This design comes from an exercise in tuning for small area on the open sky130 flow, not from production work. At most, simulation tests tie the RTL to the original design; equivalence was not proved. Some runs may be left out. An edit can pass the tests and still lose a function that they never use. Function not checked in runs 2, 5 and 9: the RTL went through the layout flow alone. No activity file was given, so power comes from the tool's default toggle rates. No driver is modelled on the clock port, so clocking that relies on it looks cheaper here than on a real chip.

**flow/config.mk**
```make
export PLATFORM = sky130hd
export DESIGN_NAME = kcpsm6
export DESIGN_NICKNAME = kcpsm6
export VERILOG_FILES = /design/flow/design.v
export SDC_FILE = /design/flow/constraint.sdc
export NUM_CORES = 4
export LEC_CHECK = 0
export CAP_MARGIN = 20
export CORE_MARGIN = 2
export CORE_UTILIZATION = 40
export PLACE_DENSITY = 0.6
export SLEW_MARGIN = 20
```
**flow/constraint.sdc**
```tcl
create_clock -name core_clock -period 9.0 [get_ports {clk}]
set_input_delay 1.8000 -clock core_clock [delete_from_list [all_inputs] [get_ports {clk}]]
set_output_delay 1.8000 -clock core_clock [all_outputs]
set_load 0.01 [all_outputs]
```
**flow/design.v**
```verilog
`timescale 1ns / 1ps
module FD (output reg Q, input C, input D);
  always @(posedge C) Q <= D;
endmodule
module FDR (output reg Q, input C, input D, input R);
  always @(posedge C) Q <= R ? 1'b0 : D;
endmodule
module FDRE (output reg Q, input C, input CE, input D, input R);
  always @(posedge C)
    if (R) Q <= 1'b0;
    else if (CE) Q <= D;
endmodule
module FDS (output reg Q, input C, input D, input S);
  always @(posedge C) Q <= S ? 1'b1 : D;
endmodule
module LUT6 #(parameter [63:0] INIT = 64'h0)
  (output O, input I0, input I1, input I2, input I3, input I4, input I5);
  assign O = INIT[{I5, I4, I3, I2, I1, I0}];
endmodule
module LUT6_2 #(parameter [63:0] INIT = 64'h0)
  (output O6, output O5, input I0, input I1, input I2, input I3, input I4, input I5);
  assign O6 = INIT[{I5, I4, I3, I2, I1, I0}];
  assign O5 = INIT[{1'b0, I4, I3, I2, I1, I0}];
endmodule
module MUXCY (output O, input CI, input DI, input S);
  assign O = S ? CI : DI;
endmodule
module XORCY (output O, input CI, input LI);
  assign O = CI ^ LI;
endmodule
module RAM32M #(parameter [63:0] INIT_A = 64'h0, parameter [63:0] INIT_B = 64'h0,
                parameter [63:0] INIT_C = 64'h0, parameter [63:0] INIT_D = 64'h0)
  (output [1:0] DOA, output [1:0] DOB, output [1:0] DOC, output [1:0] DOD,
   input [4:0] ADDRA, input [4:0] ADDRB, input [4:0] ADDRC, input [4:0] ADDRD,
   input [1:0] DIA, input [1:0] DIB, input [1:0] DIC, input [1:0] DID,
   input WCLK, input WE);
  reg [1:0] ma [0:31];
  reg [1:0] mb [0:31];
  reg [1:0] mc [0:31];
  reg [1:0] md [0:31];
  always @(posedge WCLK)
    if (WE) begin
      ma[ADDRD] <= DIA;
      mb[ADDRD] <= DIB;
      mc[ADDRD] <= DIC;
      md[ADDRD] <= DID;
    end
  assign DOA = ma[ADDRA];
  assign DOB = mb[ADDRB];
  assign DOC = mc[ADDRC];
  assign DOD = md[ADDRD];
endmodule
module RAM64M #(parameter [63:0] INIT_A = 64'h0, parameter [63:0] INIT_B = 64'h0,
                parameter [63:0] INIT_C = 64'h0, parameter [63:0] INIT_D = 64'h0)
  (output DOA, output DOB, output DOC, output DOD,
   input [5:0] ADDRA, input [5:0] ADDRB, input [5:0] ADDRC, input [5:0] ADDRD,
   input DIA, input DIB, input DIC, input DID,
   input WCLK, input WE);
  reg ma [0:63];
  reg mb [0:63];
  reg mc [0:63];
  reg md [0:63];
  always @(posedge WCLK)
    if (WE) begin
      ma[ADDRD] <= DIA;
      mb[ADDRD] <= DIB;
      mc[ADDRD] <= DIC;
      md[ADDRD] <= DID;
    end
  assign DOA = ma[ADDRA];
  assign DOB = mb[ADDRB];
  assign DOC = mc[ADDRC];
  assign DOD = md[ADDRD];
endmodule
module RAM128X1S #(parameter [127:0] INIT = 128'h0)
  (output O, input A0, input A1, input A2, input A3, input A4, input A5, input A6,
   input D, input WCLK, input WE);
  reg m [0:127];
  wire [6:0] a = {A6, A5, A4, A3, A2, A1, A0};
  always @(posedge WCLK) if (WE) m[a] <= D;
  assign O = m[a];
endmodule
module RAM256X1S #(parameter [255:0] INIT = 256'h0)
  (output O, input [7:0] A, input D, input WCLK, input WE);
  reg m [0:255];
  always @(posedge WCLK) if (WE) m[A] <= D;
  assign O = m[A];
endmodule
`timescale 1ps/1ps
module kcpsm6 (address, instruction, bram_enable, in_port, out_port, port_id, write_strobe, k_write_strobe, read_strobe, interrupt, interrupt_ack, sleep, reset, clk) ;
parameter [7:0] 	hwbuild = 8'h00 ;
parameter [11:0] 	interrupt_vector = 12'h3FF ;
parameter integer scratch_pad_memory_size = 64 ;   
output [11:0]	address ;
input	 [17:0]    	instruction ;
output		bram_enable ;
input	 [7:0]	in_port ;
output [7:0]	out_port ;
output [7:0]	port_id ;
output		write_strobe ;
output		k_write_strobe ;
output		read_strobe ;
input			interrupt ;
output		interrupt_ack ;
input			sleep ;
input			reset ;
input			clk ;
wire	[2:1]		t_state_value ;
wire	[2:1]		t_state ;
wire 			run_value ;
wire              run ;
wire  		internal_reset_value ;
wire 			internal_reset ;
wire 			sync_sleep ;
wire 			int_enable_type ;
wire 			interrupt_enable_value ;
wire			interrupt_enable ;
wire			sync_interrupt ;
wire 			active_interrupt_value ;
wire 			active_interrupt ;
wire	[2:0]		arith_logical_sel ;
wire			arith_carry_in ;
wire			arith_carry_value ;
wire			arith_carry ;
wire 	[7:0]		half_arith_logical ;
wire 	[7:0]		logical_carry_mask ;
wire 	[7:0]		carry_arith_logical ;
wire 	[7:0]		arith_logical_value ;
wire 	[7:0]		arith_logical_result ;
wire 	[7:0]		shift_rotate_value ;
wire 	[7:0]		shift_rotate_result ;
wire			shift_in_bit ;
wire 	[7:0]		alu_result ;
wire 	[1:0]		alu_mux_sel_value ;
wire 	[1:0]		alu_mux_sel ;
wire			strobe_type ;
wire 			write_strobe_value ;
wire 			k_write_strobe_value ;
wire			read_strobe_value ;
wire			flag_enable_type ;
wire			flag_enable_value ;
wire			flag_enable ; 
wire			lower_parity ;
wire			lower_parity_sel ;
wire			carry_lower_parity ;
wire 			upper_parity ;
wire			parity ;
wire			shift_carry_value ;
wire			shift_carry ;
wire			carry_flag_value ;
wire			carry_flag ;
wire 			use_zero_flag_value ;
wire			use_zero_flag ;
wire 			drive_carry_in_zero ;
wire          	carry_in_zero ;
wire             	lower_zero ;
wire         	lower_zero_sel ;
wire       		carry_lower_zero ;
wire           	middle_zero ;
wire        	middle_zero_sel ;
wire      		carry_middle_zero ;
wire         	upper_zero_sel ;
wire        	zero_flag_value ;
wire              zero_flag ;
wire       		spm_enable_value ;
wire             	spm_enable ;
wire 	[7:0]		spm_ram_data ;
wire 	[7:0]		spm_data  ;
wire           	regbank_type ;
wire             	bank_value ;
wire              bank ;
wire          	loadstar_type ;
wire         	sx_addr4_value ;
wire   		register_enable_type ;
wire  		register_enable_value ;
wire        	register_enable ;
wire 	[4:0]		sx_addr ;
wire 	[4:0]		sy_addr ;
wire 	[7:0]		sx ;
wire 	[7:0]		sy ;
wire 	[7:0]		sy_or_kk ;
wire       		pc_move_is_valid ;
wire              move_type ;
wire           	returni_type ;
wire 	[2:0]		pc_mode ;
wire 	[11:0]	register_vector ;
wire 	[11:0]	half_pc ;
wire 	[10:0]	carry_pc ;
wire 	[11:0]	pc_value ;
wire 	[11:0]	pc ;
wire 	[11:0]	pc_vector ;
wire             	push_stack ;
wire              pop_stack ;
wire 	[11:0]	stack_memory ;
wire 	[11:0]	return_vector ;
wire       		stack_carry_flag ;
wire      		shadow_carry_flag ;
wire        	stack_zero_flag ;
wire      		shadow_zero_value ;
wire       		shadow_zero_flag ;
wire             	stack_bank ;
wire            	shadow_bank ;
wire              stack_bit ;
wire            	special_bit ;
wire 	[4:0]		half_pointer_value ;
wire 	[4:0]		feed_pointer_value ;
wire 	[4:0]		stack_pointer_carry ;
wire 	[4:0]		stack_pointer_value ;
wire 	[4:0]		stack_pointer ;
LUT6_2 #(
	.INIT	(64'hFFFFF55500000EEE))
reset_lut( 
	.I0 	(run),
	.I1 	(internal_reset),
	.I2 	(stack_pointer_carry[4]),
	.I3 	(t_state[2]),
	.I4 	(reset),
	.I5 	(1'b1),
	.O5 	(run_value),
	.O6 	(internal_reset_value));
FD run_flop (  
	.D 	(run_value),
	.Q 	(run),
	.C 	(clk));
FD internal_reset_flop(
	.D	(internal_reset_value),
	.Q	(internal_reset),
	.C	(clk));
FD sync_sleep_flop(
	.D 	(sleep),
	.Q 	(sync_sleep),
	.C 	(clk));
LUT6_2 #(
	.INIT    (64'h0083000B00C4004C))
t_state_lut( 
	.I0     (t_state[1]),
	.I1     (t_state[2]),
	.I2     (sync_sleep),
	.I3     (internal_reset),
	.I4     (special_bit),
	.I5     (1'b1),
	.O5     (t_state_value[1]),
	.O6     (t_state_value[2]));
FD t_state1_flop (  
	.D      (t_state_value[1]),
	.Q      (t_state[1]),
	.C      (clk));
FD t_state2_flop (  
	.D      (t_state_value[2]),
	.Q      (t_state[2]),
	.C      (clk));
LUT6_2 #(
	.INIT	(64'h0010000000000800))
int_enable_type_lut( 
	.I0     (instruction[13]),
	.I1     (instruction[14]),
	.I2     (instruction[15]),
	.I3     (instruction[16]),
	.I4     (instruction[17]),
	.I5     (1'b1),
	.O5     (loadstar_type),
	.O6     (int_enable_type)) ;
LUT6 #(
	.INIT    (64'h000000000000CAAA))
interrupt_enable_lut( 
	.I0     (interrupt_enable),
	.I1     (instruction[0]),
	.I2     (int_enable_type),
	.I3     (t_state[1]),
	.I4     (active_interrupt),
	.I5     (internal_reset),
	.O      (interrupt_enable_value));                     
FD interrupt_enable_flop (  
	.D      (interrupt_enable_value),
	.Q      (interrupt_enable),
	.C      (clk));
FD sync_interrupt_flop (  
	.D      (interrupt),
	.Q      (sync_interrupt),
	.C      (clk));
LUT6_2 # (
	.INIT    (64'hCC33FF0080808080))
active_interrupt_lut( 
	.I0     (interrupt_enable),
	.I1     (t_state[2]),
	.I2     (sync_interrupt),
	.I3     (bank),
	.I4     (loadstar_type),
	.I5     (1'b1),
	.O5     (active_interrupt_value), 
	.O6     (sx_addr4_value));
FD active_interrupt_flop (  
	.D      (active_interrupt_value),
	.Q      (active_interrupt),
	.C      (clk));
FD interrupt_ack_flop (  
	.D      (active_interrupt),
	.Q      (interrupt_ack),
	.C      (clk));
LUT6 #(
	.INIT    (64'h5A3CFFFF00000000))
pc_move_is_valid_lut( 
	.I0     (carry_flag),
	.I1     (zero_flag),
	.I2     (instruction[14]),
	.I3     (instruction[15]),
	.I4     (instruction[16]),
	.I5     (instruction[17]),
	.O      (pc_move_is_valid)) ;
LUT6_2 # (
	.INIT    (64'h7777027700000200))
move_type_lut( 
	.I0     (instruction[12]),
	.I1     (instruction[13]),
	.I2     (instruction[14]),
	.I3     (instruction[15]),
	.I4     (instruction[16]),
	.I5     (1'b1),
	.O5     (returni_type),
	.O6     (move_type)) ;
LUT6_2 # (
	.INIT    (64'h0000F000000023FF))
pc_mode1_lut( 
	.I0     (instruction[12]),
	.I1     (returni_type),
	.I2     (move_type),
	.I3     (pc_move_is_valid),
	.I4     (active_interrupt),
	.I5     (1'b1),
	.O5     (pc_mode[0]),
	.O6     (pc_mode[1])) ;
LUT6 # (
	.INIT    (64'hFFFFFFFF00040000))
pc_mode2_lut( 
	.I0     (instruction[12]),
	.I1     (instruction[14]),
	.I2     (instruction[15]),
	.I3     (instruction[16]),
	.I4     (instruction[17]),
	.I5     (active_interrupt),
	.O      (pc_mode[2])) ;
LUT6_2 # (
	.INIT    (64'hFFFF100000002000))
push_pop_lut( 
	.I0     (instruction[12]),
	.I1     (instruction[13]),
	.I2     (move_type),
	.I3     (pc_move_is_valid),
	.I4     (active_interrupt),
	.I5     (1'b1),
	.O5     (pop_stack),
	.O6     (push_stack)) ;
LUT6_2 #(
	.INIT    (64'h03CA000004200000))
alu_decode0_lut( 
	.I0     (instruction[13]),
	.I1     (instruction[14]),
	.I2     (instruction[15]),
	.I3     (instruction[16]),
	.I4     (1'b1),
	.I5     (1'b1),
	.O5     (alu_mux_sel_value[0]),
	.O6     (arith_logical_sel[0])) ;
FD alu_mux_sel0_flop(  
	.D      (alu_mux_sel_value[0]),
	.Q      (alu_mux_sel[0]),
	.C      (clk)) ;
LUT6_2 #(
	.INIT    (64'h7708000000000F00))
alu_decode1_lut( 
	.I0     (carry_flag),
	.I1     (instruction[13]),
	.I2     (instruction[14]),
	.I3     (instruction[15]),
	.I4     (instruction[16]),
	.I5     (1'b1),
	.O5     (alu_mux_sel_value[1]),
	.O6     (arith_carry_in)) ;                     
FD alu_mux_sel1_flop (  
	.D      (alu_mux_sel_value[1]),
	.Q      (alu_mux_sel[1]),
	.C      (clk)) ;
LUT6_2 # (
	.INIT    (64'hD000000002000000))
alu_decode2_lut( 
	.I0     (instruction[14]),
	.I1     (instruction[15]),
	.I2     (instruction[16]),
	.I3     (1'b1),
	.I4     (1'b1),
	.I5     (1'b1),
	.O5     (arith_logical_sel[1]),
	.O6     (arith_logical_sel[2])) ;
LUT6_2 # (
	.INIT    (64'h00013F3F0010F7CE))
register_enable_type_lut( 
	.I0     (instruction[13]),
	.I1     (instruction[14]),
	.I2     (instruction[15]),
	.I3     (instruction[16]),
	.I4     (instruction[17]),
	.I5     (1'b1),
	.O5     (flag_enable_type),
	.O6     (register_enable_type)) ;
LUT6_2 # (
	.INIT    (64'hC0CC0000A0AA0000))
register_enable_lut( 
	.I0     (flag_enable_type),
	.I1     (register_enable_type),
	.I2     (instruction[12]),
	.I3     (instruction[17]),
	.I4     (t_state[1]),
	.I5     (1'b1),
	.O5     (flag_enable_value),
	.O6     (register_enable_value)) ;
FDR flag_enable_flop (  
	.D      (flag_enable_value),
	.Q      (flag_enable),
	.R      (active_interrupt),
	.C      (clk)) ;
FDR register_enable_flop (  
	.D      (register_enable_value),
	.Q      (register_enable),
	.R      (active_interrupt),
	.C      (clk)) ;
LUT6_2 # (
	.INIT    (64'h8000000020000000))
spm_enable_lut( 
	.I0     (instruction[13]),
	.I1     (instruction[14]),
	.I2     (instruction[17]),
	.I3     (strobe_type),
	.I4     (t_state[1]),
	.I5     (1'b1),
	.O5     (k_write_strobe_value),
	.O6     (spm_enable_value)) ;
FDR k_write_strobe_flop (  
	.D      (k_write_strobe_value),
	.Q      (k_write_strobe),
	.R      (active_interrupt),
	.C      (clk)) ;
FDR spm_enable_flop (  
	.D      (spm_enable_value),
	.Q      (spm_enable),
	.R      (active_interrupt),
	.C      (clk)) ;
LUT6_2 # (
	.INIT    (64'h4000000001000000))
read_strobe_lut( 
	.I0     (instruction[13]),
	.I1     (instruction[14]),
	.I2     (instruction[17]),
	.I3     (strobe_type),
	.I4     (t_state[1]),
	.I5     (1'b1),
	.O5     (read_strobe_value),
	.O6     (write_strobe_value)) ;
FDR write_strobe_flop (  
	.D      (write_strobe_value),
	.Q      (write_strobe),
	.R      (active_interrupt),
	.C      (clk)) ;
FDR read_strobe_flop (  
	.D      (read_strobe_value),
	.Q      (read_strobe),
	.R      (active_interrupt),
	.C      (clk)) ;
LUT6 # (
	.INIT    (64'h0080020000000000))
regbank_type_lut( 
	.I0     (instruction[12]),
	.I1     (instruction[13]),
	.I2     (instruction[14]),
	.I3     (instruction[15]),
	.I4     (instruction[16]),
	.I5     (instruction[17]),
	.O      (regbank_type)) ;
LUT6 # (
	.INIT    (64'hACACFF00FF00FF00))
bank_lut( 
	.I0     (instruction[0]),
	.I1     (shadow_bank),
	.I2     (instruction[16]),
	.I3     (bank),
	.I4     (regbank_type),
	.I5     (t_state[1]),
	.O      (bank_value)) ;                     
FDR bank_flop (  
	.D      (bank_value),
	.Q      (bank),
	.R      (internal_reset),
	.C      (clk)) ;
FD sx_addr4_flop (  
	.D      (sx_addr4_value),
	.Q      (sx_addr[4]),
	.C      (clk)) ;
assign sx_addr[3:0] = instruction[11:8] ;
assign sy_addr = {bank, instruction[7:4]} ;
XORCY arith_carry_xorcy ( 
	.LI 	(1'b0),
	.CI 	(carry_arith_logical[7]),
	.O      (arith_carry_value)) ;
FD arith_carry_flop (  
	.D      (arith_carry_value),
	.Q      (arith_carry),
	.C      (clk)) ;
LUT6_2 # (
	.INIT    (64'h0000000087780000))
lower_parity_lut( 
	.I0     (instruction[13]),
	.I1     (carry_flag),
	.I2     (arith_logical_result[0]),
	.I3     (arith_logical_result[1]),
	.I4     (1'b1),
	.I5     (1'b1),
	.O5     (lower_parity),
	.O6     (lower_parity_sel)) ;  
MUXCY parity_muxcy ( 
	.DI	(lower_parity),
	.CI	(1'b0),                     
	.S	(lower_parity_sel),
	.O      (carry_lower_parity)) ;
LUT6 #(
	.INIT    (64'h6996966996696996))
upper_parity_lut( 
	.I0     (arith_logical_result[2]),
	.I1     (arith_logical_result[3]),
	.I2     (arith_logical_result[4]),
	.I3     (arith_logical_result[5]),
	.I4     (arith_logical_result[6]),
	.I5     (arith_logical_result[7]),
	.O      (upper_parity)) ;                     
XORCY parity_xorcy( 
	.LI	(upper_parity),
        .CI	(carry_lower_parity),
	.O      (parity)) ;
LUT6 #(
	.INIT    (64'hFFFFAACCF0F0F0F0))
shift_carry_lut( 
	.I0     (sx[0]),
	.I1     (sx[7]),
	.I2     (shadow_carry_flag),
	.I3     (instruction[3]),
	.I4     (instruction[7]),
	.I5     (instruction[16]),
	.O      (shift_carry_value)) ;                     
FD shift_carry_flop(  
	.D      (shift_carry_value),
	.Q      (shift_carry),
	.C      (clk)) ;
LUT6_2 #(
	.INIT    (64'h3333AACCF0AA0000))
carry_flag_lut( 
	.I0     (shift_carry),
	.I1     (arith_carry),
	.I2     (parity),
	.I3     (instruction[14]),
	.I4     (instruction[15]),
	.I5     (instruction[16]),
	.O5     (drive_carry_in_zero),
	.O6     (carry_flag_value)) ;  
FDRE carry_flag_flop(  
	.D      (carry_flag_value),
	.Q      (carry_flag),
       	.CE     (flag_enable),
	.R      (internal_reset),
	.C      (clk)) ;
MUXCY init_zero_muxcy( 
	.DI	(drive_carry_in_zero),
	.CI	(1'b0),
	.S	(carry_flag_value),
	.O      (carry_in_zero)) ;
LUT6_2 # (
	.INIT    (64'hA280000000F000F0))
use_zero_flag_lut( 
	.I0     (instruction[13]),
	.I1     (instruction[14]),
	.I2     (instruction[15]),
	.I3     (instruction[16]),
	.I4     (1'b1),
	.I5     (1'b1),
	.O5     (strobe_type),
	.O6     (use_zero_flag_value)) ;                     
FD use_zero_flag_flop(  
	.D      (use_zero_flag_value),
	.Q      (use_zero_flag),
	.C      (clk)) ;
LUT6_2 #(
	.INIT    (64'h0000000000000001))
lower_zero_lut( 
	.I0     (alu_result[0]),
	.I1     (alu_result[1]),
	.I2     (alu_result[2]),
	.I3     (alu_result[3]),
	.I4     (alu_result[4]),
	.I5     (1'b1),
	.O5     (lower_zero),
	.O6     (lower_zero_sel)) ;                     
MUXCY lower_zero_muxcy( 
	.DI	(lower_zero),
	.CI	(carry_in_zero),
	.S	(lower_zero_sel),
	.O      (carry_lower_zero)) ;
LUT6_2 # (
	.INIT    (64'h0000000D00000000))
middle_zero_lut( 
	.I0     (use_zero_flag),
	.I1     (zero_flag),
	.I2     (alu_result[5]),
	.I3     (alu_result[6]),
	.I4     (alu_result[7]),
	.I5     (1'b1),
	.O5     (middle_zero),
	.O6     (middle_zero_sel)) ;                     
MUXCY middle_zero_muxcy( 
	.DI	(middle_zero),
	.CI	(carry_lower_zero),                     
	.S 	(middle_zero_sel),
  	.O      (carry_middle_zero)) ;
LUT6 #(
	.INIT    (64'hFBFF000000000000))
upper_zero_lut( 
	.I0     (instruction[14]),
	.I1     (instruction[15]),
	.I2     (instruction[16]),
	.I3     (1'b1),
	.I4     (1'b1),
	.I5     (1'b1),
	.O      (upper_zero_sel)) ;                     
MUXCY upper_zero_muxcy( 
	.DI	(shadow_zero_flag),
	.CI	(carry_middle_zero),                    
	.S	(upper_zero_sel),
	.O      (zero_flag_value)) ;
FDRE zero_flag_flop(  
	.D      (zero_flag_value),
	.Q      (zero_flag),
	.CE     (flag_enable),
	.R      (internal_reset),
	.C      (clk)) ;
assign register_vector = {sx[3:0], sy} ;
genvar i ;
generate
for (i = 0 ; i <= 11 ; i = i+1)
begin : address_loop
parameter [7:0] id4 = 8'h30 + i/4 ;
parameter [7:0] id8 = 8'h30 + i/8 ;
parameter [7:0] ip4d8 = 8'h30 + (i+4)/8 ;	  
FD return_vector_flop(  
	.D      (stack_memory[i]),
	.Q      (return_vector[i]),
	.C      (clk));
if (i % 2 == 0) begin: output_data
LUT6_2 #(
	.INIT   (64'hFF00F0F0CCCCAAAA))
pc_vector_mux_lut( 
	.I0     (instruction[i]),
	.I1     (return_vector[i]),
	.I2     (instruction[i+1]),
	.I3     (return_vector[i+1]),
	.I4     (instruction[12]),
	.I5     (1'b1),
	.O5     (pc_vector[i]),
	.O6     (pc_vector[i+1]));
end  
FDRE pc_flop(  
	.D      (pc_value[i]),
	.Q      (pc[i]),
	.R      (internal_reset),
	.CE     (t_state[1]),
	.C      (clk));
if (i == 0) begin: lsb_pc
if (interrupt_vector[i] == 1'b0) begin: low_int_vector
LUT6 #(
	.INIT    (64'h00AA000033CC0F00))
pc_lut( 
	.I0     (register_vector[i]),
	.I1     (pc_vector[i]),
	.I2     (pc[i]),
	.I3     (pc_mode[0]),
	.I4     (pc_mode[1]),
	.I5     (pc_mode[2]), 
	.O      (half_pc[i]));
end  
if (interrupt_vector[i] == 1'b1) begin: high_int_vector
LUT6 #(
	.INIT    (64'h00AA00FF33CC0F00))
pc_lut( 
	.I0     (register_vector[i]),
	.I1     (pc_vector[i]),
	.I2     (pc[i]),
	.I3     (pc_mode[0]),
	.I4     (pc_mode[1]),
	.I5     (pc_mode[2]), 
	.O      (half_pc[i]));
end  
XORCY pc_xorcy( 
	.LI	(half_pc[i]),
	.CI	(1'b0),
	.O      (pc_value[i]));
MUXCY pc_muxcy( 
	.DI 	(pc_mode[0]),
	.CI 	(1'b0),
	.S	(half_pc[i]),
        .O      (carry_pc[i]));
end  
if (i > 0) begin : upper_pc
if (interrupt_vector[i] == 1'b0) begin: low_int_vector
LUT6 #(
	.INIT    (64'h00AA0000CCCCF000))
pc_lut( 
	.I0     (register_vector[i]),
	.I1     (pc_vector[i]),
	.I2     (pc[i]),
	.I3     (pc_mode[0]),
	.I4     (pc_mode[1]),
	.I5     (pc_mode[2]), 
	.O      (half_pc[i]));
end  
if (interrupt_vector[i] == 1'b1) begin: high_int_vector
LUT6 #(
	.INIT    (64'h00AA00FFCCCCF000))
pc_lut( 
	.I0     (register_vector[i]),
	.I1     (pc_vector[i]),
	.I2     (pc[i]),
	.I3     (pc_mode[0]),
	.I4     (pc_mode[1]),
	.I5     (pc_mode[2]), 
	.O      (half_pc[i]));
end  
XORCY pc_xorcy( 
	.LI	(half_pc[i]),
	.CI	(carry_pc[i-1]),
	.O      (pc_value[i]));
if (i < 11) begin: mid_pc
MUXCY pc_muxcy( 
	.DI 	(1'b0),
	.CI 	(carry_pc[i-1]),
	.S 	(half_pc[i]),
	.O     	(carry_pc[i]));
end  
end  
end  
endgenerate
FD shadow_carry_flag_flop(  
	.D      (stack_carry_flag),
	.Q      (shadow_carry_flag),
	.C      (clk)) ;
FD stack_zero_flop(  
	.D      (stack_zero_flag),
	.Q      (shadow_zero_value),
	.C      (clk)) ;
FD shadow_zero_flag_flop(  
	.D      (shadow_zero_value),
	.Q      (shadow_zero_flag),
	.C      (clk)) ;
FD shadow_bank_flop(  
	.D      (stack_bank),
	.Q      (shadow_bank),
	.C      (clk)) ;
FD stack_bit_flop(  
	.D      (stack_bit),
	.Q      (special_bit),
	.C      (clk)) ;
RAM32M #(
	.INIT_A	(64'h0000000000000000), 
	.INIT_B	(64'h0000000000000000), 
	.INIT_C (64'h0000000000000000), 
	.INIT_D (64'h0000000000000000)) 
stack_ram_low ( 
	.DOA	({stack_zero_flag, stack_carry_flag}), 
	.DOB	({stack_bit, stack_bank}),
	.DOC    (stack_memory[1:0]), 
	.DOD    (stack_memory[3:2]),
	.ADDRA	(stack_pointer[4:0]), 
	.ADDRB	(stack_pointer[4:0]), 
	.ADDRC  (stack_pointer[4:0]), 
	.ADDRD  (stack_pointer[4:0]),
	.DIA	({zero_flag, carry_flag}), 
	.DIB	({run, bank}),
	.DIC    (pc[1:0]),
	.DID    (pc[3:2]),
	.WE 	(t_state[1]), 
	.WCLK	(clk));
RAM32M #(
	.INIT_A	(64'h0000000000000000), 
	.INIT_B	(64'h0000000000000000), 
	.INIT_C	(64'h0000000000000000), 
	.INIT_D	(64'h0000000000000000)) 
stack_ram_high(    
	.DOA	(stack_memory[5:4]), 
	.DOB	(stack_memory[7:6]),
	.DOC   	(stack_memory[9:8]),
	.DOD   	(stack_memory[11:10]),
	.ADDRA 	(stack_pointer[4:0]), 
	.ADDRB 	(stack_pointer[4:0]), 
	.ADDRC  (stack_pointer[4:0]), 
	.ADDRD  (stack_pointer[4:0]),
	.DIA    (pc[5:4]),
	.DIB    (pc[7:6]),
	.DIC    (pc[9:8]),
	.DID    (pc[11:10]),
	.WE 	(t_state[1]),  
	.WCLK 	(clk));
generate
for (i = 0 ; i <= 4 ; i = i+1)
begin : stack_loop
parameter [7:0]	id4 = 8'h30 + i/4 ;
if (i == 0) begin: lsb_stack
FDR pointer_flop(  
	.D      (stack_pointer_value[i]),
	.Q      (stack_pointer[i]),
	.R      (internal_reset),
	.C      (clk)) ;
LUT6_2 #(
	.INIT    (64'h001529AAAAAAAAAA))
stack_pointer_lut( 
	.I0     (stack_pointer[i]),
	.I1     (pop_stack),
	.I2     (push_stack),
	.I3     (t_state[1]),
	.I4     (t_state[2]),
	.I5     (1'b1), 
	.O5     (feed_pointer_value[i]),
	.O6     (half_pointer_value[i]));
XORCY stack_xorcy( 
	.LI 	(half_pointer_value[i]),
	.CI 	(1'b0),
	.O      (stack_pointer_value[i]));
MUXCY stack_muxcy( 
	.DI	(feed_pointer_value[i]),
	.CI	(1'b0),
	.S 	(half_pointer_value[i]),
	.O      (stack_pointer_carry[i]));
end  
if (i > 0) begin: upper_stack
FDR pointer_flop(  
	.D      (stack_pointer_value[i]),
	.Q      (stack_pointer[i]),
	.R      (internal_reset),
	.C      (clk)) ;
LUT6_2 #(
	.INIT    (64'h002A252AAAAAAAAA))
stack_pointer_lut( 
	.I0     (stack_pointer[i]),
	.I1     (pop_stack),
	.I2     (push_stack),
	.I3     (t_state[1]),
	.I4     (t_state[2]),
	.I5     (1'b1), 
	.O5     (feed_pointer_value[i]),
	.O6     (half_pointer_value[i]));
XORCY stack_xorcy( 
	.LI 	(half_pointer_value[i]),
	.CI 	(stack_pointer_carry[i-1]),
	.O      (stack_pointer_value[i]));
MUXCY stack_muxcy( 
	.DI 	(feed_pointer_value[i]),
	.CI 	(stack_pointer_carry[i-1]),
	.S 	(half_pointer_value[i]),
	.O      (stack_pointer_carry[i]));
end  
end  
endgenerate
generate
for (i = 0 ; i <= 7 ; i = i+1)
begin : data_path_loop
parameter [7:0]	id1 = 8'h30 + i ;
parameter [7:0]	id2 = 8'h30 + i/2 ;
parameter [7:0]	id4 = 8'h30 + i/4 ;
if (i % 2 == 0) begin: output_data
LUT6_2 #(
	.INIT    (64'hFF00F0F0CCCCAAAA))
sy_kk_mux_lut( 
	.I0     (sy[i]),
	.I1     (instruction[i]),
	.I2     (sy[i+1]),
	.I3     (instruction[i+1]),
	.I4     (instruction[12]),
	.I5     (1'b1),
	.O5     (sy_or_kk[i]),
	.O6     (sy_or_kk[i+1]));
end  
if (i % 2 == 0) begin: second_operand
LUT6_2 #(
	.INIT    (64'hFF00F0F0CCCCAAAA))
out_port_lut( 
	.I0     (sx[i]),
	.I1     (instruction[i+4]),
	.I2     (sx[i+1]),
	.I3     (instruction[i+5]),
	.I4     (instruction[13]),
	.I5     (1'b1),
	.O5     (out_port[i]),
	.O6     (out_port[i+1]));
end  
LUT6_2 #(
	.INIT    (64'h69696E8ACCCC0000))
arith_logical_lut( 
	.I0     (sy_or_kk[i]),
	.I1     (sx[i]),
	.I2     (arith_logical_sel[0]),
	.I3     (arith_logical_sel[1]),
	.I4     (arith_logical_sel[2]),
	.I5     (1'b1),
	.O5     (logical_carry_mask[i]),
	.O6     (half_arith_logical[i]));
FD arith_logical_flop( 
	.D      (arith_logical_value[i]),
	.Q      (arith_logical_result[i]),
	.C      (clk)) ;
if (i == 0) begin: lsb_arith_logical
MUXCY arith_logical_muxcy( 
	.DI 	(logical_carry_mask[i]),
	.CI 	(arith_carry_in),
	.S 	(half_arith_logical[i]),
	.O      (carry_arith_logical[i]));
XORCY arith_logical_xorcy( 
	.LI 	(half_arith_logical[i]),
	.CI 	(arith_carry_in),
	.O      (arith_logical_value[i]));
end  
if (i > 0) begin: upper_arith_logical
MUXCY arith_logical_muxcy( 
	.DI 	(logical_carry_mask[i]),
	.CI 	(carry_arith_logical[i-1]),
	.S 	(half_arith_logical[i]),
	.O      (carry_arith_logical[i]));
XORCY arith_logical_xorcy( 
	.LI 	(half_arith_logical[i]),
	.CI 	(carry_arith_logical[i-1]),
	.O      (arith_logical_value[i]));
end  
if (hwbuild[i] == 1'b0) begin: low_hwbuild 
FDR shift_rotate_flop( 
	.D      (shift_rotate_value[i]),
	.Q      (shift_rotate_result[i]),
	.R      (instruction[7]),
	.C      (clk)) ;
end  
if (hwbuild[i] == 1'b1) begin: high_hwbuild 
FDS shift_rotate_flop( 
	.D      (shift_rotate_value[i]),
	.Q      (shift_rotate_result[i]),
	.S 	(instruction[7]),
	.C      (clk)) ;
end  
if (i == 0) begin: lsb_shift_rotate
LUT6 #(
	.INIT    (64'hBFBC8F8CB3B08380))
shift_bit_lut( 
	.I0     (instruction[0]),
	.I1     (instruction[1]),
	.I2     (instruction[2]),
	.I3     (carry_flag),
	.I4     (sx[0]),
	.I5     (sx[7]),
	.O      (shift_in_bit));
LUT6_2 #(
	.INIT    (64'hFF00F0F0CCCCAAAA))
shift_rotate_lut( 
	.I0     (shift_in_bit),
	.I1     (sx[i+1]),
	.I2     (sx[i]),
	.I3     (sx[i+2]),
	.I4     (instruction[3]),
	.I5     (1'b1),
	.O5     (shift_rotate_value[i]),
	.O6     (shift_rotate_value[i+1]));
end  
if (i == 2 || i == 4) begin: mid_shift_rotate
LUT6_2 #(
	.INIT    (64'hFF00F0F0CCCCAAAA))
shift_rotate_lut( 
	.I0     (sx[i-1]),
	.I1     (sx[i+1]),
	.I2     (sx[i]),
	.I3     (sx[i+2]),
	.I4     (instruction[3]),
	.I5     (1'b1),
	.O5     (shift_rotate_value[i]),
	.O6     (shift_rotate_value[i+1]));
end  
if (i == 6) begin: msb_shift_rotate
LUT6_2 #(
	.INIT    (64'hFF00F0F0CCCCAAAA))
shift_rotate_lut( 
	.I0     (sx[i-1]),
	.I1     (sx[i+1]),
	.I2     (sx[i]),
	.I3     (shift_in_bit),
	.I4     (instruction[3]),
	.I5     (1'b1),
	.O5     (shift_rotate_value[i]),
	.O6     (shift_rotate_value[i+1]));
end  
LUT6 #(
	.INIT    (64'hFF00F0F0CCCCAAAA))
alu_mux_lut( 
	.I0     (arith_logical_result[i]),
	.I1     (shift_rotate_result[i]),
	.I2     (in_port[i]),
	.I3     (spm_data[i]),
	.I4     (alu_mux_sel[0]),
	.I5     (alu_mux_sel[1]),
	.O      (alu_result[i]));
if (scratch_pad_memory_size == 64) begin : small_spm
FD spm_flop( 
	.D      (spm_ram_data[i]),
	.Q      (spm_data[i]),
	.C      (clk)) ;
if (i == 0 || i == 4) begin: small_spm_ram
RAM64M #( 
	.INIT_A	(64'h0000000000000000),
	.INIT_B	(64'h0000000000000000),
	.INIT_C	(64'h0000000000000000),
	.INIT_D	(64'h0000000000000000)) 
spm_ram(   
	.DOA 	(spm_ram_data[i]),
	.DOB 	(spm_ram_data[i+1]),
	.DOC    (spm_ram_data[i+2]),
	.DOD    (spm_ram_data[i+3]),
	.ADDRA 	(sy_or_kk[5:0]),
	.ADDRB 	(sy_or_kk[5:0]),
	.ADDRC  (sy_or_kk[5:0]),
	.ADDRD  (sy_or_kk[5:0]),
	.DIA 	(sx[i]),
	.DIB 	(sx[i+1]),
	.DIC    (sx[i+2]),
	.DID    (sx[i+3]),
	.WE 	(spm_enable),
	.WCLK 	(clk));
end  
end  
if (scratch_pad_memory_size == 128) begin : medium_spm
RAM128X1S  #(
	.INIT	(128'h00000000000000000000000000000000))
spm_ram(       
	.D      (sx[i]),
	.WE 	(spm_enable),
	.WCLK 	(clk),
	.A0 	(sy_or_kk[0]),
	.A1 	(sy_or_kk[1]),
	.A2 	(sy_or_kk[2]),
	.A3 	(sy_or_kk[3]),
	.A4 	(sy_or_kk[4]),
	.A5 	(sy_or_kk[5]),
	.A6 	(sy_or_kk[6]),
	.O      (spm_ram_data[i]));
FD spm_flop( 
	.D      (spm_ram_data[i]),
	.Q      (spm_data[i]),
	.C      (clk)) ;
end  
if (scratch_pad_memory_size == 256) begin : large_spm
RAM256X1S #(
	.INIT	(256'h0000000000000000000000000000000000000000000000000000000000000000))
spm_ram (       
	.D      (sx[i]),
	.WE 	(spm_enable),
	.WCLK 	(clk),
	.A 	(sy_or_kk),
	.O      (spm_ram_data[i]));
FD spm_flop( 
	.D      (spm_ram_data[i]),
	.Q      (spm_data[i]),
	.C      (clk)) ;
end  
end  
endgenerate
RAM32M #(
	.INIT_A	(64'h0000000000000000), 
	.INIT_B	(64'h0000000000000000), 
	.INIT_C (64'h0000000000000000), 
	.INIT_D (64'h0000000000000000)) 
lower_reg_banks(    
	.DOA 	(sy[1:0]), 
	.DOB 	(sx[1:0]),
	.DOC    (sy[3:2]),
	.DOD    (sx[3:2]),
	.ADDRA 	(sy_addr), 
	.ADDRB 	(sx_addr), 
	.ADDRC  (sy_addr), 
	.ADDRD  (sx_addr), 
	.DIA 	(alu_result[1:0]),
	.DIB 	(alu_result[1:0]),
	.DIC    (alu_result[3:2]),
	.DID    (alu_result[3:2]),
	.WE 	(register_enable), 
	.WCLK	(clk));
RAM32M #(
	.INIT_A	(64'h0000000000000000), 
	.INIT_B	(64'h0000000000000000), 
	.INIT_C (64'h0000000000000000),  
	.INIT_D (64'h0000000000000000)) 
upper_reg_banks(    
	.DOA 	(sy[5:4]), 
	.DOB 	(sx[5:4]),
	.DOC    (sy[7:6]),
	.DOD    (sx[7:6]),
	.ADDRA 	(sy_addr),
	.ADDRB 	(sx_addr),
	.ADDRC  (sy_addr), 
	.ADDRD  (sx_addr), 
	.DIA 	(alu_result[5:4]),
	.DIB 	(alu_result[5:4]),
	.DIC    (alu_result[7:6]),
	.DID    (alu_result[7:6]),
	.WE 	(register_enable), 
	.WCLK	(clk));
assign address = pc;
assign bram_enable = t_state[2];
assign port_id = sy_or_kk;
endmodule
```
**flow/run.sh**
```bash
#!/bin/bash
# synth_recipe.tcl (not shown) runs the flow's synth.tcl, then flattens the netlist and writes it again
# the make line also repeats each setting of config.mk as NAME=value (left out here)
make -C /OpenROAD-flow-scripts/flow DESIGN_CONFIG=/design/flow/config.mk WORK_HOME=/design/flow/orfs CLKGATE_MAP_FILE= SYNTH_SCRIPT=/design/flow/synth_recipe.tcl finish
```
==> run_1/placement_by_type.png <==
Fill, decap, tap and diode cells in grey.
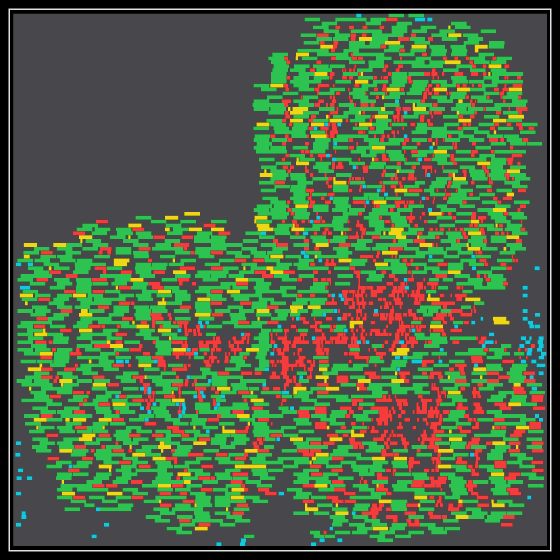
class	colour	cells	share of their area
other buffers and delay cells	cyan	165	2.3%
combinational and other logic	red	1606	24%
clock drivers and dummy loads	yellow	260	7.5%
flops	green	1362	66%
fraction of area in registers: 63.4%
Cell Rows: 137
Core Util, Final: 45.4%

==> run_1/congestion.png <==
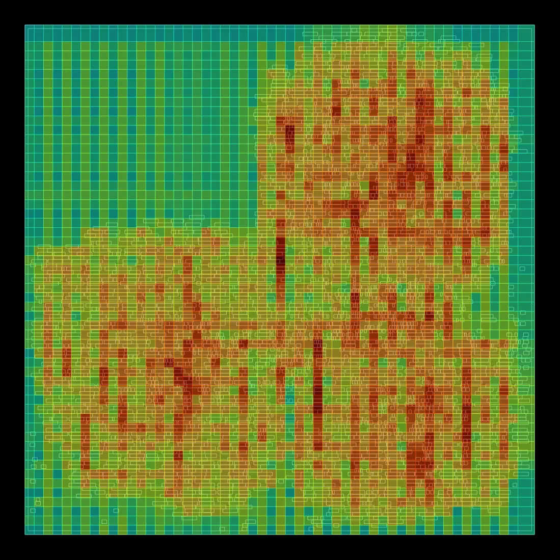
met1 global-route usage: 31.7%
met3 Track Usage GR: 4.78%
met2 Use GR: 33.1%

==> run_1/detail.png <==
Scale bar: 5 um. Window x 273 to 293, y 273 to 293 um. Cells in grey, sequential cells in the stronger grey; small squares are vias.
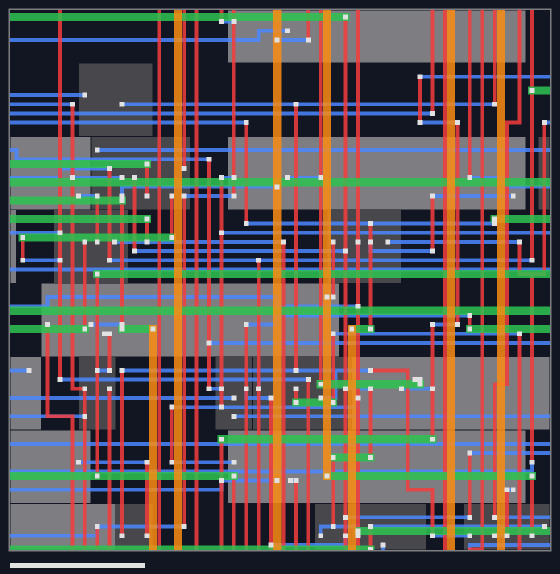
layer	colour
metal 2	red
metal 4	orange
metal 1	blue
metal 3	green
most frequent	edfxtp_1 (5), nand2_1 (4)
cells with their middle in the window	16
netlist names of flops here include	data_path_loop.small_spm.small_spm_ram.spm_ram.md (2), data_path_loop.small_spm.small_spm_ram.spm_ram.mc (2)
sequential cells in the window	5

==> impl_metrics.py, run 1 <==
metrics = {
    "outcome": {
        "status": "complete, no violations",
    },
    "sta": {
        "finalHoldViolCount": 0,
        "finalCritPeriodShare_pct": 86.5,
        "max_slew.worst_pin.slew_ns": 1.23,
        "min_period_ns": 7.78,
        "fmax_ghz": 0.128,
        "rsz0062_at_grt": "false",
        "fin_tns_setup_ns": 0,
        "max_slew_margin_pct": 17.1,
        "setup_viol": 0,
        "skew_ns": 0.0403,
        "drv_slew": 0,
    },
    "critical_path": {
        "cp_slowest_cell": "nor4_1",
        "critPathMaxFanout": 16,
        "critPathRequiredTime_ns": 7.20,
        "crit_type": "in -> out",
        "cpMostUsedCell": "clkdlybuf4s50_1",
        "critical_path.startpoint_type": "input port",
        "crit_path_cell_trace": "clkdlybuf4s50_1, and2_1, a22oi_1, a21oi_1, nor4_1, mux2_2, clkdlybuf4s50_1",
        "end_kind": "output port",
        "cpPeakStageDelay_ns": 1.04,
        "critPathArrivalTime_ns": 5.98,
    },
    "final_layout": {
        "num-fill-cells": 12000,
        "stdcell_count": 5270,
        "finish.instance_area_um2": 63200,
        "drive_gt1_share_pct": 18.8,
        "area_growth_pct": 12.9,
        "finalNetCount": 3337,
    },
    "worst_hold_path": {
        "min_path_type": "reg -> reg",
    },
    "power_and_ir_drop": {
        "peakVddDrop_uv": 178,
        "power_uw": 14000,
        "p_leak_uw": 0.0206,
        "powerDensity_nw_per_um2": 221,
    },
    "cts": {
        "cts_buffers": 142,
        "cts-htree-levels": 4,
        "post_cts_resize_count": 0,
        "hold_buffers": 0,
        "insertion_delay_ns": 0.78,
        "max-clock-path-buffers": 3,
        "cts.sinks": 1362,
        "path_clk_slew_ns": 0.06,
        "cts_root_buf": "clkbuf_16",
        "cts_setup_buffers": 0,
        "cts_tree": "done",
    },
    "die": {
        "die_x_um": 378,
        "pin_count": 63,
        "die_h_um": 378,
        "core_area_um2": 139000,
        "start_util_pct": 40.2,
        "die_area_um2": 143000,
    },
    "drt": {
        "vias": 31600,
        "drt-pass1-iter-count": 6,
        "route.detailed.drc": 0,
        "viasPerCell": 6.00,
        "first_iter_violations": 3826,
        "wl_per_cell_um": 29.7,
        "ant_nets": 0,
        "wirelength_mm": 156,
    },
    "yosys": {
        "yosysWarnings": 5,
        "ys_seq_elements": 1362,
        "synth_cell_types": 79,
        "synth_edf_count": 1280,
        "postSynthCellCount": 3206,
        "ys_top_cells_by_area": "edfxtp_1, mux4_2, a22oi_1",
        "netlist.area_leader.share_pct": 68.7,
        "synthFlopType": "edfxtp_1",
        "yosysTopAreaCell": "edfxtp_1",
        "ys_seq_area_share_pct": 71.6,
        "syn_nets": 3266,
        "avgSynthCellArea_um2": 17.4,
        "synthArstFlopShare_pct": 0,
        "synth_area_um2": 55900,
    },
    "grt": {
        "grt_pass1_wl_mm": 225,
        "grt_max_degree": 71,
        "grt_usage_pct": 21.8,
        "grt-ovfl-total": 0,
        "first_global_vias": 30500,
        "antenna_found_initial": 8,
    },
    "placement": {
        "io_buffers": 62,
        "placedInstanceArea_um2": 58600,
        "place.gp.congestion": 0.918,
        "place_inst": 5009,
        "dp_hpwl_mm": 97.2,
    },
    "job": {
        "cap_viol_max_count": 0,
    },
}
## run 1: worst paths after layout
check | startpoint | end | slack, ns | depth (start not counted)
min | stack_zero_flop.Q | shadow_zero_flag_flop.Q | 0.34 | 0
min reg2reg | stack_zero_flop.Q | shadow_zero_flag_flop.Q | 0.34 | 0
max reg2reg | lower_reg_banks.mb[19][1] | data_path_loop[7].small_spm.spm_flop.Q | 3.88 | 12
max | instruction[6] | port_id[1] | 1.22 | 7
## run 1: cells in the mapped netlist (23+ instances only)
master and number:
buf_1 27, ha_1 30, buf_2 47, mux4_2 249, clkbuf_1 106, dfxtp_1 82, edfxtp_1 1280, nor2_1 233
buf_4 39, o22ai_1 26, nand3_1 38, nand4_1 56, a22oi_1 228, mux2i_1 153, o21ai_0 42, a21oi_1 70
mux2_2 23, nand2_1 123
## run 1: cell type report
| class | instances | area [um2] | share of cell area, % |
|---|---|---|---|
| Tap cell | 1876 | 2350 | 3.72 |
| Clock buffer | 178 | 3760 | 5.95 |
| Timing Repair Buffer | 165 | 1390 | 2.20 |
| Sequential cell | 1362 | 40100 | 63.4 |
| Multi-Input combinational cell | 1582 | 14700 | 23.2 |
| Clock inverter | 82 | 820 | 1.30 |
| Inverter | 24 | 95.1 | 0.151 |
| Antenna cell | 1 | 2.50 | 0.00396 |
## run 1: layer usage
layer | vias up | share of wire (%) | global-route usage [%]
met2 | 1610 | 46 | 33.1
met1 | 16500 | 42 | 31.7
met5 | - | 0.034 | 0
li1 | 13200 | - | -
met4 | 8 | 2.5 | 5.84
met3 | 229 | 9.2 | 4.78
## run 1: cell usage in the layout (no fill, tap or decap), types with 69 or more instances in the layout
master and n:
a21oi_1 69, a22oi_1 228, buf_4 104, clkbuf_16 143, dfxtp_1 79, edfxtp_1 1280, mux2i_1 153, mux4_2 249
nand2_1 123, nor2_1 219
## run 1: stage by stage
| step | hold WS, ns | util (%) | worst slack [ns] |
|---|---|---|---|
| after floorplan | 0.310 | - | 0.00748 |
| after global placement | 0.314 | 42.1 | 1.29 |
| after detailed placement | 0.326 | 42.1 | 1.16 |
| after CTS | 0.341 | 45.4 | 1.16 |
| after global routing | 0.355 | 45.4 | 1.14 |
| final | 0.340 | 45.4 | 1.22 |
## run 1: flip-flops by register name (all words and copies together), names as in the netlist, 12 cells and up
signal and count:
stack_ram_low.mc 64, stack_ram_high.mc 64, address_loop.pc_flop.Q 12, stack_ram_high.md 64, data_path_loop.small_spm.small_spm_ram.spm_ram.mc 128, lower_reg_banks.ma 18
stack_ram_high.ma 64, stack_ram_low.ma 64, lower_reg_banks.mb 46, stack_ram_low.mb 64, upper_reg_banks.ma 64, lower_reg_banks.mc 58
data_path_loop.small_spm.small_spm_ram.spm_ram.ma 128, upper_reg_banks.md 44, upper_reg_banks.mc 20, data_path_loop.small_spm.small_spm_ram.spm_ram.mb 128, stack_ram_high.mb 64, stack_ram_low.md 64
address_loop.return_vector_flop.Q 12, data_path_loop.small_spm.small_spm_ram.spm_ram.md 128
## run 1: where the power goes
| group | internal [uW] | switching, uW | total (uW) |
|---|---|---|---|
| Clock | 3260 | 2500 | 5760 |
| Sequential | 7080 | 33.6 | 7120 |
| Combinational | 326 | 774 | 1100 |
## run 1: logic make-up (layout without fill, tap and decap cells)
logic type	after synthesis	count (layout)	share of synthesized area [%]
AOI/OAI and AO/OA	533	533	6.89
other	0	1	0
xor gates and xnor gates	25	25	0.391
and+or+nand+nor	569	569	4.80
DFF	1362	1362	71.6
adders and majority gates	30	30	0.671
buffers and inverters	262	449	2.38
muxes	425	425	13.2
## run 1: worst max-delay path: cells and delay by family
family                 cells  cell delay, ns
muxes                      1            0.57
buffers and inverters      2            1.61
AOI/OAI and AO/OA          2            0.40
and+or+nand+nor            2            1.58
==> run_1/wires.png <==
Only two layers are drawn.
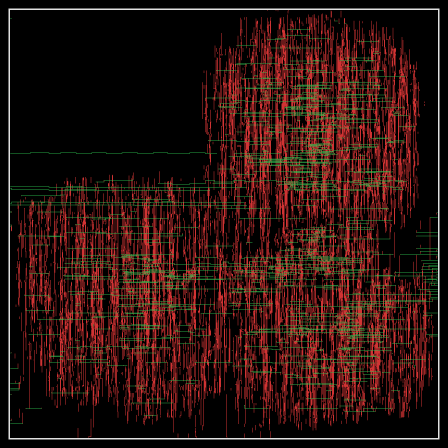

==> run 2, diff against run 1 <==
--- a/flow/design.v
+++ b/flow/design.v
@@ -86,6 +86,30 @@
   always @(posedge WCLK) if (WE) m[A] <= D;
   assign O = m[A];
 endmodule
+module ohram #(parameter W = 8, parameter AW = 5, parameter NR = 1)
+  (input clk, input we, input [AW-1:0] wa, input [W-1:0] wd,
+   input [NR*AW-1:0] ra, output [NR*W-1:0] rd);
+  localparam N = 1 << AW;
+  wire [N*W-1:0] q;
+  genvar i, p;
+  generate
+    for (i = 0; i < N; i = i + 1) begin : word
+      reg [W-1:0] r;
+      always @(posedge clk) if (we && wa == i) r <= wd;
+      assign q[i*W +: W] = r;
+    end
+    for (p = 0; p < NR; p = p + 1) begin : port
+      wire [AW-1:0] a = ra[p*AW +: AW];
+      reg [W-1:0] o;
+      integer k;
+      always @* begin
+        o = {W{1'b0}};
+        for (k = 0; k < N; k = k + 1) o = o | ({W{a == k}} & q[k*W +: W]);
+      end
+      assign rd[p*W +: W] = o;
+    end
+  endgenerate
+endmodule
 `timescale 1ps/1ps
 module kcpsm6 (address, instruction, bram_enable, in_port, out_port, port_id, write_strobe, k_write_strobe, read_strobe, interrupt, interrupt_ack, sleep, reset, clk) ;
 parameter [7:0] 	hwbuild = 8'h00 ;
@@ -763,46 +787,11 @@
 	.D      (stack_bit),
 	.Q      (special_bit),
 	.C      (clk)) ;
-RAM32M #(
-	.INIT_A	(64'h0000000000000000), 
-	.INIT_B	(64'h0000000000000000), 
-	.INIT_C (64'h0000000000000000), 
-	.INIT_D (64'h0000000000000000)) 
-stack_ram_low ( 
-	.DOA	({stack_zero_flag, stack_carry_flag}), 
-	.DOB	({stack_bit, stack_bank}),
-	.DOC    (stack_memory[1:0]), 
-	.DOD    (stack_memory[3:2]),
-	.ADDRA	(stack_pointer[4:0]), 
-	.ADDRB	(stack_pointer[4:0]), 
-	.ADDRC  (stack_pointer[4:0]), 
-	.ADDRD  (stack_pointer[4:0]),
-	.DIA	({zero_flag, carry_flag}), 
-	.DIB	({run, bank}),
-	.DIC    (pc[1:0]),
-	.DID    (pc[3:2]),
-	.WE 	(t_state[1]), 
-	.WCLK	(clk));
-RAM32M #(
-	.INIT_A	(64'h0000000000000000), 
-	.INIT_B	(64'h0000000000000000), 
-	.INIT_C	(64'h0000000000000000), 
-	.INIT_D	(64'h0000000000000000)) 
-stack_ram_high(    
-	.DOA	(stack_memory[5:4]), 
-	.DOB	(stack_memory[7:6]),
-	.DOC   	(stack_memory[9:8]),
-	.DOD   	(stack_memory[11:10]),
-	.ADDRA 	(stack_pointer[4:0]), 
-	.ADDRB 	(stack_pointer[4:0]), 
-	.ADDRC  (stack_pointer[4:0]), 
-	.ADDRD  (stack_pointer[4:0]),
-	.DIA    (pc[5:4]),
-	.DIB    (pc[7:6]),
-	.DIC    (pc[9:8]),
-	.DID    (pc[11:10]),
-	.WE 	(t_state[1]),  
-	.WCLK 	(clk));
+ohram #(.W(16), .AW(5), .NR(1)) stack_ram (
+	.clk(clk), .we(t_state[1]), .wa(stack_pointer[4:0]),
+	.wd({zero_flag, carry_flag, run, bank, pc}),
+	.ra(stack_pointer[4:0]),
+	.rd({stack_zero_flag, stack_carry_flag, stack_bit, stack_bank, stack_memory}));
 generate
 for (i = 0 ; i <= 4 ; i = i+1)
 begin : stack_loop
@@ -1010,28 +999,6 @@
 	.D      (spm_ram_data[i]),
 	.Q      (spm_data[i]),
 	.C      (clk)) ;
-if (i == 0 || i == 4) begin: small_spm_ram
-RAM64M #( 
-	.INIT_A	(64'h0000000000000000),
-	.INIT_B	(64'h0000000000000000),
-	.INIT_C	(64'h0000000000000000),
-	.INIT_D	(64'h0000000000000000)) 
-spm_ram(   
-	.DOA 	(spm_ram_data[i]),
-	.DOB 	(spm_ram_data[i+1]),
-	.DOC    (spm_ram_data[i+2]),
-	.DOD    (spm_ram_data[i+3]),
-	.ADDRA 	(sy_or_kk[5:0]),
-	.ADDRB 	(sy_or_kk[5:0]),
-	.ADDRC  (sy_or_kk[5:0]),
-	.ADDRD  (sy_or_kk[5:0]),
-	.DIA 	(sx[i]),
-	.DIB 	(sx[i+1]),
-	.DIC    (sx[i+2]),
-	.DID    (sx[i+3]),
-	.WE 	(spm_enable),
-	.WCLK 	(clk));
-end  
 end  
 if (scratch_pad_memory_size == 128) begin : medium_spm
 RAM128X1S  #(
@@ -1069,46 +1036,12 @@
 end  
 end  
 endgenerate
-RAM32M #(
-	.INIT_A	(64'h0000000000000000), 
-	.INIT_B	(64'h0000000000000000), 
-	.INIT_C (64'h0000000000000000), 
-	.INIT_D (64'h0000000000000000)) 
-lower_reg_banks(    
-	.DOA 	(sy[1:0]), 
-	.DOB 	(sx[1:0]),
-	.DOC    (sy[3:2]),
-	.DOD    (sx[3:2]),
-	.ADDRA 	(sy_addr), 
-	.ADDRB 	(sx_addr), 
-	.ADDRC  (sy_addr), 
-	.ADDRD  (sx_addr), 
-	.DIA 	(alu_result[1:0]),
-	.DIB 	(alu_result[1:0]),
-	.DIC    (alu_result[3:2]),
-	.DID    (alu_result[3:2]),
-	.WE 	(register_enable), 
-	.WCLK	(clk));
-RAM32M #(
-	.INIT_A	(64'h0000000000000000), 
-	.INIT_B	(64'h0000000000000000), 
-	.INIT_C (64'h0000000000000000),  
-	.INIT_D (64'h0000000000000000)) 
-upper_reg_banks(    
-	.DOA 	(sy[5:4]), 
-	.DOB 	(sx[5:4]),
-	.DOC    (sy[7:6]),
-	.DOD    (sx[7:6]),
-	.ADDRA 	(sy_addr),
-	.ADDRB 	(sx_addr),
-	.ADDRC  (sy_addr), 
-	.ADDRD  (sx_addr), 
-	.DIA 	(alu_result[5:4]),
-	.DIB 	(alu_result[5:4]),
-	.DIC    (alu_result[7:6]),
-	.DID    (alu_result[7:6]),
-	.WE 	(register_enable), 
-	.WCLK	(clk));
+ohram #(.W(8), .AW(6), .NR(1)) spm_ram (
+	.clk(clk), .we(spm_enable), .wa(sy_or_kk[5:0]), .wd(sx),
+	.ra(sy_or_kk[5:0]), .rd(spm_ram_data));
+ohram #(.W(8), .AW(5), .NR(2)) reg_banks (
+	.clk(clk), .we(register_enable), .wa(sx_addr), .wd(alu_result),
+	.ra({sy_addr, sx_addr}), .rd({sy, sx}));
 assign address = pc;
 assign bram_enable = t_state[2];
 assign port_id = sy_or_kk;
--- a/flow/config.mk
+++ b/flow/config.mk
@@ -5,8 +5,10 @@
 export SDC_FILE = /design/flow/constraint.sdc
 export NUM_CORES = 4
 export LEC_CHECK = 0
+export ABC_AREA = 1
 export CAP_MARGIN = 20
 export CORE_MARGIN = 2
 export CORE_UTILIZATION = 40
+export CTS_BUF_LIST = sky130_fd_sc_hd__clkbuf_4
 export PLACE_DENSITY = 0.6
 export SLEW_MARGIN = 20
==> run_2/wires.png <==
Only two layers are drawn.
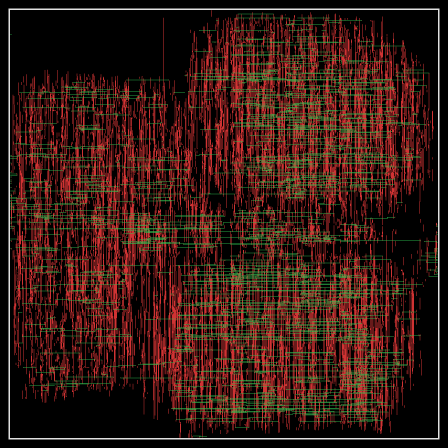
layer	colour	wire length
metal 3	green	24.1 mm
metal 2	red	91.8 mm
routed length per instance: 30.9 um
vias: 40600
GR Util All Layers: 30.4%

==> run_2/congestion.png <==
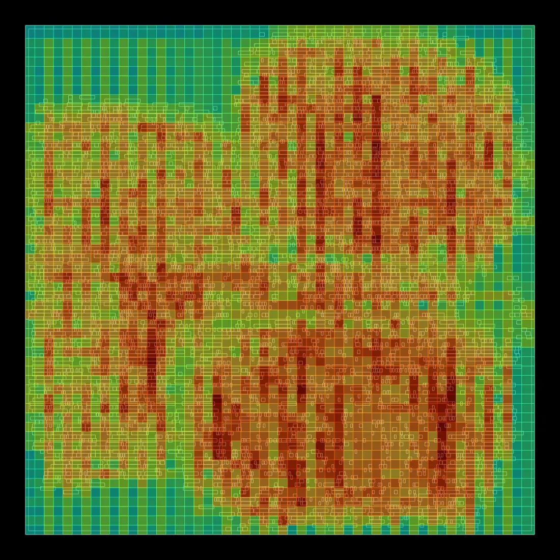
met3 Track Usage GR: 7.95%
global route hottest layer: met1
met2 Use GR: 43.2%
met1 global-route usage: 45.2%
Core Util, Final: 46.3%

==> run_2/detail.png <==
Scale bar: 5 um. Window x 271 to 291, y 271 to 291 um. Cells in grey, sequential cells in the stronger grey; small squares are vias.
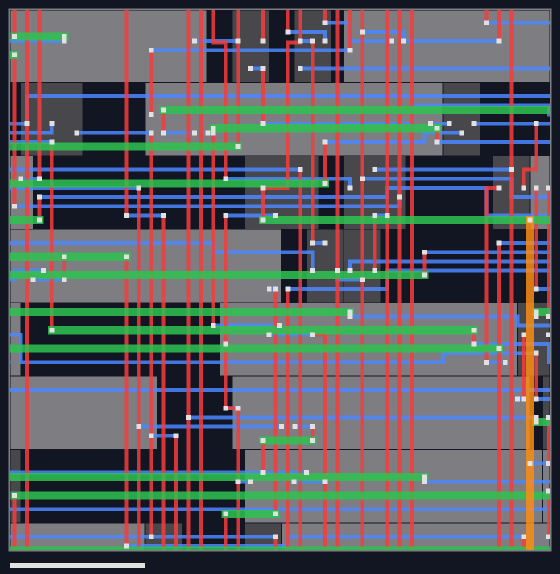
layer	colour
metal 4	orange
metal 1	blue
metal 2	red
metal 3	green
netlist names of flops here include	spm_ram.word.r (7), data_path_loop.small_spm.spm_flop.Q (1)
sequential cells in the window	8
cells with their middle in the window	18
most frequent	edfxtp_1 (7), nand2_1 (5), nor2_1 (2)

==> run 2 against run 1 <==
Compared with the run above:
- highest routed layer unchanged
- sequential share of layout area decreased by 0.26 points
- critical path depth grew 5
- utilization increased by 0.86 points
- largest power group unchanged
- hold slack better by 0.032 ns
- largest cell class unchanged
- register-to-register slack got worse by 0.88 ns
- global-route usage grew 8.6 points
- sequential power barely moved
- still clean on timing, DRC and antenna
- total power is 3.6% lower
==> impl_metrics.py, run 2 <==
metrics = {
    "die": {
        "die_area_um2": 141000,
        "row_count": 136,
        "die_h_um": 375,
        "pin_count": 63,
        "die_x_um": 375,
        "start_util_pct": 40.2,
        "core_area_um2": 137000,
    },
    "drt": {
        "viasPerCell": 5.78,
        "wirelength_mm": 217,
        "ant_nets": 0,
        "first_iter_violations": 5888,
        "drt-pass1-iter-count": 6,
        "route.detailed.drc": 0,
    },
    "final_layout": {
        "reg_top3": "spm_ram.word.r x512, stack_ram.word.r x512, reg_banks.word.r x256",
        "stdcell_count": 7024,
        "mostFrequentLayoutCells": "edfxtp_1, nand2_1, clkbuf_4, nor2_1, inv_1",
        "final_common_cell": "edfxtp_1",
        "drive_gt1_share_pct": 18.0,
        "area_growth_pct": 15.1,
        "finish.instance_area_um2": 63400,
        "finalNetCount": 5044,
    },
    "critical_path": {
        "critPathRequiredTime_ns": 7.20,
        "critPathArrivalTime_ns": 6.18,
        "cpPeakStageDelay_ns": 0.83,
        "crit_path_cell_trace": "clkdlybuf4s50_1, nor2_2, nand3_1, inv_1, nand2_1, nand4_1, a211oi_1, nand4_1, or2_1, o21ai_2, inv_1, clkdlybuf4s50_1",
        "critical_path.startpoint_type": "input port",
        "crit_type": "in -> out",
        "critPathMaxFanout": 15,
        "cp_slowest_cell": "clkdlybuf4s50_1",
        "end_kind": "output port",
    },
    "sta": {
        "drv_slew": 0,
        "rsz0062_at_grt": "false",
        "fmax_ghz": 0.125,
        "setup_viol": 0,
        "skew_ns": 0.155,
        "max_slew.worst_pin.slew_ns": 1.15,
        "min_period_ns": 7.98,
        "max_slew_margin_pct": 23.0,
        "finalCritPeriodShare_pct": 88.7,
        "finalHoldViolCount": 0,
        "fin_tns_setup_ns": 0,
    },
    "yosys": {
        "yosysMostFrequentCell": "edfxtp_1",
        "synth_edf_count": 1280,
        "synthFlopType": "edfxtp_1",
        "yosysTopAreaCell": "edfxtp_1",
        "synth_cell_types": 53,
        "synth_area_um2": 55100,
        "netlist.area_leader.share_pct": 69.7,
        "syn_nets": 4556,
        "synthTopCellsByCount": "edfxtp_1, nand2_1, nor2_1",
        "ys_top_cells_by_area": "edfxtp_1, nand2_1, dfxtp_1",
        "ys_seq_elements": 1362,
        "ys_seq_area_share_pct": 72.7,
        "avgSynthCellArea_um2": 12.3,
        "synthArstFlopShare_pct": 0,
        "yosysWarnings": 6,
        "postSynthCellCount": 4498,
    },
    "cts": {
        "cts.sinks": 1362,
        "path_clk_slew_ns": 0.07,
        "post_cts_resize_count": 0,
        "cts-htree-levels": 5,
        "hold_buffers": 0,
        "max-clock-path-buffers": 4,
        "cts_root_buf": "clkbuf_4",
        "cts_tree": "done",
        "cts_buffers": 369,
        "insertion_delay_ns": 1.37,
        "cts_setup_buffers": 0,
    },
    "outcome": {
        "status": "complete, no violations",
    },
    "power_and_ir_drop": {
        "power_uw": 13500,
        "peakVddDrop_uv": 134,
        "powerDensity_nw_per_um2": 212,
        "p_leak_uw": 0.0222,
    },
    "grt": {
        "grt_pass1_wl_mm": 298,
        "grt-ovfl-total": 0,
        "grt_max_degree": 71,
        "first_global_vias": 38500,
        "antenna_found_initial": 21,
    },
    "placement": {
        "place.gp.congestion": 1.05,
        "dp_hpwl_mm": 152,
        "placedInstanceArea_um2": 59000,
        "io_buffers": 62,
        "place_inst": 6409,
    },
    "job": {
        "cap_viol_max_count": 0,
    },
    "worst_hold_path": {
        "min_path_type": "reg -> reg",
    },
}
run 2: changes by cell type after synthesis, sizes merged, moves of 159 or more:
cell and delta:
nand2 +1107, inv +276, mux4 -249, a22oi -198, nor2 +189, nand4 +159
run 2: path summary, 6_finish.rpt:
kind | cells after the start | slack [ns] | to | startpoint
worst max-delay path | 12 | 1.02 | port_id[5] | instruction[7]
worst min-delay path | 0 | 0.37 | shadow_zero_flag_flop.Q | stack_zero_flop.Q
worst max register to register | 22 | 3.00 | data_path_loop[7].arith_logical_flop.Q | sx_addr4_flop.Q
worst min register to register | 0 | 0.37 | shadow_zero_flag_flop.Q | stack_zero_flop.Q
run 2: layer usage:
| metal | GRT usage [%] | wire length, um | vias up |
|---|---|---|---|
| li1 | - | - | 17500 |
| met1 | 45.2 | 94500 | 20200 |
| met2 | 43.2 | 91800 | 2604 |
| met3 | 7.95 | 24100 | 370 |
| met4 | 10.2 | 6790 | 10 |
| met5 | 0 | 68 | - |
run 2: through the flow:
stage | hold WS [ns] | worst slack [ns]
after floorplan | 0.310 | 2.96
after global placement | 0.387 | 1.24
after detailed placement | 0.389 | 1.24
after CTS | 0.386 | 1.29
after global routing | 0.393 | 1.06
final | 0.372 | 1.02
run 2: worst max-delay path, delay by kind of cell:
family / cells / cell delay (ns)
buffers and inverters: 4 / 1.84
AND/OR/NAND/NOR: 6 / 1.71
AO/OA/AOI/OAI: 2 / 0.81
run 2: cells by family after synthesis:
family,Yosys count,synth area share (%)
buffers and inverters,437,3.23
adders and majority gates,28,0.636
xor gates and xnor gates,19,0.302
and+or+nand+nor,2141,16.7
DFF,1362,72.7
AOI/OAI and AO/OA,511,6.43
run 2: final cells by class:
type | count | area [um2]
inverters | 303 | 1140
flip-flops and latches | 1362 | 40100
clock inverters | 52 | 205
repair buffers | 251 | 2050
diodes | 10 | 25.0
fillers | 12700 | 73700
clock buffers | 553 | 4150
multi-input cells | 2699 | 13500
well taps | 1794 | 2240
run 2: where the power goes:
group	internal, uW	switching (uW)
clock network	2760	2530
registers	7100	46.6
logic	216	818
==> run_2/layout.png <==
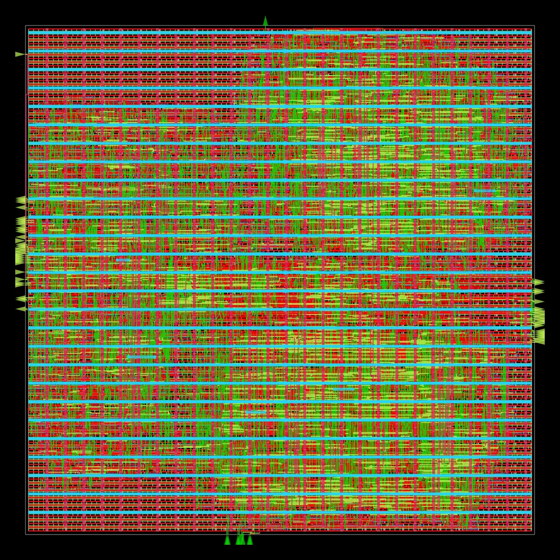

==> run 3: a larger rewrite; changed files in full <==
==> flow/design.v <==
`timescale 1ns / 1ps
module aoi222 (input a0, input b0, input a1, input b1, input a2, input b2, output y);
  assign y = ~((a0 & b0) | (a1 & b1) | (a2 & b2));
endmodule
module aoi22 (input a0, input b0, input a1, input b1, output y);
  assign y = ~((a0 & b0) | (a1 & b1));
endmodule
module rdmux #(parameter N = 32) (input [N-1:0] s, input [N-1:0] d, output y);
  localparam G = N / 3, R = N % 3, P = G + (R != 0);
  wire [P-1:0] p;
  genvar i;
  generate
    for (i = 0; i < G; i = i + 1) begin : g
      aoi222 u (s[3*i], d[3*i], s[3*i+1], d[3*i+1], s[3*i+2], d[3*i+2], p[i]);
    end
    if (R == 2) begin : r2
      aoi22 u (s[3*G], d[3*G], s[3*G+1], d[3*G+1], p[G]);
    end
    if (R == 1) begin : r1
      assign p[G] = ~(s[3*G] & d[3*G]);
    end
  endgenerate
  assign y = ~&p;
endmodule
module nor2g (input a, input b, output y);
  assign y = ~(a | b);
endmodule
module dec #(parameter AW = 5, parameter W = 1)
  (input [AW-1:0] a, input we, output [(1<<AW)-1:0] y, output [(1<<AW)-1:0] w);
  localparam NB = 1 << (AW - 2);
  wire [3:0] pa_n, paw_n;
  wire [NB-1:0] pb_n;
  genvar i;
  generate
    for (i = 0; i < 4; i = i + 1) begin : pa
      assign pa_n[i] = ~(a[1:0] == i);
      assign paw_n[i] = ~(we & (a[1:0] == i));
    end
    for (i = 0; i < NB; i = i + 1) begin : pb
      assign pb_n[i] = ~(a[AW-1:2] == i);
    end
    for (i = 0; i < (1<<AW); i = i + 1) begin : d
      nor2g ur (.a(pa_n[i%4]), .b(pb_n[i/4]), .y(y[i]));
      if (W) begin : wr
        nor2g uw (.a(paw_n[i%4]), .b(pb_n[i/4]), .y(w[i]));
      end else begin : nwr
        assign w[i] = 1'b0;
      end
    end
  endgenerate
endmodule
`timescale 1ps/1ps
module kcpsm6 (address, instruction, bram_enable, in_port, out_port, port_id, write_strobe, k_write_strobe, read_strobe, interrupt, interrupt_ack, sleep, reset, clk) ;
parameter [7:0] 	hwbuild = 8'h00 ;
parameter [11:0] 	interrupt_vector = 12'h3FF ;
parameter integer scratch_pad_memory_size = 64 ;   
output [11:0]	address ;
input	 [17:0]    	instruction ;
output		bram_enable ;
input	 [7:0]	in_port ;
output [7:0]	out_port ;
output [7:0]	port_id ;
output		write_strobe ;
output		k_write_strobe ;
output		read_strobe ;
input			interrupt ;
output		interrupt_ack ;
input			sleep ;
input			reset ;
input			clk ;
function lut_bit(input [63:0] init, input [5:0] idx);
  lut_bit = init[idx];
endfunction
wire	[2:1]		t_state_value ;
wire	[2:1]		t_state ;
wire 			run_value ;
wire              run ;
wire  		internal_reset_value ;
wire 			internal_reset ;
wire 			sync_sleep ;
wire 			int_enable_type ;
wire 			interrupt_enable_value ;
wire			interrupt_enable ;
wire			sync_interrupt ;
wire 			active_interrupt_value ;
wire 			active_interrupt ;
wire	[2:0]		arith_logical_sel ;
wire			arith_carry_in ;
wire			arith_carry_value ;
wire			arith_carry ;
wire 	[7:0]		half_arith_logical ;
wire 	[7:0]		logical_carry_mask ;
wire 	[7:0]		carry_arith_logical ;
wire 	[7:0]		arith_logical_value ;
wire 	[7:0]		arith_logical_result ;
wire 	[7:0]		shift_rotate_value ;
wire 	[7:0]		shift_rotate_result ;
wire			shift_in_bit ;
wire 	[7:0]		alu_result ;
wire 	[1:0]		alu_mux_sel_value ;
wire 	[1:0]		alu_mux_sel ;
wire			strobe_type ;
wire 			write_strobe_value ;
wire 			k_write_strobe_value ;
wire			read_strobe_value ;
wire			flag_enable_type ;
wire			flag_enable_value ;
wire			flag_enable ; 
wire			lower_parity ;
wire			lower_parity_sel ;
wire			carry_lower_parity ;
wire 			upper_parity ;
wire			parity ;
wire			shift_carry_value ;
wire			shift_carry ;
wire			carry_flag_value ;
wire			carry_flag ;
wire 			use_zero_flag_value ;
wire			use_zero_flag ;
wire 			drive_carry_in_zero ;
wire          	carry_in_zero ;
wire             	lower_zero ;
wire         	lower_zero_sel ;
wire       		carry_lower_zero ;
wire           	middle_zero ;
wire        	middle_zero_sel ;
wire      		carry_middle_zero ;
wire         	upper_zero_sel ;
wire        	zero_flag_value ;
wire              zero_flag ;
wire       		spm_enable_value ;
wire             	spm_enable ;
wire 	[7:0]		spm_ram_data ;
wire 	[7:0]		spm_data  ;
wire           	regbank_type ;
wire             	bank_value ;
wire              bank ;
wire          	loadstar_type ;
wire         	sx_addr4_value ;
wire   		register_enable_type ;
wire  		register_enable_value ;
wire        	register_enable ;
wire 	[4:0]		sx_addr ;
wire 	[4:0]		sy_addr ;
wire 	[7:0]		sx ;
wire 	[7:0]		sy ;
wire 	[7:0]		sy_or_kk ;
wire       		pc_move_is_valid ;
wire              move_type ;
wire           	returni_type ;
wire 	[2:0]		pc_mode ;
wire 	[11:0]	register_vector ;
wire 	[11:0]	half_pc ;
wire 	[10:0]	carry_pc ;
wire 	[11:0]	pc_value ;
wire 	[11:0]	pc ;
wire 	[11:0]	pc_vector ;
wire             	push_stack ;
wire              pop_stack ;
wire 	[11:0]	stack_memory ;
wire 	[11:0]	return_vector ;
wire       		stack_carry_flag ;
wire      		shadow_carry_flag ;
wire        	stack_zero_flag ;
wire      		shadow_zero_value ;
wire       		shadow_zero_flag ;
wire             	stack_bank ;
wire            	shadow_bank ;
wire              stack_bit ;
wire            	special_bit ;
wire 	[4:0]		half_pointer_value ;
wire 	[4:0]		feed_pointer_value ;
wire 	[4:0]		stack_pointer_carry ;
wire 	[4:0]		stack_pointer_value ;
wire 	[4:0]		stack_pointer ;
assign internal_reset_value = lut_bit(64'hFFFFF55500000EEE, {1'b1, reset, t_state[2], stack_pointer_carry[4], internal_reset, run});
assign run_value = lut_bit(64'hFFFFF55500000EEE, {1'b0, reset, t_state[2], stack_pointer_carry[4], internal_reset, run});
reg run_flop_q;
always @(posedge clk) run_flop_q <= run_value;
assign run = run_flop_q;
reg internal_reset_flop_q;
always @(posedge clk) internal_reset_flop_q <= internal_reset_value;
assign internal_reset = internal_reset_flop_q;
reg sync_sleep_flop_q;
always @(posedge clk) sync_sleep_flop_q <= sleep;
assign sync_sleep = sync_sleep_flop_q;
assign t_state_value[2] = lut_bit(64'h0083000B00C4004C, {1'b1, special_bit, internal_reset, sync_sleep, t_state[2], t_state[1]});
assign t_state_value[1] = lut_bit(64'h0083000B00C4004C, {1'b0, special_bit, internal_reset, sync_sleep, t_state[2], t_state[1]});
reg t_state1_flop_q;
always @(posedge clk) t_state1_flop_q <= t_state_value[1];
assign t_state[1] = t_state1_flop_q;
reg t_state2_flop_q;
always @(posedge clk) t_state2_flop_q <= t_state_value[2];
assign t_state[2] = t_state2_flop_q;
assign int_enable_type = lut_bit(64'h0010000000000800, {1'b1, instruction[17], instruction[16], instruction[15], instruction[14], instruction[13]});
assign loadstar_type = lut_bit(64'h0010000000000800, {1'b0, instruction[17], instruction[16], instruction[15], instruction[14], instruction[13]});
assign interrupt_enable_value = lut_bit(64'h000000000000CAAA, {internal_reset, active_interrupt, t_state[1], int_enable_type, instruction[0], interrupt_enable});                     
reg interrupt_enable_flop_q;
always @(posedge clk) interrupt_enable_flop_q <= interrupt_enable_value;
assign interrupt_enable = interrupt_enable_flop_q;
reg sync_interrupt_flop_q;
always @(posedge clk) sync_interrupt_flop_q <= interrupt;
assign sync_interrupt = sync_interrupt_flop_q;
assign sx_addr4_value = lut_bit(64'hCC33FF0080808080, {1'b1, loadstar_type, bank, sync_interrupt, t_state[2], interrupt_enable});
assign active_interrupt_value = lut_bit(64'hCC33FF0080808080, {1'b0, loadstar_type, bank, sync_interrupt, t_state[2], interrupt_enable});
reg active_interrupt_flop_q;
always @(posedge clk) active_interrupt_flop_q <= active_interrupt_value;
assign active_interrupt = active_interrupt_flop_q;
reg interrupt_ack_flop_q;
always @(posedge clk) interrupt_ack_flop_q <= active_interrupt;
assign interrupt_ack = interrupt_ack_flop_q;
assign pc_move_is_valid = lut_bit(64'h5A3CFFFF00000000, {instruction[17], instruction[16], instruction[15], instruction[14], zero_flag, carry_flag});
assign move_type = lut_bit(64'h7777027700000200, {1'b1, instruction[16], instruction[15], instruction[14], instruction[13], instruction[12]});
assign returni_type = lut_bit(64'h7777027700000200, {1'b0, instruction[16], instruction[15], instruction[14], instruction[13], instruction[12]});
assign pc_mode[1] = lut_bit(64'h0000F000000023FF, {1'b1, active_interrupt, pc_move_is_valid, move_type, returni_type, instruction[12]});
assign pc_mode[0] = lut_bit(64'h0000F000000023FF, {1'b0, active_interrupt, pc_move_is_valid, move_type, returni_type, instruction[12]});
assign pc_mode[2] = lut_bit(64'hFFFFFFFF00040000, {active_interrupt, instruction[17], instruction[16], instruction[15], instruction[14], instruction[12]});
assign push_stack = lut_bit(64'hFFFF100000002000, {1'b1, active_interrupt, pc_move_is_valid, move_type, instruction[13], instruction[12]});
assign pop_stack = lut_bit(64'hFFFF100000002000, {1'b0, active_interrupt, pc_move_is_valid, move_type, instruction[13], instruction[12]});
assign arith_logical_sel[0] = lut_bit(64'h03CA000004200000, {1'b1, 1'b1, instruction[16], instruction[15], instruction[14], instruction[13]});
assign alu_mux_sel_value[0] = lut_bit(64'h03CA000004200000, {1'b0, 1'b1, instruction[16], instruction[15], instruction[14], instruction[13]});
reg alu_mux_sel0_flop_q;
always @(posedge clk) alu_mux_sel0_flop_q <= alu_mux_sel_value[0];
assign alu_mux_sel[0] = alu_mux_sel0_flop_q;
assign arith_carry_in = lut_bit(64'h7708000000000F00, {1'b1, instruction[16], instruction[15], instruction[14], instruction[13], carry_flag});
assign alu_mux_sel_value[1] = lut_bit(64'h7708000000000F00, {1'b0, instruction[16], instruction[15], instruction[14], instruction[13], carry_flag});                     
reg alu_mux_sel1_flop_q;
always @(posedge clk) alu_mux_sel1_flop_q <= alu_mux_sel_value[1];
assign alu_mux_sel[1] = alu_mux_sel1_flop_q;
assign arith_logical_sel[2] = lut_bit(64'hD000000002000000, {1'b1, 1'b1, 1'b1, instruction[16], instruction[15], instruction[14]});
assign arith_logical_sel[1] = lut_bit(64'hD000000002000000, {1'b0, 1'b1, 1'b1, instruction[16], instruction[15], instruction[14]});
assign register_enable_type = lut_bit(64'h00013F3F0010F7CE, {1'b1, instruction[17], instruction[16], instruction[15], instruction[14], instruction[13]});
assign flag_enable_type = lut_bit(64'h00013F3F0010F7CE, {1'b0, instruction[17], instruction[16], instruction[15], instruction[14], instruction[13]});
assign register_enable_value = lut_bit(64'hC0CC0000A0AA0000, {1'b1, t_state[1], instruction[17], instruction[12], register_enable_type, flag_enable_type});
assign flag_enable_value = lut_bit(64'hC0CC0000A0AA0000, {1'b0, t_state[1], instruction[17], instruction[12], register_enable_type, flag_enable_type});
reg flag_enable_flop_q;
always @(posedge clk) flag_enable_flop_q <= (active_interrupt) ? 1'b0 : (flag_enable_value);
assign flag_enable = flag_enable_flop_q;
reg register_enable_flop_q;
always @(posedge clk) register_enable_flop_q <= (active_interrupt) ? 1'b0 : (register_enable_value);
assign register_enable = register_enable_flop_q;
assign spm_enable_value = lut_bit(64'h8000000020000000, {1'b1, t_state[1], strobe_type, instruction[17], instruction[14], instruction[13]});
assign k_write_strobe_value = lut_bit(64'h8000000020000000, {1'b0, t_state[1], strobe_type, instruction[17], instruction[14], instruction[13]});
reg k_write_strobe_flop_q;
always @(posedge clk) k_write_strobe_flop_q <= (active_interrupt) ? 1'b0 : (k_write_strobe_value);
assign k_write_strobe = k_write_strobe_flop_q;
reg spm_enable_flop_q;
always @(posedge clk) spm_enable_flop_q <= (active_interrupt) ? 1'b0 : (spm_enable_value);
assign spm_enable = spm_enable_flop_q;
assign write_strobe_value = lut_bit(64'h4000000001000000, {1'b1, t_state[1], strobe_type, instruction[17], instruction[14], instruction[13]});
assign read_strobe_value = lut_bit(64'h4000000001000000, {1'b0, t_state[1], strobe_type, instruction[17], instruction[14], instruction[13]});
reg write_strobe_flop_q;
always @(posedge clk) write_strobe_flop_q <= (active_interrupt) ? 1'b0 : (write_strobe_value);
assign write_strobe = write_strobe_flop_q;
reg read_strobe_flop_q;
always @(posedge clk) read_strobe_flop_q <= (active_interrupt) ? 1'b0 : (read_strobe_value);
assign read_strobe = read_strobe_flop_q;
assign regbank_type = lut_bit(64'h0080020000000000, {instruction[17], instruction[16], instruction[15], instruction[14], instruction[13], instruction[12]});
assign bank_value = lut_bit(64'hACACFF00FF00FF00, {t_state[1], regbank_type, bank, instruction[16], shadow_bank, instruction[0]});                     
reg bank_flop_q;
always @(posedge clk) bank_flop_q <= (internal_reset) ? 1'b0 : (bank_value);
assign bank = bank_flop_q;
reg sx_addr4_flop_q;
always @(posedge clk) sx_addr4_flop_q <= sx_addr4_value;
assign sx_addr[4] = sx_addr4_flop_q;
assign sx_addr[3:0] = instruction[11:8] ;
assign sy_addr = {bank, instruction[7:4]} ;
assign arith_carry_value = (carry_arith_logical[7]) ^ (1'b0);
reg arith_carry_flop_q;
always @(posedge clk) arith_carry_flop_q <= arith_carry_value;
assign arith_carry = arith_carry_flop_q;
assign lower_parity_sel = lut_bit(64'h0000000087780000, {1'b1, 1'b1, arith_logical_result[1], arith_logical_result[0], carry_flag, instruction[13]});
assign lower_parity = lut_bit(64'h0000000087780000, {1'b0, 1'b1, arith_logical_result[1], arith_logical_result[0], carry_flag, instruction[13]});  
assign carry_lower_parity = (lower_parity_sel) ? (1'b0) : (lower_parity);
assign upper_parity = lut_bit(64'h6996966996696996, {arith_logical_result[7], arith_logical_result[6], arith_logical_result[5], arith_logical_result[4], arith_logical_result[3], arith_logical_result[2]});                     
assign parity = (carry_lower_parity) ^ (upper_parity);
assign shift_carry_value = lut_bit(64'hFFFFAACCF0F0F0F0, {instruction[16], instruction[7], instruction[3], shadow_carry_flag, sx[7], sx[0]});                     
reg shift_carry_flop_q;
always @(posedge clk) shift_carry_flop_q <= shift_carry_value;
assign shift_carry = shift_carry_flop_q;
assign carry_flag_value = lut_bit(64'h3333AACCF0AA0000, {instruction[16], instruction[15], instruction[14], parity, arith_carry, shift_carry});
assign drive_carry_in_zero = lut_bit(64'h3333AACCF0AA0000, {1'b0, instruction[15], instruction[14], parity, arith_carry, shift_carry});  
reg carry_flag_flop_q;
always @(posedge clk) carry_flag_flop_q <= (internal_reset) ? 1'b0 : (flag_enable) ? (carry_flag_value) : carry_flag_flop_q;
assign carry_flag = carry_flag_flop_q;
assign carry_in_zero = (carry_flag_value) ? (1'b0) : (drive_carry_in_zero);
assign use_zero_flag_value = lut_bit(64'hA280000000F000F0, {1'b1, 1'b1, instruction[16], instruction[15], instruction[14], instruction[13]});
assign strobe_type = lut_bit(64'hA280000000F000F0, {1'b0, 1'b1, instruction[16], instruction[15], instruction[14], instruction[13]});                     
reg use_zero_flag_flop_q;
always @(posedge clk) use_zero_flag_flop_q <= use_zero_flag_value;
assign use_zero_flag = use_zero_flag_flop_q;
assign lower_zero_sel = lut_bit(64'h0000000000000001, {1'b1, alu_result[4], alu_result[3], alu_result[2], alu_result[1], alu_result[0]});
assign lower_zero = lut_bit(64'h0000000000000001, {1'b0, alu_result[4], alu_result[3], alu_result[2], alu_result[1], alu_result[0]});                     
assign carry_lower_zero = (lower_zero_sel) ? (carry_in_zero) : (lower_zero);
assign middle_zero_sel = lut_bit(64'h0000000D00000000, {1'b1, alu_result[7], alu_result[6], alu_result[5], zero_flag, use_zero_flag});
assign middle_zero = lut_bit(64'h0000000D00000000, {1'b0, alu_result[7], alu_result[6], alu_result[5], zero_flag, use_zero_flag});                     
assign carry_middle_zero = (middle_zero_sel) ? (carry_lower_zero) : (middle_zero);
assign upper_zero_sel = lut_bit(64'hFBFF000000000000, {1'b1, 1'b1, 1'b1, instruction[16], instruction[15], instruction[14]});                     
assign zero_flag_value = (upper_zero_sel) ? (carry_middle_zero) : (shadow_zero_flag);
reg zero_flag_flop_q;
always @(posedge clk) zero_flag_flop_q <= (internal_reset) ? 1'b0 : (flag_enable) ? (zero_flag_value) : zero_flag_flop_q;
assign zero_flag = zero_flag_flop_q;
assign register_vector = {sx[3:0], sy} ;
genvar i ;
genvar j ;
generate
for (i = 0 ; i <= 11 ; i = i+1)
begin : address_loop
parameter [7:0] id4 = 8'h30 + i/4 ;
parameter [7:0] id8 = 8'h30 + i/8 ;
parameter [7:0] ip4d8 = 8'h30 + (i+4)/8 ;	  
reg return_vector_flop_q;
always @(posedge clk) return_vector_flop_q <= stack_memory[i];
assign return_vector[i] = return_vector_flop_q;
if (i % 2 == 0) begin: output_data
assign pc_vector[i+1] = lut_bit(64'hFF00F0F0CCCCAAAA, {1'b1, instruction[12], return_vector[i+1], instruction[i+1], return_vector[i], instruction[i]});
assign pc_vector[i] = lut_bit(64'hFF00F0F0CCCCAAAA, {1'b0, instruction[12], return_vector[i+1], instruction[i+1], return_vector[i], instruction[i]});
end 
reg pc_flop_q;
always @(posedge clk) pc_flop_q <= (internal_reset) ? 1'b0 : (t_state[1]) ? (pc_value[i]) : pc_flop_q;
assign pc[i] = pc_flop_q;
if (i == 0) begin: lsb_pc
if (interrupt_vector[i] == 1'b0) begin: low_int_vector
assign half_pc[i] = lut_bit(64'h00AA000033CC0F00, {pc_mode[2], pc_mode[1], pc_mode[0], pc[i], pc_vector[i], register_vector[i]});
end 
if (interrupt_vector[i] == 1'b1) begin: high_int_vector
assign half_pc[i] = lut_bit(64'h00AA00FF33CC0F00, {pc_mode[2], pc_mode[1], pc_mode[0], pc[i], pc_vector[i], register_vector[i]});
end 
assign pc_value[i] = (1'b0) ^ (half_pc[i]);
assign carry_pc[i] = (half_pc[i]) ? (1'b0) : (pc_mode[0]);
end 
if (i > 0) begin : upper_pc
if (interrupt_vector[i] == 1'b0) begin: low_int_vector
assign half_pc[i] = lut_bit(64'h00AA0000CCCCF000, {pc_mode[2], pc_mode[1], pc_mode[0], pc[i], pc_vector[i], register_vector[i]});
end 
if (interrupt_vector[i] == 1'b1) begin: high_int_vector
assign half_pc[i] = lut_bit(64'h00AA00FFCCCCF000, {pc_mode[2], pc_mode[1], pc_mode[0], pc[i], pc_vector[i], register_vector[i]});
end 
assign pc_value[i] = (carry_pc[i-1]) ^ (half_pc[i]);
if (i < 11) begin: mid_pc
assign carry_pc[i] = (half_pc[i]) ? (carry_pc[i-1]) : (1'b0);
end 
end 
end 
endgenerate
reg shadow_carry_flag_flop_q;
always @(posedge clk) shadow_carry_flag_flop_q <= stack_carry_flag;
assign shadow_carry_flag = shadow_carry_flag_flop_q;
reg stack_zero_flop_q;
always @(posedge clk) stack_zero_flop_q <= stack_zero_flag;
assign shadow_zero_value = stack_zero_flop_q;
reg shadow_zero_flag_flop_q;
always @(posedge clk) shadow_zero_flag_flop_q <= shadow_zero_value;
assign shadow_zero_flag = shadow_zero_flag_flop_q;
reg shadow_bank_flop_q;
always @(posedge clk) shadow_bank_flop_q <= stack_bank;
assign shadow_bank = shadow_bank_flop_q;
reg stack_bit_flop_q;
always @(posedge clk) stack_bit_flop_q <= stack_bit;
assign special_bit = stack_bit_flop_q;
wire [31:0] sp_sel ;
wire [15:0] stack_wd = {zero_flag, carry_flag, run, bank, pc} ;
wire [15:0] stack_rd ;
wire [31:0] sp_wr ;
dec #(.AW(5), .W(1)) sp_dec (.a(stack_pointer[4:0]), .we(t_state[1]), .y(sp_sel), .w(sp_wr)) ;
reg [15:0] stack_mem [0:31] ;
generate
for (i = 0 ; i < 32 ; i = i+1) begin : stack_word
  always @(posedge clk) if (sp_wr[i]) stack_mem[i] <= stack_wd ;
end
for (j = 0 ; j < 16 ; j = j+1) begin : stack_bit_rd
  wire [31:0] col ;
  for (i = 0 ; i < 32 ; i = i+1) begin : c
    assign col[i] = stack_mem[i][j] ;
  end
  rdmux #(.N(32)) u (.s(sp_sel), .d(col), .y(stack_rd[j])) ;
end
endgenerate
assign {stack_zero_flag, stack_carry_flag, stack_bit, stack_bank, stack_memory} = stack_rd ;
generate
for (i = 0 ; i <= 4 ; i = i+1)
begin : stack_loop
parameter [7:0]	id4 = 8'h30 + i/4 ;
if (i == 0) begin: lsb_stack
reg pointer_flop_q;
always @(posedge clk) pointer_flop_q <= (internal_reset) ? 1'b0 : (stack_pointer_value[i]);
assign stack_pointer[i] = pointer_flop_q;
assign half_pointer_value[i] = lut_bit(64'h001529AAAAAAAAAA, {1'b1, t_state[2], t_state[1], push_stack, pop_stack, stack_pointer[i]});
assign feed_pointer_value[i] = lut_bit(64'h001529AAAAAAAAAA, {1'b0, t_state[2], t_state[1], push_stack, pop_stack, stack_pointer[i]});
assign stack_pointer_value[i] = (1'b0) ^ (half_pointer_value[i]);
assign stack_pointer_carry[i] = (half_pointer_value[i]) ? (1'b0) : (feed_pointer_value[i]);
end 
if (i > 0) begin: upper_stack
reg pointer_flop_q;
always @(posedge clk) pointer_flop_q <= (internal_reset) ? 1'b0 : (stack_pointer_value[i]);
assign stack_pointer[i] = pointer_flop_q;
assign half_pointer_value[i] = lut_bit(64'h002A252AAAAAAAAA, {1'b1, t_state[2], t_state[1], push_stack, pop_stack, stack_pointer[i]});
assign feed_pointer_value[i] = lut_bit(64'h002A252AAAAAAAAA, {1'b0, t_state[2], t_state[1], push_stack, pop_stack, stack_pointer[i]});
assign stack_pointer_value[i] = (stack_pointer_carry[i-1]) ^ (half_pointer_value[i]);
assign stack_pointer_carry[i] = (half_pointer_value[i]) ? (stack_pointer_carry[i-1]) : (feed_pointer_value[i]);
end 
end 
endgenerate
generate
for (i = 0 ; i <= 7 ; i = i+1)
begin : data_path_loop
parameter [7:0]	id1 = 8'h30 + i ;
parameter [7:0]	id2 = 8'h30 + i/2 ;
parameter [7:0]	id4 = 8'h30 + i/4 ;
if (i % 2 == 0) begin: output_data
assign sy_or_kk[i+1] = lut_bit(64'hFF00F0F0CCCCAAAA, {1'b1, instruction[12], instruction[i+1], sy[i+1], instruction[i], sy[i]});
assign sy_or_kk[i] = lut_bit(64'hFF00F0F0CCCCAAAA, {1'b0, instruction[12], instruction[i+1], sy[i+1], instruction[i], sy[i]});
end 
if (i % 2 == 0) begin: second_operand
assign out_port[i+1] = lut_bit(64'hFF00F0F0CCCCAAAA, {1'b1, instruction[13], instruction[i+5], sx[i+1], instruction[i+4], sx[i]});
assign out_port[i] = lut_bit(64'hFF00F0F0CCCCAAAA, {1'b0, instruction[13], instruction[i+5], sx[i+1], instruction[i+4], sx[i]});
end 
assign half_arith_logical[i] = lut_bit(64'h69696E8ACCCC0000, {1'b1, arith_logical_sel[2], arith_logical_sel[1], arith_logical_sel[0], sx[i], sy_or_kk[i]});
assign logical_carry_mask[i] = lut_bit(64'h69696E8ACCCC0000, {1'b0, arith_logical_sel[2], arith_logical_sel[1], arith_logical_sel[0], sx[i], sy_or_kk[i]});
reg arith_logical_flop_q;
always @(posedge clk) arith_logical_flop_q <= arith_logical_value[i];
assign arith_logical_result[i] = arith_logical_flop_q;
if (i == 0) begin: lsb_arith_logical
assign carry_arith_logical[i] = (half_arith_logical[i]) ? (arith_carry_in) : (logical_carry_mask[i]);
assign arith_logical_value[i] = (arith_carry_in) ^ (half_arith_logical[i]);
end 
if (i > 0) begin: upper_arith_logical
assign carry_arith_logical[i] = (half_arith_logical[i]) ? (carry_arith_logical[i-1]) : (logical_carry_mask[i]);
assign arith_logical_value[i] = (carry_arith_logical[i-1]) ^ (half_arith_logical[i]);
end 
if (hwbuild[i] == 1'b0) begin: low_hwbuild 
reg shift_rotate_flop_q;
always @(posedge clk) shift_rotate_flop_q <= (instruction[7]) ? 1'b0 : (shift_rotate_value[i]);
assign shift_rotate_result[i] = shift_rotate_flop_q;
end 
if (hwbuild[i] == 1'b1) begin: high_hwbuild 
reg shift_rotate_flop_q;
always @(posedge clk) shift_rotate_flop_q <= (instruction[7]) ? 1'b1 : (shift_rotate_value[i]);
assign shift_rotate_result[i] = shift_rotate_flop_q;
end 
if (i == 0) begin: lsb_shift_rotate
assign shift_in_bit = lut_bit(64'hBFBC8F8CB3B08380, {sx[7], sx[0], carry_flag, instruction[2], instruction[1], instruction[0]});
assign shift_rotate_value[i+1] = lut_bit(64'hFF00F0F0CCCCAAAA, {1'b1, instruction[3], sx[i+2], sx[i], sx[i+1], shift_in_bit});
assign shift_rotate_value[i] = lut_bit(64'hFF00F0F0CCCCAAAA, {1'b0, instruction[3], sx[i+2], sx[i], sx[i+1], shift_in_bit});
end 
if (i == 2 || i == 4) begin: mid_shift_rotate
assign shift_rotate_value[i+1] = lut_bit(64'hFF00F0F0CCCCAAAA, {1'b1, instruction[3], sx[i+2], sx[i], sx[i+1], sx[i-1]});
assign shift_rotate_value[i] = lut_bit(64'hFF00F0F0CCCCAAAA, {1'b0, instruction[3], sx[i+2], sx[i], sx[i+1], sx[i-1]});
end 
if (i == 6) begin: msb_shift_rotate
assign shift_rotate_value[i+1] = lut_bit(64'hFF00F0F0CCCCAAAA, {1'b1, instruction[3], shift_in_bit, sx[i], sx[i+1], sx[i-1]});
assign shift_rotate_value[i] = lut_bit(64'hFF00F0F0CCCCAAAA, {1'b0, instruction[3], shift_in_bit, sx[i], sx[i+1], sx[i-1]});
end 
assign alu_result[i] = lut_bit(64'hFF00F0F0CCCCAAAA, {alu_mux_sel[1], alu_mux_sel[0], spm_data[i], in_port[i], shift_rotate_result[i], arith_logical_result[i]});
if (scratch_pad_memory_size == 64) begin : small_spm
reg spm_flop_q;
always @(posedge clk) spm_flop_q <= spm_ram_data[i];
assign spm_data[i] = spm_flop_q;
end 
if (scratch_pad_memory_size == 128) begin : medium_spm
RAM128X1S  #(
	.INIT	(128'h00000000000000000000000000000000))
spm_ram(       
	.D      (sx[i]),
	.WE 	(spm_enable),
	.WCLK 	(clk),
	.A0 	(sy_or_kk[0]),
	.A1 	(sy_or_kk[1]),
	.A2 	(sy_or_kk[2]),
	.A3 	(sy_or_kk[3]),
	.A4 	(sy_or_kk[4]),
	.A5 	(sy_or_kk[5]),
	.A6 	(sy_or_kk[6]),
	.O      (spm_ram_data[i]));
reg spm_flop_q;
always @(posedge clk) spm_flop_q <= spm_ram_data[i];
assign spm_data[i] = spm_flop_q;
end 
if (scratch_pad_memory_size == 256) begin : large_spm
RAM256X1S #(
	.INIT	(256'h0000000000000000000000000000000000000000000000000000000000000000))
spm_ram (       
	.D      (sx[i]),
	.WE 	(spm_enable),
	.WCLK 	(clk),
	.A 	(sy_or_kk),
	.O      (spm_ram_data[i]));
reg spm_flop_q;
always @(posedge clk) spm_flop_q <= spm_ram_data[i];
assign spm_data[i] = spm_flop_q;
end 
end 
endgenerate
wire [63:0] spm_sel ;
wire [63:0] spm_wr ;
dec #(.AW(6), .W(1)) spm_dec (.a(sy_or_kk[5:0]), .we(spm_enable), .y(spm_sel), .w(spm_wr)) ;
reg [7:0] spm_mem [0:63] ;
generate
for (i = 0 ; i < 64 ; i = i+1) begin : spm_word
  always @(posedge clk) if (spm_wr[i]) spm_mem[i] <= sx ;
end
for (j = 0 ; j < 8 ; j = j+1) begin : spm_bit_rd
  wire [63:0] col ;
  for (i = 0 ; i < 64 ; i = i+1) begin : c
    assign col[i] = spm_mem[i][j] ;
  end
  rdmux #(.N(64)) u (.s(spm_sel), .d(col), .y(spm_ram_data[j])) ;
end
endgenerate
wire [31:0] sx_sel ;
wire [31:0] sy_sel ;
wire [31:0] sx_wr ;
dec #(.AW(5), .W(1)) sx_dec (.a(sx_addr), .we(register_enable), .y(sx_sel), .w(sx_wr)) ;
wire [31:0] sy_unused ;
dec #(.AW(5), .W(0)) sy_dec (.a(sy_addr), .we(1'b0), .y(sy_sel), .w(sy_unused)) ;
reg [7:0] reg_mem [0:31] ;
generate
for (i = 0 ; i < 32 ; i = i+1) begin : reg_word
  always @(posedge clk) if (sx_wr[i]) reg_mem[i] <= alu_result ;
end
for (j = 0 ; j < 8 ; j = j+1) begin : reg_bit_rd
  wire [31:0] col ;
  for (i = 0 ; i < 32 ; i = i+1) begin : c
    assign col[i] = reg_mem[i][j] ;
  end
  rdmux #(.N(32)) ux (.s(sx_sel), .d(col), .y(sx[j])) ;
  rdmux #(.N(32)) uy (.s(sy_sel), .d(col), .y(sy[j])) ;
end
endgenerate
assign address = pc;
assign bram_enable = t_state[2];
assign port_id = sy_or_kk;
endmodule
==> flow/config.mk <==
export PLATFORM = sky130hd
export DESIGN_NAME = kcpsm6
export DESIGN_NICKNAME = kcpsm6
export VERILOG_FILES = /design/flow/design.v
export SDC_FILE = /design/flow/constraint.sdc
export NUM_CORES = 4
export LEC_CHECK = 0
export CAP_MARGIN = 20
export CORE_MARGIN = 2
export CORE_UTILIZATION = 60
export CTS_BUF_LIST = sky130_fd_sc_hd__clkbuf_8
export CTS_CLUSTER_DIAMETER = 60
export CTS_CLUSTER_SIZE = 20
export PLACE_DENSITY = 0.75
export SLEW_MARGIN = 20
export SYNTH_HIERARCHICAL = 1
export SYNTH_MINIMUM_KEEP_SIZE = 0
==> run_3/layout.png <==
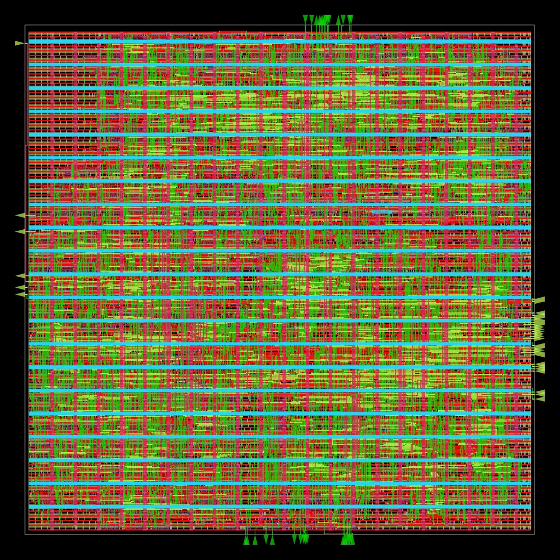
Die Area: 88800 um2
Final Cell Area: 56200 um2
die height: 298 um
Core Util, Final: 65.8%

==> run_3/congestion.png <==
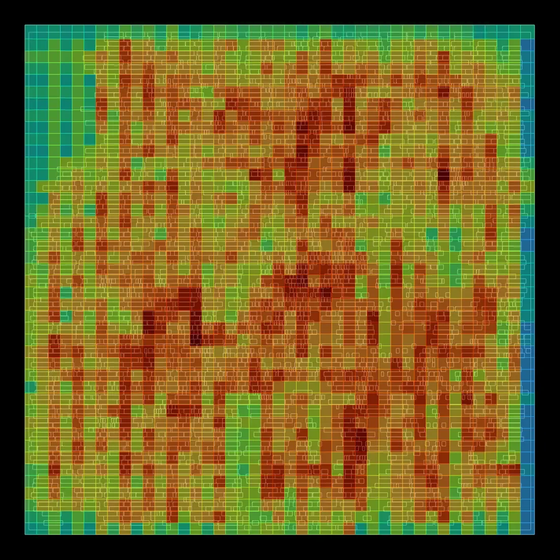
met1 global-route usage: 45.6%
GR Util All Layers: 31.9%
met3 Track Usage GR: 6.53%

==> run 3 against run 2 <==
Compared with the run above:
- clock power is 39% lower
- highest routed layer unchanged
- count of clock-buffer cells in the layout is 452 lower
- sequential share of layout area is 8.1 points higher
- clock skew is 0.11 ns lower
- largest power group unchanged
- critical endpoint is now port_id[2]
==> impl_metrics.py, run 3 <==
metrics = {
    "outcome": {
        "status": "complete, no violations",
    },
    "cts": {
        "cts_buffers": 96,
        "cts_tree": "done",
        "insertion_delay_ns": 0.80,
        "max-clock-path-buffers": 3,
        "cts_root_buf": "clkbuf_8",
        "path_clk_slew_ns": 0.12,
        "cts_setup_buffers": 0,
        "cts.sinks": 1362,
        "hold_buffers": 0,
        "post_cts_resize_count": 0,
        "cts-htree-levels": 3,
    },
    "sta": {
        "hold_ws_ns": 0.403,
        "skew_ns": 0.0445,
        "min_period_ns": 8.15,
        "max_slew.worst_pin.slew_ns": 1.15,
        "fin_tns_setup_ns": 0,
        "setup_viol": 0,
        "fmax_ghz": 0.123,
        "drv_slew": 0,
        "finalHoldViolCount": 0,
        "max_slew_margin_pct": 23.1,
        "finalCritPeriodShare_pct": 90.6,
        "rsz0062_at_grt": "false",
    },
    "placement": {
        "placedInstanceArea_um2": 54100,
        "io_buffers": 62,
        "dp_hpwl_mm": 93.5,
        "place_inst": 4184,
        "place.gp.congestion": 0.985,
    },
    "drt": {
        "wirelength_mm": 144,
        "ant_nets": 0,
        "vias": 32400,
        "route.detailed.drc": 0,
        "viasPerCell": 7.45,
        "drt-pass1-iter-count": 14,
        "first_iter_violations": 7121,
        "wl_per_cell_um": 33.1,
    },
    "grt": {
        "grt_pass1_wl_mm": 208,
        "grt_max_degree": 70,
        "grt-ovfl-total": 0,
        "antenna_found_initial": 5,
        "first_global_vias": 30800,
    },
    "critical_path": {
        "cpPeakStageDelay_ns": 1.02,
        "critPathRequiredTime_ns": 7.20,
        "crit_path_cell_trace": "clkdlybuf4s50_1, or3b_1, nor2_1, a222oi_1, nand4_1, or3_1, mux2i_1, inv_1, clkdlybuf4s50_1",
        "reg2reg_from": "bank_flop_q",
        "critPathArrivalTime_ns": 6.35,
        "crit_type": "in -> out",
        "critPathMaxFanout": 20,
        "critical_path.startpoint": "instruction[7]",
        "critPathTopFamily": "buffers and inverters",
        "critical_path.startpoint_type": "input port",
        "end_kind": "output port",
        "cpMostUsedCell": "clkdlybuf4s50_1",
        "worst-path-buf-inv": 3,
        "cp_slowest_cell": "clkdlybuf4s50_1",
    },
    "final_layout": {
        "stdcell_count": 4355,
        "mostFrequentLayoutCells": "edfxtp_1, a222oi_1, nor2_1, nand4_1, clkbuf_8",
        "reg_top3": "spm_mem x512, stack_mem x512, reg_mem x256",
        "drive_gt1_share_pct": 10.9,
        "finalNetCount": 3199,
        "num-fill-cells": 5808,
        "final_common_cell": "edfxtp_1",
        "area_growth_pct": 8.35,
    },
    "yosys": {
        "yosysWarnings": 10,
        "synth_area_um2": 51900,
        "avgSynthCellArea_um2": 17.5,
        "syn_nets": 3030,
        "postSynthCellCount": 2971,
    },
    "die": {
        "start_util_pct": 60.7,
        "die_x_um": 298,
        "pin_count": 63,
    },
    "power_and_ir_drop": {
        "powerDensity_nw_per_um2": 200,
        "p_leak_uw": 0.0168,
        "peakVddDrop_uv": 199,
    },
    "worst_hold_path": {
        "min_path_type": "reg -> reg",
        "min_from": "stack_zero_flop_q",
    },
    "job": {
        "cap_viol_max_count": 0,
    },
}
==> run_3/placement_by_type.png <==
Fill, decap, tap and diode cells in grey.
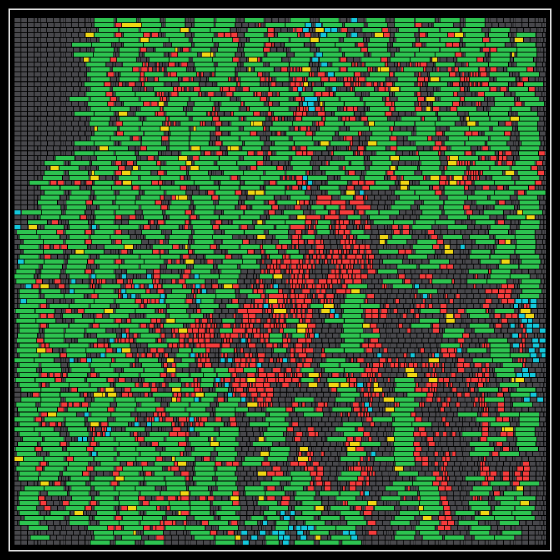
class	colour	cells	share of their area
combinational and other logic	red	1539	21%
flops	green	1362	73%
clock drivers and dummy loads	yellow	165	3.6%
other buffers and delay cells	cyan	141	2.2%
Core ar.: 85400 um2
fraction of area in registers: 71.3%
Cell Rows: 107

==> run 3: cell count changes in the layout (fill, tap and decap cells not counted), moves of 60 or more <==
cell      before  now
a221oi_1      70   10
a222oi_1       0  488
buf_4        188   78
clkbuf_4     553    0
clkbuf_8       0  101
inv_1        260   40
nand2_1     1212   65
nand3_1      150   66
nand4_1      215  102
o21ai_0      112   30
==> run 3: final timing paths <==
check / cells after the start / end / slack [ns]
min reg2reg: 0 / shadow_zero_flag_flop_q / 0.40
max: 9 / port_id[2] / 0.85
min: 0 / shadow_zero_flag_flop_q / 0.40
max reg2reg: 13 / data_path_loop[0].small_spm.spm_flop_q / 3.24
==> run 3: routing by layer <==
layer | wire [um] | track usage (%) | vias up
li1 | - | - | 13400
met1 | 54200 | 45.6 | 16200
met2 | 66300 | 49.4 | 2508
met3 | 17400 | 6.53 | 329
met4 | 6050 | 11.5 | 2
met5 | 10 | 0 | -
==> run 3: report_power, final <==
part	leakage, uW	internal (uW)	switching [uW]
clock	0.00105	1160	2060
combinational	0.00401	224	639
sequential	0.0117	7080	36.2
==> run 3: worst reg2reg max path, delay by kind of cell, from the launching register on <==
kind                   cells  cell delay, ns
and+or+nand+nor            8            2.58
AOI/OAI and AO/OA          3            1.73
DFF                        1            0.65
buffers and inverters      1            0.38
muxes                      1            0.31
==> run 3: through the flow <==
step	power [uW]	worst slack [ns]	util (%)
global placement	8090	0.974	63.4
CTS	11200	0.986	65.7
detailed placement	8120	1.00	63.4
finish	11200	0.850	65.8
floorplan	7700	2.84	-
global route	11500	0.841	65.8
==> run 3: cell type report <==
cell class | count | area (um2) | share of cell area [%]
clock buffers | 101 | 1390 | 2.47
well taps | 1144 | 1430 | 2.55
clock inverters | 64 | 584 | 1.04
repair buffers | 141 | 1230 | 2.18
multi-input cells | 1514 | 11400 | 20.2
flip-flops and latches | 1362 | 40100 | 71.3
diodes | 4 | 10.0 | 0.0178
inverters | 25 | 93.8 | 0.167
==> run_3/wires.png <==
Only two layers are drawn.
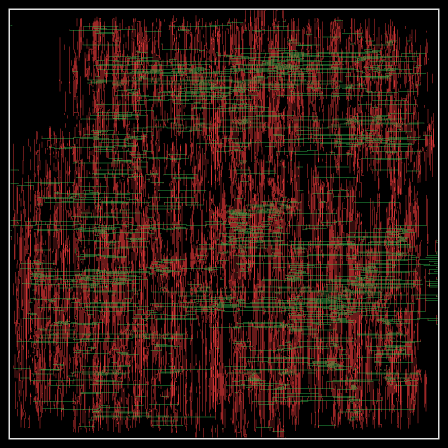

==> run 4, diff against run 3 <==
--- a/flow/config.mk
+++ b/flow/config.mk
@@ -8,9 +8,9 @@
 export CAP_MARGIN = 20
 export CORE_MARGIN = 2
 export CORE_UTILIZATION = 60
-export CTS_BUF_LIST = sky130_fd_sc_hd__clkbuf_8
-export CTS_CLUSTER_DIAMETER = 60
-export CTS_CLUSTER_SIZE = 20
+export CTS_BUF_LIST = sky130_fd_sc_hd__clkbuf_16
+export CTS_CLUSTER_DIAMETER = 80
+export CTS_CLUSTER_SIZE = 30
 export PLACE_DENSITY = 0.75
 export SLEW_MARGIN = 20
 export SYNTH_HIERARCHICAL = 1
==> run_4/wires.png <==
Only two layers are drawn.
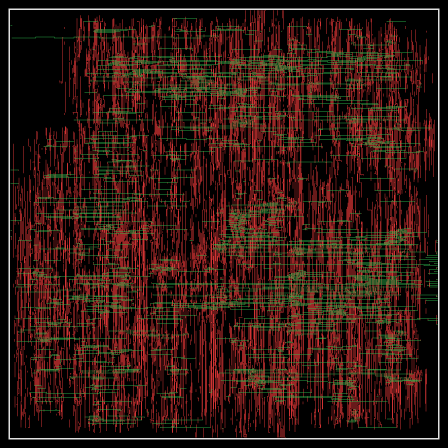
routed wire length: 144 mm
routed length per instance: 33.5 um

==> run_4/placement_by_type.png <==
Fill, decap, tap and diode cells in grey.
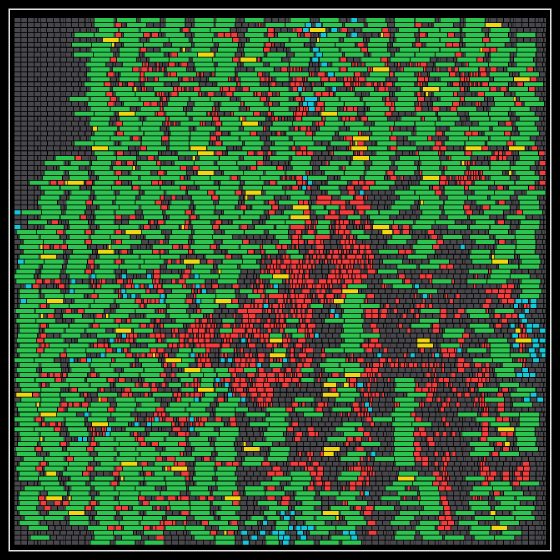
class	colour	cells	share of their area
flops	green	1362	74%
combinational and other logic	red	1539	21%
other buffers and delay cells	cyan	139	2.2%
clock drivers and dummy loads	yellow	104	3.2%
Core Util, Final: 65.5%
Final Cell Area: 55900 um2
fraction of area in registers: 71.6%

==> run 4 against run 3 <==
Compared with the run above:
- still clean on timing, DRC and antenna
- setup slack better by 0.0032 ns
- final area down 0.42%
- synthesized cell count unchanged
- clock skew down 0.010 ns
- register-to-register slack about the same
- count of clock-buffer cells in the layout down 44
- wire length about the same
- utilization down 0.28 points
- final cell count down 1.5%
- clock power down 4%
- die area unchanged
- fmax about the same
- critical path type unchanged
- largest cell class unchanged
- largest power group unchanged
- highest routed layer is now met4
==> impl_metrics.py, run 4 <==
metrics = {
    "sta": {
        "fin_ws_ns": 0.854,
        "finalCritPeriodShare_pct": 90.5,
        "finalHoldViolCount": 0,
        "rsz0062_at_grt": "false",
        "fmax_ghz": 0.123,
        "fin_tns_setup_ns": 0,
        "drv_slew": 0,
        "max_slew_margin_pct": 21.4,
        "max_slew.worst_pin.slew_ns": 1.17,
        "min_period_ns": 8.15,
        "setup_viol": 0,
        "skew_ns": 0.0341,
    },
    "cts": {
        "insertion_delay_ns": 0.69,
        "hold_buffers": 0,
        "cts-htree-levels": 2,
        "cts_root_buf": "clkbuf_16",
        "max-clock-path-buffers": 3,
        "cts_tree": "done",
        "post_cts_resize_count": 0,
        "cts_setup_buffers": 0,
        "path_clk_slew_ns": 0.12,
        "cts_buffers": 55,
        "cts.sinks": 1362,
    },
    "critical_path": {
        "critPathArrivalTime_ns": 6.35,
        "critical_path.startpoint_type": "input port",
        "critPathMaxFanout": 20,
        "critPathRequiredTime_ns": 7.20,
        "crit_type": "in -> out",
        "end_kind": "output port",
    },
    "placement": {
        "place.gp.congestion": 0.985,
        "dp_hpwl_mm": 93.5,
        "dp_slack_ns": 1.00,
        "io_buffers": 62,
    },
    "worst_hold_path": {
        "min_path_type": "reg -> reg",
    },
    "die": {
        "row_count": 107,
        "start_util_pct": 60.7,
        "die_area_um2": 88800,
        "core_area_um2": 85400,
    },
    "drt": {
        "first_iter_violations": 7169,
        "route.detailed.drc": 0,
        "drt-pass1-iter-count": 14,
        "ant_nets": 0,
        "vias": 32200,
        "viasPerCell": 7.51,
    },
    "final_layout": {
        "reg_top3": "spm_mem x512, stack_mem x512, reg_mem x256",
        "mostFrequentLayoutCells": "edfxtp_1, a222oi_1, nor2_1, nand4_1, dfxtp_1",
        "num-fill-cells": 5828,
        "final_common_cell": "edfxtp_1",
        "finalNetCount": 3156,
        "drive_gt1_share_pct": 8.68,
        "area_growth_pct": 7.89,
    },
    "yosys": {
        "syn_nets": 3030,
        "avgSynthCellArea_um2": 17.5,
        "synth_area_um2": 51900,
        "yosysWarnings": 10,
        "postSynthCellCount": 2971,
    },
    "grt": {
        "first_global_vias": 30300,
        "grt_usage_pct": 31.8,
        "antenna_found_initial": 2,
        "grt_pass1_wl_mm": 208,
        "grt-ovfl-total": 0,
        "grt_max_degree": 70,
    },
    "power_and_ir_drop": {
        "powerDensity_nw_per_um2": 198,
        "power_uw": 11100,
        "peakVddDrop_uv": 251,
        "p_leak_uw": 0.0167,
    },
    "outcome": {
        "status": "complete, no violations",
    },
    "job": {
        "cap_viol_max_count": 0,
    },
}
==> run_4/layout.png <==
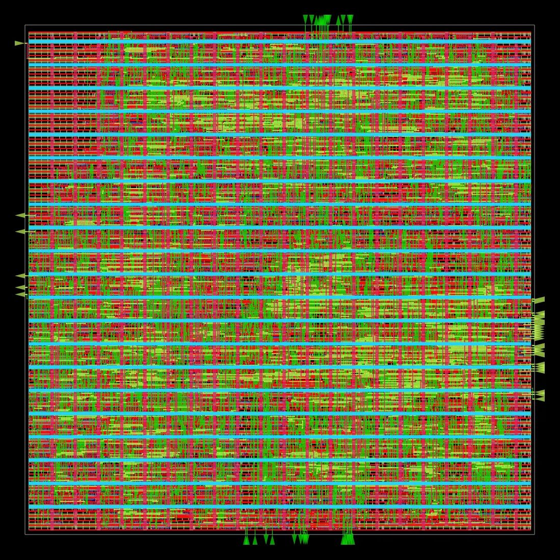
DIE WIDTH: 298 um
io pins: 63
Finished Layout Cells: 4290

==> run 4: final timing paths <==
path | startpoint | slack [ns] | depth (start not counted) | end
worst max-delay path | instruction[7] | 0.85 | 9 | port_id[2]
worst min-delay path | stack_zero_flop_q | 0.42 | 0 | shadow_zero_flag_flop_q
worst min register to register | stack_zero_flop_q | 0.42 | 0 | shadow_zero_flag_flop_q
worst max register to register | bank_flop_q | 3.25 | 13 | data_path_loop[0].small_spm.spm_flop_q
==> run 4: report_power, final <==
group          internal [uW]  leakage, uW  switching, uW
clock                   1230     0.000970           1880
combinational            224      0.00400            638
sequential              7090       0.0117           37.2
total                   8540       0.0167           2550
==> run 4: area by class of cell <==
type / instances / area, um2 / share of cell area [%]
flip-flops and latches: 1362 / 40100 / 71.6
clock buffers: 57 / 1430 / 2.55
diodes: 2 / 5.00 / 0.00895
clock inverters: 47 / 328 / 0.586
multi-input cells: 1514 / 11400 / 20.3
repair buffers: 139 / 1210 / 2.16
inverters: 25 / 93.8 / 0.168
well taps: 1144 / 1430 / 2.56
==> run 4: through the flow <==
step	cell area [um2]	instances	hold WS [ns]	util [%]
after floorplan	51900	2971	0.310	-
after global placement	54100	4184	0.376	63.4
after detailed placement	54100	4184	0.385	63.4
after CTS	55900	4288	0.404	65.4
after global routing	55900	4288	0.399	65.5
final	55900	4290	0.417	65.5
==> run 4: critical path, stage by stage <==
cell	delay, ns
clkdlybuf4s50_1	0.99
or3b_1	0.69
nor2_1	0.65
a222oi_1	0.31
nand4_1	0.24
or3_1	0.26
mux2i_1	0.17
inv_1	0.52
clkdlybuf4s50_1	0.67
==> run 4: per-layer routing <==
layer | global-route usage [%] | vias up | wire [um]
li1 | - | 13300 | -
met1 | 45.8 | 16100 | 53800
met2 | 49.6 | 2507 | 66800
met3 | 5.65 | 324 | 17500
met4 | 10.9 | 0 | 5800
met5 | 0 | - | 0
==> run_4/logic_types.png <==
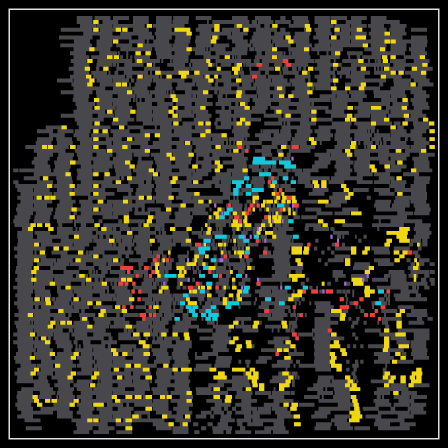

==> run 5, diff against run 4 <==
--- a/flow/design.v
+++ b/flow/design.v
@@ -417,9 +417,6 @@
 end 
 assign half_arith_logical[i] = lut_bit(64'h69696E8ACCCC0000, {1'b1, arith_logical_sel[2], arith_logical_sel[1], arith_logical_sel[0], sx[i], sy_or_kk[i]});
 assign logical_carry_mask[i] = lut_bit(64'h69696E8ACCCC0000, {1'b0, arith_logical_sel[2], arith_logical_sel[1], arith_logical_sel[0], sx[i], sy_or_kk[i]});
-reg arith_logical_flop_q;
-always @(posedge clk) arith_logical_flop_q <= arith_logical_value[i];
-assign arith_logical_result[i] = arith_logical_flop_q;
 if (i == 0) begin: lsb_arith_logical
 assign carry_arith_logical[i] = (half_arith_logical[i]) ? (arith_carry_in) : (logical_carry_mask[i]);
 assign arith_logical_value[i] = (arith_carry_in) ^ (half_arith_logical[i]);
@@ -428,16 +425,6 @@
 assign carry_arith_logical[i] = (half_arith_logical[i]) ? (carry_arith_logical[i-1]) : (logical_carry_mask[i]);
 assign arith_logical_value[i] = (carry_arith_logical[i-1]) ^ (half_arith_logical[i]);
 end 
-if (hwbuild[i] == 1'b0) begin: low_hwbuild 
-reg shift_rotate_flop_q;
-always @(posedge clk) shift_rotate_flop_q <= (instruction[7]) ? 1'b0 : (shift_rotate_value[i]);
-assign shift_rotate_result[i] = shift_rotate_flop_q;
-end 
-if (hwbuild[i] == 1'b1) begin: high_hwbuild 
-reg shift_rotate_flop_q;
-always @(posedge clk) shift_rotate_flop_q <= (instruction[7]) ? 1'b1 : (shift_rotate_value[i]);
-assign shift_rotate_result[i] = shift_rotate_flop_q;
-end 
 if (i == 0) begin: lsb_shift_rotate
 assign shift_in_bit = lut_bit(64'hBFBC8F8CB3B08380, {sx[7], sx[0], carry_flag, instruction[2], instruction[1], instruction[0]});
 assign shift_rotate_value[i+1] = lut_bit(64'hFF00F0F0CCCCAAAA, {1'b1, instruction[3], sx[i+2], sx[i], sx[i+1], shift_in_bit});
@@ -451,46 +438,15 @@
 assign shift_rotate_value[i+1] = lut_bit(64'hFF00F0F0CCCCAAAA, {1'b1, instruction[3], shift_in_bit, sx[i], sx[i+1], sx[i-1]});
 assign shift_rotate_value[i] = lut_bit(64'hFF00F0F0CCCCAAAA, {1'b0, instruction[3], shift_in_bit, sx[i], sx[i+1], sx[i-1]});
 end 
-assign alu_result[i] = lut_bit(64'hFF00F0F0CCCCAAAA, {alu_mux_sel[1], alu_mux_sel[0], spm_data[i], in_port[i], shift_rotate_result[i], arith_logical_result[i]});
-if (scratch_pad_memory_size == 64) begin : small_spm
-reg spm_flop_q;
-always @(posedge clk) spm_flop_q <= spm_ram_data[i];
-assign spm_data[i] = spm_flop_q;
-end 
-if (scratch_pad_memory_size == 128) begin : medium_spm
-RAM128X1S  #(
-	.INIT	(128'h00000000000000000000000000000000))
-spm_ram(       
-	.D      (sx[i]),
-	.WE 	(spm_enable),
-	.WCLK 	(clk),
-	.A0 	(sy_or_kk[0]),
-	.A1 	(sy_or_kk[1]),
-	.A2 	(sy_or_kk[2]),
-	.A3 	(sy_or_kk[3]),
-	.A4 	(sy_or_kk[4]),
-	.A5 	(sy_or_kk[5]),
-	.A6 	(sy_or_kk[6]),
-	.O      (spm_ram_data[i]));
-reg spm_flop_q;
-always @(posedge clk) spm_flop_q <= spm_ram_data[i];
-assign spm_data[i] = spm_flop_q;
-end 
-if (scratch_pad_memory_size == 256) begin : large_spm
-RAM256X1S #(
-	.INIT	(256'h0000000000000000000000000000000000000000000000000000000000000000))
-spm_ram (       
-	.D      (sx[i]),
-	.WE 	(spm_enable),
-	.WCLK 	(clk),
-	.A 	(sy_or_kk),
-	.O      (spm_ram_data[i]));
-reg spm_flop_q;
-always @(posedge clk) spm_flop_q <= spm_ram_data[i];
-assign spm_data[i] = spm_flop_q;
-end 
 end 
 endgenerate
+reg [7:0] result_q ;
+always @(posedge clk)
+  result_q <= alu_mux_sel_value[1] ? spm_ram_data :
+              alu_mux_sel_value[0] ? (instruction[7] ? hwbuild : shift_rotate_value) :
+              arith_logical_value ;
+assign alu_result = (alu_mux_sel[1] & ~alu_mux_sel[0]) ? in_port : result_q ;
+assign arith_logical_result = result_q ;
 wire [63:0] spm_sel ;
 wire [63:0] spm_wr ;
 dec #(.AW(6), .W(1)) spm_dec (.a(sy_or_kk[5:0]), .we(spm_enable), .y(spm_sel), .w(spm_wr)) ;
--- a/flow/config.mk
+++ b/flow/config.mk
@@ -7,11 +7,11 @@
 export LEC_CHECK = 0
 export CAP_MARGIN = 20
 export CORE_MARGIN = 2
-export CORE_UTILIZATION = 60
+export CORE_UTILIZATION = 70
 export CTS_BUF_LIST = sky130_fd_sc_hd__clkbuf_16
 export CTS_CLUSTER_DIAMETER = 80
 export CTS_CLUSTER_SIZE = 30
-export PLACE_DENSITY = 0.75
+export PLACE_DENSITY = 0.85
 export SLEW_MARGIN = 20
 export SYNTH_HIERARCHICAL = 1
 export SYNTH_MINIMUM_KEEP_SIZE = 0
==> run_5/logic_types.png <==
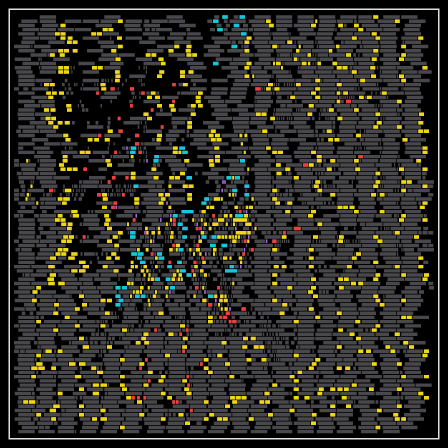
family	colour	cells
inverting AOI/OAI gates	yellow	663
multiplexers	cyan	60
inverters	purple	26
AND and OR gates	red	75
most common cell after layout, fill and taps aside: edfxtp_1
Finished Layout Cells: 4114
multi-input gate share of total cell area: 20.3%

==> run_5/placement_by_type.png <==
Fill, decap, tap and diode cells in grey.
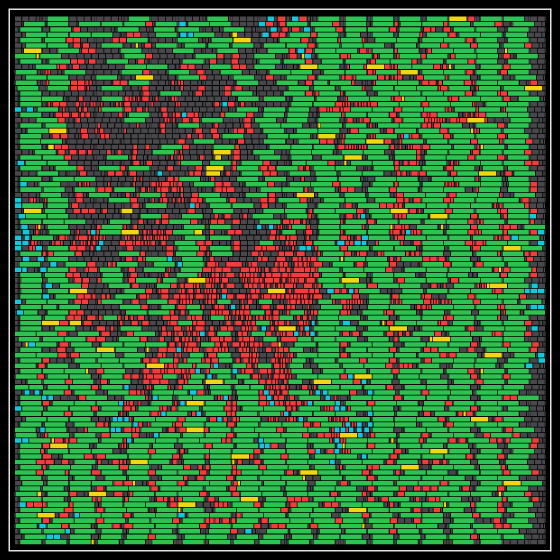
class	colour	cells	share of their area
combinational and other logic	red	1556	21%
flops	green	1346	74%
other buffers and delay cells	cyan	154	2.4%
clock drivers and dummy loads	yellow	97	2.9%
Core Util, Final: 75.7%
Core ar.: 72800 um2
Final Cell Area: 55200 um2
fraction of area in registers: 72.1%
Cell Rows: 99

==> run_5/detail.png <==
Scale bar: 5 um. Window x 196 to 216, y 196 to 216 um. Cells in grey, sequential cells in the stronger grey; small squares are vias.
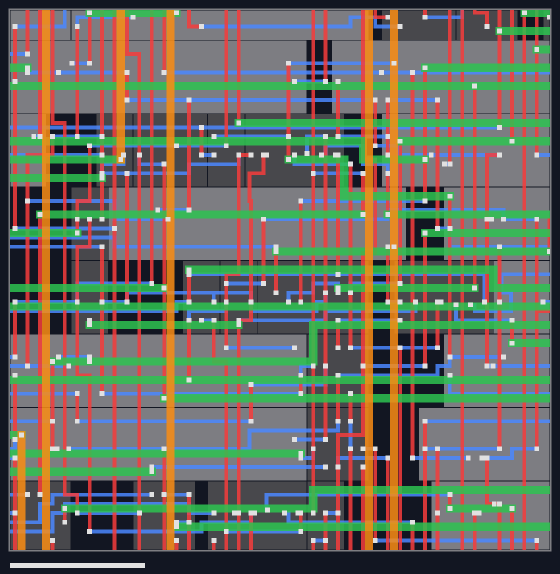
layer	colour
metal 2	red
metal 1	blue
metal 4	orange
metal 3	green
sequential cells in the window	6
most frequent	nor2_1 (6), edfxtp_1 (6), nand4_1 (4)
netlist names of flops here include	spm_mem (6)
cells with their middle in the window	22

==> run 5 against run 4 <==
Compared with the run above:
- hold slack worse by 0.050 ns
- final cell count shrank 4.1%
- critical path depth up 1
==> impl_metrics.py, run 5 <==
metrics = {
    "grt": {
        "antenna_found_initial": 10,
        "grt_pass1_wl_mm": 208,
        "grt_max_degree": 72,
        "grt_usage_pct": 38.1,
        "first_global_vias": 30900,
        "grt-ovfl-total": 0,
    },
    "die": {
        "start_util_pct": 70.6,
        "die_area_um2": 75700,
        "die_x_um": 275,
        "pin_count": 63,
        "die_h_um": 275,
    },
    "sta": {
        "setup_viol": 0,
        "skew_ns": 0.0385,
        "max_slew.worst_pin.slew_ns": 1.19,
        "finalHoldViolCount": 0,
        "fmax_ghz": 0.122,
        "max_slew_margin_pct": 20.4,
        "min_period_ns": 8.20,
        "finalCritPeriodShare_pct": 91.1,
        "fin_tns_setup_ns": 0,
        "rsz0062_at_grt": "false",
        "fin_ws_ns": 0.799,
        "drv_slew": 0,
    },
    "cts": {
        "cts.sinks": 1346,
        "post_cts_resize_count": 0,
        "cts_buffers": 52,
        "max-clock-path-buffers": 3,
        "cts_tree": "done",
        "cts-htree-levels": 2,
        "insertion_delay_ns": 0.69,
        "cts_root_buf": "clkbuf_16",
        "path_clk_slew_ns": 0.11,
        "cts_setup_buffers": 0,
        "hold_buffers": 0,
    },
    "power_and_ir_drop": {
        "powerDensity_nw_per_um2": 197,
        "clkPwrFrac_pct": 26.7,
        "p_comb_share_pct": 8.6,
        "sw_frac_of_total_pct": 23.4,
        "intPower_uw": 8350,
        "peakVddDrop_uv": 247,
        "p_leak_uw": 0.0177,
        "power_switching_uw": 2550,
        "pwr-share-seq_pct": 64.7,
    },
    "final_layout": {
        "area_growth_pct": 7.20,
        "finalNetCount": 3169,
        "reg_top3": "spm_mem x512, stack_mem x512, reg_mem x256",
        "mostFrequentLayoutCells": "edfxtp_1, a222oi_1, nor2_1, nand4_1, buf_4",
        "drive_gt1_share_pct": 7.93,
    },
    "placement": {
        "io_buffers": 62,
        "place.gp.congestion": 0.956,
        "dp_slack_ns": 0.768,
        "placedInstanceArea_um2": 53500,
        "dp_hpwl_mm": 93.4,
        "place_inst": 4009,
    },
    "outcome": {
        "status": "complete, no violations",
    },
    "critical_path": {
        "critical_path.startpoint_type": "input port",
        "end_kind": "output port",
        "critPathMaxFanout": 71,
        "reg2reg_to": "result_q[0]",
        "r2r_cells": 17,
        "crit_type": "in -> out",
        "critPathRequiredTime_ns": 7.20,
        "r2r_setup_slack_ns": 2.10,
        "reg2reg_from": "bank_flop_q",
        "critPathArrivalTime_ns": 6.40,
    },
    "job": {
        "cap_viol_max_count": 0,
    },
    "drt": {
        "route.detailed.drc": 0,
        "viasPerCell": 8.14,
        "wl_per_cell_um": 35.3,
        "ant_nets": 0,
        "first_iter_violations": 7861,
        "drt-pass1-iter-count": 14,
        "vias": 33500,
        "wirelength_mm": 145,
    },
    "yosys": {
        "avgSynthCellArea_um2": 17.3,
        "postSynthCellCount": 2976,
        "yosysWarnings": 10,
        "syn_nets": 3035,
        "synth_area_um2": 51400,
    },
    "worst_hold_path": {
        "hold_end": "shadow_zero_flag_flop_q",
        "min_from": "stack_zero_flop_q",
        "min_path_type": "reg -> reg",
        "hold_depth": 0,
    },
}
## run 5: cell types whose count changed in the layout (fill, tap and decap cells not counted), sizes merged, moves of 10 or more
cell | previous run | this run
o22ai | 0 | 20
dfxtp | 82 | 66
a221oi | 10 | 0
nand2 | 65 | 77
nor3 | 13 | 24
buf | 77 | 93
## run 5: metrics by stage
step | utilization (%) | power, uW | hold WS, ns
6_report | 75.7 | 10900 | 0.367
5_1_grt | 75.7 | 11100 | 0.379
4_1_cts | 75.6 | 10900 | 0.367
3_5_place_dp | 73.5 | 8100 | 0.348
3_3_place_gp | 73.5 | 8070 | 0.349
2_1_floorplan | - | 7660 | 0.310
## run 5: worst max path at each step
stage                                from          end  slack [ns]  depth (start not counted)
after floorplan           instruction[11]  out_port[0]        2.89                          8
after global placement     instruction[4]  result_q[0]        0.86                         17
after detailed placement   instruction[4]  result_q[4]        0.77                         17
after CTS                 instruction[10]  out_port[0]        0.93                         10
after global routing      instruction[10]  out_port[0]        0.71                         10
final                     instruction[10]  out_port[0]        0.80                         10
## run 5: area by class of cell
| class | instances | area (um2) |
|---|---|---|
| Sequential cell | 1346 | 39800 |
| Fill cell | 3982 | 17700 |
| Multi-Input combinational cell | 1530 | 11200 |
| Clock buffer | 53 | 1330 |
| Timing Repair Buffer | 154 | 1310 |
| Tap cell | 959 | 1200 |
| Clock inverter | 44 | 230 |
| Inverter | 26 | 97.6 |
| Antenna cell | 2 | 5.00 |
## run 5: layer usage
layer  GRT usage (%)  up-vias  part of all wire [%]
met2            58.1     3296                    45
met1            55.1    16400                    35
met3            8.80      480                    15
met4            13.8       12                   4.8
met5               0        -                 0.056
li1                -    13300                     -
## run 5: power groups by stage
stage | combinational, uW | sequential [uW] | clock [uW]
detailed placement | 911 | 7190 | 0
global placement | 881 | 7190 | 0
floorplan | 483 | 7170 | 0
global route | 972 | 7050 | 3100
finish | 940 | 7050 | 2910
CTS | 915 | 7050 | 2900
## run 5: critical path, cell delays in order
cell,delay [ns]
clkdlybuf4s50_1,0.78
or3b_1,0.72
nor2_1,0.51
a222oi_1,0.24
nand3_1,0.25
or3_2,0.16
buf_4,0.62
inv_1,0.35
o21ai_0,0.32
clkdlybuf4s50_1,0.59
==> run_5/layout.png <==
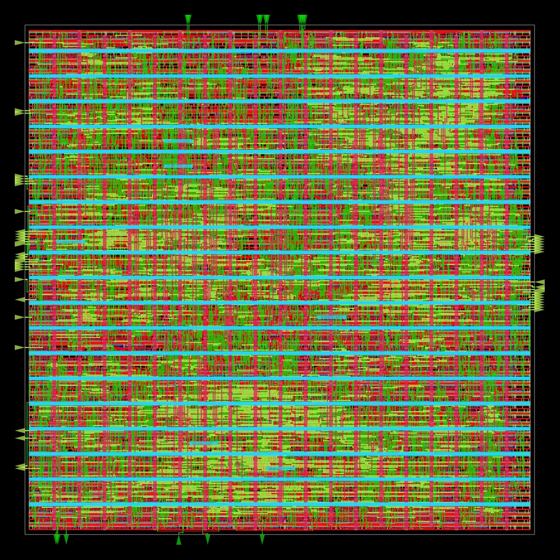

==> run 6, diff against run 5 <==
--- a/flow/design.v
+++ b/flow/design.v
@@ -26,25 +26,26 @@
   assign y = ~(a | b);
 endmodule
 module dec #(parameter AW = 5, parameter W = 1)
-  (input [AW-1:0] a, input we, output [(1<<AW)-1:0] y, output [(1<<AW)-1:0] w);
-  localparam NB = 1 << (AW - 2);
-  wire [3:0] pa_n, paw_n;
+  (input [AW-1:0] a, input we, output [(1<<AW)-1:0] y, output [(W ? (1<<AW) : 1)-1:0] w);
+  localparam LA = AW / 2, NA = 1 << LA, NB = 1 << (AW - LA);
+  wire [NA-1:0] pa_n, paw_n;
   wire [NB-1:0] pb_n;
   genvar i;
   generate
-    for (i = 0; i < 4; i = i + 1) begin : pa
-      assign pa_n[i] = ~(a[1:0] == i);
-      assign paw_n[i] = ~(we & (a[1:0] == i));
+    for (i = 0; i < NA; i = i + 1) begin : pa
+      assign pa_n[i] = ~(a[LA-1:0] == i);
+      assign paw_n[i] = ~(we & (a[LA-1:0] == i));
     end
     for (i = 0; i < NB; i = i + 1) begin : pb
-      assign pb_n[i] = ~(a[AW-1:2] == i);
+      assign pb_n[i] = ~(a[AW-1:LA] == i);
+    end
+    if (!W) begin : nw
+      assign w = 1'b0;
     end
     for (i = 0; i < (1<<AW); i = i + 1) begin : d
-      nor2g ur (.a(pa_n[i%4]), .b(pb_n[i/4]), .y(y[i]));
+      nor2g ur (.a(pa_n[i%NA]), .b(pb_n[i/NA]), .y(y[i]));
       if (W) begin : wr
-        nor2g uw (.a(paw_n[i%4]), .b(pb_n[i/4]), .y(w[i]));
-      end else begin : nwr
-        assign w[i] = 1'b0;
+        nor2g uw (.a(paw_n[i%NA]), .b(pb_n[i/NA]), .y(w[i]));
       end
     end
   endgenerate
@@ -467,7 +468,7 @@
 wire [31:0] sy_sel ;
 wire [31:0] sx_wr ;
 dec #(.AW(5), .W(1)) sx_dec (.a(sx_addr), .we(register_enable), .y(sx_sel), .w(sx_wr)) ;
-wire [31:0] sy_unused ;
+wire sy_unused ;
 dec #(.AW(5), .W(0)) sy_dec (.a(sy_addr), .we(1'b0), .y(sy_sel), .w(sy_unused)) ;
 reg [7:0] reg_mem [0:31] ;
 generate
==> run_6/layout.png <==
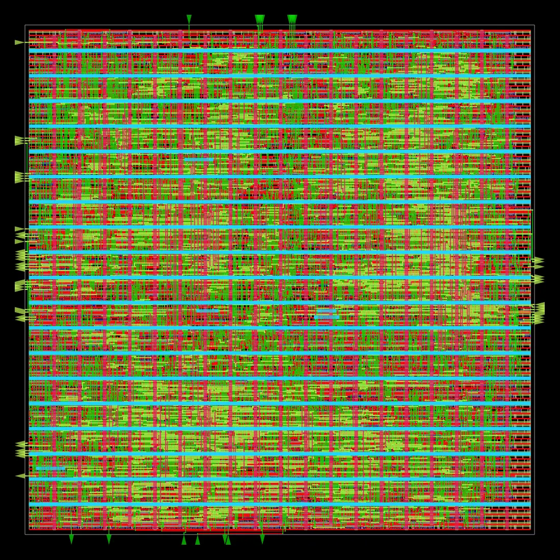
DIE WIDTH: 275 um
Die Area: 75600 um2
die height: 275 um

==> run_6/placement_by_type.png <==
Fill, decap, tap and diode cells in grey.
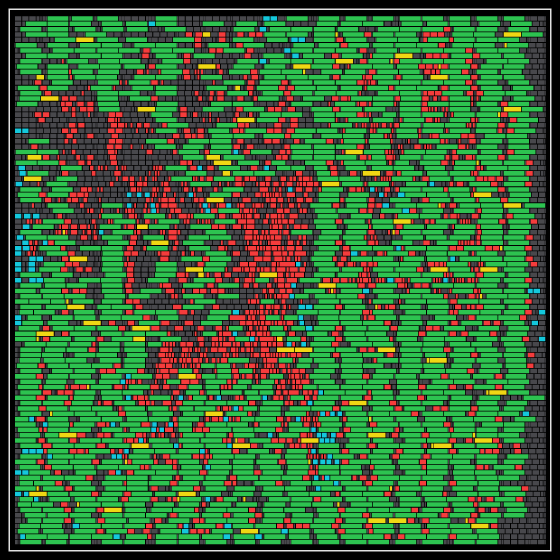
class	colour	cells	share of their area
flops	green	1346	74%
clock drivers and dummy loads	yellow	96	2.9%
combinational and other logic	red	1536	21%
other buffers and delay cells	cyan	148	2.3%

==> run 6 against run 5 <==
Compared with the run above:
- largest cell class unchanged
- via count down 1.6%
- critical endpoint is now result_q[4]
- clock power about the same
- register-to-register slack worse by 0.32 ns
- utilization down 0.093 points
- still clean
- combinational power down 7.3%
==> impl_metrics.py, run 6 <==
metrics = {
    "drt": {
        "viasPerCell": 8.06,
        "drt-pass1-iter-count": 13,
        "ant_nets": 0,
        "route.detailed.drc": 0,
        "vias": 33000,
        "wl_per_cell_um": 35.5,
        "wirelength_mm": 145,
        "first_iter_violations": 8361,
    },
    "job": {
        "cap_viol_max_count": 0,
    },
    "final_layout": {
        "drive_gt1_share_pct": 8.13,
        "seqCellArea_um2": 39800,
        "final_common_cell": "edfxtp_1",
        "finalNetCount": 3144,
        "num-fill-cells": 4068,
        "mostFrequentLayoutCells": "edfxtp_1, a222oi_1, nor2_1, nand4_1, buf_4",
        "multi_input_area_um2": 11200,
        "reg_top3": "spm_mem x512, stack_mem x512, reg_mem x256",
        "area_growth_pct": 7.19,
    },
    "placement": {
        "io_buffers": 62,
        "dp_slack_ns": 0.749,
        "place.gp.congestion": 0.973,
        "dp_hpwl_mm": 96.2,
    },
    "die": {
        "row_count": 99,
        "core_area_um2": 72800,
        "pin_count": 63,
        "start_util_pct": 70.6,
    },
    "sta": {
        "finalCritPeriodShare_pct": 90.5,
        "max_slew.worst_pin.slew_ns": 1.15,
        "fmax_ghz": 0.123,
        "min_period_ns": 8.15,
        "max_slew_margin_pct": 22.8,
        "rsz0062_at_grt": "false",
        "fin_tns_setup_ns": 0,
        "finalHoldViolCount": 0,
        "fin_ws_ns": 0.854,
        "setup_viol": 0,
        "drv_slew": 0,
        "skew_ns": 0.0386,
    },
    "grt": {
        "grt_use_met2_pct": 60.2,
        "grt-ovfl-total": 0,
        "antenna_found_initial": 14,
        "grt_pass1_wl_mm": 208,
        "grt_max_degree": 70,
        "met3_usage_pct": 9.12,
        "first_global_vias": 30700,
        "top_usage_layer": "met2",
        "grt_usage_pct": 38.4,
        "use_met1_pct": 54.3,
    },
    "power_and_ir_drop": {
        "powerDensity_nw_per_um2": 196,
        "p_leak_uw": 0.0164,
        "peakVddDrop_uv": 201,
        "power_uw": 10800,
    },
    "critical_path": {
        "end_kind": "flip-flop",
        "critPathRequiredTime_ns": 9.53,
        "critPathMaxFanout": 17,
        "critPathArrivalTime_ns": 8.68,
        "crit_type": "in -> reg",
        "critical_path.startpoint_type": "input port",
    },
    "outcome": {
        "status": "complete, no violations",
    },
    "yosys": {
        "yosysWarnings": 10,
        "synth_area_um2": 51400,
        "postSynthCellCount": 2951,
        "syn_nets": 3010,
        "avgSynthCellArea_um2": 17.4,
    },
    "cts": {
        "cts-htree-levels": 2,
        "path_clk_slew_ns": 0.10,
        "cts_root_buf": "clkbuf_16",
        "cts.sinks": 1346,
        "insertion_delay_ns": 0.67,
        "cts_setup_buffers": 0,
        "cts_buffers": 53,
        "hold_buffers": 0,
        "post_cts_resize_count": 0,
        "max-clock-path-buffers": 3,
        "cts_tree": "done",
    },
    "worst_hold_path": {
        "min_path_type": "reg -> reg",
    },
}
==> run_6/wires.png <==
Only two layers are drawn.
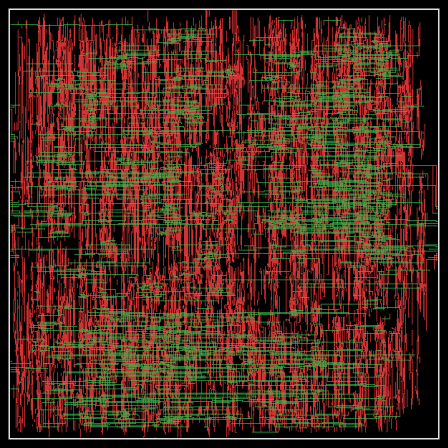
layer	colour	wire length
metal 3	green	22.7 mm
metal 2	red	67.7 mm

-- run 6: final cells by class --
cell class              instances  share of cell area (%)
flip-flops and latches       1346                    72.2
repair buffers                148                    2.30
multi-input cells            1508                    20.3
clock buffers                  53                    2.41
well taps                     959                    2.18
diodes                          1                 0.00454
inverters                      28                   0.191
clock inverters                43                   0.466
-- run 6: critical path: stages --
cell and delay, ns:
clkdlybuf4s50_1 0.61, buf_4 0.31, or3b_1 0.22, nor2_1 0.21, a222oi_1 0.62, nand4_1 0.39, or3_1 0.47, mux2i_1 0.55
inv_1 0.35, nand3b_1 0.63, nor2_1 0.38, a222oi_1 0.60, nand4_1 0.25, nor4_1 0.78, nand2_1 0.21, a21oi_1 0.18
o31ai_1 0.09
-- run 6: final timing paths --
kind | startpoint | end | slack [ns] | depth (start not counted)
max | instruction[7] | result_q[4] | 0.85 | 17
min reg2reg | stack_zero_flop_q | shadow_zero_flag_flop_q | 0.35 | 0
max reg2reg | bank_flop_q | result_q[4] | 1.78 | 16
min | stack_zero_flop_q | shadow_zero_flag_flop_q | 0.35 | 0
-- run 6: metal layers --
layer / share of wire [%] / routed length (um)
met5: 0.039 / 57
met4: 4.1 / 5890
met2: 47 / 67700
met1: 34 / 48800
met3: 16 / 22700
-- run 6: power by group --
| group | internal [uW] | total (uW) | switching [uW] |
|---|---|---|---|
| combinational | 219 | 871 | 652 |
| clock | 1130 | 2920 | 1790 |
| sequential | 7000 | 7030 | 25.8 |
-- run 6: per-stage QoR --
step	util, %	instance area, um2	hold WS, ns	std cells
2_1_floorplan	-	51400	0.310	2951
3_3_place_gp	73.4	53400	0.318	3988
3_5_place_dp	73.4	53400	0.322	3988
4_1_cts	75.6	55000	0.347	4084
5_1_grt	75.6	55100	0.351	4085
6_report	75.6	55100	0.352	4086
==> run_6/congestion.png <==
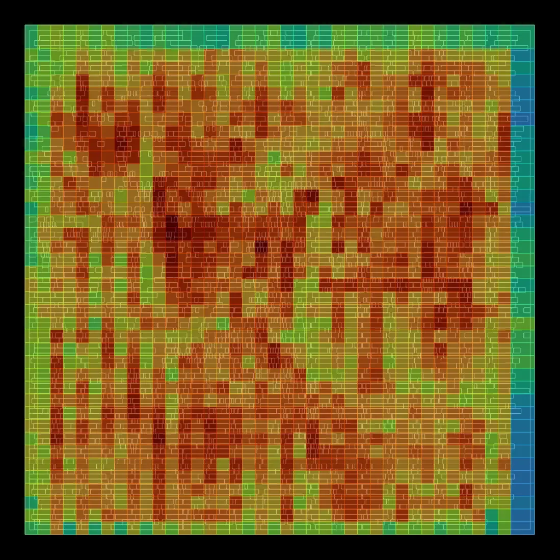

==> run 7, diff against run 6 <==
--- a/flow/design.v
+++ b/flow/design.v
@@ -2,9 +2,6 @@
 module aoi222 (input a0, input b0, input a1, input b1, input a2, input b2, output y);
   assign y = ~((a0 & b0) | (a1 & b1) | (a2 & b2));
 endmodule
-module aoi22 (input a0, input b0, input a1, input b1, output y);
-  assign y = ~((a0 & b0) | (a1 & b1));
-endmodule
 module rdmux #(parameter N = 32) (input [N-1:0] s, input [N-1:0] d, output y);
   localparam G = N / 3, R = N % 3, P = G + (R != 0);
   wire [P-1:0] p;
@@ -14,7 +11,7 @@
       aoi222 u (s[3*i], d[3*i], s[3*i+1], d[3*i+1], s[3*i+2], d[3*i+2], p[i]);
     end
     if (R == 2) begin : r2
-      aoi22 u (s[3*G], d[3*G], s[3*G+1], d[3*G+1], p[G]);
+      aoi222 u (s[3*G], d[3*G], s[3*G+1], d[3*G+1], s[0], d[0], p[G]);
     end
     if (R == 1) begin : r1
       assign p[G] = ~(s[3*G] & d[3*G]);
@@ -167,7 +164,6 @@
 wire       		shadow_zero_flag ;
 wire             	stack_bank ;
 wire            	shadow_bank ;
-wire              stack_bit ;
 wire            	special_bit ;
 wire 	[4:0]		half_pointer_value ;
 wire 	[4:0]		feed_pointer_value ;
@@ -356,20 +352,18 @@
 reg shadow_bank_flop_q;
 always @(posedge clk) shadow_bank_flop_q <= stack_bank;
 assign shadow_bank = shadow_bank_flop_q;
-reg stack_bit_flop_q;
-always @(posedge clk) stack_bit_flop_q <= stack_bit;
-assign special_bit = stack_bit_flop_q;
+assign special_bit = 1'b1 ;
 wire [31:0] sp_sel ;
-wire [15:0] stack_wd = {zero_flag, carry_flag, run, bank, pc} ;
-wire [15:0] stack_rd ;
+wire [14:0] stack_wd = {zero_flag, carry_flag, bank, pc} ;
+wire [14:0] stack_rd ;
 wire [31:0] sp_wr ;
 dec #(.AW(5), .W(1)) sp_dec (.a(stack_pointer[4:0]), .we(t_state[1]), .y(sp_sel), .w(sp_wr)) ;
-reg [15:0] stack_mem [0:31] ;
+reg [14:0] stack_mem [0:31] ;
 generate
 for (i = 0 ; i < 32 ; i = i+1) begin : stack_word
   always @(posedge clk) if (sp_wr[i]) stack_mem[i] <= stack_wd ;
 end
-for (j = 0 ; j < 16 ; j = j+1) begin : stack_bit_rd
+for (j = 0 ; j < 15 ; j = j+1) begin : stack_bit_rd
   wire [31:0] col ;
   for (i = 0 ; i < 32 ; i = i+1) begin : c
     assign col[i] = stack_mem[i][j] ;
@@ -377,7 +371,7 @@
   rdmux #(.N(32)) u (.s(sp_sel), .d(col), .y(stack_rd[j])) ;
 end
 endgenerate
-assign {stack_zero_flag, stack_carry_flag, stack_bit, stack_bank, stack_memory} = stack_rd ;
+assign {stack_zero_flag, stack_carry_flag, stack_bank, stack_memory} = stack_rd ;
 generate
 for (i = 0 ; i <= 4 ; i = i+1)
 begin : stack_loop
==> run_7/congestion.png <==
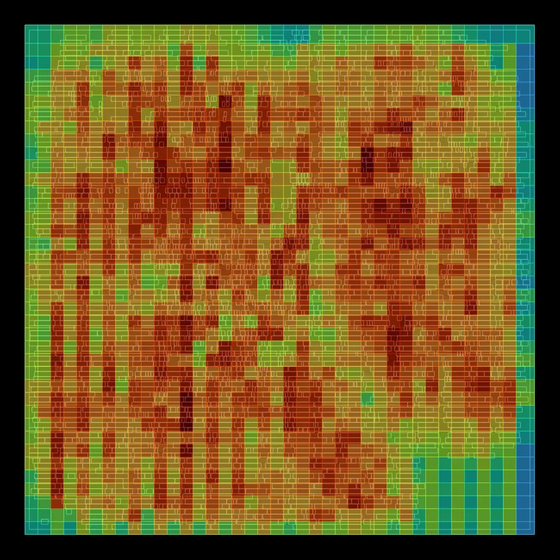
met3 Track Usage GR: 6.96%
global route hottest layer: met2
met1 global-route usage: 52.0%
GR Util All Layers: 37.0%
met2 Use GR: 58.9%

==> run_7/wires.png <==
Only two layers are drawn.
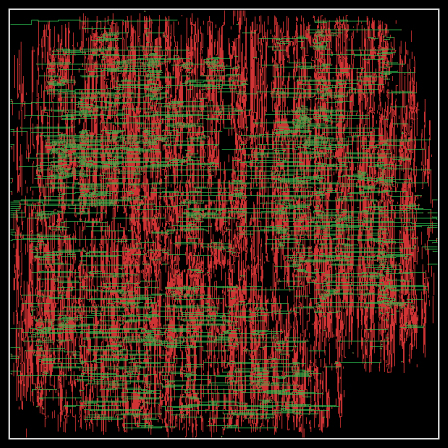
layer	colour	wire length
metal 3	green	20.3 mm
metal 2	red	64.0 mm

==> run 7 against run 6 <==
Compared with the run above:
- synthesized cell count is 0.98% lower
- clock power is essentially flat
- final area fell by 2.2%
- fmax increased by 2.5%
- first-iteration DRC count is 7.8% higher
- critical path type is now in -> out
- highest routed layer unchanged
==> impl_metrics.py, run 7 <==
metrics = {
    "outcome": {
        "status": "complete, no violations",
    },
    "final_layout": {
        "utilization_pct": 75.6,
        "reg_top3": "spm_mem x512, stack_mem x480, reg_mem x256",
        "top_register": "spm_mem",
        "mostFrequentLayoutCells": "edfxtp_1, a222oi_1, nor2_1, nand4_1, dfxtp_1",
        "finalNetCount": 3089,
        "drive_gt1_share_pct": 6.71,
        "largest_reg_flops": 512,
        "area_growth_pct": 7.18,
        "final_common_cell": "edfxtp_1",
    },
    "power_and_ir_drop": {
        "powerDensity_nw_per_um2": 198,
        "power_switching_uw": 2450,
        "sw_frac_of_total_pct": 22.9,
        "p_comb_share_pct": 8.3,
        "pwr-share-seq_pct": 64.2,
        "peakVddDrop_uv": 199,
        "p_leak_uw": 0.0161,
        "clkPwrFrac_pct": 27.5,
        "intPower_uw": 8250,
    },
    "yosys": {
        "yosysWarnings": 10,
        "synth_area_um2": 50300,
        "syn_nets": 2981,
        "avgSynthCellArea_um2": 17.2,
        "postSynthCellCount": 2922,
    },
    "cts": {
        "hold_buffers": 0,
        "max-clock-path-buffers": 3,
        "cts.sinks": 1313,
        "post_cts_resize_count": 0,
        "cts-htree-levels": 2,
        "cts_root_buf": "clkbuf_16",
        "cts_buffers": 52,
        "insertion_delay_ns": 0.66,
        "cts_tree": "done",
        "path_clk_slew_ns": 0.10,
        "cts_setup_buffers": 0,
    },
    "worst_hold_path": {
        "min_path_type": "reg -> reg",
        "min_from": "stack_zero_flop_q",
    },
    "critical_path": {
        "critPathMaxFanout": 18,
        "worst-path-buf-inv": 3,
        "crit_type": "in -> out",
        "cpMostUsedCell": "clkdlybuf4s50_1",
        "critPathArrivalTime_ns": 6.15,
        "cpPeakStageDelay_ns": 0.69,
        "critical_path.startpoint": "instruction[5]",
        "critPathRequiredTime_ns": 7.20,
        "critPathTopFamily": "buffers and inverters",
        "reg2reg_from": "bank_flop_q",
        "critical_path.startpoint_type": "input port",
        "end_kind": "output port",
        "cp_slowest_cell": "clkdlybuf4s50_1",
        "crit_path_cell_trace": "clkdlybuf4s50_1, nand2b_1, nor2_1, a222oi_1, nand4_1, or3_1, mux2i_1, inv_1, clkdlybuf4s50_1",
    },
    "placement": {
        "dp_hpwl_mm": 90.0,
        "place.gp.congestion": 1.00,
        "io_buffers": 62,
        "dp_slack_ns": 1.10,
    },
    "die": {
        "core_area_um2": 71200,
        "die_area_um2": 74000,
        "die_h_um": 272,
        "pin_count": 63,
        "start_util_pct": 70.6,
        "row_count": 98,
        "die_x_um": 272,
    },
    "sta": {
        "fmax_ghz": 0.126,
        "min_period_ns": 7.95,
        "max_slew.worst_pin.slew_ns": 1.17,
        "finalCritPeriodShare_pct": 88.3,
        "drv_slew": 0,
        "skew_ns": 0.0261,
        "fin_tns_setup_ns": 0,
        "fin_ws_ns": 1.05,
        "max_slew_margin_pct": 21.6,
        "setup_viol": 0,
        "rsz0062_at_grt": "false",
        "finalHoldViolCount": 0,
    },
    "drt": {
        "route.detailed.drc": 0,
        "wl_per_cell_um": 34.5,
        "drt-pass1-iter-count": 13,
        "first_iter_violations": 9016,
        "viasPerCell": 8.13,
        "ant_nets": 0,
        "wirelength_mm": 139,
        "vias": 32700,
    },
    "grt": {
        "grt-ovfl-total": 0,
        "antenna_found_initial": 7,
        "first_global_vias": 30600,
        "grt_pass1_wl_mm": 201,
        "grt_max_degree": 71,
    },
    "job": {
        "cap_viol_max_count": 0,
    },
}
==> run_7/detail.png <==
Scale bar: 5 um. Window x 194 to 214, y 194 to 214 um. Cells in grey, sequential cells in the stronger grey; small squares are vias.
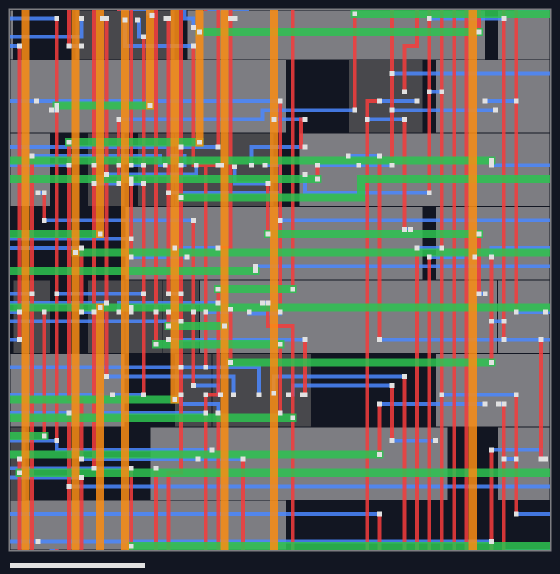
layer	colour
metal 2	red
metal 1	blue
metal 4	orange
metal 3	green
netlist names of flops here include	spm_mem (7), result_q (1)
cells with their middle in the window	19
most frequent	nor2_1 (7), edfxtp_1 (7), a222oi_1 (3)
sequential cells in the window	8

-- run 7: cell count changes in the layout (fill, tap and decap cells not counted), moves of 9 or more --
cell / before / now
nand2_1: 51 / 60
a22oi_2: 32 / 0
buf_4: 86 / 61
edfxtp_1: 1280 / 1248
nor2_1: 335 / 314
a222oi_1: 489 / 509
o22ai_1: 1 / 15
mux2_2: 16 / 27
-- run 7: through the flow --
step / instance area [um2] / total power, uW / hold WS (ns) / std cells
4_1_cts: 53800 / 10700 / 0.386 / 4019
5_1_grt: 53900 / 10900 / 0.378 / 4020
2_1_floorplan: 50300 / 7470 / 0.310 / 2922
6_report: 53900 / 10700 / 0.380 / 4023
3_5_place_dp: 52200 / 7860 / 0.372 / 3925
3_3_place_gp: 52200 / 7840 / 0.355 / 3925
-- run 7: layout make-up --
type                       count  area (um2)
sequential                  1313       38800
fill                        3923       17400
multi-input combinational   1512       11100
clock buffer                  54        1350
tap                          950        1190
timing repair buffer         123        1080
clock inverter                40         285
inverter                      28         105
antenna                        3        7.51
-- run 7: worst reg2reg max path: stages, from the launching register on --
cell and delay, ns:
dfxtp_1 0.44, buf_4 0.34, nand3b_1 0.24, nor2_1 0.22
a222oi_1 0.54, nand4_1 0.19, or3_1 0.47, mux2i_1 0.48
inv_1 0.42, nand3b_1 0.63, nor2_1 0.31, a222oi_1 0.69
nand4_1 0.22, a211oi_1 0.64, nand2_1 0.24, nand2_1 0.11
o21ai_0 0.09
-- run 7: power groups by stage --
| stage | Clock, uW | Sequential (uW) | Combinational [uW] |
|---|---|---|---|
| 6_report | 2940 | 6870 | 885 |
| 3_5_place_dp | 0 | 7010 | 855 |
| 4_1_cts | 2940 | 6870 | 859 |
| 3_3_place_gp | 0 | 7010 | 830 |
| 2_1_floorplan | 0 | 6990 | 478 |
| 5_1_grt | 3120 | 6870 | 924 |
-- run 7: final timing paths --
| kind | endpoint | slack [ns] | depth (start not counted) |
|---|---|---|---|
| setup / recovery | port_id[1] | 1.05 | 9 |
| hold / removal | shadow_zero_flag_flop_q | 0.38 | 0 |
| setup reg to reg | result_q[1] | 2.64 | 16 |
| hold reg to reg | shadow_zero_flag_flop_q | 0.38 | 0 |
-- run 7: routing by layer --
| layer | global-route usage [%] | up-vias | share of wire (%) | wire length (um) |
|---|---|---|---|---|
| li1 | - | 13100 | - | - |
| met1 | 52.0 | 15900 | 34 | 46900 |
| met2 | 58.9 | 3257 | 46 | 64000 |
| met3 | 6.96 | 492 | 15 | 20300 |
| met4 | 13.9 | 10 | 5.2 | 7260 |
| met5 | 0 | - | 0.038 | 53 |
==> run_7/layout.png <==
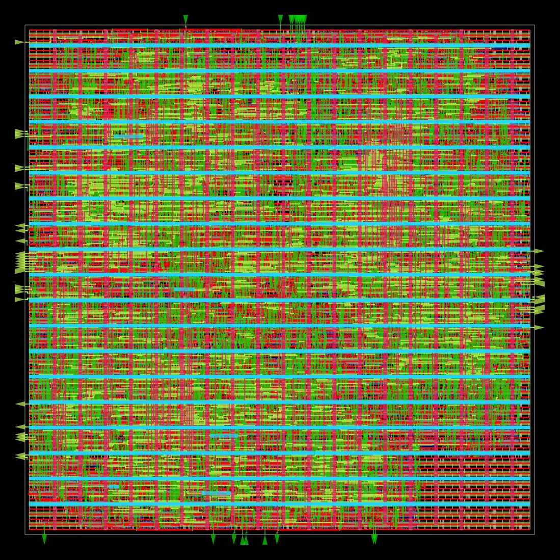

==> run 8, diff against run 7 <==
--- a/flow/design.v
+++ b/flow/design.v
@@ -358,17 +358,17 @@
 wire [14:0] stack_rd ;
 wire [31:0] sp_wr ;
 dec #(.AW(5), .W(1)) sp_dec (.a(stack_pointer[4:0]), .we(t_state[1]), .y(sp_sel), .w(sp_wr)) ;
-reg [14:0] stack_mem [0:31] ;
+reg [14:0] stack_mem [0:30] ;
 generate
-for (i = 0 ; i < 32 ; i = i+1) begin : stack_word
+for (i = 0 ; i < 31 ; i = i+1) begin : stack_word
   always @(posedge clk) if (sp_wr[i]) stack_mem[i] <= stack_wd ;
 end
 for (j = 0 ; j < 15 ; j = j+1) begin : stack_bit_rd
-  wire [31:0] col ;
-  for (i = 0 ; i < 32 ; i = i+1) begin : c
+  wire [30:0] col ;
+  for (i = 0 ; i < 31 ; i = i+1) begin : c
     assign col[i] = stack_mem[i][j] ;
   end
-  rdmux #(.N(32)) u (.s(sp_sel), .d(col), .y(stack_rd[j])) ;
+  rdmux #(.N(31)) u (.s(sp_sel[30:0]), .d(col), .y(stack_rd[j])) ;
 end
 endgenerate
 assign {stack_zero_flag, stack_carry_flag, stack_bank, stack_memory} = stack_rd ;
==> run_8/layout.png <==
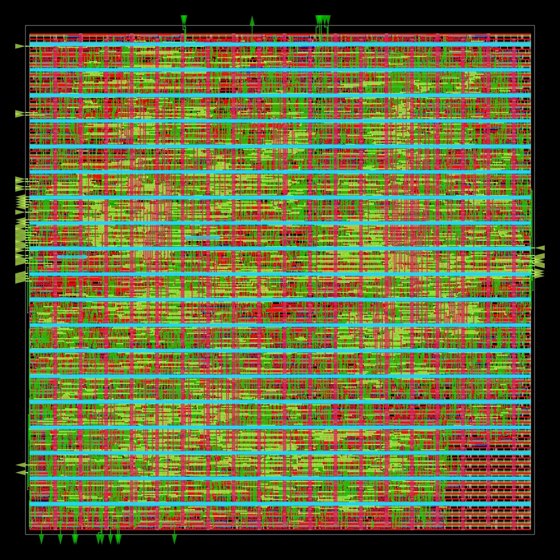
DIE WIDTH: 271 um
routed wire length: 140 mm
Finished Layout Cells: 4002

==> run_8/placement_by_type.png <==
Fill, decap, tap and diode cells in grey.
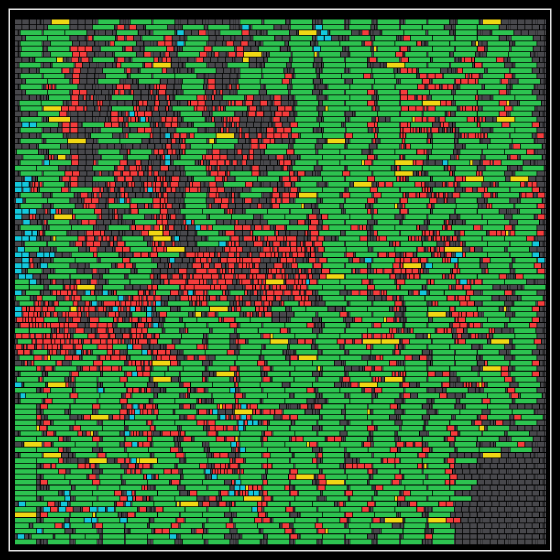
class	colour	cells	share of their area
combinational and other logic	red	1533	22%
flops	green	1298	73%
other buffers and delay cells	cyan	132	2.2%
clock drivers and dummy loads	yellow	96	3.0%
Core Util, Final: 76.0%
fraction of area in registers: 71.6%
Cell Rows: 97
Final Cell Area: 53500 um2

==> run 8 against run 7 <==
Compared with the run above:
- global-route usage is 0.62 points higher
- non-clock buffer count grew 9
- hold slack worse by 0.023 ns
- area after synthesis is 0.63% lower
- via count down 0.23%
- fmax rose by 0.85%
- setup slack improved by 0.067 ns
- critical endpoint is now out_port[7]
==> impl_metrics.py, run 8 <==
metrics = {
    "cts": {
        "cts_setup_buffers": 0,
        "cts_tree": "done",
        "cts.sinks": 1298,
        "max-clock-path-buffers": 3,
        "cts_root_buf": "clkbuf_16",
        "hold_buffers": 0,
        "cts-htree-levels": 2,
        "path_clk_slew_ns": 0.11,
        "insertion_delay_ns": 0.67,
        "post_cts_resize_count": 0,
        "cts_buffers": 51,
    },
    "sta": {
        "finalHoldViolCount": 0,
        "fin_tns_setup_ns": 0,
        "max_slew_margin_pct": 22.5,
        "setup_viol": 0,
        "rsz0062_at_grt": "false",
        "skew_ns": 0.0227,
        "fmax_ghz": 0.127,
        "finalCritPeriodShare_pct": 87.5,
        "max_slew.worst_pin.slew_ns": 1.16,
        "drv_slew": 0,
        "fin_ws_ns": 1.12,
        "min_period_ns": 7.88,
        "hold_ws_ns": 0.357,
    },
    "final_layout": {
        "mostFrequentLayoutCells": "edfxtp_1, a222oi_1, nor2_1, nand4_1, nand2_1",
        "area_growth_pct": 7.10,
        "largest_reg_flops": 512,
        "finalNetCount": 3075,
        "top_register": "spm_mem",
        "reg_top3": "spm_mem x512, stack_mem x465, reg_mem x256",
        "final_common_cell": "edfxtp_1",
        "drive_gt1_share_pct": 7.03,
        "num-fill-cells": 3836,
    },
    "power_and_ir_drop": {
        "p_leak_uw": 0.0162,
        "p_comb_share_pct": 8.5,
        "pwr-share-seq_pct": 64.3,
        "peakVddDrop_uv": 206,
        "powerDensity_nw_per_um2": 198,
        "intPower_uw": 8130,
        "power_switching_uw": 2440,
        "clkPwrFrac_pct": 27.2,
        "sw_frac_of_total_pct": 23.1,
    },
    "yosys": {
        "syn_nets": 2967,
        "postSynthCellCount": 2908,
        "avgSynthCellArea_um2": 17.2,
        "yosysWarnings": 10,
        "synth_area_um2": 50000,
    },
    "die": {
        "die_area_um2": 73500,
        "pin_count": 63,
        "core_area_um2": 70400,
        "start_util_pct": 71.0,
    },
    "placement": {
        "place_inst": 3902,
        "dp_hpwl_mm": 91.8,
        "placedInstanceArea_um2": 51800,
        "dp_slack_ns": 1.28,
        "io_buffers": 62,
        "place.gp.congestion": 0.994,
    },
    "grt": {
        "grt_use_met2_pct": 57.8,
        "met3_usage_pct": 7.99,
        "grt-ovfl-total": 0,
        "grt_max_degree": 71,
        "first_global_vias": 30300,
        "use_met1_pct": 55.0,
        "grt_pass1_wl_mm": 203,
        "top_usage_layer": "met2",
        "antenna_found_initial": 2,
    },
    "outcome": {
        "status": "complete, no violations",
    },
    "critical_path": {
        "critPathArrivalTime_ns": 6.08,
        "critPathMaxFanout": 10,
        "critPathRequiredTime_ns": 7.20,
        "cp_slowest_cell": "clkdlybuf4s50_1",
        "cpPeakStageDelay_ns": 0.71,
        "critical_path.startpoint_type": "input port",
        "cpMostUsedCell": "clkdlybuf4s50_1",
        "end_kind": "output port",
        "crit_path_cell_trace": "clkdlybuf4s50_1, nand2_1, nor2_1, a222oi_1, nand4_1, or3_2, inv_1, o21ai_0, clkdlybuf4s50_1",
        "crit_type": "in -> out",
    },
    "job": {
        "cap_viol_max_count": 0,
    },
    "drt": {
        "ant_nets": 0,
        "drt-pass1-iter-count": 14,
        "first_iter_violations": 8741,
        "viasPerCell": 8.16,
        "route.detailed.drc": 0,
    },
    "worst_hold_path": {
        "min_path_type": "reg -> reg",
    },
}
==> run_8/wires.png <==
Only two layers are drawn.
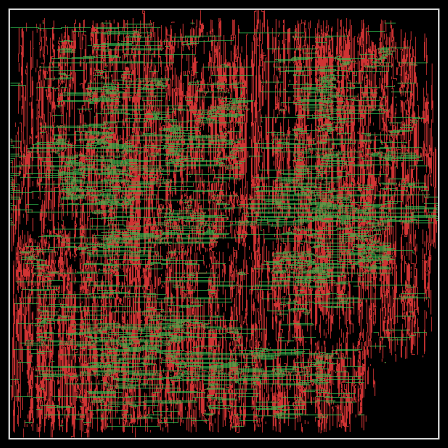
GR Util All Layers: 37.6%
routed length per instance: 35.0 um
vias: 32700

## run 8: routing by layer
metal  up-vias  share of wire (%)
li1      13000                  -
met1     15900                 35
met2      3284                 46
met3       462                 15
met4         4                4.5
met5         -              0.021
## run 8: power groups by stage
stage               combinational [uW]  sequential (uW)  clock (uW)
finish                             903             6790        2870
global route                       943             6790        3060
CTS                                882             6790        2880
detailed placement                 877             6930           0
global placement                   851             6920           0
floorplan                          491             6910           0
## run 8: stage by stage
stage | utilization [%] | total power [uW]
global route | 76.0 | 10800
detailed placement | 73.7 | 7800
global placement | 73.7 | 7780
CTS | 75.9 | 10500
finish | 76.0 | 10600
floorplan | - | 7400
## run 8: path summary, 6_finish.rpt
kind	startpoint	to	slack (ns)	depth (start not counted)
setup reg to reg	bank_flop_q	result_q[2]	3.13	15
setup / recovery	instruction[8]	out_port[7]	1.12	9
hold reg to reg	stack_zero_flop_q	shadow_zero_flag_flop_q	0.36	0
hold / removal	stack_zero_flop_q	shadow_zero_flag_flop_q	0.36	0
## run 8: area by class of cell
cell class	instances	area, um2	share of cell area, %
timing repair buffer	132	1140	2.14
sequential	1298	38300	71.6
inverter	33	124	0.232
antenna	3	7.51	0.0140
clock inverter	43	267	0.498
tap	940	1180	2.20
clock buffer	53	1330	2.48
multi-input combinational	1500	11100	20.8
## run 8: worst max-delay path: cells and delay by family
family	cells	cell delay, ns
buffers and inverters	3	1.50
AOI/OAI and AO/OA	2	0.88
and+or+nand+nor	4	1.88
==> run_8/congestion.png <==
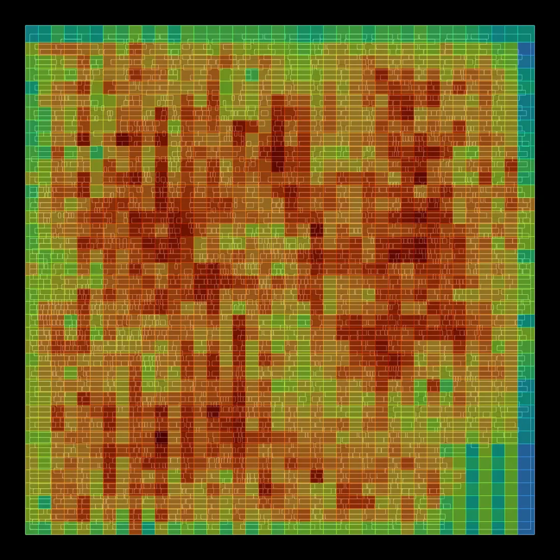

==> run 9, diff against run 8 <==
--- a/flow/design.v
+++ b/flow/design.v
@@ -23,7 +23,8 @@
   assign y = ~(a | b);
 endmodule
 module dec #(parameter AW = 5, parameter W = 1)
-  (input [AW-1:0] a, input we, output [(1<<AW)-1:0] y, output [(W ? (1<<AW) : 1)-1:0] w);
+  (input [AW-1:0] a, input we, output [(1<<AW)-1:0] y, output [(W ? (1<<AW) : 1)-1:0] w,
+   output [(1<<AW)-1:0] y2, output [(W ? (1<<AW) : 1)-1:0] w2);
   localparam LA = AW / 2, NA = 1 << LA, NB = 1 << (AW - LA);
   wire [NA-1:0] pa_n, paw_n;
   wire [NB-1:0] pb_n;
@@ -38,11 +39,14 @@
     end
     if (!W) begin : nw
       assign w = 1'b0;
+      assign w2 = 1'b0;
     end
     for (i = 0; i < (1<<AW); i = i + 1) begin : d
       nor2g ur (.a(pa_n[i%NA]), .b(pb_n[i/NA]), .y(y[i]));
+      nor2g ur2 (.a(pa_n[i%NA]), .b(pb_n[i/NA]), .y(y2[i]));
       if (W) begin : wr
         nor2g uw (.a(paw_n[i%NA]), .b(pb_n[i/NA]), .y(w[i]));
+        nor2g uw2 (.a(paw_n[i%NA]), .b(pb_n[i/NA]), .y(w2[i]));
       end
     end
   endgenerate
@@ -357,18 +361,21 @@
 wire [14:0] stack_wd = {zero_flag, carry_flag, bank, pc} ;
 wire [14:0] stack_rd ;
 wire [31:0] sp_wr ;
-dec #(.AW(5), .W(1)) sp_dec (.a(stack_pointer[4:0]), .we(t_state[1]), .y(sp_sel), .w(sp_wr)) ;
+wire [31:0] sp_sel2 ;
+wire [31:0] sp_wr2 ;
+dec #(.AW(5), .W(1)) sp_dec (.a(stack_pointer[4:0]), .we(t_state[1]), .y(sp_sel), .w(sp_wr), .y2(sp_sel2), .w2(sp_wr2)) ;
 reg [14:0] stack_mem [0:30] ;
 generate
 for (i = 0 ; i < 31 ; i = i+1) begin : stack_word
-  always @(posedge clk) if (sp_wr[i]) stack_mem[i] <= stack_wd ;
+  always @(posedge clk) if (sp_wr[i]) stack_mem[i][7:0] <= stack_wd[7:0] ;
+  always @(posedge clk) if (sp_wr2[i]) stack_mem[i][14:8] <= stack_wd[14:8] ;
 end
 for (j = 0 ; j < 15 ; j = j+1) begin : stack_bit_rd
   wire [30:0] col ;
   for (i = 0 ; i < 31 ; i = i+1) begin : c
     assign col[i] = stack_mem[i][j] ;
   end
-  rdmux #(.N(31)) u (.s(sp_sel[30:0]), .d(col), .y(stack_rd[j])) ;
+  rdmux #(.N(31)) u (.s(j < 8 ? sp_sel[30:0] : sp_sel2[30:0]), .d(col), .y(stack_rd[j])) ;
 end
 endgenerate
 assign {stack_zero_flag, stack_carry_flag, stack_bank, stack_memory} = stack_rd ;
@@ -444,7 +451,7 @@
 assign arith_logical_result = result_q ;
 wire [63:0] spm_sel ;
 wire [63:0] spm_wr ;
-dec #(.AW(6), .W(1)) spm_dec (.a(sy_or_kk[5:0]), .we(spm_enable), .y(spm_sel), .w(spm_wr)) ;
+dec #(.AW(6), .W(1)) spm_dec (.a(sy_or_kk[5:0]), .we(spm_enable), .y(spm_sel), .w(spm_wr), .y2(), .w2()) ;
 reg [7:0] spm_mem [0:63] ;
 generate
 for (i = 0 ; i < 64 ; i = i+1) begin : spm_word
@@ -461,9 +468,9 @@
 wire [31:0] sx_sel ;
 wire [31:0] sy_sel ;
 wire [31:0] sx_wr ;
-dec #(.AW(5), .W(1)) sx_dec (.a(sx_addr), .we(register_enable), .y(sx_sel), .w(sx_wr)) ;
+dec #(.AW(5), .W(1)) sx_dec (.a(sx_addr), .we(register_enable), .y(sx_sel), .w(sx_wr), .y2(), .w2()) ;
 wire sy_unused ;
-dec #(.AW(5), .W(0)) sy_dec (.a(sy_addr), .we(1'b0), .y(sy_sel), .w(sy_unused)) ;
+dec #(.AW(5), .W(0)) sy_dec (.a(sy_addr), .we(1'b0), .y(sy_sel), .w(sy_unused), .y2(), .w2()) ;
 reg [7:0] reg_mem [0:31] ;
 generate
 for (i = 0 ; i < 32 ; i = i+1) begin : reg_word
==> run_9/congestion.png <==
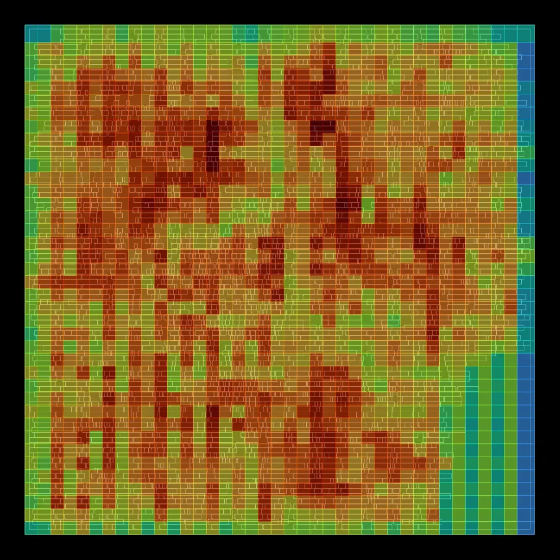
met3 Track Usage GR: 8.09%
Core Util, Final: 75.0%
GR Util All Layers: 35.5%
routed length per instance: 33.1 um

==> run_9/placement_by_type.png <==
Fill, decap, tap and diode cells in grey.
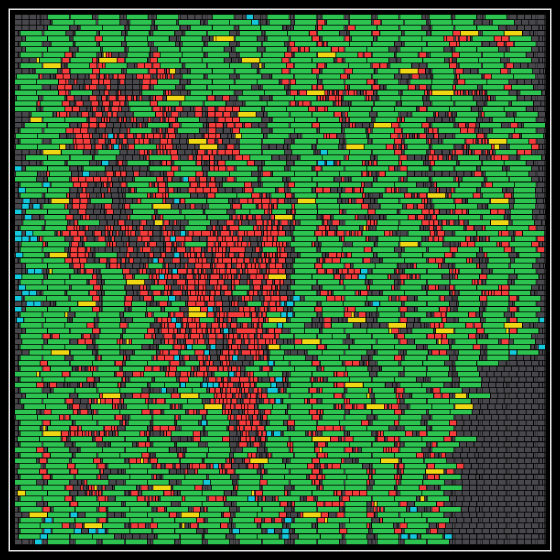
class	colour	cells	share of their area
other buffers and delay cells	cyan	98	1.7%
flops	green	1298	74%
clock drivers and dummy loads	yellow	88	3.0%
combinational and other logic	red	1602	22%
Cell Rows: 98
fraction of area in registers: 71.9%
Core ar.: 71100 um2

==> run 9 against run 8 <==
Compared with the run above:
- still clean on timing, DRC and antenna
- sequential share of layout area grew 0.23 points
- die area grew 0.20%
- flip-flop and latch count is the same
- non-clock buffer count shrank 34
- hold slack gained 0.0067 ns
- final area shrank 0.32%
- utilization shrank 1.0 points
- area after synthesis grew 0.21%
- global-route usage shrank 2.1 points
- critical endpoint is now out_port[0]
- largest cell class unchanged
- largest power group unchanged
==> impl_metrics.py, run 9 <==
metrics = {
    "yosys": {
        "yosysWarnings": 10,
        "syn_nets": 3027,
        "synth_area_um2": 50100,
        "avgSynthCellArea_um2": 16.9,
        "postSynthCellCount": 2968,
    },
    "critical_path": {
        "critPathMaxFanout": 10,
        "r2r_cells": 18,
        "critPathRequiredTime_ns": 7.20,
        "r2r_setup_slack_ns": 2.83,
        "critPathArrivalTime_ns": 6.03,
        "crit_path_cell_trace": "clkdlybuf4s50_1, nand2b_1, nor2_1, a222oi_1, nand4_1, or3_2, inv_1, o21ai_0, clkdlybuf4s50_1",
        "cpPeakStageDelay_ns": 0.77,
        "endpoint": "out_port[0]",
        "reg2reg_to": "result_q[7]",
        "critical_path.startpoint_type": "input port",
        "cp_slowest_cell": "clkdlybuf4s50_1",
        "reg2reg_from": "bank_flop_q",
        "critical_path.startpoint": "instruction[9]",
        "crit_type": "in -> out",
        "cpMostUsedCell": "clkdlybuf4s50_1",
        "end_kind": "output port",
    },
    "drt": {
        "viasPerCell": 8.05,
        "vias": 32500,
        "wirelength_mm": 134,
        "route.detailed.drc": 0,
        "first_iter_violations": 8680,
        "drt-pass1-iter-count": 17,
        "ant_nets": 0,
    },
    "worst_hold_path": {
        "min_path_type": "reg -> reg",
        "hold_depth": 0,
    },
    "grt": {
        "first_global_vias": 30200,
        "grt_pass1_wl_mm": 194,
        "antenna_found_initial": 5,
        "grt_max_degree": 71,
        "grt-ovfl-total": 0,
    },
    "outcome": {
        "status": "complete, no violations",
    },
    "die": {
        "die_x_um": 271,
        "die_h_um": 271,
        "pin_count": 63,
        "start_util_pct": 70.4,
        "die_area_um2": 73700,
    },
    "power_and_ir_drop": {
        "p_leak_uw": 0.0159,
        "powerDensity_nw_per_um2": 197,
        "peakVddDrop_uv": 205,
        "power_uw": 10500,
    },
    "cts": {
        "cts-htree-levels": 2,
        "cts_buffers": 52,
        "cts.sinks": 1298,
        "cts_root_buf": "clkbuf_16",
        "cts_tree": "done",
        "hold_buffers": 0,
        "cts_setup_buffers": 0,
        "path_clk_slew_ns": 0.10,
        "insertion_delay_ns": 0.66,
        "max-clock-path-buffers": 3,
        "post_cts_resize_count": 0,
    },
    "final_layout": {
        "reg_top3": "spm_mem x512, stack_mem x465, reg_mem x256",
        "top_register": "spm_mem",
        "drive_gt1_share_pct": 5.06,
        "stdcell_count": 4037,
        "largest_reg_flops": 512,
        "final_common_cell": "edfxtp_1",
        "finalNetCount": 3111,
        "area_growth_pct": 6.54,
        "finish.instance_area_um2": 53300,
        "mostFrequentLayoutCells": "edfxtp_1, a222oi_1, nor2_1, nand4_1, nand2_1",
    },
    "sta": {
        "skew_ns": 0.0358,
        "max_slew.worst_pin.slew_ns": 1.22,
        "finalHoldViolCount": 0,
        "min_period_ns": 7.83,
        "max_slew_margin_pct": 18.3,
        "finalCritPeriodShare_pct": 87.0,
        "setup_viol": 0,
        "drv_slew": 0,
        "rsz0062_at_grt": "false",
        "fmax_ghz": 0.128,
        "fin_tns_setup_ns": 0,
    },
    "job": {
        "cap_viol_max_count": 0,
    },
    "placement": {
        "place.gp.congestion": 1.06,
        "io_buffers": 62,
        "dp_hpwl_mm": 86.2,
        "placedInstanceArea_um2": 51800,
        "place_inst": 3948,
    },
}
==> run_9/logic_types.png <==
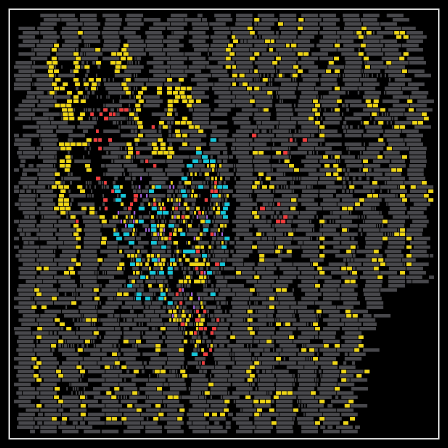
family	colour	cells
AND and OR gates	red	68
multiplexers	cyan	66
inverting AOI/OAI gates	yellow	652
inverters	purple	29

## run 9: cell type report
type / instances / area, um2
inverters: 29 / 109
fillers: 4072 / 17800
flip-flops and latches: 1298 / 38300
clock inverters: 35 / 244
well taps: 950 / 1190
diodes: 1 / 2.50
clock buffers: 53 / 1330
repair buffers: 98 / 893
multi-input cells: 1573 / 11200
## run 9: through the flow
| stage | hold WS [ns] | worst slack [ns] |
|---|---|---|
| 4_1_cts | 0.365 | 1.48 |
| 5_1_grt | 0.367 | 1.22 |
| 2_1_floorplan | 0.310 | 2.56 |
| 3_5_place_dp | 0.320 | 1.23 |
| 6_report | 0.363 | 1.17 |
| 3_3_place_gp | 0.326 | 1.34 |
## run 9: worst min path at each step
stage | start | endpoint | slack, ns
detailed placement | stack_zero_flop_q | shadow_zero_flag_flop_q | 0.32
global placement | stack_zero_flop_q | shadow_zero_flag_flop_q | 0.33
finish | stack_zero_flop_q | shadow_zero_flag_flop_q | 0.36
floorplan | stack_zero_flop_q | shadow_zero_flag_flop_q | 0.31
global route | stack_zero_flop_q | shadow_zero_flag_flop_q | 0.37
CTS | stack_zero_flop_q | shadow_zero_flag_flop_q | 0.36
## run 9: power breakdown
group	switching [uW]	internal, uW
sequential	21.7	6760
clock	1740	1140
combinational	635	221
total	2390	8120
## run 9: per-layer routing
layer | share of wire, % | wire (um) | vias up | track usage, %
met4 | 5.0 | 6680 | 6 | 13.9
li1 | - | - | 13100 | -
met1 | 35 | 46700 | 15800 | 49.8
met3 | 14 | 19000 | 487 | 8.09
met2 | 46 | 61200 | 3113 | 55.2
met5 | 0.027 | 36 | - | 0
## run 9: critical path, delay by kind of cell
| kind | cells | cell delay (ns) |
|---|---|---|
| AO/OA/AOI/OAI | 2 | 0.87 |
| AND/OR/NAND/NOR | 4 | 1.80 |
| buffers and inverters | 3 | 1.57 |
==> run_9/detail.png <==
Scale bar: 5 um. Window x 194 to 214, y 194 to 214 um. Cells in grey, sequential cells in the stronger grey; small squares are vias.
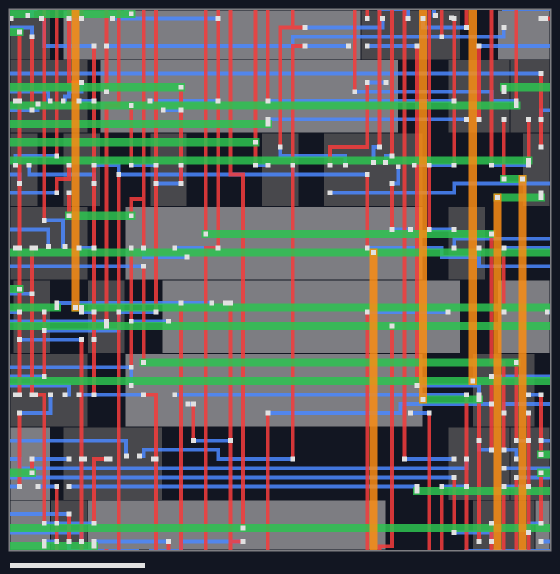

==> run 10, diff against run 9 <==
--- a/flow/design.v
+++ b/flow/design.v
@@ -310,9 +310,7 @@
 parameter [7:0] id4 = 8'h30 + i/4 ;
 parameter [7:0] id8 = 8'h30 + i/8 ;
 parameter [7:0] ip4d8 = 8'h30 + (i+4)/8 ;	  
-reg return_vector_flop_q;
-always @(posedge clk) return_vector_flop_q <= stack_memory[i];
-assign return_vector[i] = return_vector_flop_q;
+assign return_vector[i] = stack_memory[i];
 if (i % 2 == 0) begin: output_data
 assign pc_vector[i+1] = lut_bit(64'hFF00F0F0CCCCAAAA, {1'b1, instruction[12], return_vector[i+1], instruction[i+1], return_vector[i], instruction[i]});
 assign pc_vector[i] = lut_bit(64'hFF00F0F0CCCCAAAA, {1'b0, instruction[12], return_vector[i+1], instruction[i+1], return_vector[i], instruction[i]});
@@ -344,18 +342,12 @@
 end 
 end 
 endgenerate
-reg shadow_carry_flag_flop_q;
-always @(posedge clk) shadow_carry_flag_flop_q <= stack_carry_flag;
-assign shadow_carry_flag = shadow_carry_flag_flop_q;
+assign shadow_carry_flag = stack_carry_flag;
 reg stack_zero_flop_q;
 always @(posedge clk) stack_zero_flop_q <= stack_zero_flag;
 assign shadow_zero_value = stack_zero_flop_q;
-reg shadow_zero_flag_flop_q;
-always @(posedge clk) shadow_zero_flag_flop_q <= shadow_zero_value;
-assign shadow_zero_flag = shadow_zero_flag_flop_q;
-reg shadow_bank_flop_q;
-always @(posedge clk) shadow_bank_flop_q <= stack_bank;
-assign shadow_bank = shadow_bank_flop_q;
+assign shadow_zero_flag = shadow_zero_value;
+assign shadow_bank = stack_bank;
 assign special_bit = 1'b1 ;
 wire [31:0] sp_sel ;
 wire [14:0] stack_wd = {zero_flag, carry_flag, bank, pc} ;
@@ -375,7 +367,7 @@
   for (i = 0 ; i < 31 ; i = i+1) begin : c
     assign col[i] = stack_mem[i][j] ;
   end
-  rdmux #(.N(31)) u (.s(j < 8 ? sp_sel[30:0] : sp_sel2[30:0]), .d(col), .y(stack_rd[j])) ;
+  rdmux #(.N(31)) u (.s(j < 8 ? sp_sel[31:1] : sp_sel2[31:1]), .d(col), .y(stack_rd[j])) ;
 end
 endgenerate
 assign {stack_zero_flag, stack_carry_flag, stack_bank, stack_memory} = stack_rd ;
==> run_10/detail.png <==
Scale bar: 5 um. Window x 193 to 213, y 193 to 213 um. Cells in grey, sequential cells in the stronger grey; small squares are vias.
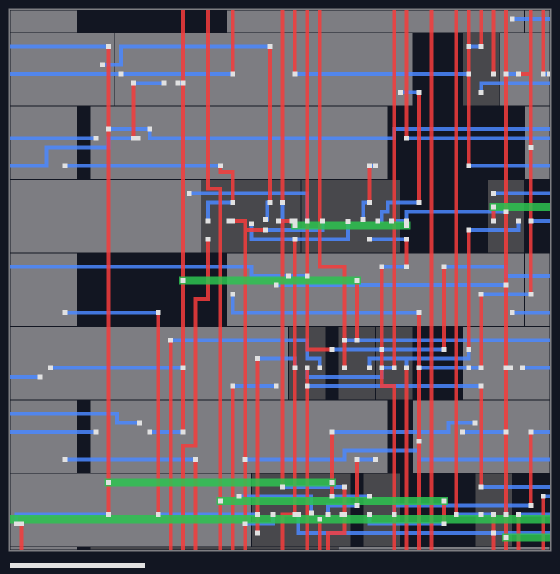
layer	colour
metal 1	blue
metal 2	red
metal 3	green
most frequent	edfxtp_1 (7), nor2_1 (6), a222oi_1 (3)
sequential cells in the window	7
cells with their middle in the window	17
netlist names of flops here include	stack_mem (7)

==> run_10/wires.png <==
Only two layers are drawn.
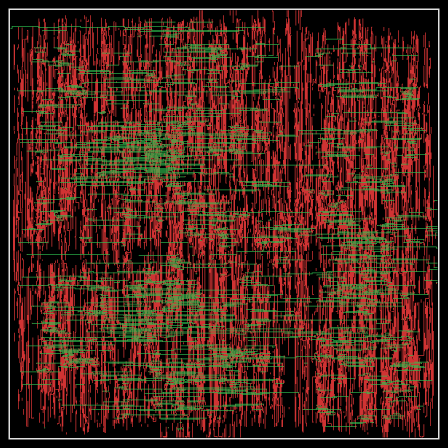
routed wire length: 136 mm
vias: 32200

==> run 10 against run 9 <==
Compared with the run above:
- area after synthesis down 0.75%
- still clean
- first-iteration DRC count decreased by 5.8%
- largest cell class unchanged
- fmax shrank 2.0%
- highest routed layer unchanged
==> impl_metrics.py, run 10 <==
metrics = {
    "sta": {
        "max_slew_margin_pct": 15.1,
        "finalCritPeriodShare_pct": 88.8,
        "setup_viol": 0,
        "skew_ns": 0.0350,
        "fin_ws_ns": 1.01,
        "drv_slew": 0,
        "fmax_ghz": 0.125,
        "rsz0062_at_grt": "false",
        "min_period_ns": 7.99,
        "max_slew.worst_pin.slew_ns": 1.27,
        "finalHoldViolCount": 0,
    },
    "critical_path": {
        "critPathMaxFanout": 10,
        "critical_path.startpoint_type": "input port",
        "critPathRequiredTime_ns": 7.20,
        "r2r_cells": 21,
        "cpPeakStageDelay_ns": 0.97,
        "cpMostUsedCell": "clkdlybuf4s50_1",
        "end_kind": "output port",
        "critPathTopFamily": "simple AND/OR/NAND/NOR gates",
        "cp_slowest_cell": "clkdlybuf4s50_1",
        "crit_type": "in -> out",
        "cp_num_cells": 9,
        "worst-path-buf-inv": 3,
        "critPathArrivalTime_ns": 6.19,
    },
    "placement": {
        "place.gp.congestion": 1.03,
        "dp_hpwl_mm": 89.6,
        "io_buffers": 62,
        "dp_slack_ns": 1.06,
        "placedInstanceArea_um2": 51500,
    },
    "final_layout": {
        "top_register": "spm_mem",
        "drive_gt1_share_pct": 5.56,
        "largest_reg_flops": 512,
        "area_growth_pct": 6.67,
        "final_common_cell": "edfxtp_1",
        "finish.instance_area_um2": 53000,
        "utilization_pct": 75.5,
        "finalNetCount": 3095,
    },
    "grt": {
        "grt_max_degree": 72,
        "grt-ovfl-total": 0,
        "grt_usage_pct": 36.6,
        "grt_pass1_wl_mm": 198,
        "antenna_found_initial": 5,
        "first_global_vias": 30000,
    },
    "power_and_ir_drop": {
        "peakVddDrop_uv": 194,
        "p_leak_uw": 0.0167,
        "intPower_uw": 7970,
        "power_switching_uw": 2370,
        "clkPwrFrac_pct": 26.9,
        "powerDensity_nw_per_um2": 195,
        "sw_frac_of_total_pct": 22.9,
        "p_comb_share_pct": 8.2,
    },
    "die": {
        "start_util_pct": 70.8,
        "core_area_um2": 70100,
        "die_h_um": 270,
        "pin_count": 63,
        "die_x_um": 270,
    },
    "yosys": {
        "avgSynthCellArea_um2": 16.9,
        "synth_area_um2": 49700,
        "syn_nets": 3000,
    },
    "worst_hold_path": {
        "min_path_type": "reg -> reg",
        "hold_depth": 1,
    },
    "drt": {
        "route.detailed.drc": 0,
        "ant_nets": 0,
        "viasPerCell": 8.02,
        "drt-pass1-iter-count": 13,
    },
    "outcome": {
        "status": "complete, no violations",
    },
    "cts": {
        "hold_buffers": 0,
        "path_clk_slew_ns": 0.10,
        "cts_root_buf": "clkbuf_16",
        "cts.sinks": 1283,
        "cts_buffers": 51,
        "post_cts_resize_count": 0,
        "cts-htree-levels": 2,
        "insertion_delay_ns": 0.66,
        "max-clock-path-buffers": 3,
        "cts_setup_buffers": 0,
    },
    "job": {
        "cap_viol_max_count": 0,
    },
}
==> run_10/logic_types.png <==
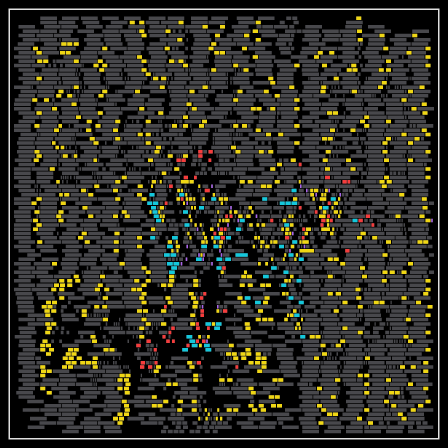
family	colour	cells
inverters	purple	29
multiplexers	cyan	65
inverting AOI/OAI gates	yellow	647
AND and OR gates	red	64
Finished Layout Cells: 4017
multi-input gate share of total cell area: 21.1%

==> run 10: worst register-to-register path, cell delays in order (launching register included) <==
cell	delay, ns
dfxtp_1	0.61
nand2b_1	1.03
nor2_1	0.41
a222oi_1	0.63
nand2_1	0.18
a2111o_1	0.52
mux2_2	0.31
o22ai_1	0.20
a22oi_1	0.11
ha_1	0.24
ha_1	0.20
ha_1	0.19
ha_1	0.20
ha_1	0.20
ha_1	0.20
ha_1	0.24
ha_1	0.22
ha_1	0.20
ha_1	0.20
or3_1	0.32
mux2_2	0.27
o221ai_1	0.07
==> run 10: stage by stage <==
step	instances	hold WS, ns	total power [uW]
floorplan	2941	0.368	7290
global placement	3922	0.373	7640
detailed placement	3922	0.387	7660
CTS	4012	0.411	10300
global route	4013	0.426	10600
finish	4017	0.411	10300
==> run 10: layer usage <==
| layer | GRT usage, % | vias to the layer above | part of all wire [%] |
|---|---|---|---|
| met5 | 0 | - | 0.013 |
| met4 | 14.2 | 2 | 4.7 |
| met3 | 6.69 | 389 | 13 |
| met2 | 57.9 | 2911 | 47 |
| met1 | 51.6 | 15900 | 35 |
| li1 | - | 13000 | - |
==> run 10: area by class of cell <==
class	count	area, um2	area share [%]
timing repair buffer	108	970	1.83
sequential	1283	38000	71.8
tap	940	1180	2.22
inverter	29	109	0.205
clock buffer	51	1280	2.41
antenna	4	10.0	0.0189
clock inverter	39	235	0.444
multi-input combinational	1563	11200	21.1
==> run 10: worst paths after layout <==
kind | start | end | slack, ns
setup / recovery | instruction[10] | out_port[7] | 1.01
hold / removal | run_flop_q | internal_reset_flop_q | 0.41
setup reg to reg | stack_loop[0].lsb_stack.pointer_flop_q | address_loop[11].pc_flop_q | 2.16
hold reg to reg | run_flop_q | internal_reset_flop_q | 0.41
==> run 10: power by group through the flow <==
stage,Combinational (uW),Clock [uW],Sequential [uW]
2_1_floorplan,459,0,6830
3_5_place_dp,820,0,6840
6_report,847,2790,6710
5_1_grt,883,2990,6710
3_3_place_gp,799,0,6840
4_1_cts,823,2790,6710
==> run_10/congestion.png <==
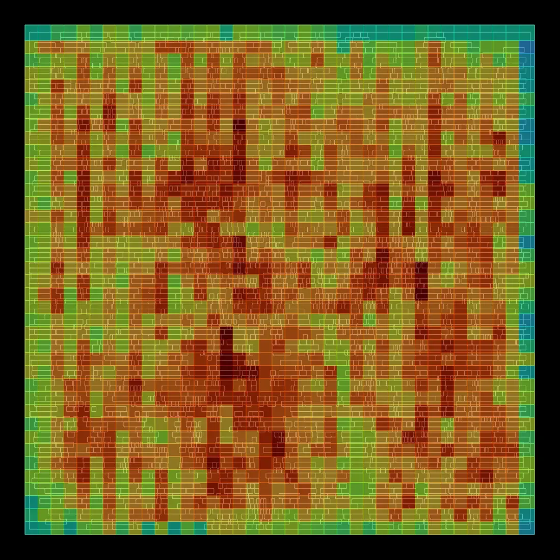

==> run 11, diff against run 10 <==
==> flow/flow/run.sh (new file) <==
#!/bin/bash
set -euo pipefail
bash standard.sh \
  "CTS_ARGS=-sink_clustering_enable -repair_clock_nets -sink_clustering_size 30 -sink_clustering_max_diameter 80 -buf_list sky130_fd_sc_hd__clkbuf_16 -dont_use_dummy_load" \
  finish > flow_make.log 2>&1
==> flow/standard.sh (new file) <==
#!/bin/bash
# synth_recipe.tcl (not shown) runs the flow's synth.tcl, then flattens the netlist and writes it again
# the make line also repeats each setting of config.mk as NAME=value (left out here)
make -C /OpenROAD-flow-scripts/flow DESIGN_CONFIG=/design/flow/config.mk WORK_HOME=/design/flow/orfs CLKGATE_MAP_FILE= SYNTH_SCRIPT=/design/flow/synth_recipe.tcl "${@:-finish}"
removed: flow/run.sh
==> run_11/congestion.png <==
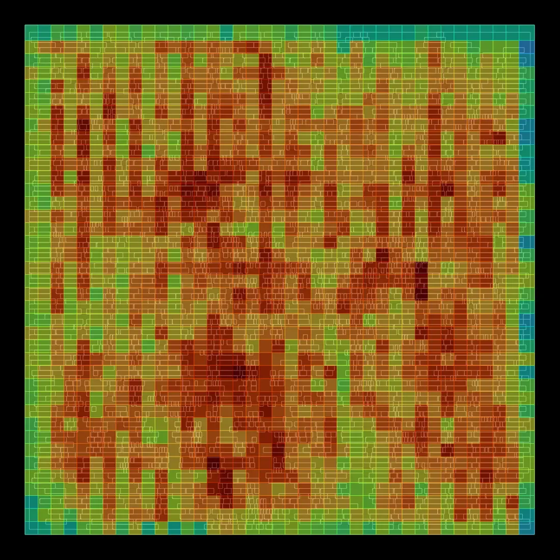
met2 Use GR: 57.9%
GR Util All Layers: 36.5%

==> run_11/logic_types.png <==
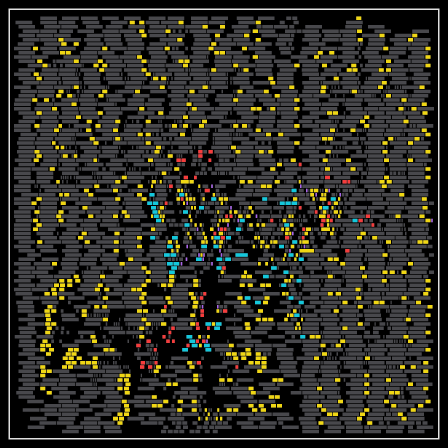
family	colour	cells
multiplexers	cyan	65
inverters	purple	29
AND and OR gates	red	64
inverting AOI/OAI gates	yellow	647

==> run 11 against run 10 <==
Compared with the run above:
- critical path type unchanged
- final cell count shrank 1.0%
- highest routed layer unchanged
- clock skew grew 0.028 ns
- die area is the same
- fmax grew 0.42%
- still clean on timing, DRC and antenna
- largest power group unchanged
==> impl_metrics.py, run 11 <==
metrics = {
    "outcome": {
        "status": "complete, no violations",
    },
    "drt": {
        "first_iter_violations": 7933,
        "viasPerCell": 8.12,
        "vias": 32300,
        "met2_length_mm": 63.8,
        "top_layer_used": "met5",
        "ant_nets": 0,
        "drt-pass1-iter-count": 11,
        "route.detailed.drc": 0,
        "wl_per_cell_um": 34.1,
        "wl_met1_mm": 47.1,
        "wirelength_mm": 135,
        "dr_wl_met3_mm": 18.0,
    },
    "sta": {
        "rsz0062_at_grt": "false",
        "fin_tns_setup_ns": 0,
        "drv_slew": 0,
        "fmax_ghz": 0.126,
        "setup_viol": 0,
        "skew_ns": 0.0631,
        "max_slew_margin_pct": 19.0,
        "max_slew.worst_pin.slew_ns": 1.21,
        "min_period_ns": 7.96,
        "finalCritPeriodShare_pct": 88.4,
        "finalHoldViolCount": 0,
    },
    "power_and_ir_drop": {
        "powerDensity_nw_per_um2": 193,
        "peakVddDrop_uv": 177,
        "p_leak_uw": 0.0165,
    },
    "critical_path": {
        "critical_path.startpoint_type": "input port",
        "crit_type": "in -> out",
        "crit_path_cell_trace": "clkdlybuf4s50_1, nand3_1, nor2_1, a222oi_1, nand4_1, or3_2, inv_1, o21ai_0, clkdlybuf4s50_1",
        "end_kind": "output port",
        "cp_num_cells": 9,
        "r2r_setup_slack_ns": 2.19,
        "worst-path-buf-inv": 3,
        "cpPeakStageDelay_ns": 0.97,
        "critPathTopFamily": "simple AND/OR/NAND/NOR gates",
        "critPathMaxFanout": 10,
        "cp_slowest_cell": "clkdlybuf4s50_1",
        "cpMostUsedCell": "clkdlybuf4s50_1",
        "r2r_cells": 21,
        "critPathRequiredTime_ns": 7.20,
        "critPathArrivalTime_ns": 6.16,
    },
    "final_layout": {
        "final_common_cell": "edfxtp_1",
        "drive_gt1_share_pct": 5.24,
        "area_growth_pct": 6.18,
        "largest_reg_flops": 512,
        "reg_top3": "spm_mem x512, stack_mem x465, reg_mem x256",
        "mostFrequentLayoutCells": "edfxtp_1, a222oi_1, nor2_1, nand4_1, nand2_1",
        "stdcell_count": 3976,
        "finalNetCount": 3095,
        "top_register": "spm_mem",
    },
    "cts": {
        "path_clk_slew_ns": 0.10,
        "insertion_delay_ns": 0.66,
        "max-clock-path-buffers": 3,
        "cts_setup_buffers": 0,
        "cts.sinks": 1283,
        "cts_tree": "done",
        "post_cts_resize_count": 0,
        "hold_buffers": 0,
        "cts_buffers": 51,
        "cts-htree-levels": 2,
        "cts_root_buf": "clkbuf_16",
    },
    "grt": {
        "grt-ovfl-total": 0,
        "grt_pass1_wl_mm": 197,
        "antenna_found_initial": 4,
        "first_global_vias": 30100,
        "grt_max_degree": 72,
    },
    "yosys": {
        "avgSynthCellArea_um2": 16.9,
        "yosysWarnings": 10,
        "synth_area_um2": 49700,
        "postSynthCellCount": 2941,
        "syn_nets": 3000,
    },
    "die": {
        "core_area_um2": 70100,
        "pin_count": 63,
        "row_count": 97,
        "start_util_pct": 70.8,
    },
    "placement": {
        "dp_hpwl_mm": 89.6,
        "place_inst": 3922,
        "io_buffers": 62,
        "place.gp.congestion": 1.03,
    },
    "job": {
        "cap_viol_max_count": 0,
    },
    "worst_hold_path": {
        "min_path_type": "reg -> reg",
        "hold_depth": 1,
    },
}
==> run_11/layout.png <==
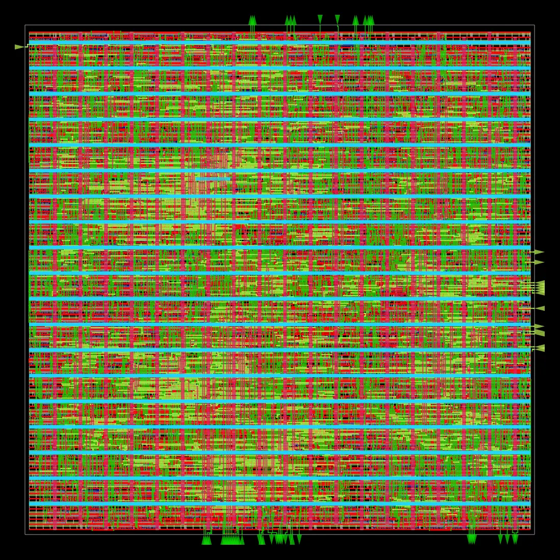
die height: 270 um
Die Area: 73100 um2
DIE WIDTH: 270 um
Core Util, Final: 75.2%

-- run 11: worst register-to-register path, cell delays in order, from the launching register on --
cell and delay (ns):
dfxtp_1 0.62, nand2b_1 0.98, nor2_1 0.41, a222oi_1 0.62
nand2_1 0.18, a2111o_1 0.52, mux2_2 0.31, o22ai_1 0.21
a22oi_1 0.11, ha_1 0.24, ha_1 0.20, ha_1 0.19
ha_1 0.20, ha_1 0.20, ha_1 0.21, ha_1 0.24
ha_1 0.22, ha_1 0.20, ha_1 0.20, or3_1 0.32
mux2_2 0.27, o221ai_1 0.07
-- run 11: area by class of cell --
cell class	count	area [um2]
Antenna cell	2	5.00
Clock buffer	51	1280
Fill cell	4080	17400
Inverter	29	109
Multi-Input combinational cell	1563	11200
Sequential cell	1283	38000
Tap cell	940	1180
Timing Repair Buffer	108	970
-- run 11: layer usage --
metal / vias to the layer above / global-route usage, %
met1: 15900 / 50.9
met5: - / 0
li1: 13000 / -
met3: 451 / 7.09
met4: 2 / 14.3
met2: 2890 / 57.9
-- run 11: report_power, final --
part	switching, uW	total (uW)	internal (uW)
Clock	1610	2630	1020
Sequential	22.0	6710	6680
Combinational	632	849	217
-- run 11: metrics by stage --
| step | power (uW) | area (um2) | setup WS [ns] | util (%) | hold WS [ns] |
|---|---|---|---|---|---|
| finish | 10200 | 52800 | 1.04 | 75.2 | 0.415 |
| global route | 10400 | 52700 | 1.07 | 75.2 | 0.426 |
| CTS | 10200 | 52700 | 1.32 | 75.2 | 0.411 |
| detailed placement | 7660 | 51500 | 1.06 | 73.4 | 0.387 |
| global placement | 7640 | 51500 | 1.10 | 73.4 | 0.373 |
| floorplan | 7290 | 49700 | 2.56 | - | 0.368 |
-- run 11: worst paths after layout --
check                                    startpoint                          to
max                                 instruction[10]                 out_port[7]
min                                      run_flop_q       internal_reset_flop_q
max reg2reg  stack_loop[0].lsb_stack.pointer_flop_q  address_loop[11].pc_flop_q
min reg2reg                              run_flop_q       internal_reset_flop_q
==> run_11/placement_by_type.png <==
Fill, decap, tap and diode cells in grey.
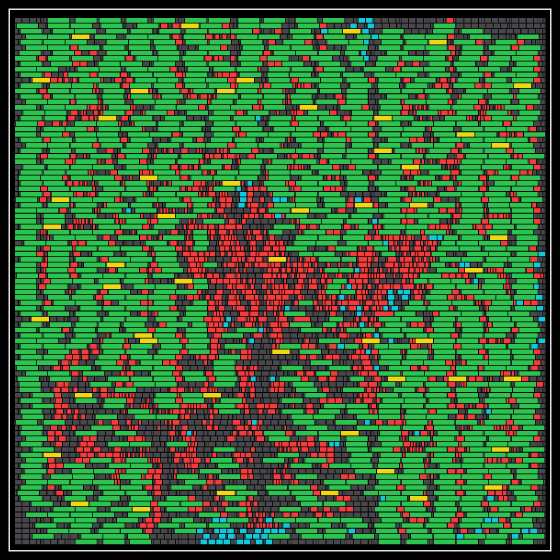

==> run 12, diff against run 11 <==
--- a/flow/design.v
+++ b/flow/design.v
@@ -266,7 +266,12 @@
 assign sx_addr[4] = sx_addr4_flop_q;
 assign sx_addr[3:0] = instruction[11:8] ;
 assign sy_addr = {bank, instruction[7:4]} ;
-assign arith_carry_value = (carry_arith_logical[7]) ^ (1'b0);
+wire alu_sub = arith_logical_sel[2] & ~arith_logical_sel[0] ;
+wire [8:0] alu_sum = {1'b0, sx} + {1'b0, alu_sub ? ~sy_or_kk : sy_or_kk} + {8'b0, arith_carry_in} ;
+wire [7:0] alu_logic = arith_logical_sel[1] ? (arith_logical_sel[0] ? sx ^ sy_or_kk : sx | sy_or_kk) :
+                                              (arith_logical_sel[0] ? sx & sy_or_kk : sy_or_kk) ;
+assign arith_logical_value = arith_logical_sel[2] ? alu_sum[7:0] : alu_logic ;
+assign arith_carry_value = arith_logical_sel[2] & alu_sum[8] ;
 reg arith_carry_flop_q;
 always @(posedge clk) arith_carry_flop_q <= arith_carry_value;
 assign arith_carry = arith_carry_flop_q;
@@ -371,30 +376,13 @@
 end
 endgenerate
 assign {stack_zero_flag, stack_carry_flag, stack_bank, stack_memory} = stack_rd ;
-generate
-for (i = 0 ; i <= 4 ; i = i+1)
-begin : stack_loop
-parameter [7:0]	id4 = 8'h30 + i/4 ;
-if (i == 0) begin: lsb_stack
-reg pointer_flop_q;
-always @(posedge clk) pointer_flop_q <= (internal_reset) ? 1'b0 : (stack_pointer_value[i]);
-assign stack_pointer[i] = pointer_flop_q;
-assign half_pointer_value[i] = lut_bit(64'h001529AAAAAAAAAA, {1'b1, t_state[2], t_state[1], push_stack, pop_stack, stack_pointer[i]});
-assign feed_pointer_value[i] = lut_bit(64'h001529AAAAAAAAAA, {1'b0, t_state[2], t_state[1], push_stack, pop_stack, stack_pointer[i]});
-assign stack_pointer_value[i] = (1'b0) ^ (half_pointer_value[i]);
-assign stack_pointer_carry[i] = (half_pointer_value[i]) ? (1'b0) : (feed_pointer_value[i]);
-end 
-if (i > 0) begin: upper_stack
-reg pointer_flop_q;
-always @(posedge clk) pointer_flop_q <= (internal_reset) ? 1'b0 : (stack_pointer_value[i]);
-assign stack_pointer[i] = pointer_flop_q;
-assign half_pointer_value[i] = lut_bit(64'h002A252AAAAAAAAA, {1'b1, t_state[2], t_state[1], push_stack, pop_stack, stack_pointer[i]});
-assign feed_pointer_value[i] = lut_bit(64'h002A252AAAAAAAAA, {1'b0, t_state[2], t_state[1], push_stack, pop_stack, stack_pointer[i]});
-assign stack_pointer_value[i] = (stack_pointer_carry[i-1]) ^ (half_pointer_value[i]);
-assign stack_pointer_carry[i] = (half_pointer_value[i]) ? (stack_pointer_carry[i-1]) : (feed_pointer_value[i]);
-end 
-end 
-endgenerate
+wire [4:0] sp_step = t_state[2] ? 5'd1 :
+                     t_state[1] ? (push_stack ? 5'd0 : pop_stack ? 5'd30 : 5'd31) : 5'd0 ;
+assign stack_pointer_value = stack_pointer + sp_step ;
+assign stack_pointer_carry = {&stack_pointer, 4'b0000} ;
+reg [4:0] pointer_q ;
+always @(posedge clk) pointer_q <= internal_reset ? 5'd0 : stack_pointer_value ;
+assign stack_pointer = pointer_q ;
 generate
 for (i = 0 ; i <= 7 ; i = i+1)
 begin : data_path_loop
@@ -409,16 +397,6 @@
 assign out_port[i+1] = lut_bit(64'hFF00F0F0CCCCAAAA, {1'b1, instruction[13], instruction[i+5], sx[i+1], instruction[i+4], sx[i]});
 assign out_port[i] = lut_bit(64'hFF00F0F0CCCCAAAA, {1'b0, instruction[13], instruction[i+5], sx[i+1], instruction[i+4], sx[i]});
 end 
-assign half_arith_logical[i] = lut_bit(64'h69696E8ACCCC0000, {1'b1, arith_logical_sel[2], arith_logical_sel[1], arith_logical_sel[0], sx[i], sy_or_kk[i]});
-assign logical_carry_mask[i] = lut_bit(64'h69696E8ACCCC0000, {1'b0, arith_logical_sel[2], arith_logical_sel[1], arith_logical_sel[0], sx[i], sy_or_kk[i]});
-if (i == 0) begin: lsb_arith_logical
-assign carry_arith_logical[i] = (half_arith_logical[i]) ? (arith_carry_in) : (logical_carry_mask[i]);
-assign arith_logical_value[i] = (arith_carry_in) ^ (half_arith_logical[i]);
-end 
-if (i > 0) begin: upper_arith_logical
-assign carry_arith_logical[i] = (half_arith_logical[i]) ? (carry_arith_logical[i-1]) : (logical_carry_mask[i]);
-assign arith_logical_value[i] = (carry_arith_logical[i-1]) ^ (half_arith_logical[i]);
-end 
 if (i == 0) begin: lsb_shift_rotate
 assign shift_in_bit = lut_bit(64'hBFBC8F8CB3B08380, {sx[7], sx[0], carry_flag, instruction[2], instruction[1], instruction[0]});
 assign shift_rotate_value[i+1] = lut_bit(64'hFF00F0F0CCCCAAAA, {1'b1, instruction[3], sx[i+2], sx[i], sx[i+1], shift_in_bit});
==> run_12/placement_by_type.png <==
Fill, decap, tap and diode cells in grey.
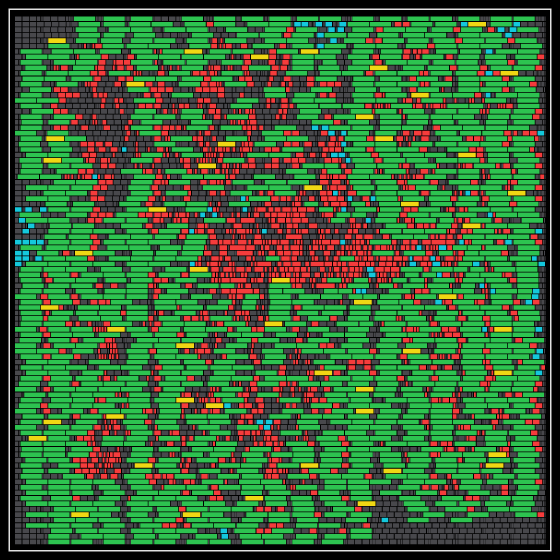
class	colour	cells	share of their area
other buffers and delay cells	cyan	96	1.7%
combinational and other logic	red	1524	21%
flops	green	1283	74%
clock drivers	yellow	50	2.4%
Cell Rows: 97
Core ar.: 69900 um2
Core Util, Final: 74.8%
Final Cell Area: 52300 um2

==> run_12/logic_types.png <==
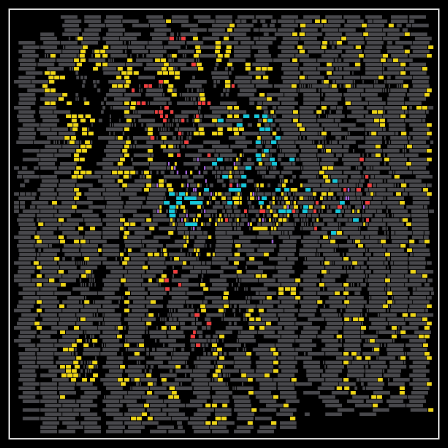
family	colour	cells
inverters	purple	30
AND and OR gates	red	52
inverting AOI/OAI gates	yellow	601
multiplexers	cyan	51

==> run_12/detail.png <==
Scale bar: 5 um. Window x 192 to 212, y 192 to 212 um. Cells in grey, sequential cells in the stronger grey; small squares are vias.
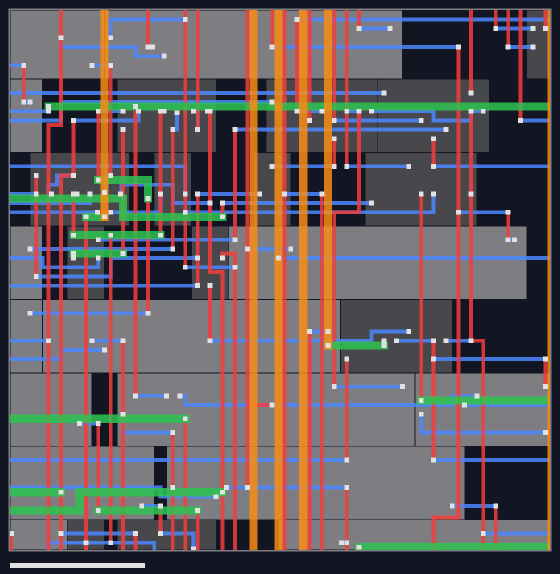
layer	colour
metal 4	orange
metal 1	blue
metal 2	red
metal 3	green
sequential cells in the window	5
netlist names of flops here include	stack_mem (5)
most frequent	edfxtp_1 (5), nand2_1 (4), a2111o_1 (4)
cells with their middle in the window	15

==> run 12 against run 11 <==
Compared with the run above:
- still clean on timing, DRC and antenna
- via count fell by 1.9%
- register-to-register slack improved by 0.12 ns
- wire length fell by 0.26%
==> impl_metrics.py, run 12 <==
metrics = {
    "yosys": {
        "yosysWarnings": 10,
        "syn_nets": 2938,
        "avgSynthCellArea_um2": 17.2,
        "postSynthCellCount": 2868,
        "synth_area_um2": 49400,
    },
    "final_layout": {
        "top_register": "spm_mem",
        "drive_gt1_share_pct": 4.37,
        "seqCellArea_um2": 38000,
        "multi_input_area_um2": 10900,
        "final_common_cell": "edfxtp_1",
        "largest_reg_flops": 512,
        "num-fill-cells": 3973,
        "reg_top3": "spm_mem x512, stack_mem x465, reg_mem x256",
        "area_growth_pct": 5.97,
        "mostFrequentLayoutCells": "edfxtp_1, a222oi_1, nor2_1, nand4_1, nand2_1",
        "stdcell_count": 3894,
        "finalNetCount": 3025,
    },
    "sta": {
        "max_slew_margin_pct": 24.1,
        "skew_ns": 0.0791,
        "fin_tns_setup_ns": 0,
        "fmax_ghz": 0.127,
        "max_slew.worst_pin.slew_ns": 1.14,
        "hold_ws_ns": 0.404,
        "drv_slew": 0,
        "min_period_ns": 7.90,
        "rsz0062_at_grt": "false",
        "finalCritPeriodShare_pct": 87.8,
        "finalHoldViolCount": 0,
    },
    "cts": {
        "cts.sinks": 1283,
        "post_cts_resize_count": 0,
        "cts_tree": "done",
        "insertion_delay_ns": 0.67,
        "cts_root_buf": "clkbuf_16",
        "path_clk_slew_ns": 0.11,
        "cts-htree-levels": 2,
        "hold_buffers": 0,
        "cts_buffers": 50,
        "max-clock-path-buffers": 3,
        "cts_setup_buffers": 0,
    },
    "drt": {
        "drt-pass1-iter-count": 14,
        "first_iter_violations": 8381,
        "route.detailed.drc": 0,
        "wl_per_cell_um": 34.7,
        "viasPerCell": 8.13,
        "ant_nets": 0,
        "wirelength_mm": 135,
        "vias": 31700,
    },
    "placement": {
        "place.gp.congestion": 1.04,
        "placedInstanceArea_um2": 51100,
        "io_buffers": 62,
        "place_inst": 3842,
        "dp_hpwl_mm": 88.8,
    },
    "critical_path": {
        "end_kind": "output port",
        "critPathRequiredTime_ns": 7.20,
        "critical_path.startpoint_type": "input port",
        "crit_type": "in -> out",
        "critPathArrivalTime_ns": 6.10,
        "critPathMaxFanout": 19,
    },
    "die": {
        "start_util_pct": 70.6,
        "pin_count": 63,
        "die_x_um": 270,
        "die_h_um": 270,
    },
    "grt": {
        "grt_pass1_wl_mm": 197,
        "first_global_vias": 29700,
        "grt-ovfl-total": 0,
        "grt_max_degree": 70,
        "antenna_found_initial": 6,
        "grt_usage_pct": 36.6,
    },
    "outcome": {
        "status": "complete, no violations",
    },
    "power_and_ir_drop": {
        "peakVddDrop_uv": 197,
        "p_leak_uw": 0.0167,
        "powerDensity_nw_per_um2": 194,
        "power_uw": 10100,
    },
    "worst_hold_path": {
        "min_path_type": "reg -> reg",
    },
}
-- run 12: per-layer routing --
layer / vias up / track usage [%] / wire, um
met1: 15500 / 52.4 / 47000
met4: 10 / 12.0 / 5630
li1: 12700 / - / -
met2: 3096 / 57.0 / 62500
met3: 394 / 8.44 / 20000
met5: - / 0 / 57
-- run 12: where the power goes --
group	total, uW	switching [uW]	internal [uW]
registers	6690	21.0	6670
clock network	2620	1620	1000
logic	817	603	215
total	10100	2250	7890
-- run 12: final timing paths --
kind	slack (ns)	endpoint	depth (start not counted)	startpoint
min reg2reg	0.40	internal_reset_flop_q	1	run_flop_q
max	1.10	port_id[0]	9	instruction[7]
max reg2reg	2.31	address_loop[11].pc_flop_q	22	pointer_q[1]
min	0.40	internal_reset_flop_q	1	run_flop_q
-- run 12: final cells by class --
cell class | instances | area share [%]
inverter | 30 | 0.215
multi-input combinational | 1494 | 20.8
tap | 940 | 2.25
antenna | 1 | 0.00478
clock buffer | 50 | 2.39
timing repair buffer | 96 | 1.68
sequential | 1283 | 72.7
-- run 12: per-stage QoR --
stage / setup slack, ns / utilization [%]
2_1_floorplan: 2.53 / -
3_5_place_dp: 0.932 / 73.0
3_3_place_gp: 1.01 / 73.0
4_1_cts: 1.39 / 74.8
5_1_grt: 1.10 / 74.8
6_report: 1.10 / 74.8
-- run 12: worst max-delay path, cell delays in order --
cell and delay (ns):
clkdlybuf4s50_1 0.87, or3b_1 0.63, nor2_1 0.73, a222oi_1 0.24, nand4_1 0.24, or3_1 0.23
mux2i_1 0.14, inv_1 0.45, clkdlybuf4s50_1 0.72
==> run_12/congestion.png <==
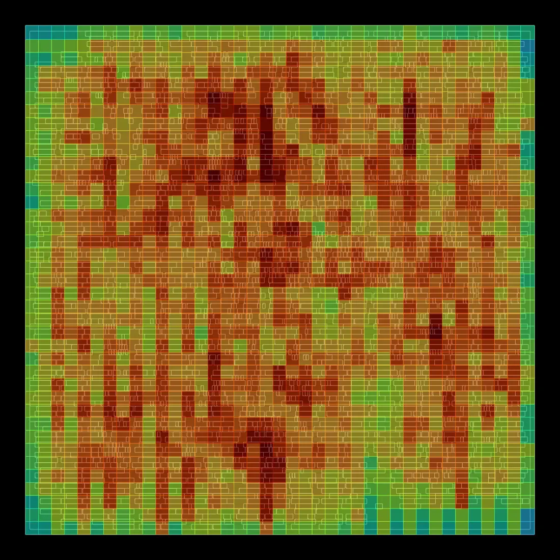

==> run 13, diff against run 12 <==
==> flow/flow/run.sh (replaced) <==
#!/bin/bash
# The standard layout, with two changes: every input and output port is
# buffered with sky130_fd_sc_hd__buf_1 (the standard flow's buffer_ports picks
# a larger delay buffer), and the clock tree is built without dummy loads
# (CTS's load-balancing cells that drive nothing), with the same CTS settings
# as config.mk otherwise. make's full output goes to flow_make.log; each ORFS
# step keeps its own log under orfs/logs/.
set -euo pipefail
bash standard.sh \
  "BUFFER_PORTS_ARGS=-inputs -outputs -buffer_cell sky130_fd_sc_hd__buf_1" \
  "CTS_ARGS=-sink_clustering_enable -repair_clock_nets -sink_clustering_size 30 -sink_clustering_max_diameter 80 -buf_list sky130_fd_sc_hd__clkbuf_16 -dont_use_dummy_load" \
  finish > flow_make.log 2>&1
==> run_13/congestion.png <==
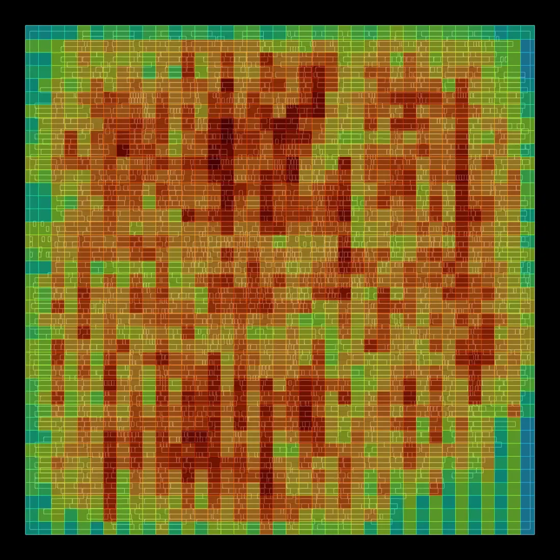
Core Util, Final: 74.3%
GR Util All Layers: 35.6%
met1 global-route usage: 51.0%

==> run_13/wires.png <==
Only two layers are drawn.
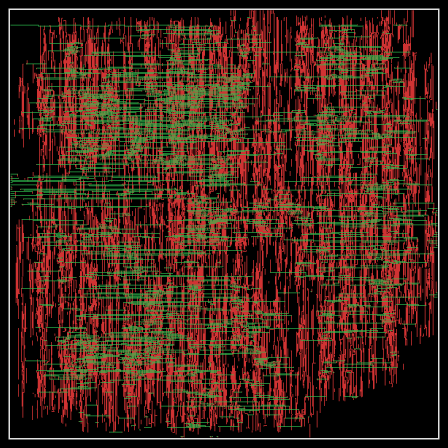
routed length per instance: 33.8 um
vias: 31800
routed wire length: 132 mm

==> run_13/detail.png <==
Scale bar: 5 um. Window x 192 to 212, y 192 to 212 um. Cells in grey, sequential cells in the stronger grey; small squares are vias.
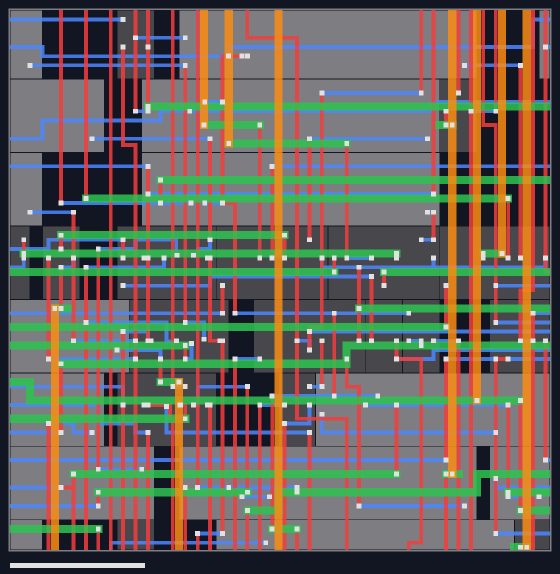
layer	colour
metal 2	red
metal 4	orange
metal 1	blue
metal 3	green
most frequent	a2111o_1 (5), edfxtp_1 (5), nand2_1 (4)
netlist names of flops here include	stack_mem (5)
cells with their middle in the window	20
sequential cells in the window	5

==> run 13 against run 12 <==
Compared with the run above:
- synthesized cell count stayed put
- highest routed layer unchanged
- final area is 0.73% lower
- largest cell class unchanged
- non-clock buffer count is 1 lower
- sequential share of layout area is 0.54 points higher
- clock skew is 0.022 ns lower
- critical endpoint is now out_port[0]
- via count is 0.46% higher
==> impl_metrics.py, run 13 <==
metrics = {
    "outcome": {
        "status": "complete, no violations",
    },
    "power_and_ir_drop": {
        "p_leak_uw": 0.0165,
        "powerDensity_nw_per_um2": 194,
        "peakVddDrop_uv": 202,
    },
    "critical_path": {
        "critPathArrivalTime_ns": 5.92,
        "critical_path.startpoint_type": "input port",
        "critPathMaxFanout": 70,
        "critical_path.startpoint": "instruction[11]",
        "end_kind": "output port",
        "crit_type": "in -> out",
        "reg2reg_from": "pointer_q[0]",
        "critPathRequiredTime_ns": 7.20,
    },
    "die": {
        "die_area_um2": 72700,
        "core_area_um2": 69900,
        "die_h_um": 270,
        "pin_count": 63,
        "row_count": 97,
        "die_x_um": 270,
        "start_util_pct": 70.6,
    },
    "sta": {
        "hold_ws_ns": 0.407,
        "skew_ns": 0.0567,
        "max_slew_margin_pct": 12.4,
        "setup_viol": 0,
        "min_period_ns": 7.72,
        "max_slew.worst_pin.slew_ns": 1.31,
        "drv_slew": 0,
        "finalHoldViolCount": 0,
        "fmax_ghz": 0.130,
        "fin_tns_setup_ns": 0,
        "finalCritPeriodShare_pct": 85.8,
        "rsz0062_at_grt": "false",
    },
    "yosys": {
        "syn_nets": 2938,
        "postSynthCellCount": 2868,
        "avgSynthCellArea_um2": 17.2,
        "synth_area_um2": 49400,
        "yosysWarnings": 10,
    },
    "final_layout": {
        "mostFrequentLayoutCells": "edfxtp_1, a222oi_1, nor2_1, nand4_1, nand2_1",
        "final_common_cell": "edfxtp_1",
        "reg_top3": "spm_mem x512, stack_mem x465, reg_mem x256",
        "largest_reg_flops": 512,
        "drive_gt1_share_pct": 4.40,
        "num-fill-cells": 4034,
        "seqCellArea_um2": 38000,
        "top_register": "spm_mem",
        "area_growth_pct": 5.20,
        "multi_input_area_um2": 10900,
        "finalNetCount": 3024,
    },
    "drt": {
        "ant_nets": 0,
        "first_iter_violations": 8399,
        "viasPerCell": 8.17,
        "drt-pass1-iter-count": 14,
        "route.detailed.drc": 0,
    },
    "placement": {
        "dp_hpwl_mm": 85.5,
        "place.gp.congestion": 1.00,
        "io_buffers": 62,
    },
    "grt": {
        "antenna_found_initial": 6,
        "grt_max_degree": 71,
        "grt-ovfl-total": 0,
        "grt_pass1_wl_mm": 192,
        "first_global_vias": 29700,
    },
    "cts": {
        "cts-htree-levels": 2,
        "hold_buffers": 0,
        "cts_root_buf": "clkbuf_16",
        "cts_tree": "done",
        "cts_buffers": 50,
        "cts_setup_buffers": 0,
        "insertion_delay_ns": 0.66,
        "cts.sinks": 1283,
        "path_clk_slew_ns": 0.11,
        "max-clock-path-buffers": 3,
        "post_cts_resize_count": 0,
    },
    "worst_hold_path": {
        "min_from": "run_flop_q",
        "min_path_type": "reg -> reg",
    },
    "job": {
        "cap_viol_max_count": 0,
    },
}
==> run 13: routing by layer <==
layer  global-route usage (%)  routed length, um  vias up
met3                     8.11              19900      476
li1                         -                  -    12700
met2                     54.5              60100     3222
met4                     13.8               6470        6
met5                        0                 41        -
met1                     51.0              45400    15400
==> run 13: layout make-up <==
| cell class | count | share of cell area, % |
|---|---|---|
| Antenna cell | 3 | 0.0145 |
| Inverter | 30 | 0.217 |
| Clock buffer | 50 | 2.41 |
| Tap cell | 940 | 2.26 |
| Sequential cell | 1283 | 73.2 |
| Timing Repair Buffer | 95 | 0.944 |
| Multi-Input combinational cell | 1494 | 20.9 |
==> run 13: per-stage QoR <==
stage          std cells  utilization (%)  setup WS (ns)  area [um2]  total power [uW]
4_1_cts             3891             74.3           1.55       51900             10100
6_report            3895             74.3           1.28       51900             10100
3_3_place_gp        3841             72.5           1.34       50700              7560
5_1_grt             3894             74.3           1.23       51900             10300
2_1_floorplan       2868                -           2.53       49400              7260
3_5_place_dp        3841             72.5           1.33       50700              7590
==> run 13: worst paths after layout <==
check / cells past startpoint / slack (ns) / to
max: 10 / 1.28 / out_port[0]
min reg2reg: 1 / 0.41 / internal_reset_flop_q
min: 1 / 0.41 / internal_reset_flop_q
max reg2reg: 22 / 2.23 / address_loop[11].pc_flop_q
==> run 13: worst max-delay path: stages <==
cell	delay, ns
buf_1	0.55
nand3_1	0.49
nor2_1	0.66
a222oi_1	0.28
nand4_1	0.31
or3_2	0.17
buf_4	0.59
inv_1	0.18
o21ai_0	0.55
buf_1	0.22
==> run 13: power breakdown <==
| group | leakage, uW | internal, uW | switching [uW] |
|---|---|---|---|
| logic | 0.00371 | 197 | 599 |
| registers | 0.0122 | 6670 | 18.8 |
| clock network | 0.000616 | 1000 | 1600 |
| total | 0.0165 | 7870 | 2220 |
==> run_13/placement_by_type.png <==
Fill, decap, tap and diode cells in grey.
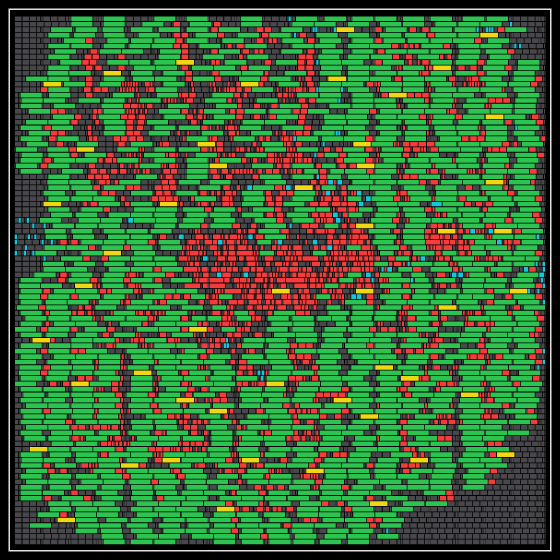

==> run 14, diff against run 13 <==
==> flow/flow/run.sh (replaced) <==
#!/bin/bash
# The standard layout, with three changes: every input and output port is
# buffered with sky130_fd_sc_hd__buf_1 (the standard flow's buffer_ports picks
# a larger delay buffer), and the clock tree is built without dummy loads
# (CTS's load-balancing cells that drive nothing), with the same CTS settings
# as config.mk otherwise; and after global routing the resizer may slow any
# path with positive slack to save power (RECOVER_POWER, which downsizes
# cells). make's full output goes to flow_make.log; each ORFS
# step keeps its own log under orfs/logs/.
set -euo pipefail
bash standard.sh \
  "BUFFER_PORTS_ARGS=-inputs -outputs -buffer_cell sky130_fd_sc_hd__buf_1" \
  "CTS_ARGS=-sink_clustering_enable -repair_clock_nets -sink_clustering_size 30 -sink_clustering_max_diameter 80 -buf_list sky130_fd_sc_hd__clkbuf_16 -dont_use_dummy_load" \
  RECOVER_POWER=100 \
  finish > flow_make.log 2>&1
==> run_14/placement_by_type.png <==
Fill, decap, tap and diode cells in grey.
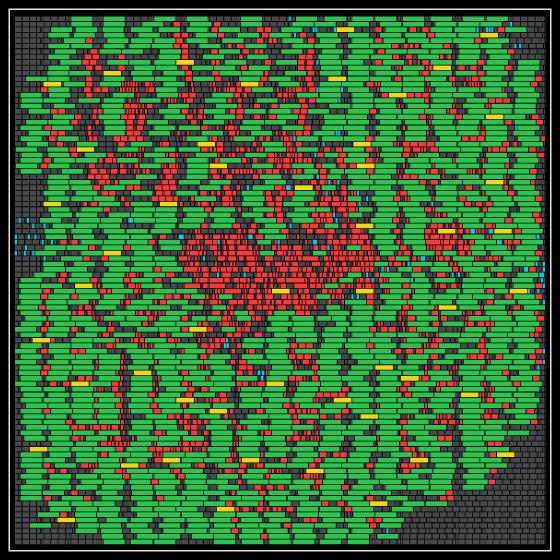
class	colour	cells	share of their area
other buffers and delay cells	cyan	95	0.79%
clock drivers	yellow	50	2.5%
flops	green	1283	75%
combinational and other logic	red	1524	22%

==> run_14/logic_types.png <==
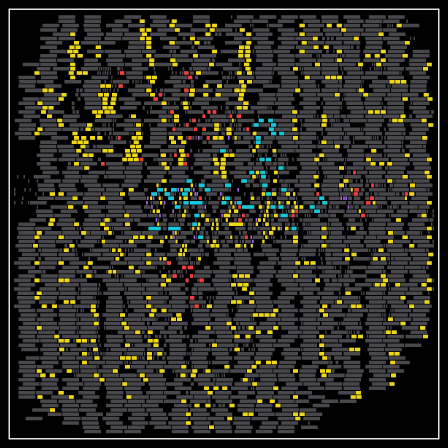
family	colour	cells
AND and OR gates	red	52
inverting AOI/OAI gates	yellow	601
multiplexers	cyan	51
inverters	purple	30
multi-input gate share of total cell area: 21.0%
Finished Layout Cells: 3895

==> run 14 against run 13 <==
Compared with the run above:
- the layout now fails its checks (max-capacitance violations, max-slew violations)
- flip-flop and latch count is the same
- final cell count did not move
- setup slack got worse by 0.50 ns
- critical path type is now in -> reg
- largest cell class unchanged
- largest power group unchanged
==> impl_metrics.py, run 14 <==
metrics = {
    "critical_path": {
        "end_kind": "flip-flop",
        "worst-path-buf-inv": 2,
        "reg2reg_from": "bank_flop_q",
        "crit_path_cell_trace": "clkbuf_1, nand3b_1, nor2_1, a222oi_1, nand4_1, or3_2, clkbuf_1, ha_1, o21a_1, a21boi_0, o21a_1, o21a_1, or3_1, a31oi_1",
        "cpPeakStageDelay_ns": 2.41,
        "endpoint": "result_q[6]",
        "crit_type": "in -> reg",
        "critPathArrivalTime_ns": 8.81,
        "critPathTopFamily": "buffers and inverters",
        "cpMostUsedCell": "o21a_1",
        "critPathMaxFanout": 67,
        "r2r_setup_slack_ns": 1.56,
        "r2r_cells": 17,
        "critical_path.startpoint_type": "input port",
    },
    "die": {
        "die_h_um": 270,
        "pin_count": 63,
        "start_util_pct": 70.6,
        "core_area_um2": 69900,
        "die_area_um2": 72700,
        "die_x_um": 270,
        "row_count": 97,
    },
    "final_layout": {
        "num-fill-cells": 4060,
        "finalNetCount": 3024,
        "multi_input_area_um2": 10900,
        "drive_gt1_share_pct": 3.12,
        "mostFrequentLayoutCells": "edfxtp_1, a222oi_1, nor2_1, nand4_1, nand2_1",
        "area_growth_pct": 4.99,
        "top_register": "spm_mem",
        "seqCellArea_um2": 38000,
        "reg_top3": "spm_mem x512, stack_mem x465, reg_mem x256",
        "final_common_cell": "edfxtp_1",
    },
    "cts": {
        "post_cts_resize_count": 0,
        "cts.sinks": 1283,
        "cts_setup_buffers": 0,
        "hold_buffers": 0,
        "cts_root_buf": "clkbuf_16",
        "cts_buffers": 50,
        "max-clock-path-buffers": 3,
        "cts_tree": "done",
        "insertion_delay_ns": 0.65,
    },
    "sta": {
        "finalCritPeriodShare_pct": 91.3,
        "skew_ns": 0.0535,
        "finalHoldViolCount": 0,
        "setup_viol": 0,
        "rsz0062_at_grt": "false",
        "fin_tns_setup_ns": 0,
        "drv_slew": 810,
        "max_slew_margin_pct": -138,
        "max_slew.worst_pin.slew_ns": 3.56,
    },
    "grt": {
        "grt_usage_pct": 35.6,
        "grt_max_degree": 71,
        "antenna_found_initial": 6,
        "grt_pass1_wl_mm": 192,
        "grt-ovfl-total": 0,
        "first_global_vias": 29700,
    },
    "placement": {
        "place_inst": 3841,
        "dp_slack_ns": 1.33,
        "io_buffers": 62,
        "place.gp.congestion": 1.00,
    },
    "drt": {
        "wirelength_mm": 132,
        "drt-pass1-iter-count": 12,
        "viasPerCell": 8.14,
        "route.detailed.drc": 0,
        "wl_per_cell_um": 33.8,
        "first_iter_violations": 8351,
    },
    "power_and_ir_drop": {
        "p_leak_uw": 0.0164,
        "sw_frac_of_total_pct": 22.0,
        "peakVddDrop_uv": 203,
        "intPower_uw": 7880,
        "power_uw": 10100,
        "powerDensity_nw_per_um2": 195,
        "p_comb_share_pct": 7.8,
        "clkPwrFrac_pct": 25.8,
        "pwr-share-seq_pct": 66.4,
    },
    "outcome": {
        "status": "finished with violations",
        "so_faults": "max-capacitance violations, max-slew violations",
    },
    "job": {
        "cap_viol_max_count": 20,
    },
    "yosys": {
        "avgSynthCellArea_um2": 17.2,
        "syn_nets": 2938,
        "postSynthCellCount": 2868,
        "synth_area_um2": 49400,
        "yosysWarnings": 10,
    },
    "worst_hold_path": {
        "min_path_type": "reg -> reg",
    },
}
==> run_14/wires.png <==
Only two layers are drawn.
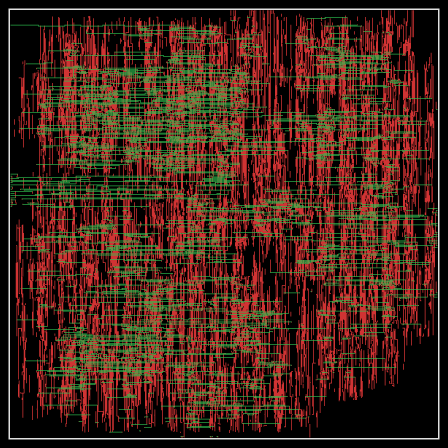
layer	colour	wire length
metal 2	red	60.1 mm
metal 3	green	19900 um

==> run 14: final cells by class <==
class                           instances  area share [%]
Timing Repair Buffer                   95           0.770
Multi-Input combinational cell       1494            21.0
Clock buffer                           50            2.41
Antenna cell                            3          0.0145
Tap cell                              940            2.27
Sequential cell                      1283            73.4
Inverter                               30           0.217
==> run 14: metal layers <==
metal / routed length (um) / up-vias / part of all wire (%) / global-route usage [%]
met2: 60100 / 3123 / 46 / 54.5
met1: 44900 / 15400 / 34 / 51.0
met5: 41 / - / 0.031 / 0
met3: 19900 / 505 / 15 / 8.11
met4: 6880 / 6 / 5.2 / 13.8
li1: - / 12700 / - / -
==> run 14: worst min-delay path by stage <==
| stage | startpoint | endpoint | depth (start not counted) |
|---|---|---|---|
| final | run_flop_q | internal_reset_flop_q | 1 |
| after global routing | run_flop_q | internal_reset_flop_q | 1 |
| after CTS | run_flop_q | internal_reset_flop_q | 1 |
| after detailed placement | run_flop_q | internal_reset_flop_q | 1 |
| after global placement | run_flop_q | internal_reset_flop_q | 1 |
| after floorplan | run_flop_q | internal_reset_flop_q | 1 |
==> run 14: power groups by stage <==
stage	registers [uW]	clock network, uW	logic [uW]
floorplan	6820	0	445
global placement	6820	0	740
detailed placement	6820	0	770
CTS	6690	2600	769
global route	6710	2790	825
finish	6700	2610	789
==> run 14: stage by stage <==
stage	cell area [um2]	hold slack [ns]	utilization (%)
final	51800	0.402	74.1
after global routing	51800	0.424	74.1
after CTS	51900	0.401	74.3
after detailed placement	50700	0.374	72.5
after global placement	50700	0.362	72.5
after floorplan	49400	0.358	-
==> run_14/layout.png <==
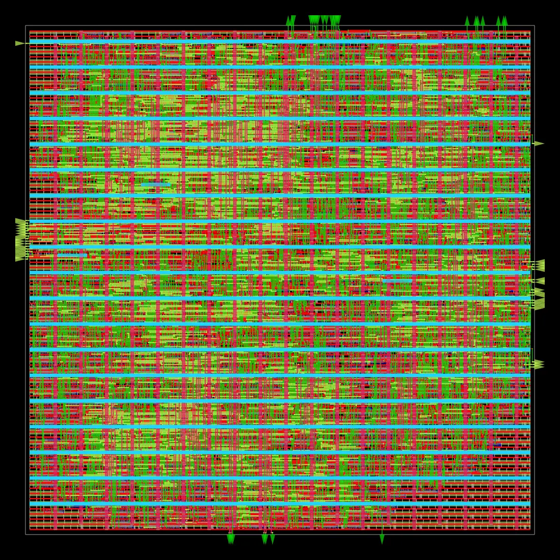

==> run 15, diff against run 14 <==
--- a/flow/design.v
+++ b/flow/design.v
@@ -220,14 +220,10 @@
 assign pop_stack = lut_bit(64'hFFFF100000002000, {1'b0, active_interrupt, pc_move_is_valid, move_type, instruction[13], instruction[12]});
 assign arith_logical_sel[0] = lut_bit(64'h03CA000004200000, {1'b1, 1'b1, instruction[16], instruction[15], instruction[14], instruction[13]});
 assign alu_mux_sel_value[0] = lut_bit(64'h03CA000004200000, {1'b0, 1'b1, instruction[16], instruction[15], instruction[14], instruction[13]});
-reg alu_mux_sel0_flop_q;
-always @(posedge clk) alu_mux_sel0_flop_q <= alu_mux_sel_value[0];
-assign alu_mux_sel[0] = alu_mux_sel0_flop_q;
+assign alu_mux_sel[0] = alu_mux_sel_value[0];
 assign arith_carry_in = lut_bit(64'h7708000000000F00, {1'b1, instruction[16], instruction[15], instruction[14], instruction[13], carry_flag});
 assign alu_mux_sel_value[1] = lut_bit(64'h7708000000000F00, {1'b0, instruction[16], instruction[15], instruction[14], instruction[13], carry_flag});                     
-reg alu_mux_sel1_flop_q;
-always @(posedge clk) alu_mux_sel1_flop_q <= alu_mux_sel_value[1];
-assign alu_mux_sel[1] = alu_mux_sel1_flop_q;
+assign alu_mux_sel[1] = alu_mux_sel_value[1];
 assign arith_logical_sel[2] = lut_bit(64'hD000000002000000, {1'b1, 1'b1, 1'b1, instruction[16], instruction[15], instruction[14]});
 assign arith_logical_sel[1] = lut_bit(64'hD000000002000000, {1'b0, 1'b1, 1'b1, instruction[16], instruction[15], instruction[14]});
 assign register_enable_type = lut_bit(64'h00013F3F0010F7CE, {1'b1, instruction[17], instruction[16], instruction[15], instruction[14], instruction[13]});
@@ -272,9 +268,7 @@
                                               (arith_logical_sel[0] ? sx & sy_or_kk : sy_or_kk) ;
 assign arith_logical_value = arith_logical_sel[2] ? alu_sum[7:0] : alu_logic ;
 assign arith_carry_value = arith_logical_sel[2] & alu_sum[8] ;
-reg arith_carry_flop_q;
-always @(posedge clk) arith_carry_flop_q <= arith_carry_value;
-assign arith_carry = arith_carry_flop_q;
+assign arith_carry = arith_carry_value;
 assign lower_parity_sel = lut_bit(64'h0000000087780000, {1'b1, 1'b1, arith_logical_result[1], arith_logical_result[0], carry_flag, instruction[13]});
 assign lower_parity = lut_bit(64'h0000000087780000, {1'b0, 1'b1, arith_logical_result[1], arith_logical_result[0], carry_flag, instruction[13]});  
 assign carry_lower_parity = (lower_parity_sel) ? (1'b0) : (lower_parity);
@@ -292,9 +286,7 @@
 assign carry_in_zero = (carry_flag_value) ? (1'b0) : (drive_carry_in_zero);
 assign use_zero_flag_value = lut_bit(64'hA280000000F000F0, {1'b1, 1'b1, instruction[16], instruction[15], instruction[14], instruction[13]});
 assign strobe_type = lut_bit(64'hA280000000F000F0, {1'b0, 1'b1, instruction[16], instruction[15], instruction[14], instruction[13]});                     
-reg use_zero_flag_flop_q;
-always @(posedge clk) use_zero_flag_flop_q <= use_zero_flag_value;
-assign use_zero_flag = use_zero_flag_flop_q;
+assign use_zero_flag = use_zero_flag_value;
 assign lower_zero_sel = lut_bit(64'h0000000000000001, {1'b1, alu_result[4], alu_result[3], alu_result[2], alu_result[1], alu_result[0]});
 assign lower_zero = lut_bit(64'h0000000000000001, {1'b0, alu_result[4], alu_result[3], alu_result[2], alu_result[1], alu_result[0]});                     
 assign carry_lower_zero = (lower_zero_sel) ? (carry_in_zero) : (lower_zero);
==> flow/flow/run.sh (replaced) <==
#!/bin/bash
# The standard layout, with two changes: every input and output port is
# buffered with sky130_fd_sc_hd__buf_1 (the standard flow's buffer_ports picks
# a larger delay buffer), and the clock tree is built without dummy loads
# (CTS's load-balancing cells that drive nothing), with the same CTS settings
# as config.mk otherwise. make's full output goes to flow_make.log; each ORFS
# step keeps its own log under orfs/logs/.
set -euo pipefail
bash standard.sh \
  "BUFFER_PORTS_ARGS=-inputs -outputs -buffer_cell sky130_fd_sc_hd__buf_1" \
  "CTS_ARGS=-sink_clustering_enable -repair_clock_nets -sink_clustering_size 30 -sink_clustering_max_diameter 80 -buf_list sky130_fd_sc_hd__clkbuf_16 -dont_use_dummy_load" \
  finish > flow_make.log 2>&1
==> run_15/layout.png <==
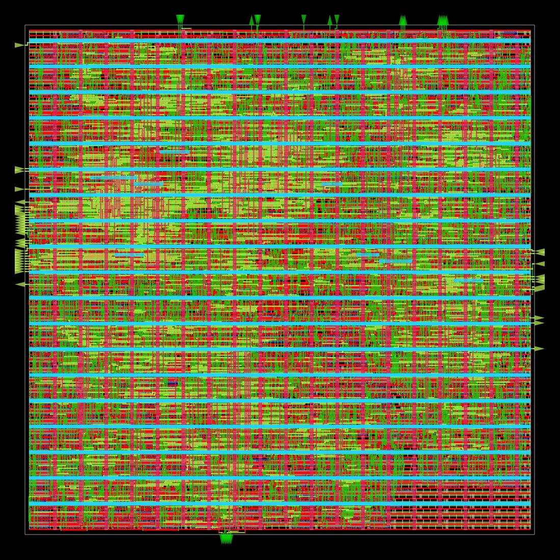
Finished Layout Cells: 3911
die height: 269 um
Die Area: 72600 um2
Core Util, Final: 74.2%
DIE WIDTH: 269 um

==> run_15/wires.png <==
Only two layers are drawn.
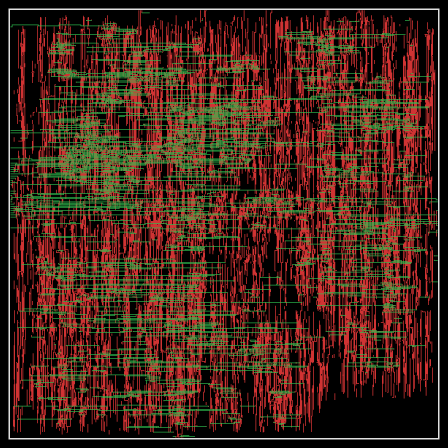
layer	colour	wire length
metal 3	green	20.4 mm
metal 2	red	60.2 mm
vias: 31700
routed wire length: 134 mm
routed length per instance: 34.2 um

==> run_15/placement_by_type.png <==
Fill, decap, tap and diode cells in grey.
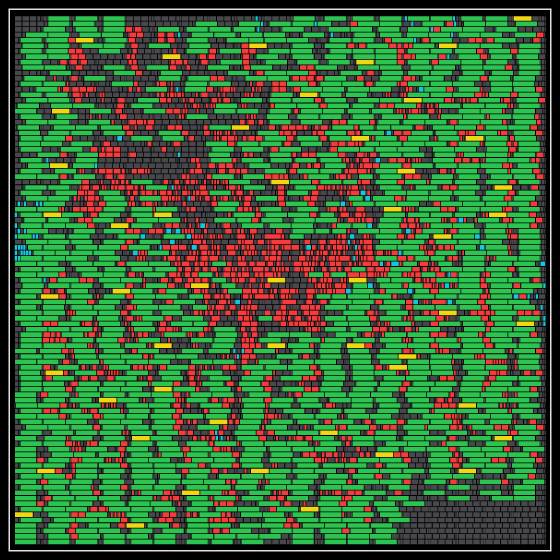
fraction of area in registers: 73.2%
Final Cell Area: 51900 um2

==> run 15 against run 14 <==
Compared with the run above:
- now clean on timing, DRC and antenna
- fmax is 2.6% higher
- clock power hardly changed
- setup slack better by 0.21 ns
- count of clock-buffer cells in the layout stayed put
- total power is 0.37% higher
- synthesized cell count is 0.70% higher
- area after synthesis is 0.11% lower
- register-to-register slack better by 0.86 ns
- wire length is 1.4% higher
- clock skew is 0.026 ns higher
- sequential power hardly changed
- hold slack better by 0.0082 ns
- critical path type is now in -> out
==> impl_metrics.py, run 15 <==
metrics = {
    "placement": {
        "placedInstanceArea_um2": 50600,
        "place.gp.congestion": 1.03,
        "dp_hpwl_mm": 87.5,
        "io_buffers": 62,
    },
    "outcome": {
        "status": "complete, no violations",
    },
    "final_layout": {
        "num-fill-cells": 4063,
        "largest_reg_flops": 512,
        "multi_input_area_um2": 10900,
        "drive_gt1_share_pct": 4.35,
        "reg_top3": "spm_mem x512, stack_mem x465, reg_mem x256",
        "finalNetCount": 3039,
        "top_register": "spm_mem",
    },
    "power_and_ir_drop": {
        "power_switching_uw": 2280,
        "p_leak_uw": 0.0164,
        "intPower_uw": 7860,
        "sw_frac_of_total_pct": 22.5,
        "peakVddDrop_uv": 204,
        "clkPwrFrac_pct": 25.8,
        "pwr-share-seq_pct": 66.0,
        "powerDensity_nw_per_um2": 195,
    },
    "critical_path": {
        "cp_slowest_cell": "buf_1",
        "cpMostUsedCell": "buf_1",
        "r2r_cells": 15,
        "crit_path_cell_trace": "buf_1, nand3_1, nor2_1, a222oi_1, nand4_1, or3_2, buf_4, inv_1, o21ai_0, buf_1",
        "reg2reg_from": "bank_flop_q",
        "crit_type": "in -> out",
        "critPathRequiredTime_ns": 7.20,
        "critical_path.startpoint_type": "input port",
        "critPathMaxFanout": 70,
    },
    "sta": {
        "skew_ns": 0.0796,
        "fmax_ghz": 0.125,
        "fin_tns_setup_ns": 0,
        "finalCritPeriodShare_pct": 88.9,
        "min_period_ns": 8.00,
        "drv_slew": 0,
        "rsz0062_at_grt": "false",
        "setup_viol": 0,
    },
    "drt": {
        "first_iter_violations": 8205,
        "drt-pass1-iter-count": 15,
        "viasPerCell": 8.10,
        "ant_nets": 0,
        "route.detailed.drc": 0,
    },
    "cts": {
        "cts-htree-levels": 2,
        "cts.sinks": 1279,
        "hold_buffers": 0,
        "post_cts_resize_count": 0,
        "insertion_delay_ns": 0.68,
        "cts_root_buf": "clkbuf_16",
        "max-clock-path-buffers": 3,
        "cts_setup_buffers": 0,
    },
    "yosys": {
        "postSynthCellCount": 2888,
        "avgSynthCellArea_um2": 17.1,
        "yosysWarnings": 10,
        "syn_nets": 2958,
        "synth_area_um2": 49300,
    },
    "grt": {
        "grt_usage_pct": 36.1,
        "grt-ovfl-total": 0,
        "grt_pass1_wl_mm": 194,
        "first_global_vias": 29500,
        "grt_max_degree": 71,
    },
    "die": {
        "core_area_um2": 69900,
        "row_count": 97,
        "pin_count": 63,
    },
    "worst_hold_path": {
        "min_path_type": "reg -> reg",
        "min_from": "run_flop_q",
        "hold_end": "internal_reset_flop_q",
    },
    "job": {
        "cap_viol_max_count": 0,
    },
}
run 15: critical path, delay by kind of cell:
family,cells,cell delay [ns]
and+or+nand+nor,4,1.70
AOI/OAI and AO/OA,2,0.86
buffers and inverters,4,1.78
run 15: how the worst max path moves through the flow:
stage / startpoint / endpoint / slack, ns / cells past startpoint
final: instruction[10] / out_port[0] / 1.0 / 10
after global routing: instruction[10] / out_port[0] / 0.96 / 10
after CTS: instruction[10] / out_port[0] / 1.38 / 10
after detailed placement: instruction[7] / result_q[0] / 1.00 / 15
after global placement: instruction[7] / result_q[3] / 1.28 / 16
after floorplan: instruction[10] / out_port[1] / 2.54 / 8
run 15: metal layers:
metal	share of wire [%]	global-route usage, %
met4	3.8	11.1
met2	45	54.5
met1	36	53.1
met5	0.085	0
met3	15	9.06
run 15: metrics by stage:
stage	power (uW)	cells	setup slack [ns]	utilization, %	hold WS (ns)
global placement	7600	3856	1.28	72.4	0.362
floorplan	7260	2888	2.54	-	0.358
CTS	10100	3906	1.38	74.2	0.404
detailed placement	7620	3856	1.00	72.4	0.375
global route	10400	3908	0.956	74.2	0.422
finish	10100	3911	0.996	74.2	0.411
run 15: final cells by class:
cell class	count	area share [%]
Clock buffer	50	2.41
Multi-Input combinational cell	1516	21.0
Sequential cell	1279	73.2
Tap cell	940	2.27
Inverter	28	0.203
Timing Repair Buffer	94	0.924
Antenna cell	4	0.0193
run 15: power by group through the flow:
stage | Sequential, uW | Combinational, uW | Clock, uW
finish | 6680 | 835 | 2610
global placement | 6820 | 784 | 0
global route | 6690 | 869 | 2800
detailed placement | 6820 | 807 | 0
CTS | 6680 | 810 | 2620
floorplan | 6810 | 457 | 0
==> run_15/logic_types.png <==
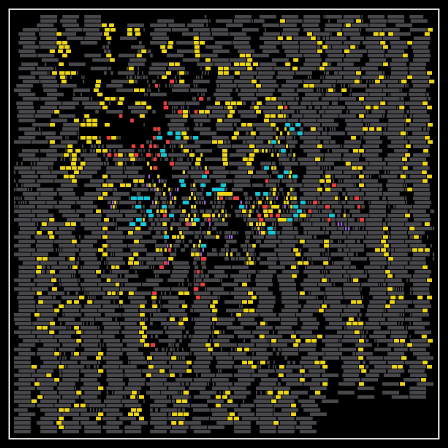

==> run 16, diff against run 15 <==
--- a/flow/design.v
+++ b/flow/design.v
@@ -364,7 +364,7 @@
   for (i = 0 ; i < 31 ; i = i+1) begin : c
     assign col[i] = stack_mem[i][j] ;
   end
-  rdmux #(.N(31)) u (.s(j < 8 ? sp_sel[31:1] : sp_sel2[31:1]), .d(col), .y(stack_rd[j])) ;
+  rdmux #(.N(31)) u (.s(sp_sel[31:1]), .d(col), .y(stack_rd[j])) ;
 end
 endgenerate
 assign {stack_zero_flag, stack_carry_flag, stack_bank, stack_memory} = stack_rd ;
==> run_16/logic_types.png <==
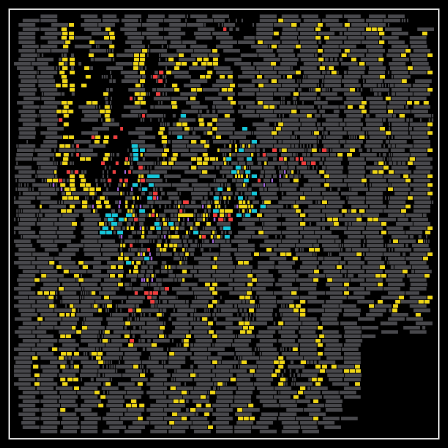
multi-input gate share of total cell area: 20.8%
Finished Layout Cells: 3908

==> run_16/placement_by_type.png <==
Fill, decap, tap and diode cells in grey.
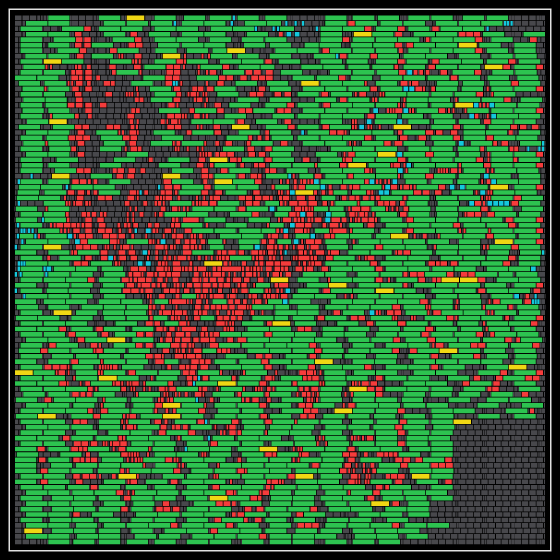
class	colour	cells	share of their area
flops	green	1279	75%
clock drivers	yellow	51	2.5%
combinational and other logic	red	1513	21%
other buffers and delay cells	cyan	121	1.3%
Core Util, Final: 74.5%
fraction of area in registers: 73.0%
Core ar.: 69800 um2
Final Cell Area: 52000 um2

==> run_16/congestion.png <==
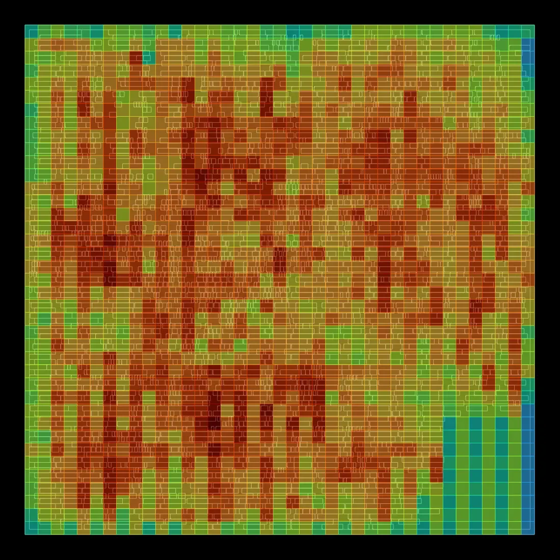
met3 Track Usage GR: 7.67%
routed length per instance: 34.4 um
met1 global-route usage: 51.2%
met2 Use GR: 57.7%
GR Util All Layers: 36.4%

==> run 16 against run 15 <==
Compared with the run above:
- sequential power is essentially flat
- via count shrank 0.25%
- setup slack improved by 0.50 ns
- final area up 0.21%
- register-to-register slack better by 0.14 ns
- synthesized cell count is 1.1% lower
- non-clock buffer count grew 27
- final cell count is essentially flat
- die area is 0.23% lower
- utilization up 0.29 points
- critical endpoint is now result_q[3]
==> impl_metrics.py, run 16 <==
metrics = {
    "die": {
        "row_count": 97,
        "pin_count": 63,
        "die_area_um2": 72400,
        "die_x_um": 269,
        "die_h_um": 269,
    },
    "cts": {
        "cts_buffers": 51,
        "cts_tree": "done",
        "cts_setup_buffers": 0,
        "path_clk_slew_ns": 0.11,
        "cts-htree-levels": 2,
        "insertion_delay_ns": 0.67,
        "cts.sinks": 1279,
        "cts_root_buf": "clkbuf_16",
        "max-clock-path-buffers": 3,
        "post_cts_resize_count": 0,
    },
    "critical_path": {
        "critPathArrivalTime_ns": 8.04,
        "worst-path-buf-inv": 2,
        "critPathTopFamily": "simple AND/OR/NAND/NOR gates",
        "crit_type": "in -> reg",
        "cp_slowest_cell": "or3b_1",
        "cpMostUsedCell": "a222oi_1",
        "cpPeakStageDelay_ns": 0.77,
        "end_kind": "flip-flop",
        "crit_path_cell_trace": "buf_1, or3b_1, nor2_1, a222oi_1, nand4_1, or3_1, mux2i_1, inv_1, or3b_1, nor2_1, a222oi_1, nand4_1, nor4_1, nand2_1, a222oi_1, o21ai_0",
        "critPathRequiredTime_ns": 9.54,
    },
    "power_and_ir_drop": {
        "p_leak_uw": 0.0166,
        "p_comb_share_pct": 8.1,
        "sw_frac_of_total_pct": 22.4,
        "power_uw": 10100,
        "power_switching_uw": 2270,
        "peakVddDrop_uv": 267,
        "clkPwrFrac_pct": 26.0,
        "powerDensity_nw_per_um2": 195,
        "intPower_uw": 7870,
    },
    "grt": {
        "grt-ovfl-total": 0,
        "first_global_vias": 29600,
        "grt_pass1_wl_mm": 195,
        "antenna_found_initial": 7,
        "grt_max_degree": 70,
    },
    "final_layout": {
        "drive_gt1_share_pct": 5.30,
        "num-fill-cells": 4006,
        "reg_top3": "spm_mem x512, stack_mem x465, reg_mem x256",
        "finalNetCount": 3036,
        "top_register": "spm_mem",
        "final_common_cell": "edfxtp_1",
        "area_growth_pct": 5.65,
        "mostFrequentLayoutCells": "edfxtp_1, a222oi_1, nor2_1, nand4_1, nand2_1",
        "largest_reg_flops": 512,
    },
    "sta": {
        "hold_ws_ns": 0.411,
        "finalCritPeriodShare_pct": 83.4,
        "rsz0062_at_grt": "false",
        "min_period_ns": 7.51,
        "fin_tns_setup_ns": 0,
        "setup_viol": 0,
        "fmax_ghz": 0.133,
        "max_slew.worst_pin.slew_ns": 1.15,
        "finalHoldViolCount": 0,
        "drv_slew": 0,
        "skew_ns": 0.0983,
    },
    "drt": {
        "first_iter_violations": 8833,
        "viasPerCell": 8.09,
        "wirelength_mm": 134,
        "drt-pass1-iter-count": 22,
        "vias": 31600,
        "route.detailed.drc": 0,
        "ant_nets": 0,
    },
    "placement": {
        "io_buffers": 62,
        "dp_hpwl_mm": 88.3,
        "place.gp.congestion": 1.05,
    },
    "yosys": {
        "syn_nets": 2927,
        "yosysWarnings": 10,
        "synth_area_um2": 49200,
        "postSynthCellCount": 2857,
        "avgSynthCellArea_um2": 17.2,
    },
    "outcome": {
        "status": "complete, no violations",
    },
    "worst_hold_path": {
        "min_path_type": "reg -> reg",
    },
    "job": {
        "cap_viol_max_count": 0,
    },
}
run 16: worst paths after layout:
kind,start,endpoint,slack [ns],cells past startpoint
max,instruction[7],result_q[3],1.49,16
min,run_flop_q,internal_reset_flop_q,0.41,1
max reg2reg,bank_flop_q,result_q[3],2.56,16
min reg2reg,run_flop_q,internal_reset_flop_q,0.41,1
run 16: cell type report:
cell class	count	area, um2	area share, %
clock buffers	51	1280	2.46
multi-input cells	1485	10800	20.8
inverters	28	105	0.202
diodes	4	10.0	0.0193
flip-flops and latches	1279	37900	73.0
repair buffers	121	678	1.30
well taps	940	1180	2.26
run 16: worst register-to-register path: cells and delay by family (launching register included):
kind	cells	cell delay, ns
buffers and inverters	2	0.90
AO/OA/AOI/OAI	4	1.18
flip-flops	1	0.58
AND/OR/NAND/NOR	9	3.52
multiplexers	1	0.13
run 16: power by group through the flow:
stage,Combinational (uW),Sequential (uW),Clock (uW)
4_1_cts,791,6680,2640
3_5_place_dp,787,6820,0
5_1_grt,853,6690,2820
3_3_place_gp,764,6820,0
6_report,817,6680,2640
2_1_floorplan,456,6810,0
run 16: metrics by stage:
stage / setup slack [ns] / util [%] / area [um2] / instances
global placement: 1.35 / 72.6 / 50700 / 3853
finish: 1.49 / 74.5 / 52000 / 3908
global route: 1.40 / 74.5 / 52000 / 3904
floorplan: 2.54 / - / 49200 / 2857
CTS: 1.89 / 74.5 / 52000 / 3904
detailed placement: 1.18 / 72.6 / 50700 / 3853
run 16: per-layer routing:
layer / vias up / part of all wire, % / track usage, %
li1: 12700 / - / -
met1: 15400 / 34 / 51.2
met2: 3016 / 47 / 57.7
met3: 472 / 15 / 7.67
met4: 14 / 4.6 / 12.9
met5: - / 0.075 / 0

[what the ideal ports hide]
Ports are ideal in the flow. The routed layouts listed here were re-timed in OpenROAD.
Step 1: set_driving_cell puts a clkbuf_16 on clk and a buf_2 on each other input, an assumption about the parent block.
Step 2 moves the port delays by t, midway between the first and last clock arrival at a register: inputs arrive t later, outputs are due t later. That takes back most of the time a late clock gives input paths.
Slacks: no drivers / after step 1 / after step 2; pairs: no drivers / after step 1.
run	t (ns)	slack for setup (ns)	worst setup path after step 2	clock arrival spread, ns	cell pins on the clock port's net
run 1	0.830	1.215 / 1.189 / 1.165	input to register	0.043 / 0.043	1
run 2	1.372	1.016 / 0.983 / 0.880	input to register	0.155 / 0.154	1
run 3	0.837	0.850 / 0.820 / 0.781	input to register	0.052 / 0.052	1
run 4	0.742	0.854 / 0.823 / 0.799	input to register	0.034 / 0.035	1
run 5	0.743	0.799 / 0.776 / 0.187	input to register	0.040 / 0.040	1
run 6	0.722	0.854 / 0.885 / 0.163	input to register	0.040 / 0.040	1
run 7	0.719	1.055 / 1.021 / 0.441	input to register	0.026 / 0.026	1
run 8	0.726	1.121 / 1.098 / 0.960	input to register	0.022 / 0.023	1
run 9	0.704	1.166 / 1.141 / 0.734	input to register	0.037 / 0.037	1
run 10	0.716	1.008 / 0.986 / 0.694	input to register	0.036 / 0.037	1
run 11	0.696	1.041 / 1.020 / 0.728	input to register	0.064 / 0.064	1
run 12	0.705	1.102 / 1.073 / 0.522	input to register	0.079 / 0.079	1
run 13	0.699	1.280 / 1.222 / 0.929	input to register	0.057 / 0.057	1
run 14	0.697	0.784 / 0.798 / 0.101	input to register	0.053 / 0.054	1
run 15	0.708	0.996 / 0.954 / 0.709	input to register	0.080 / 0.080	1
run 16	0.694	1.492 / 1.504 / 0.812	input to register	0.099 / 0.098	1
For run 6, which loses most, drivers alone change the setup slack by +0.031 ns; drivers and shift together by -0.691 ns.
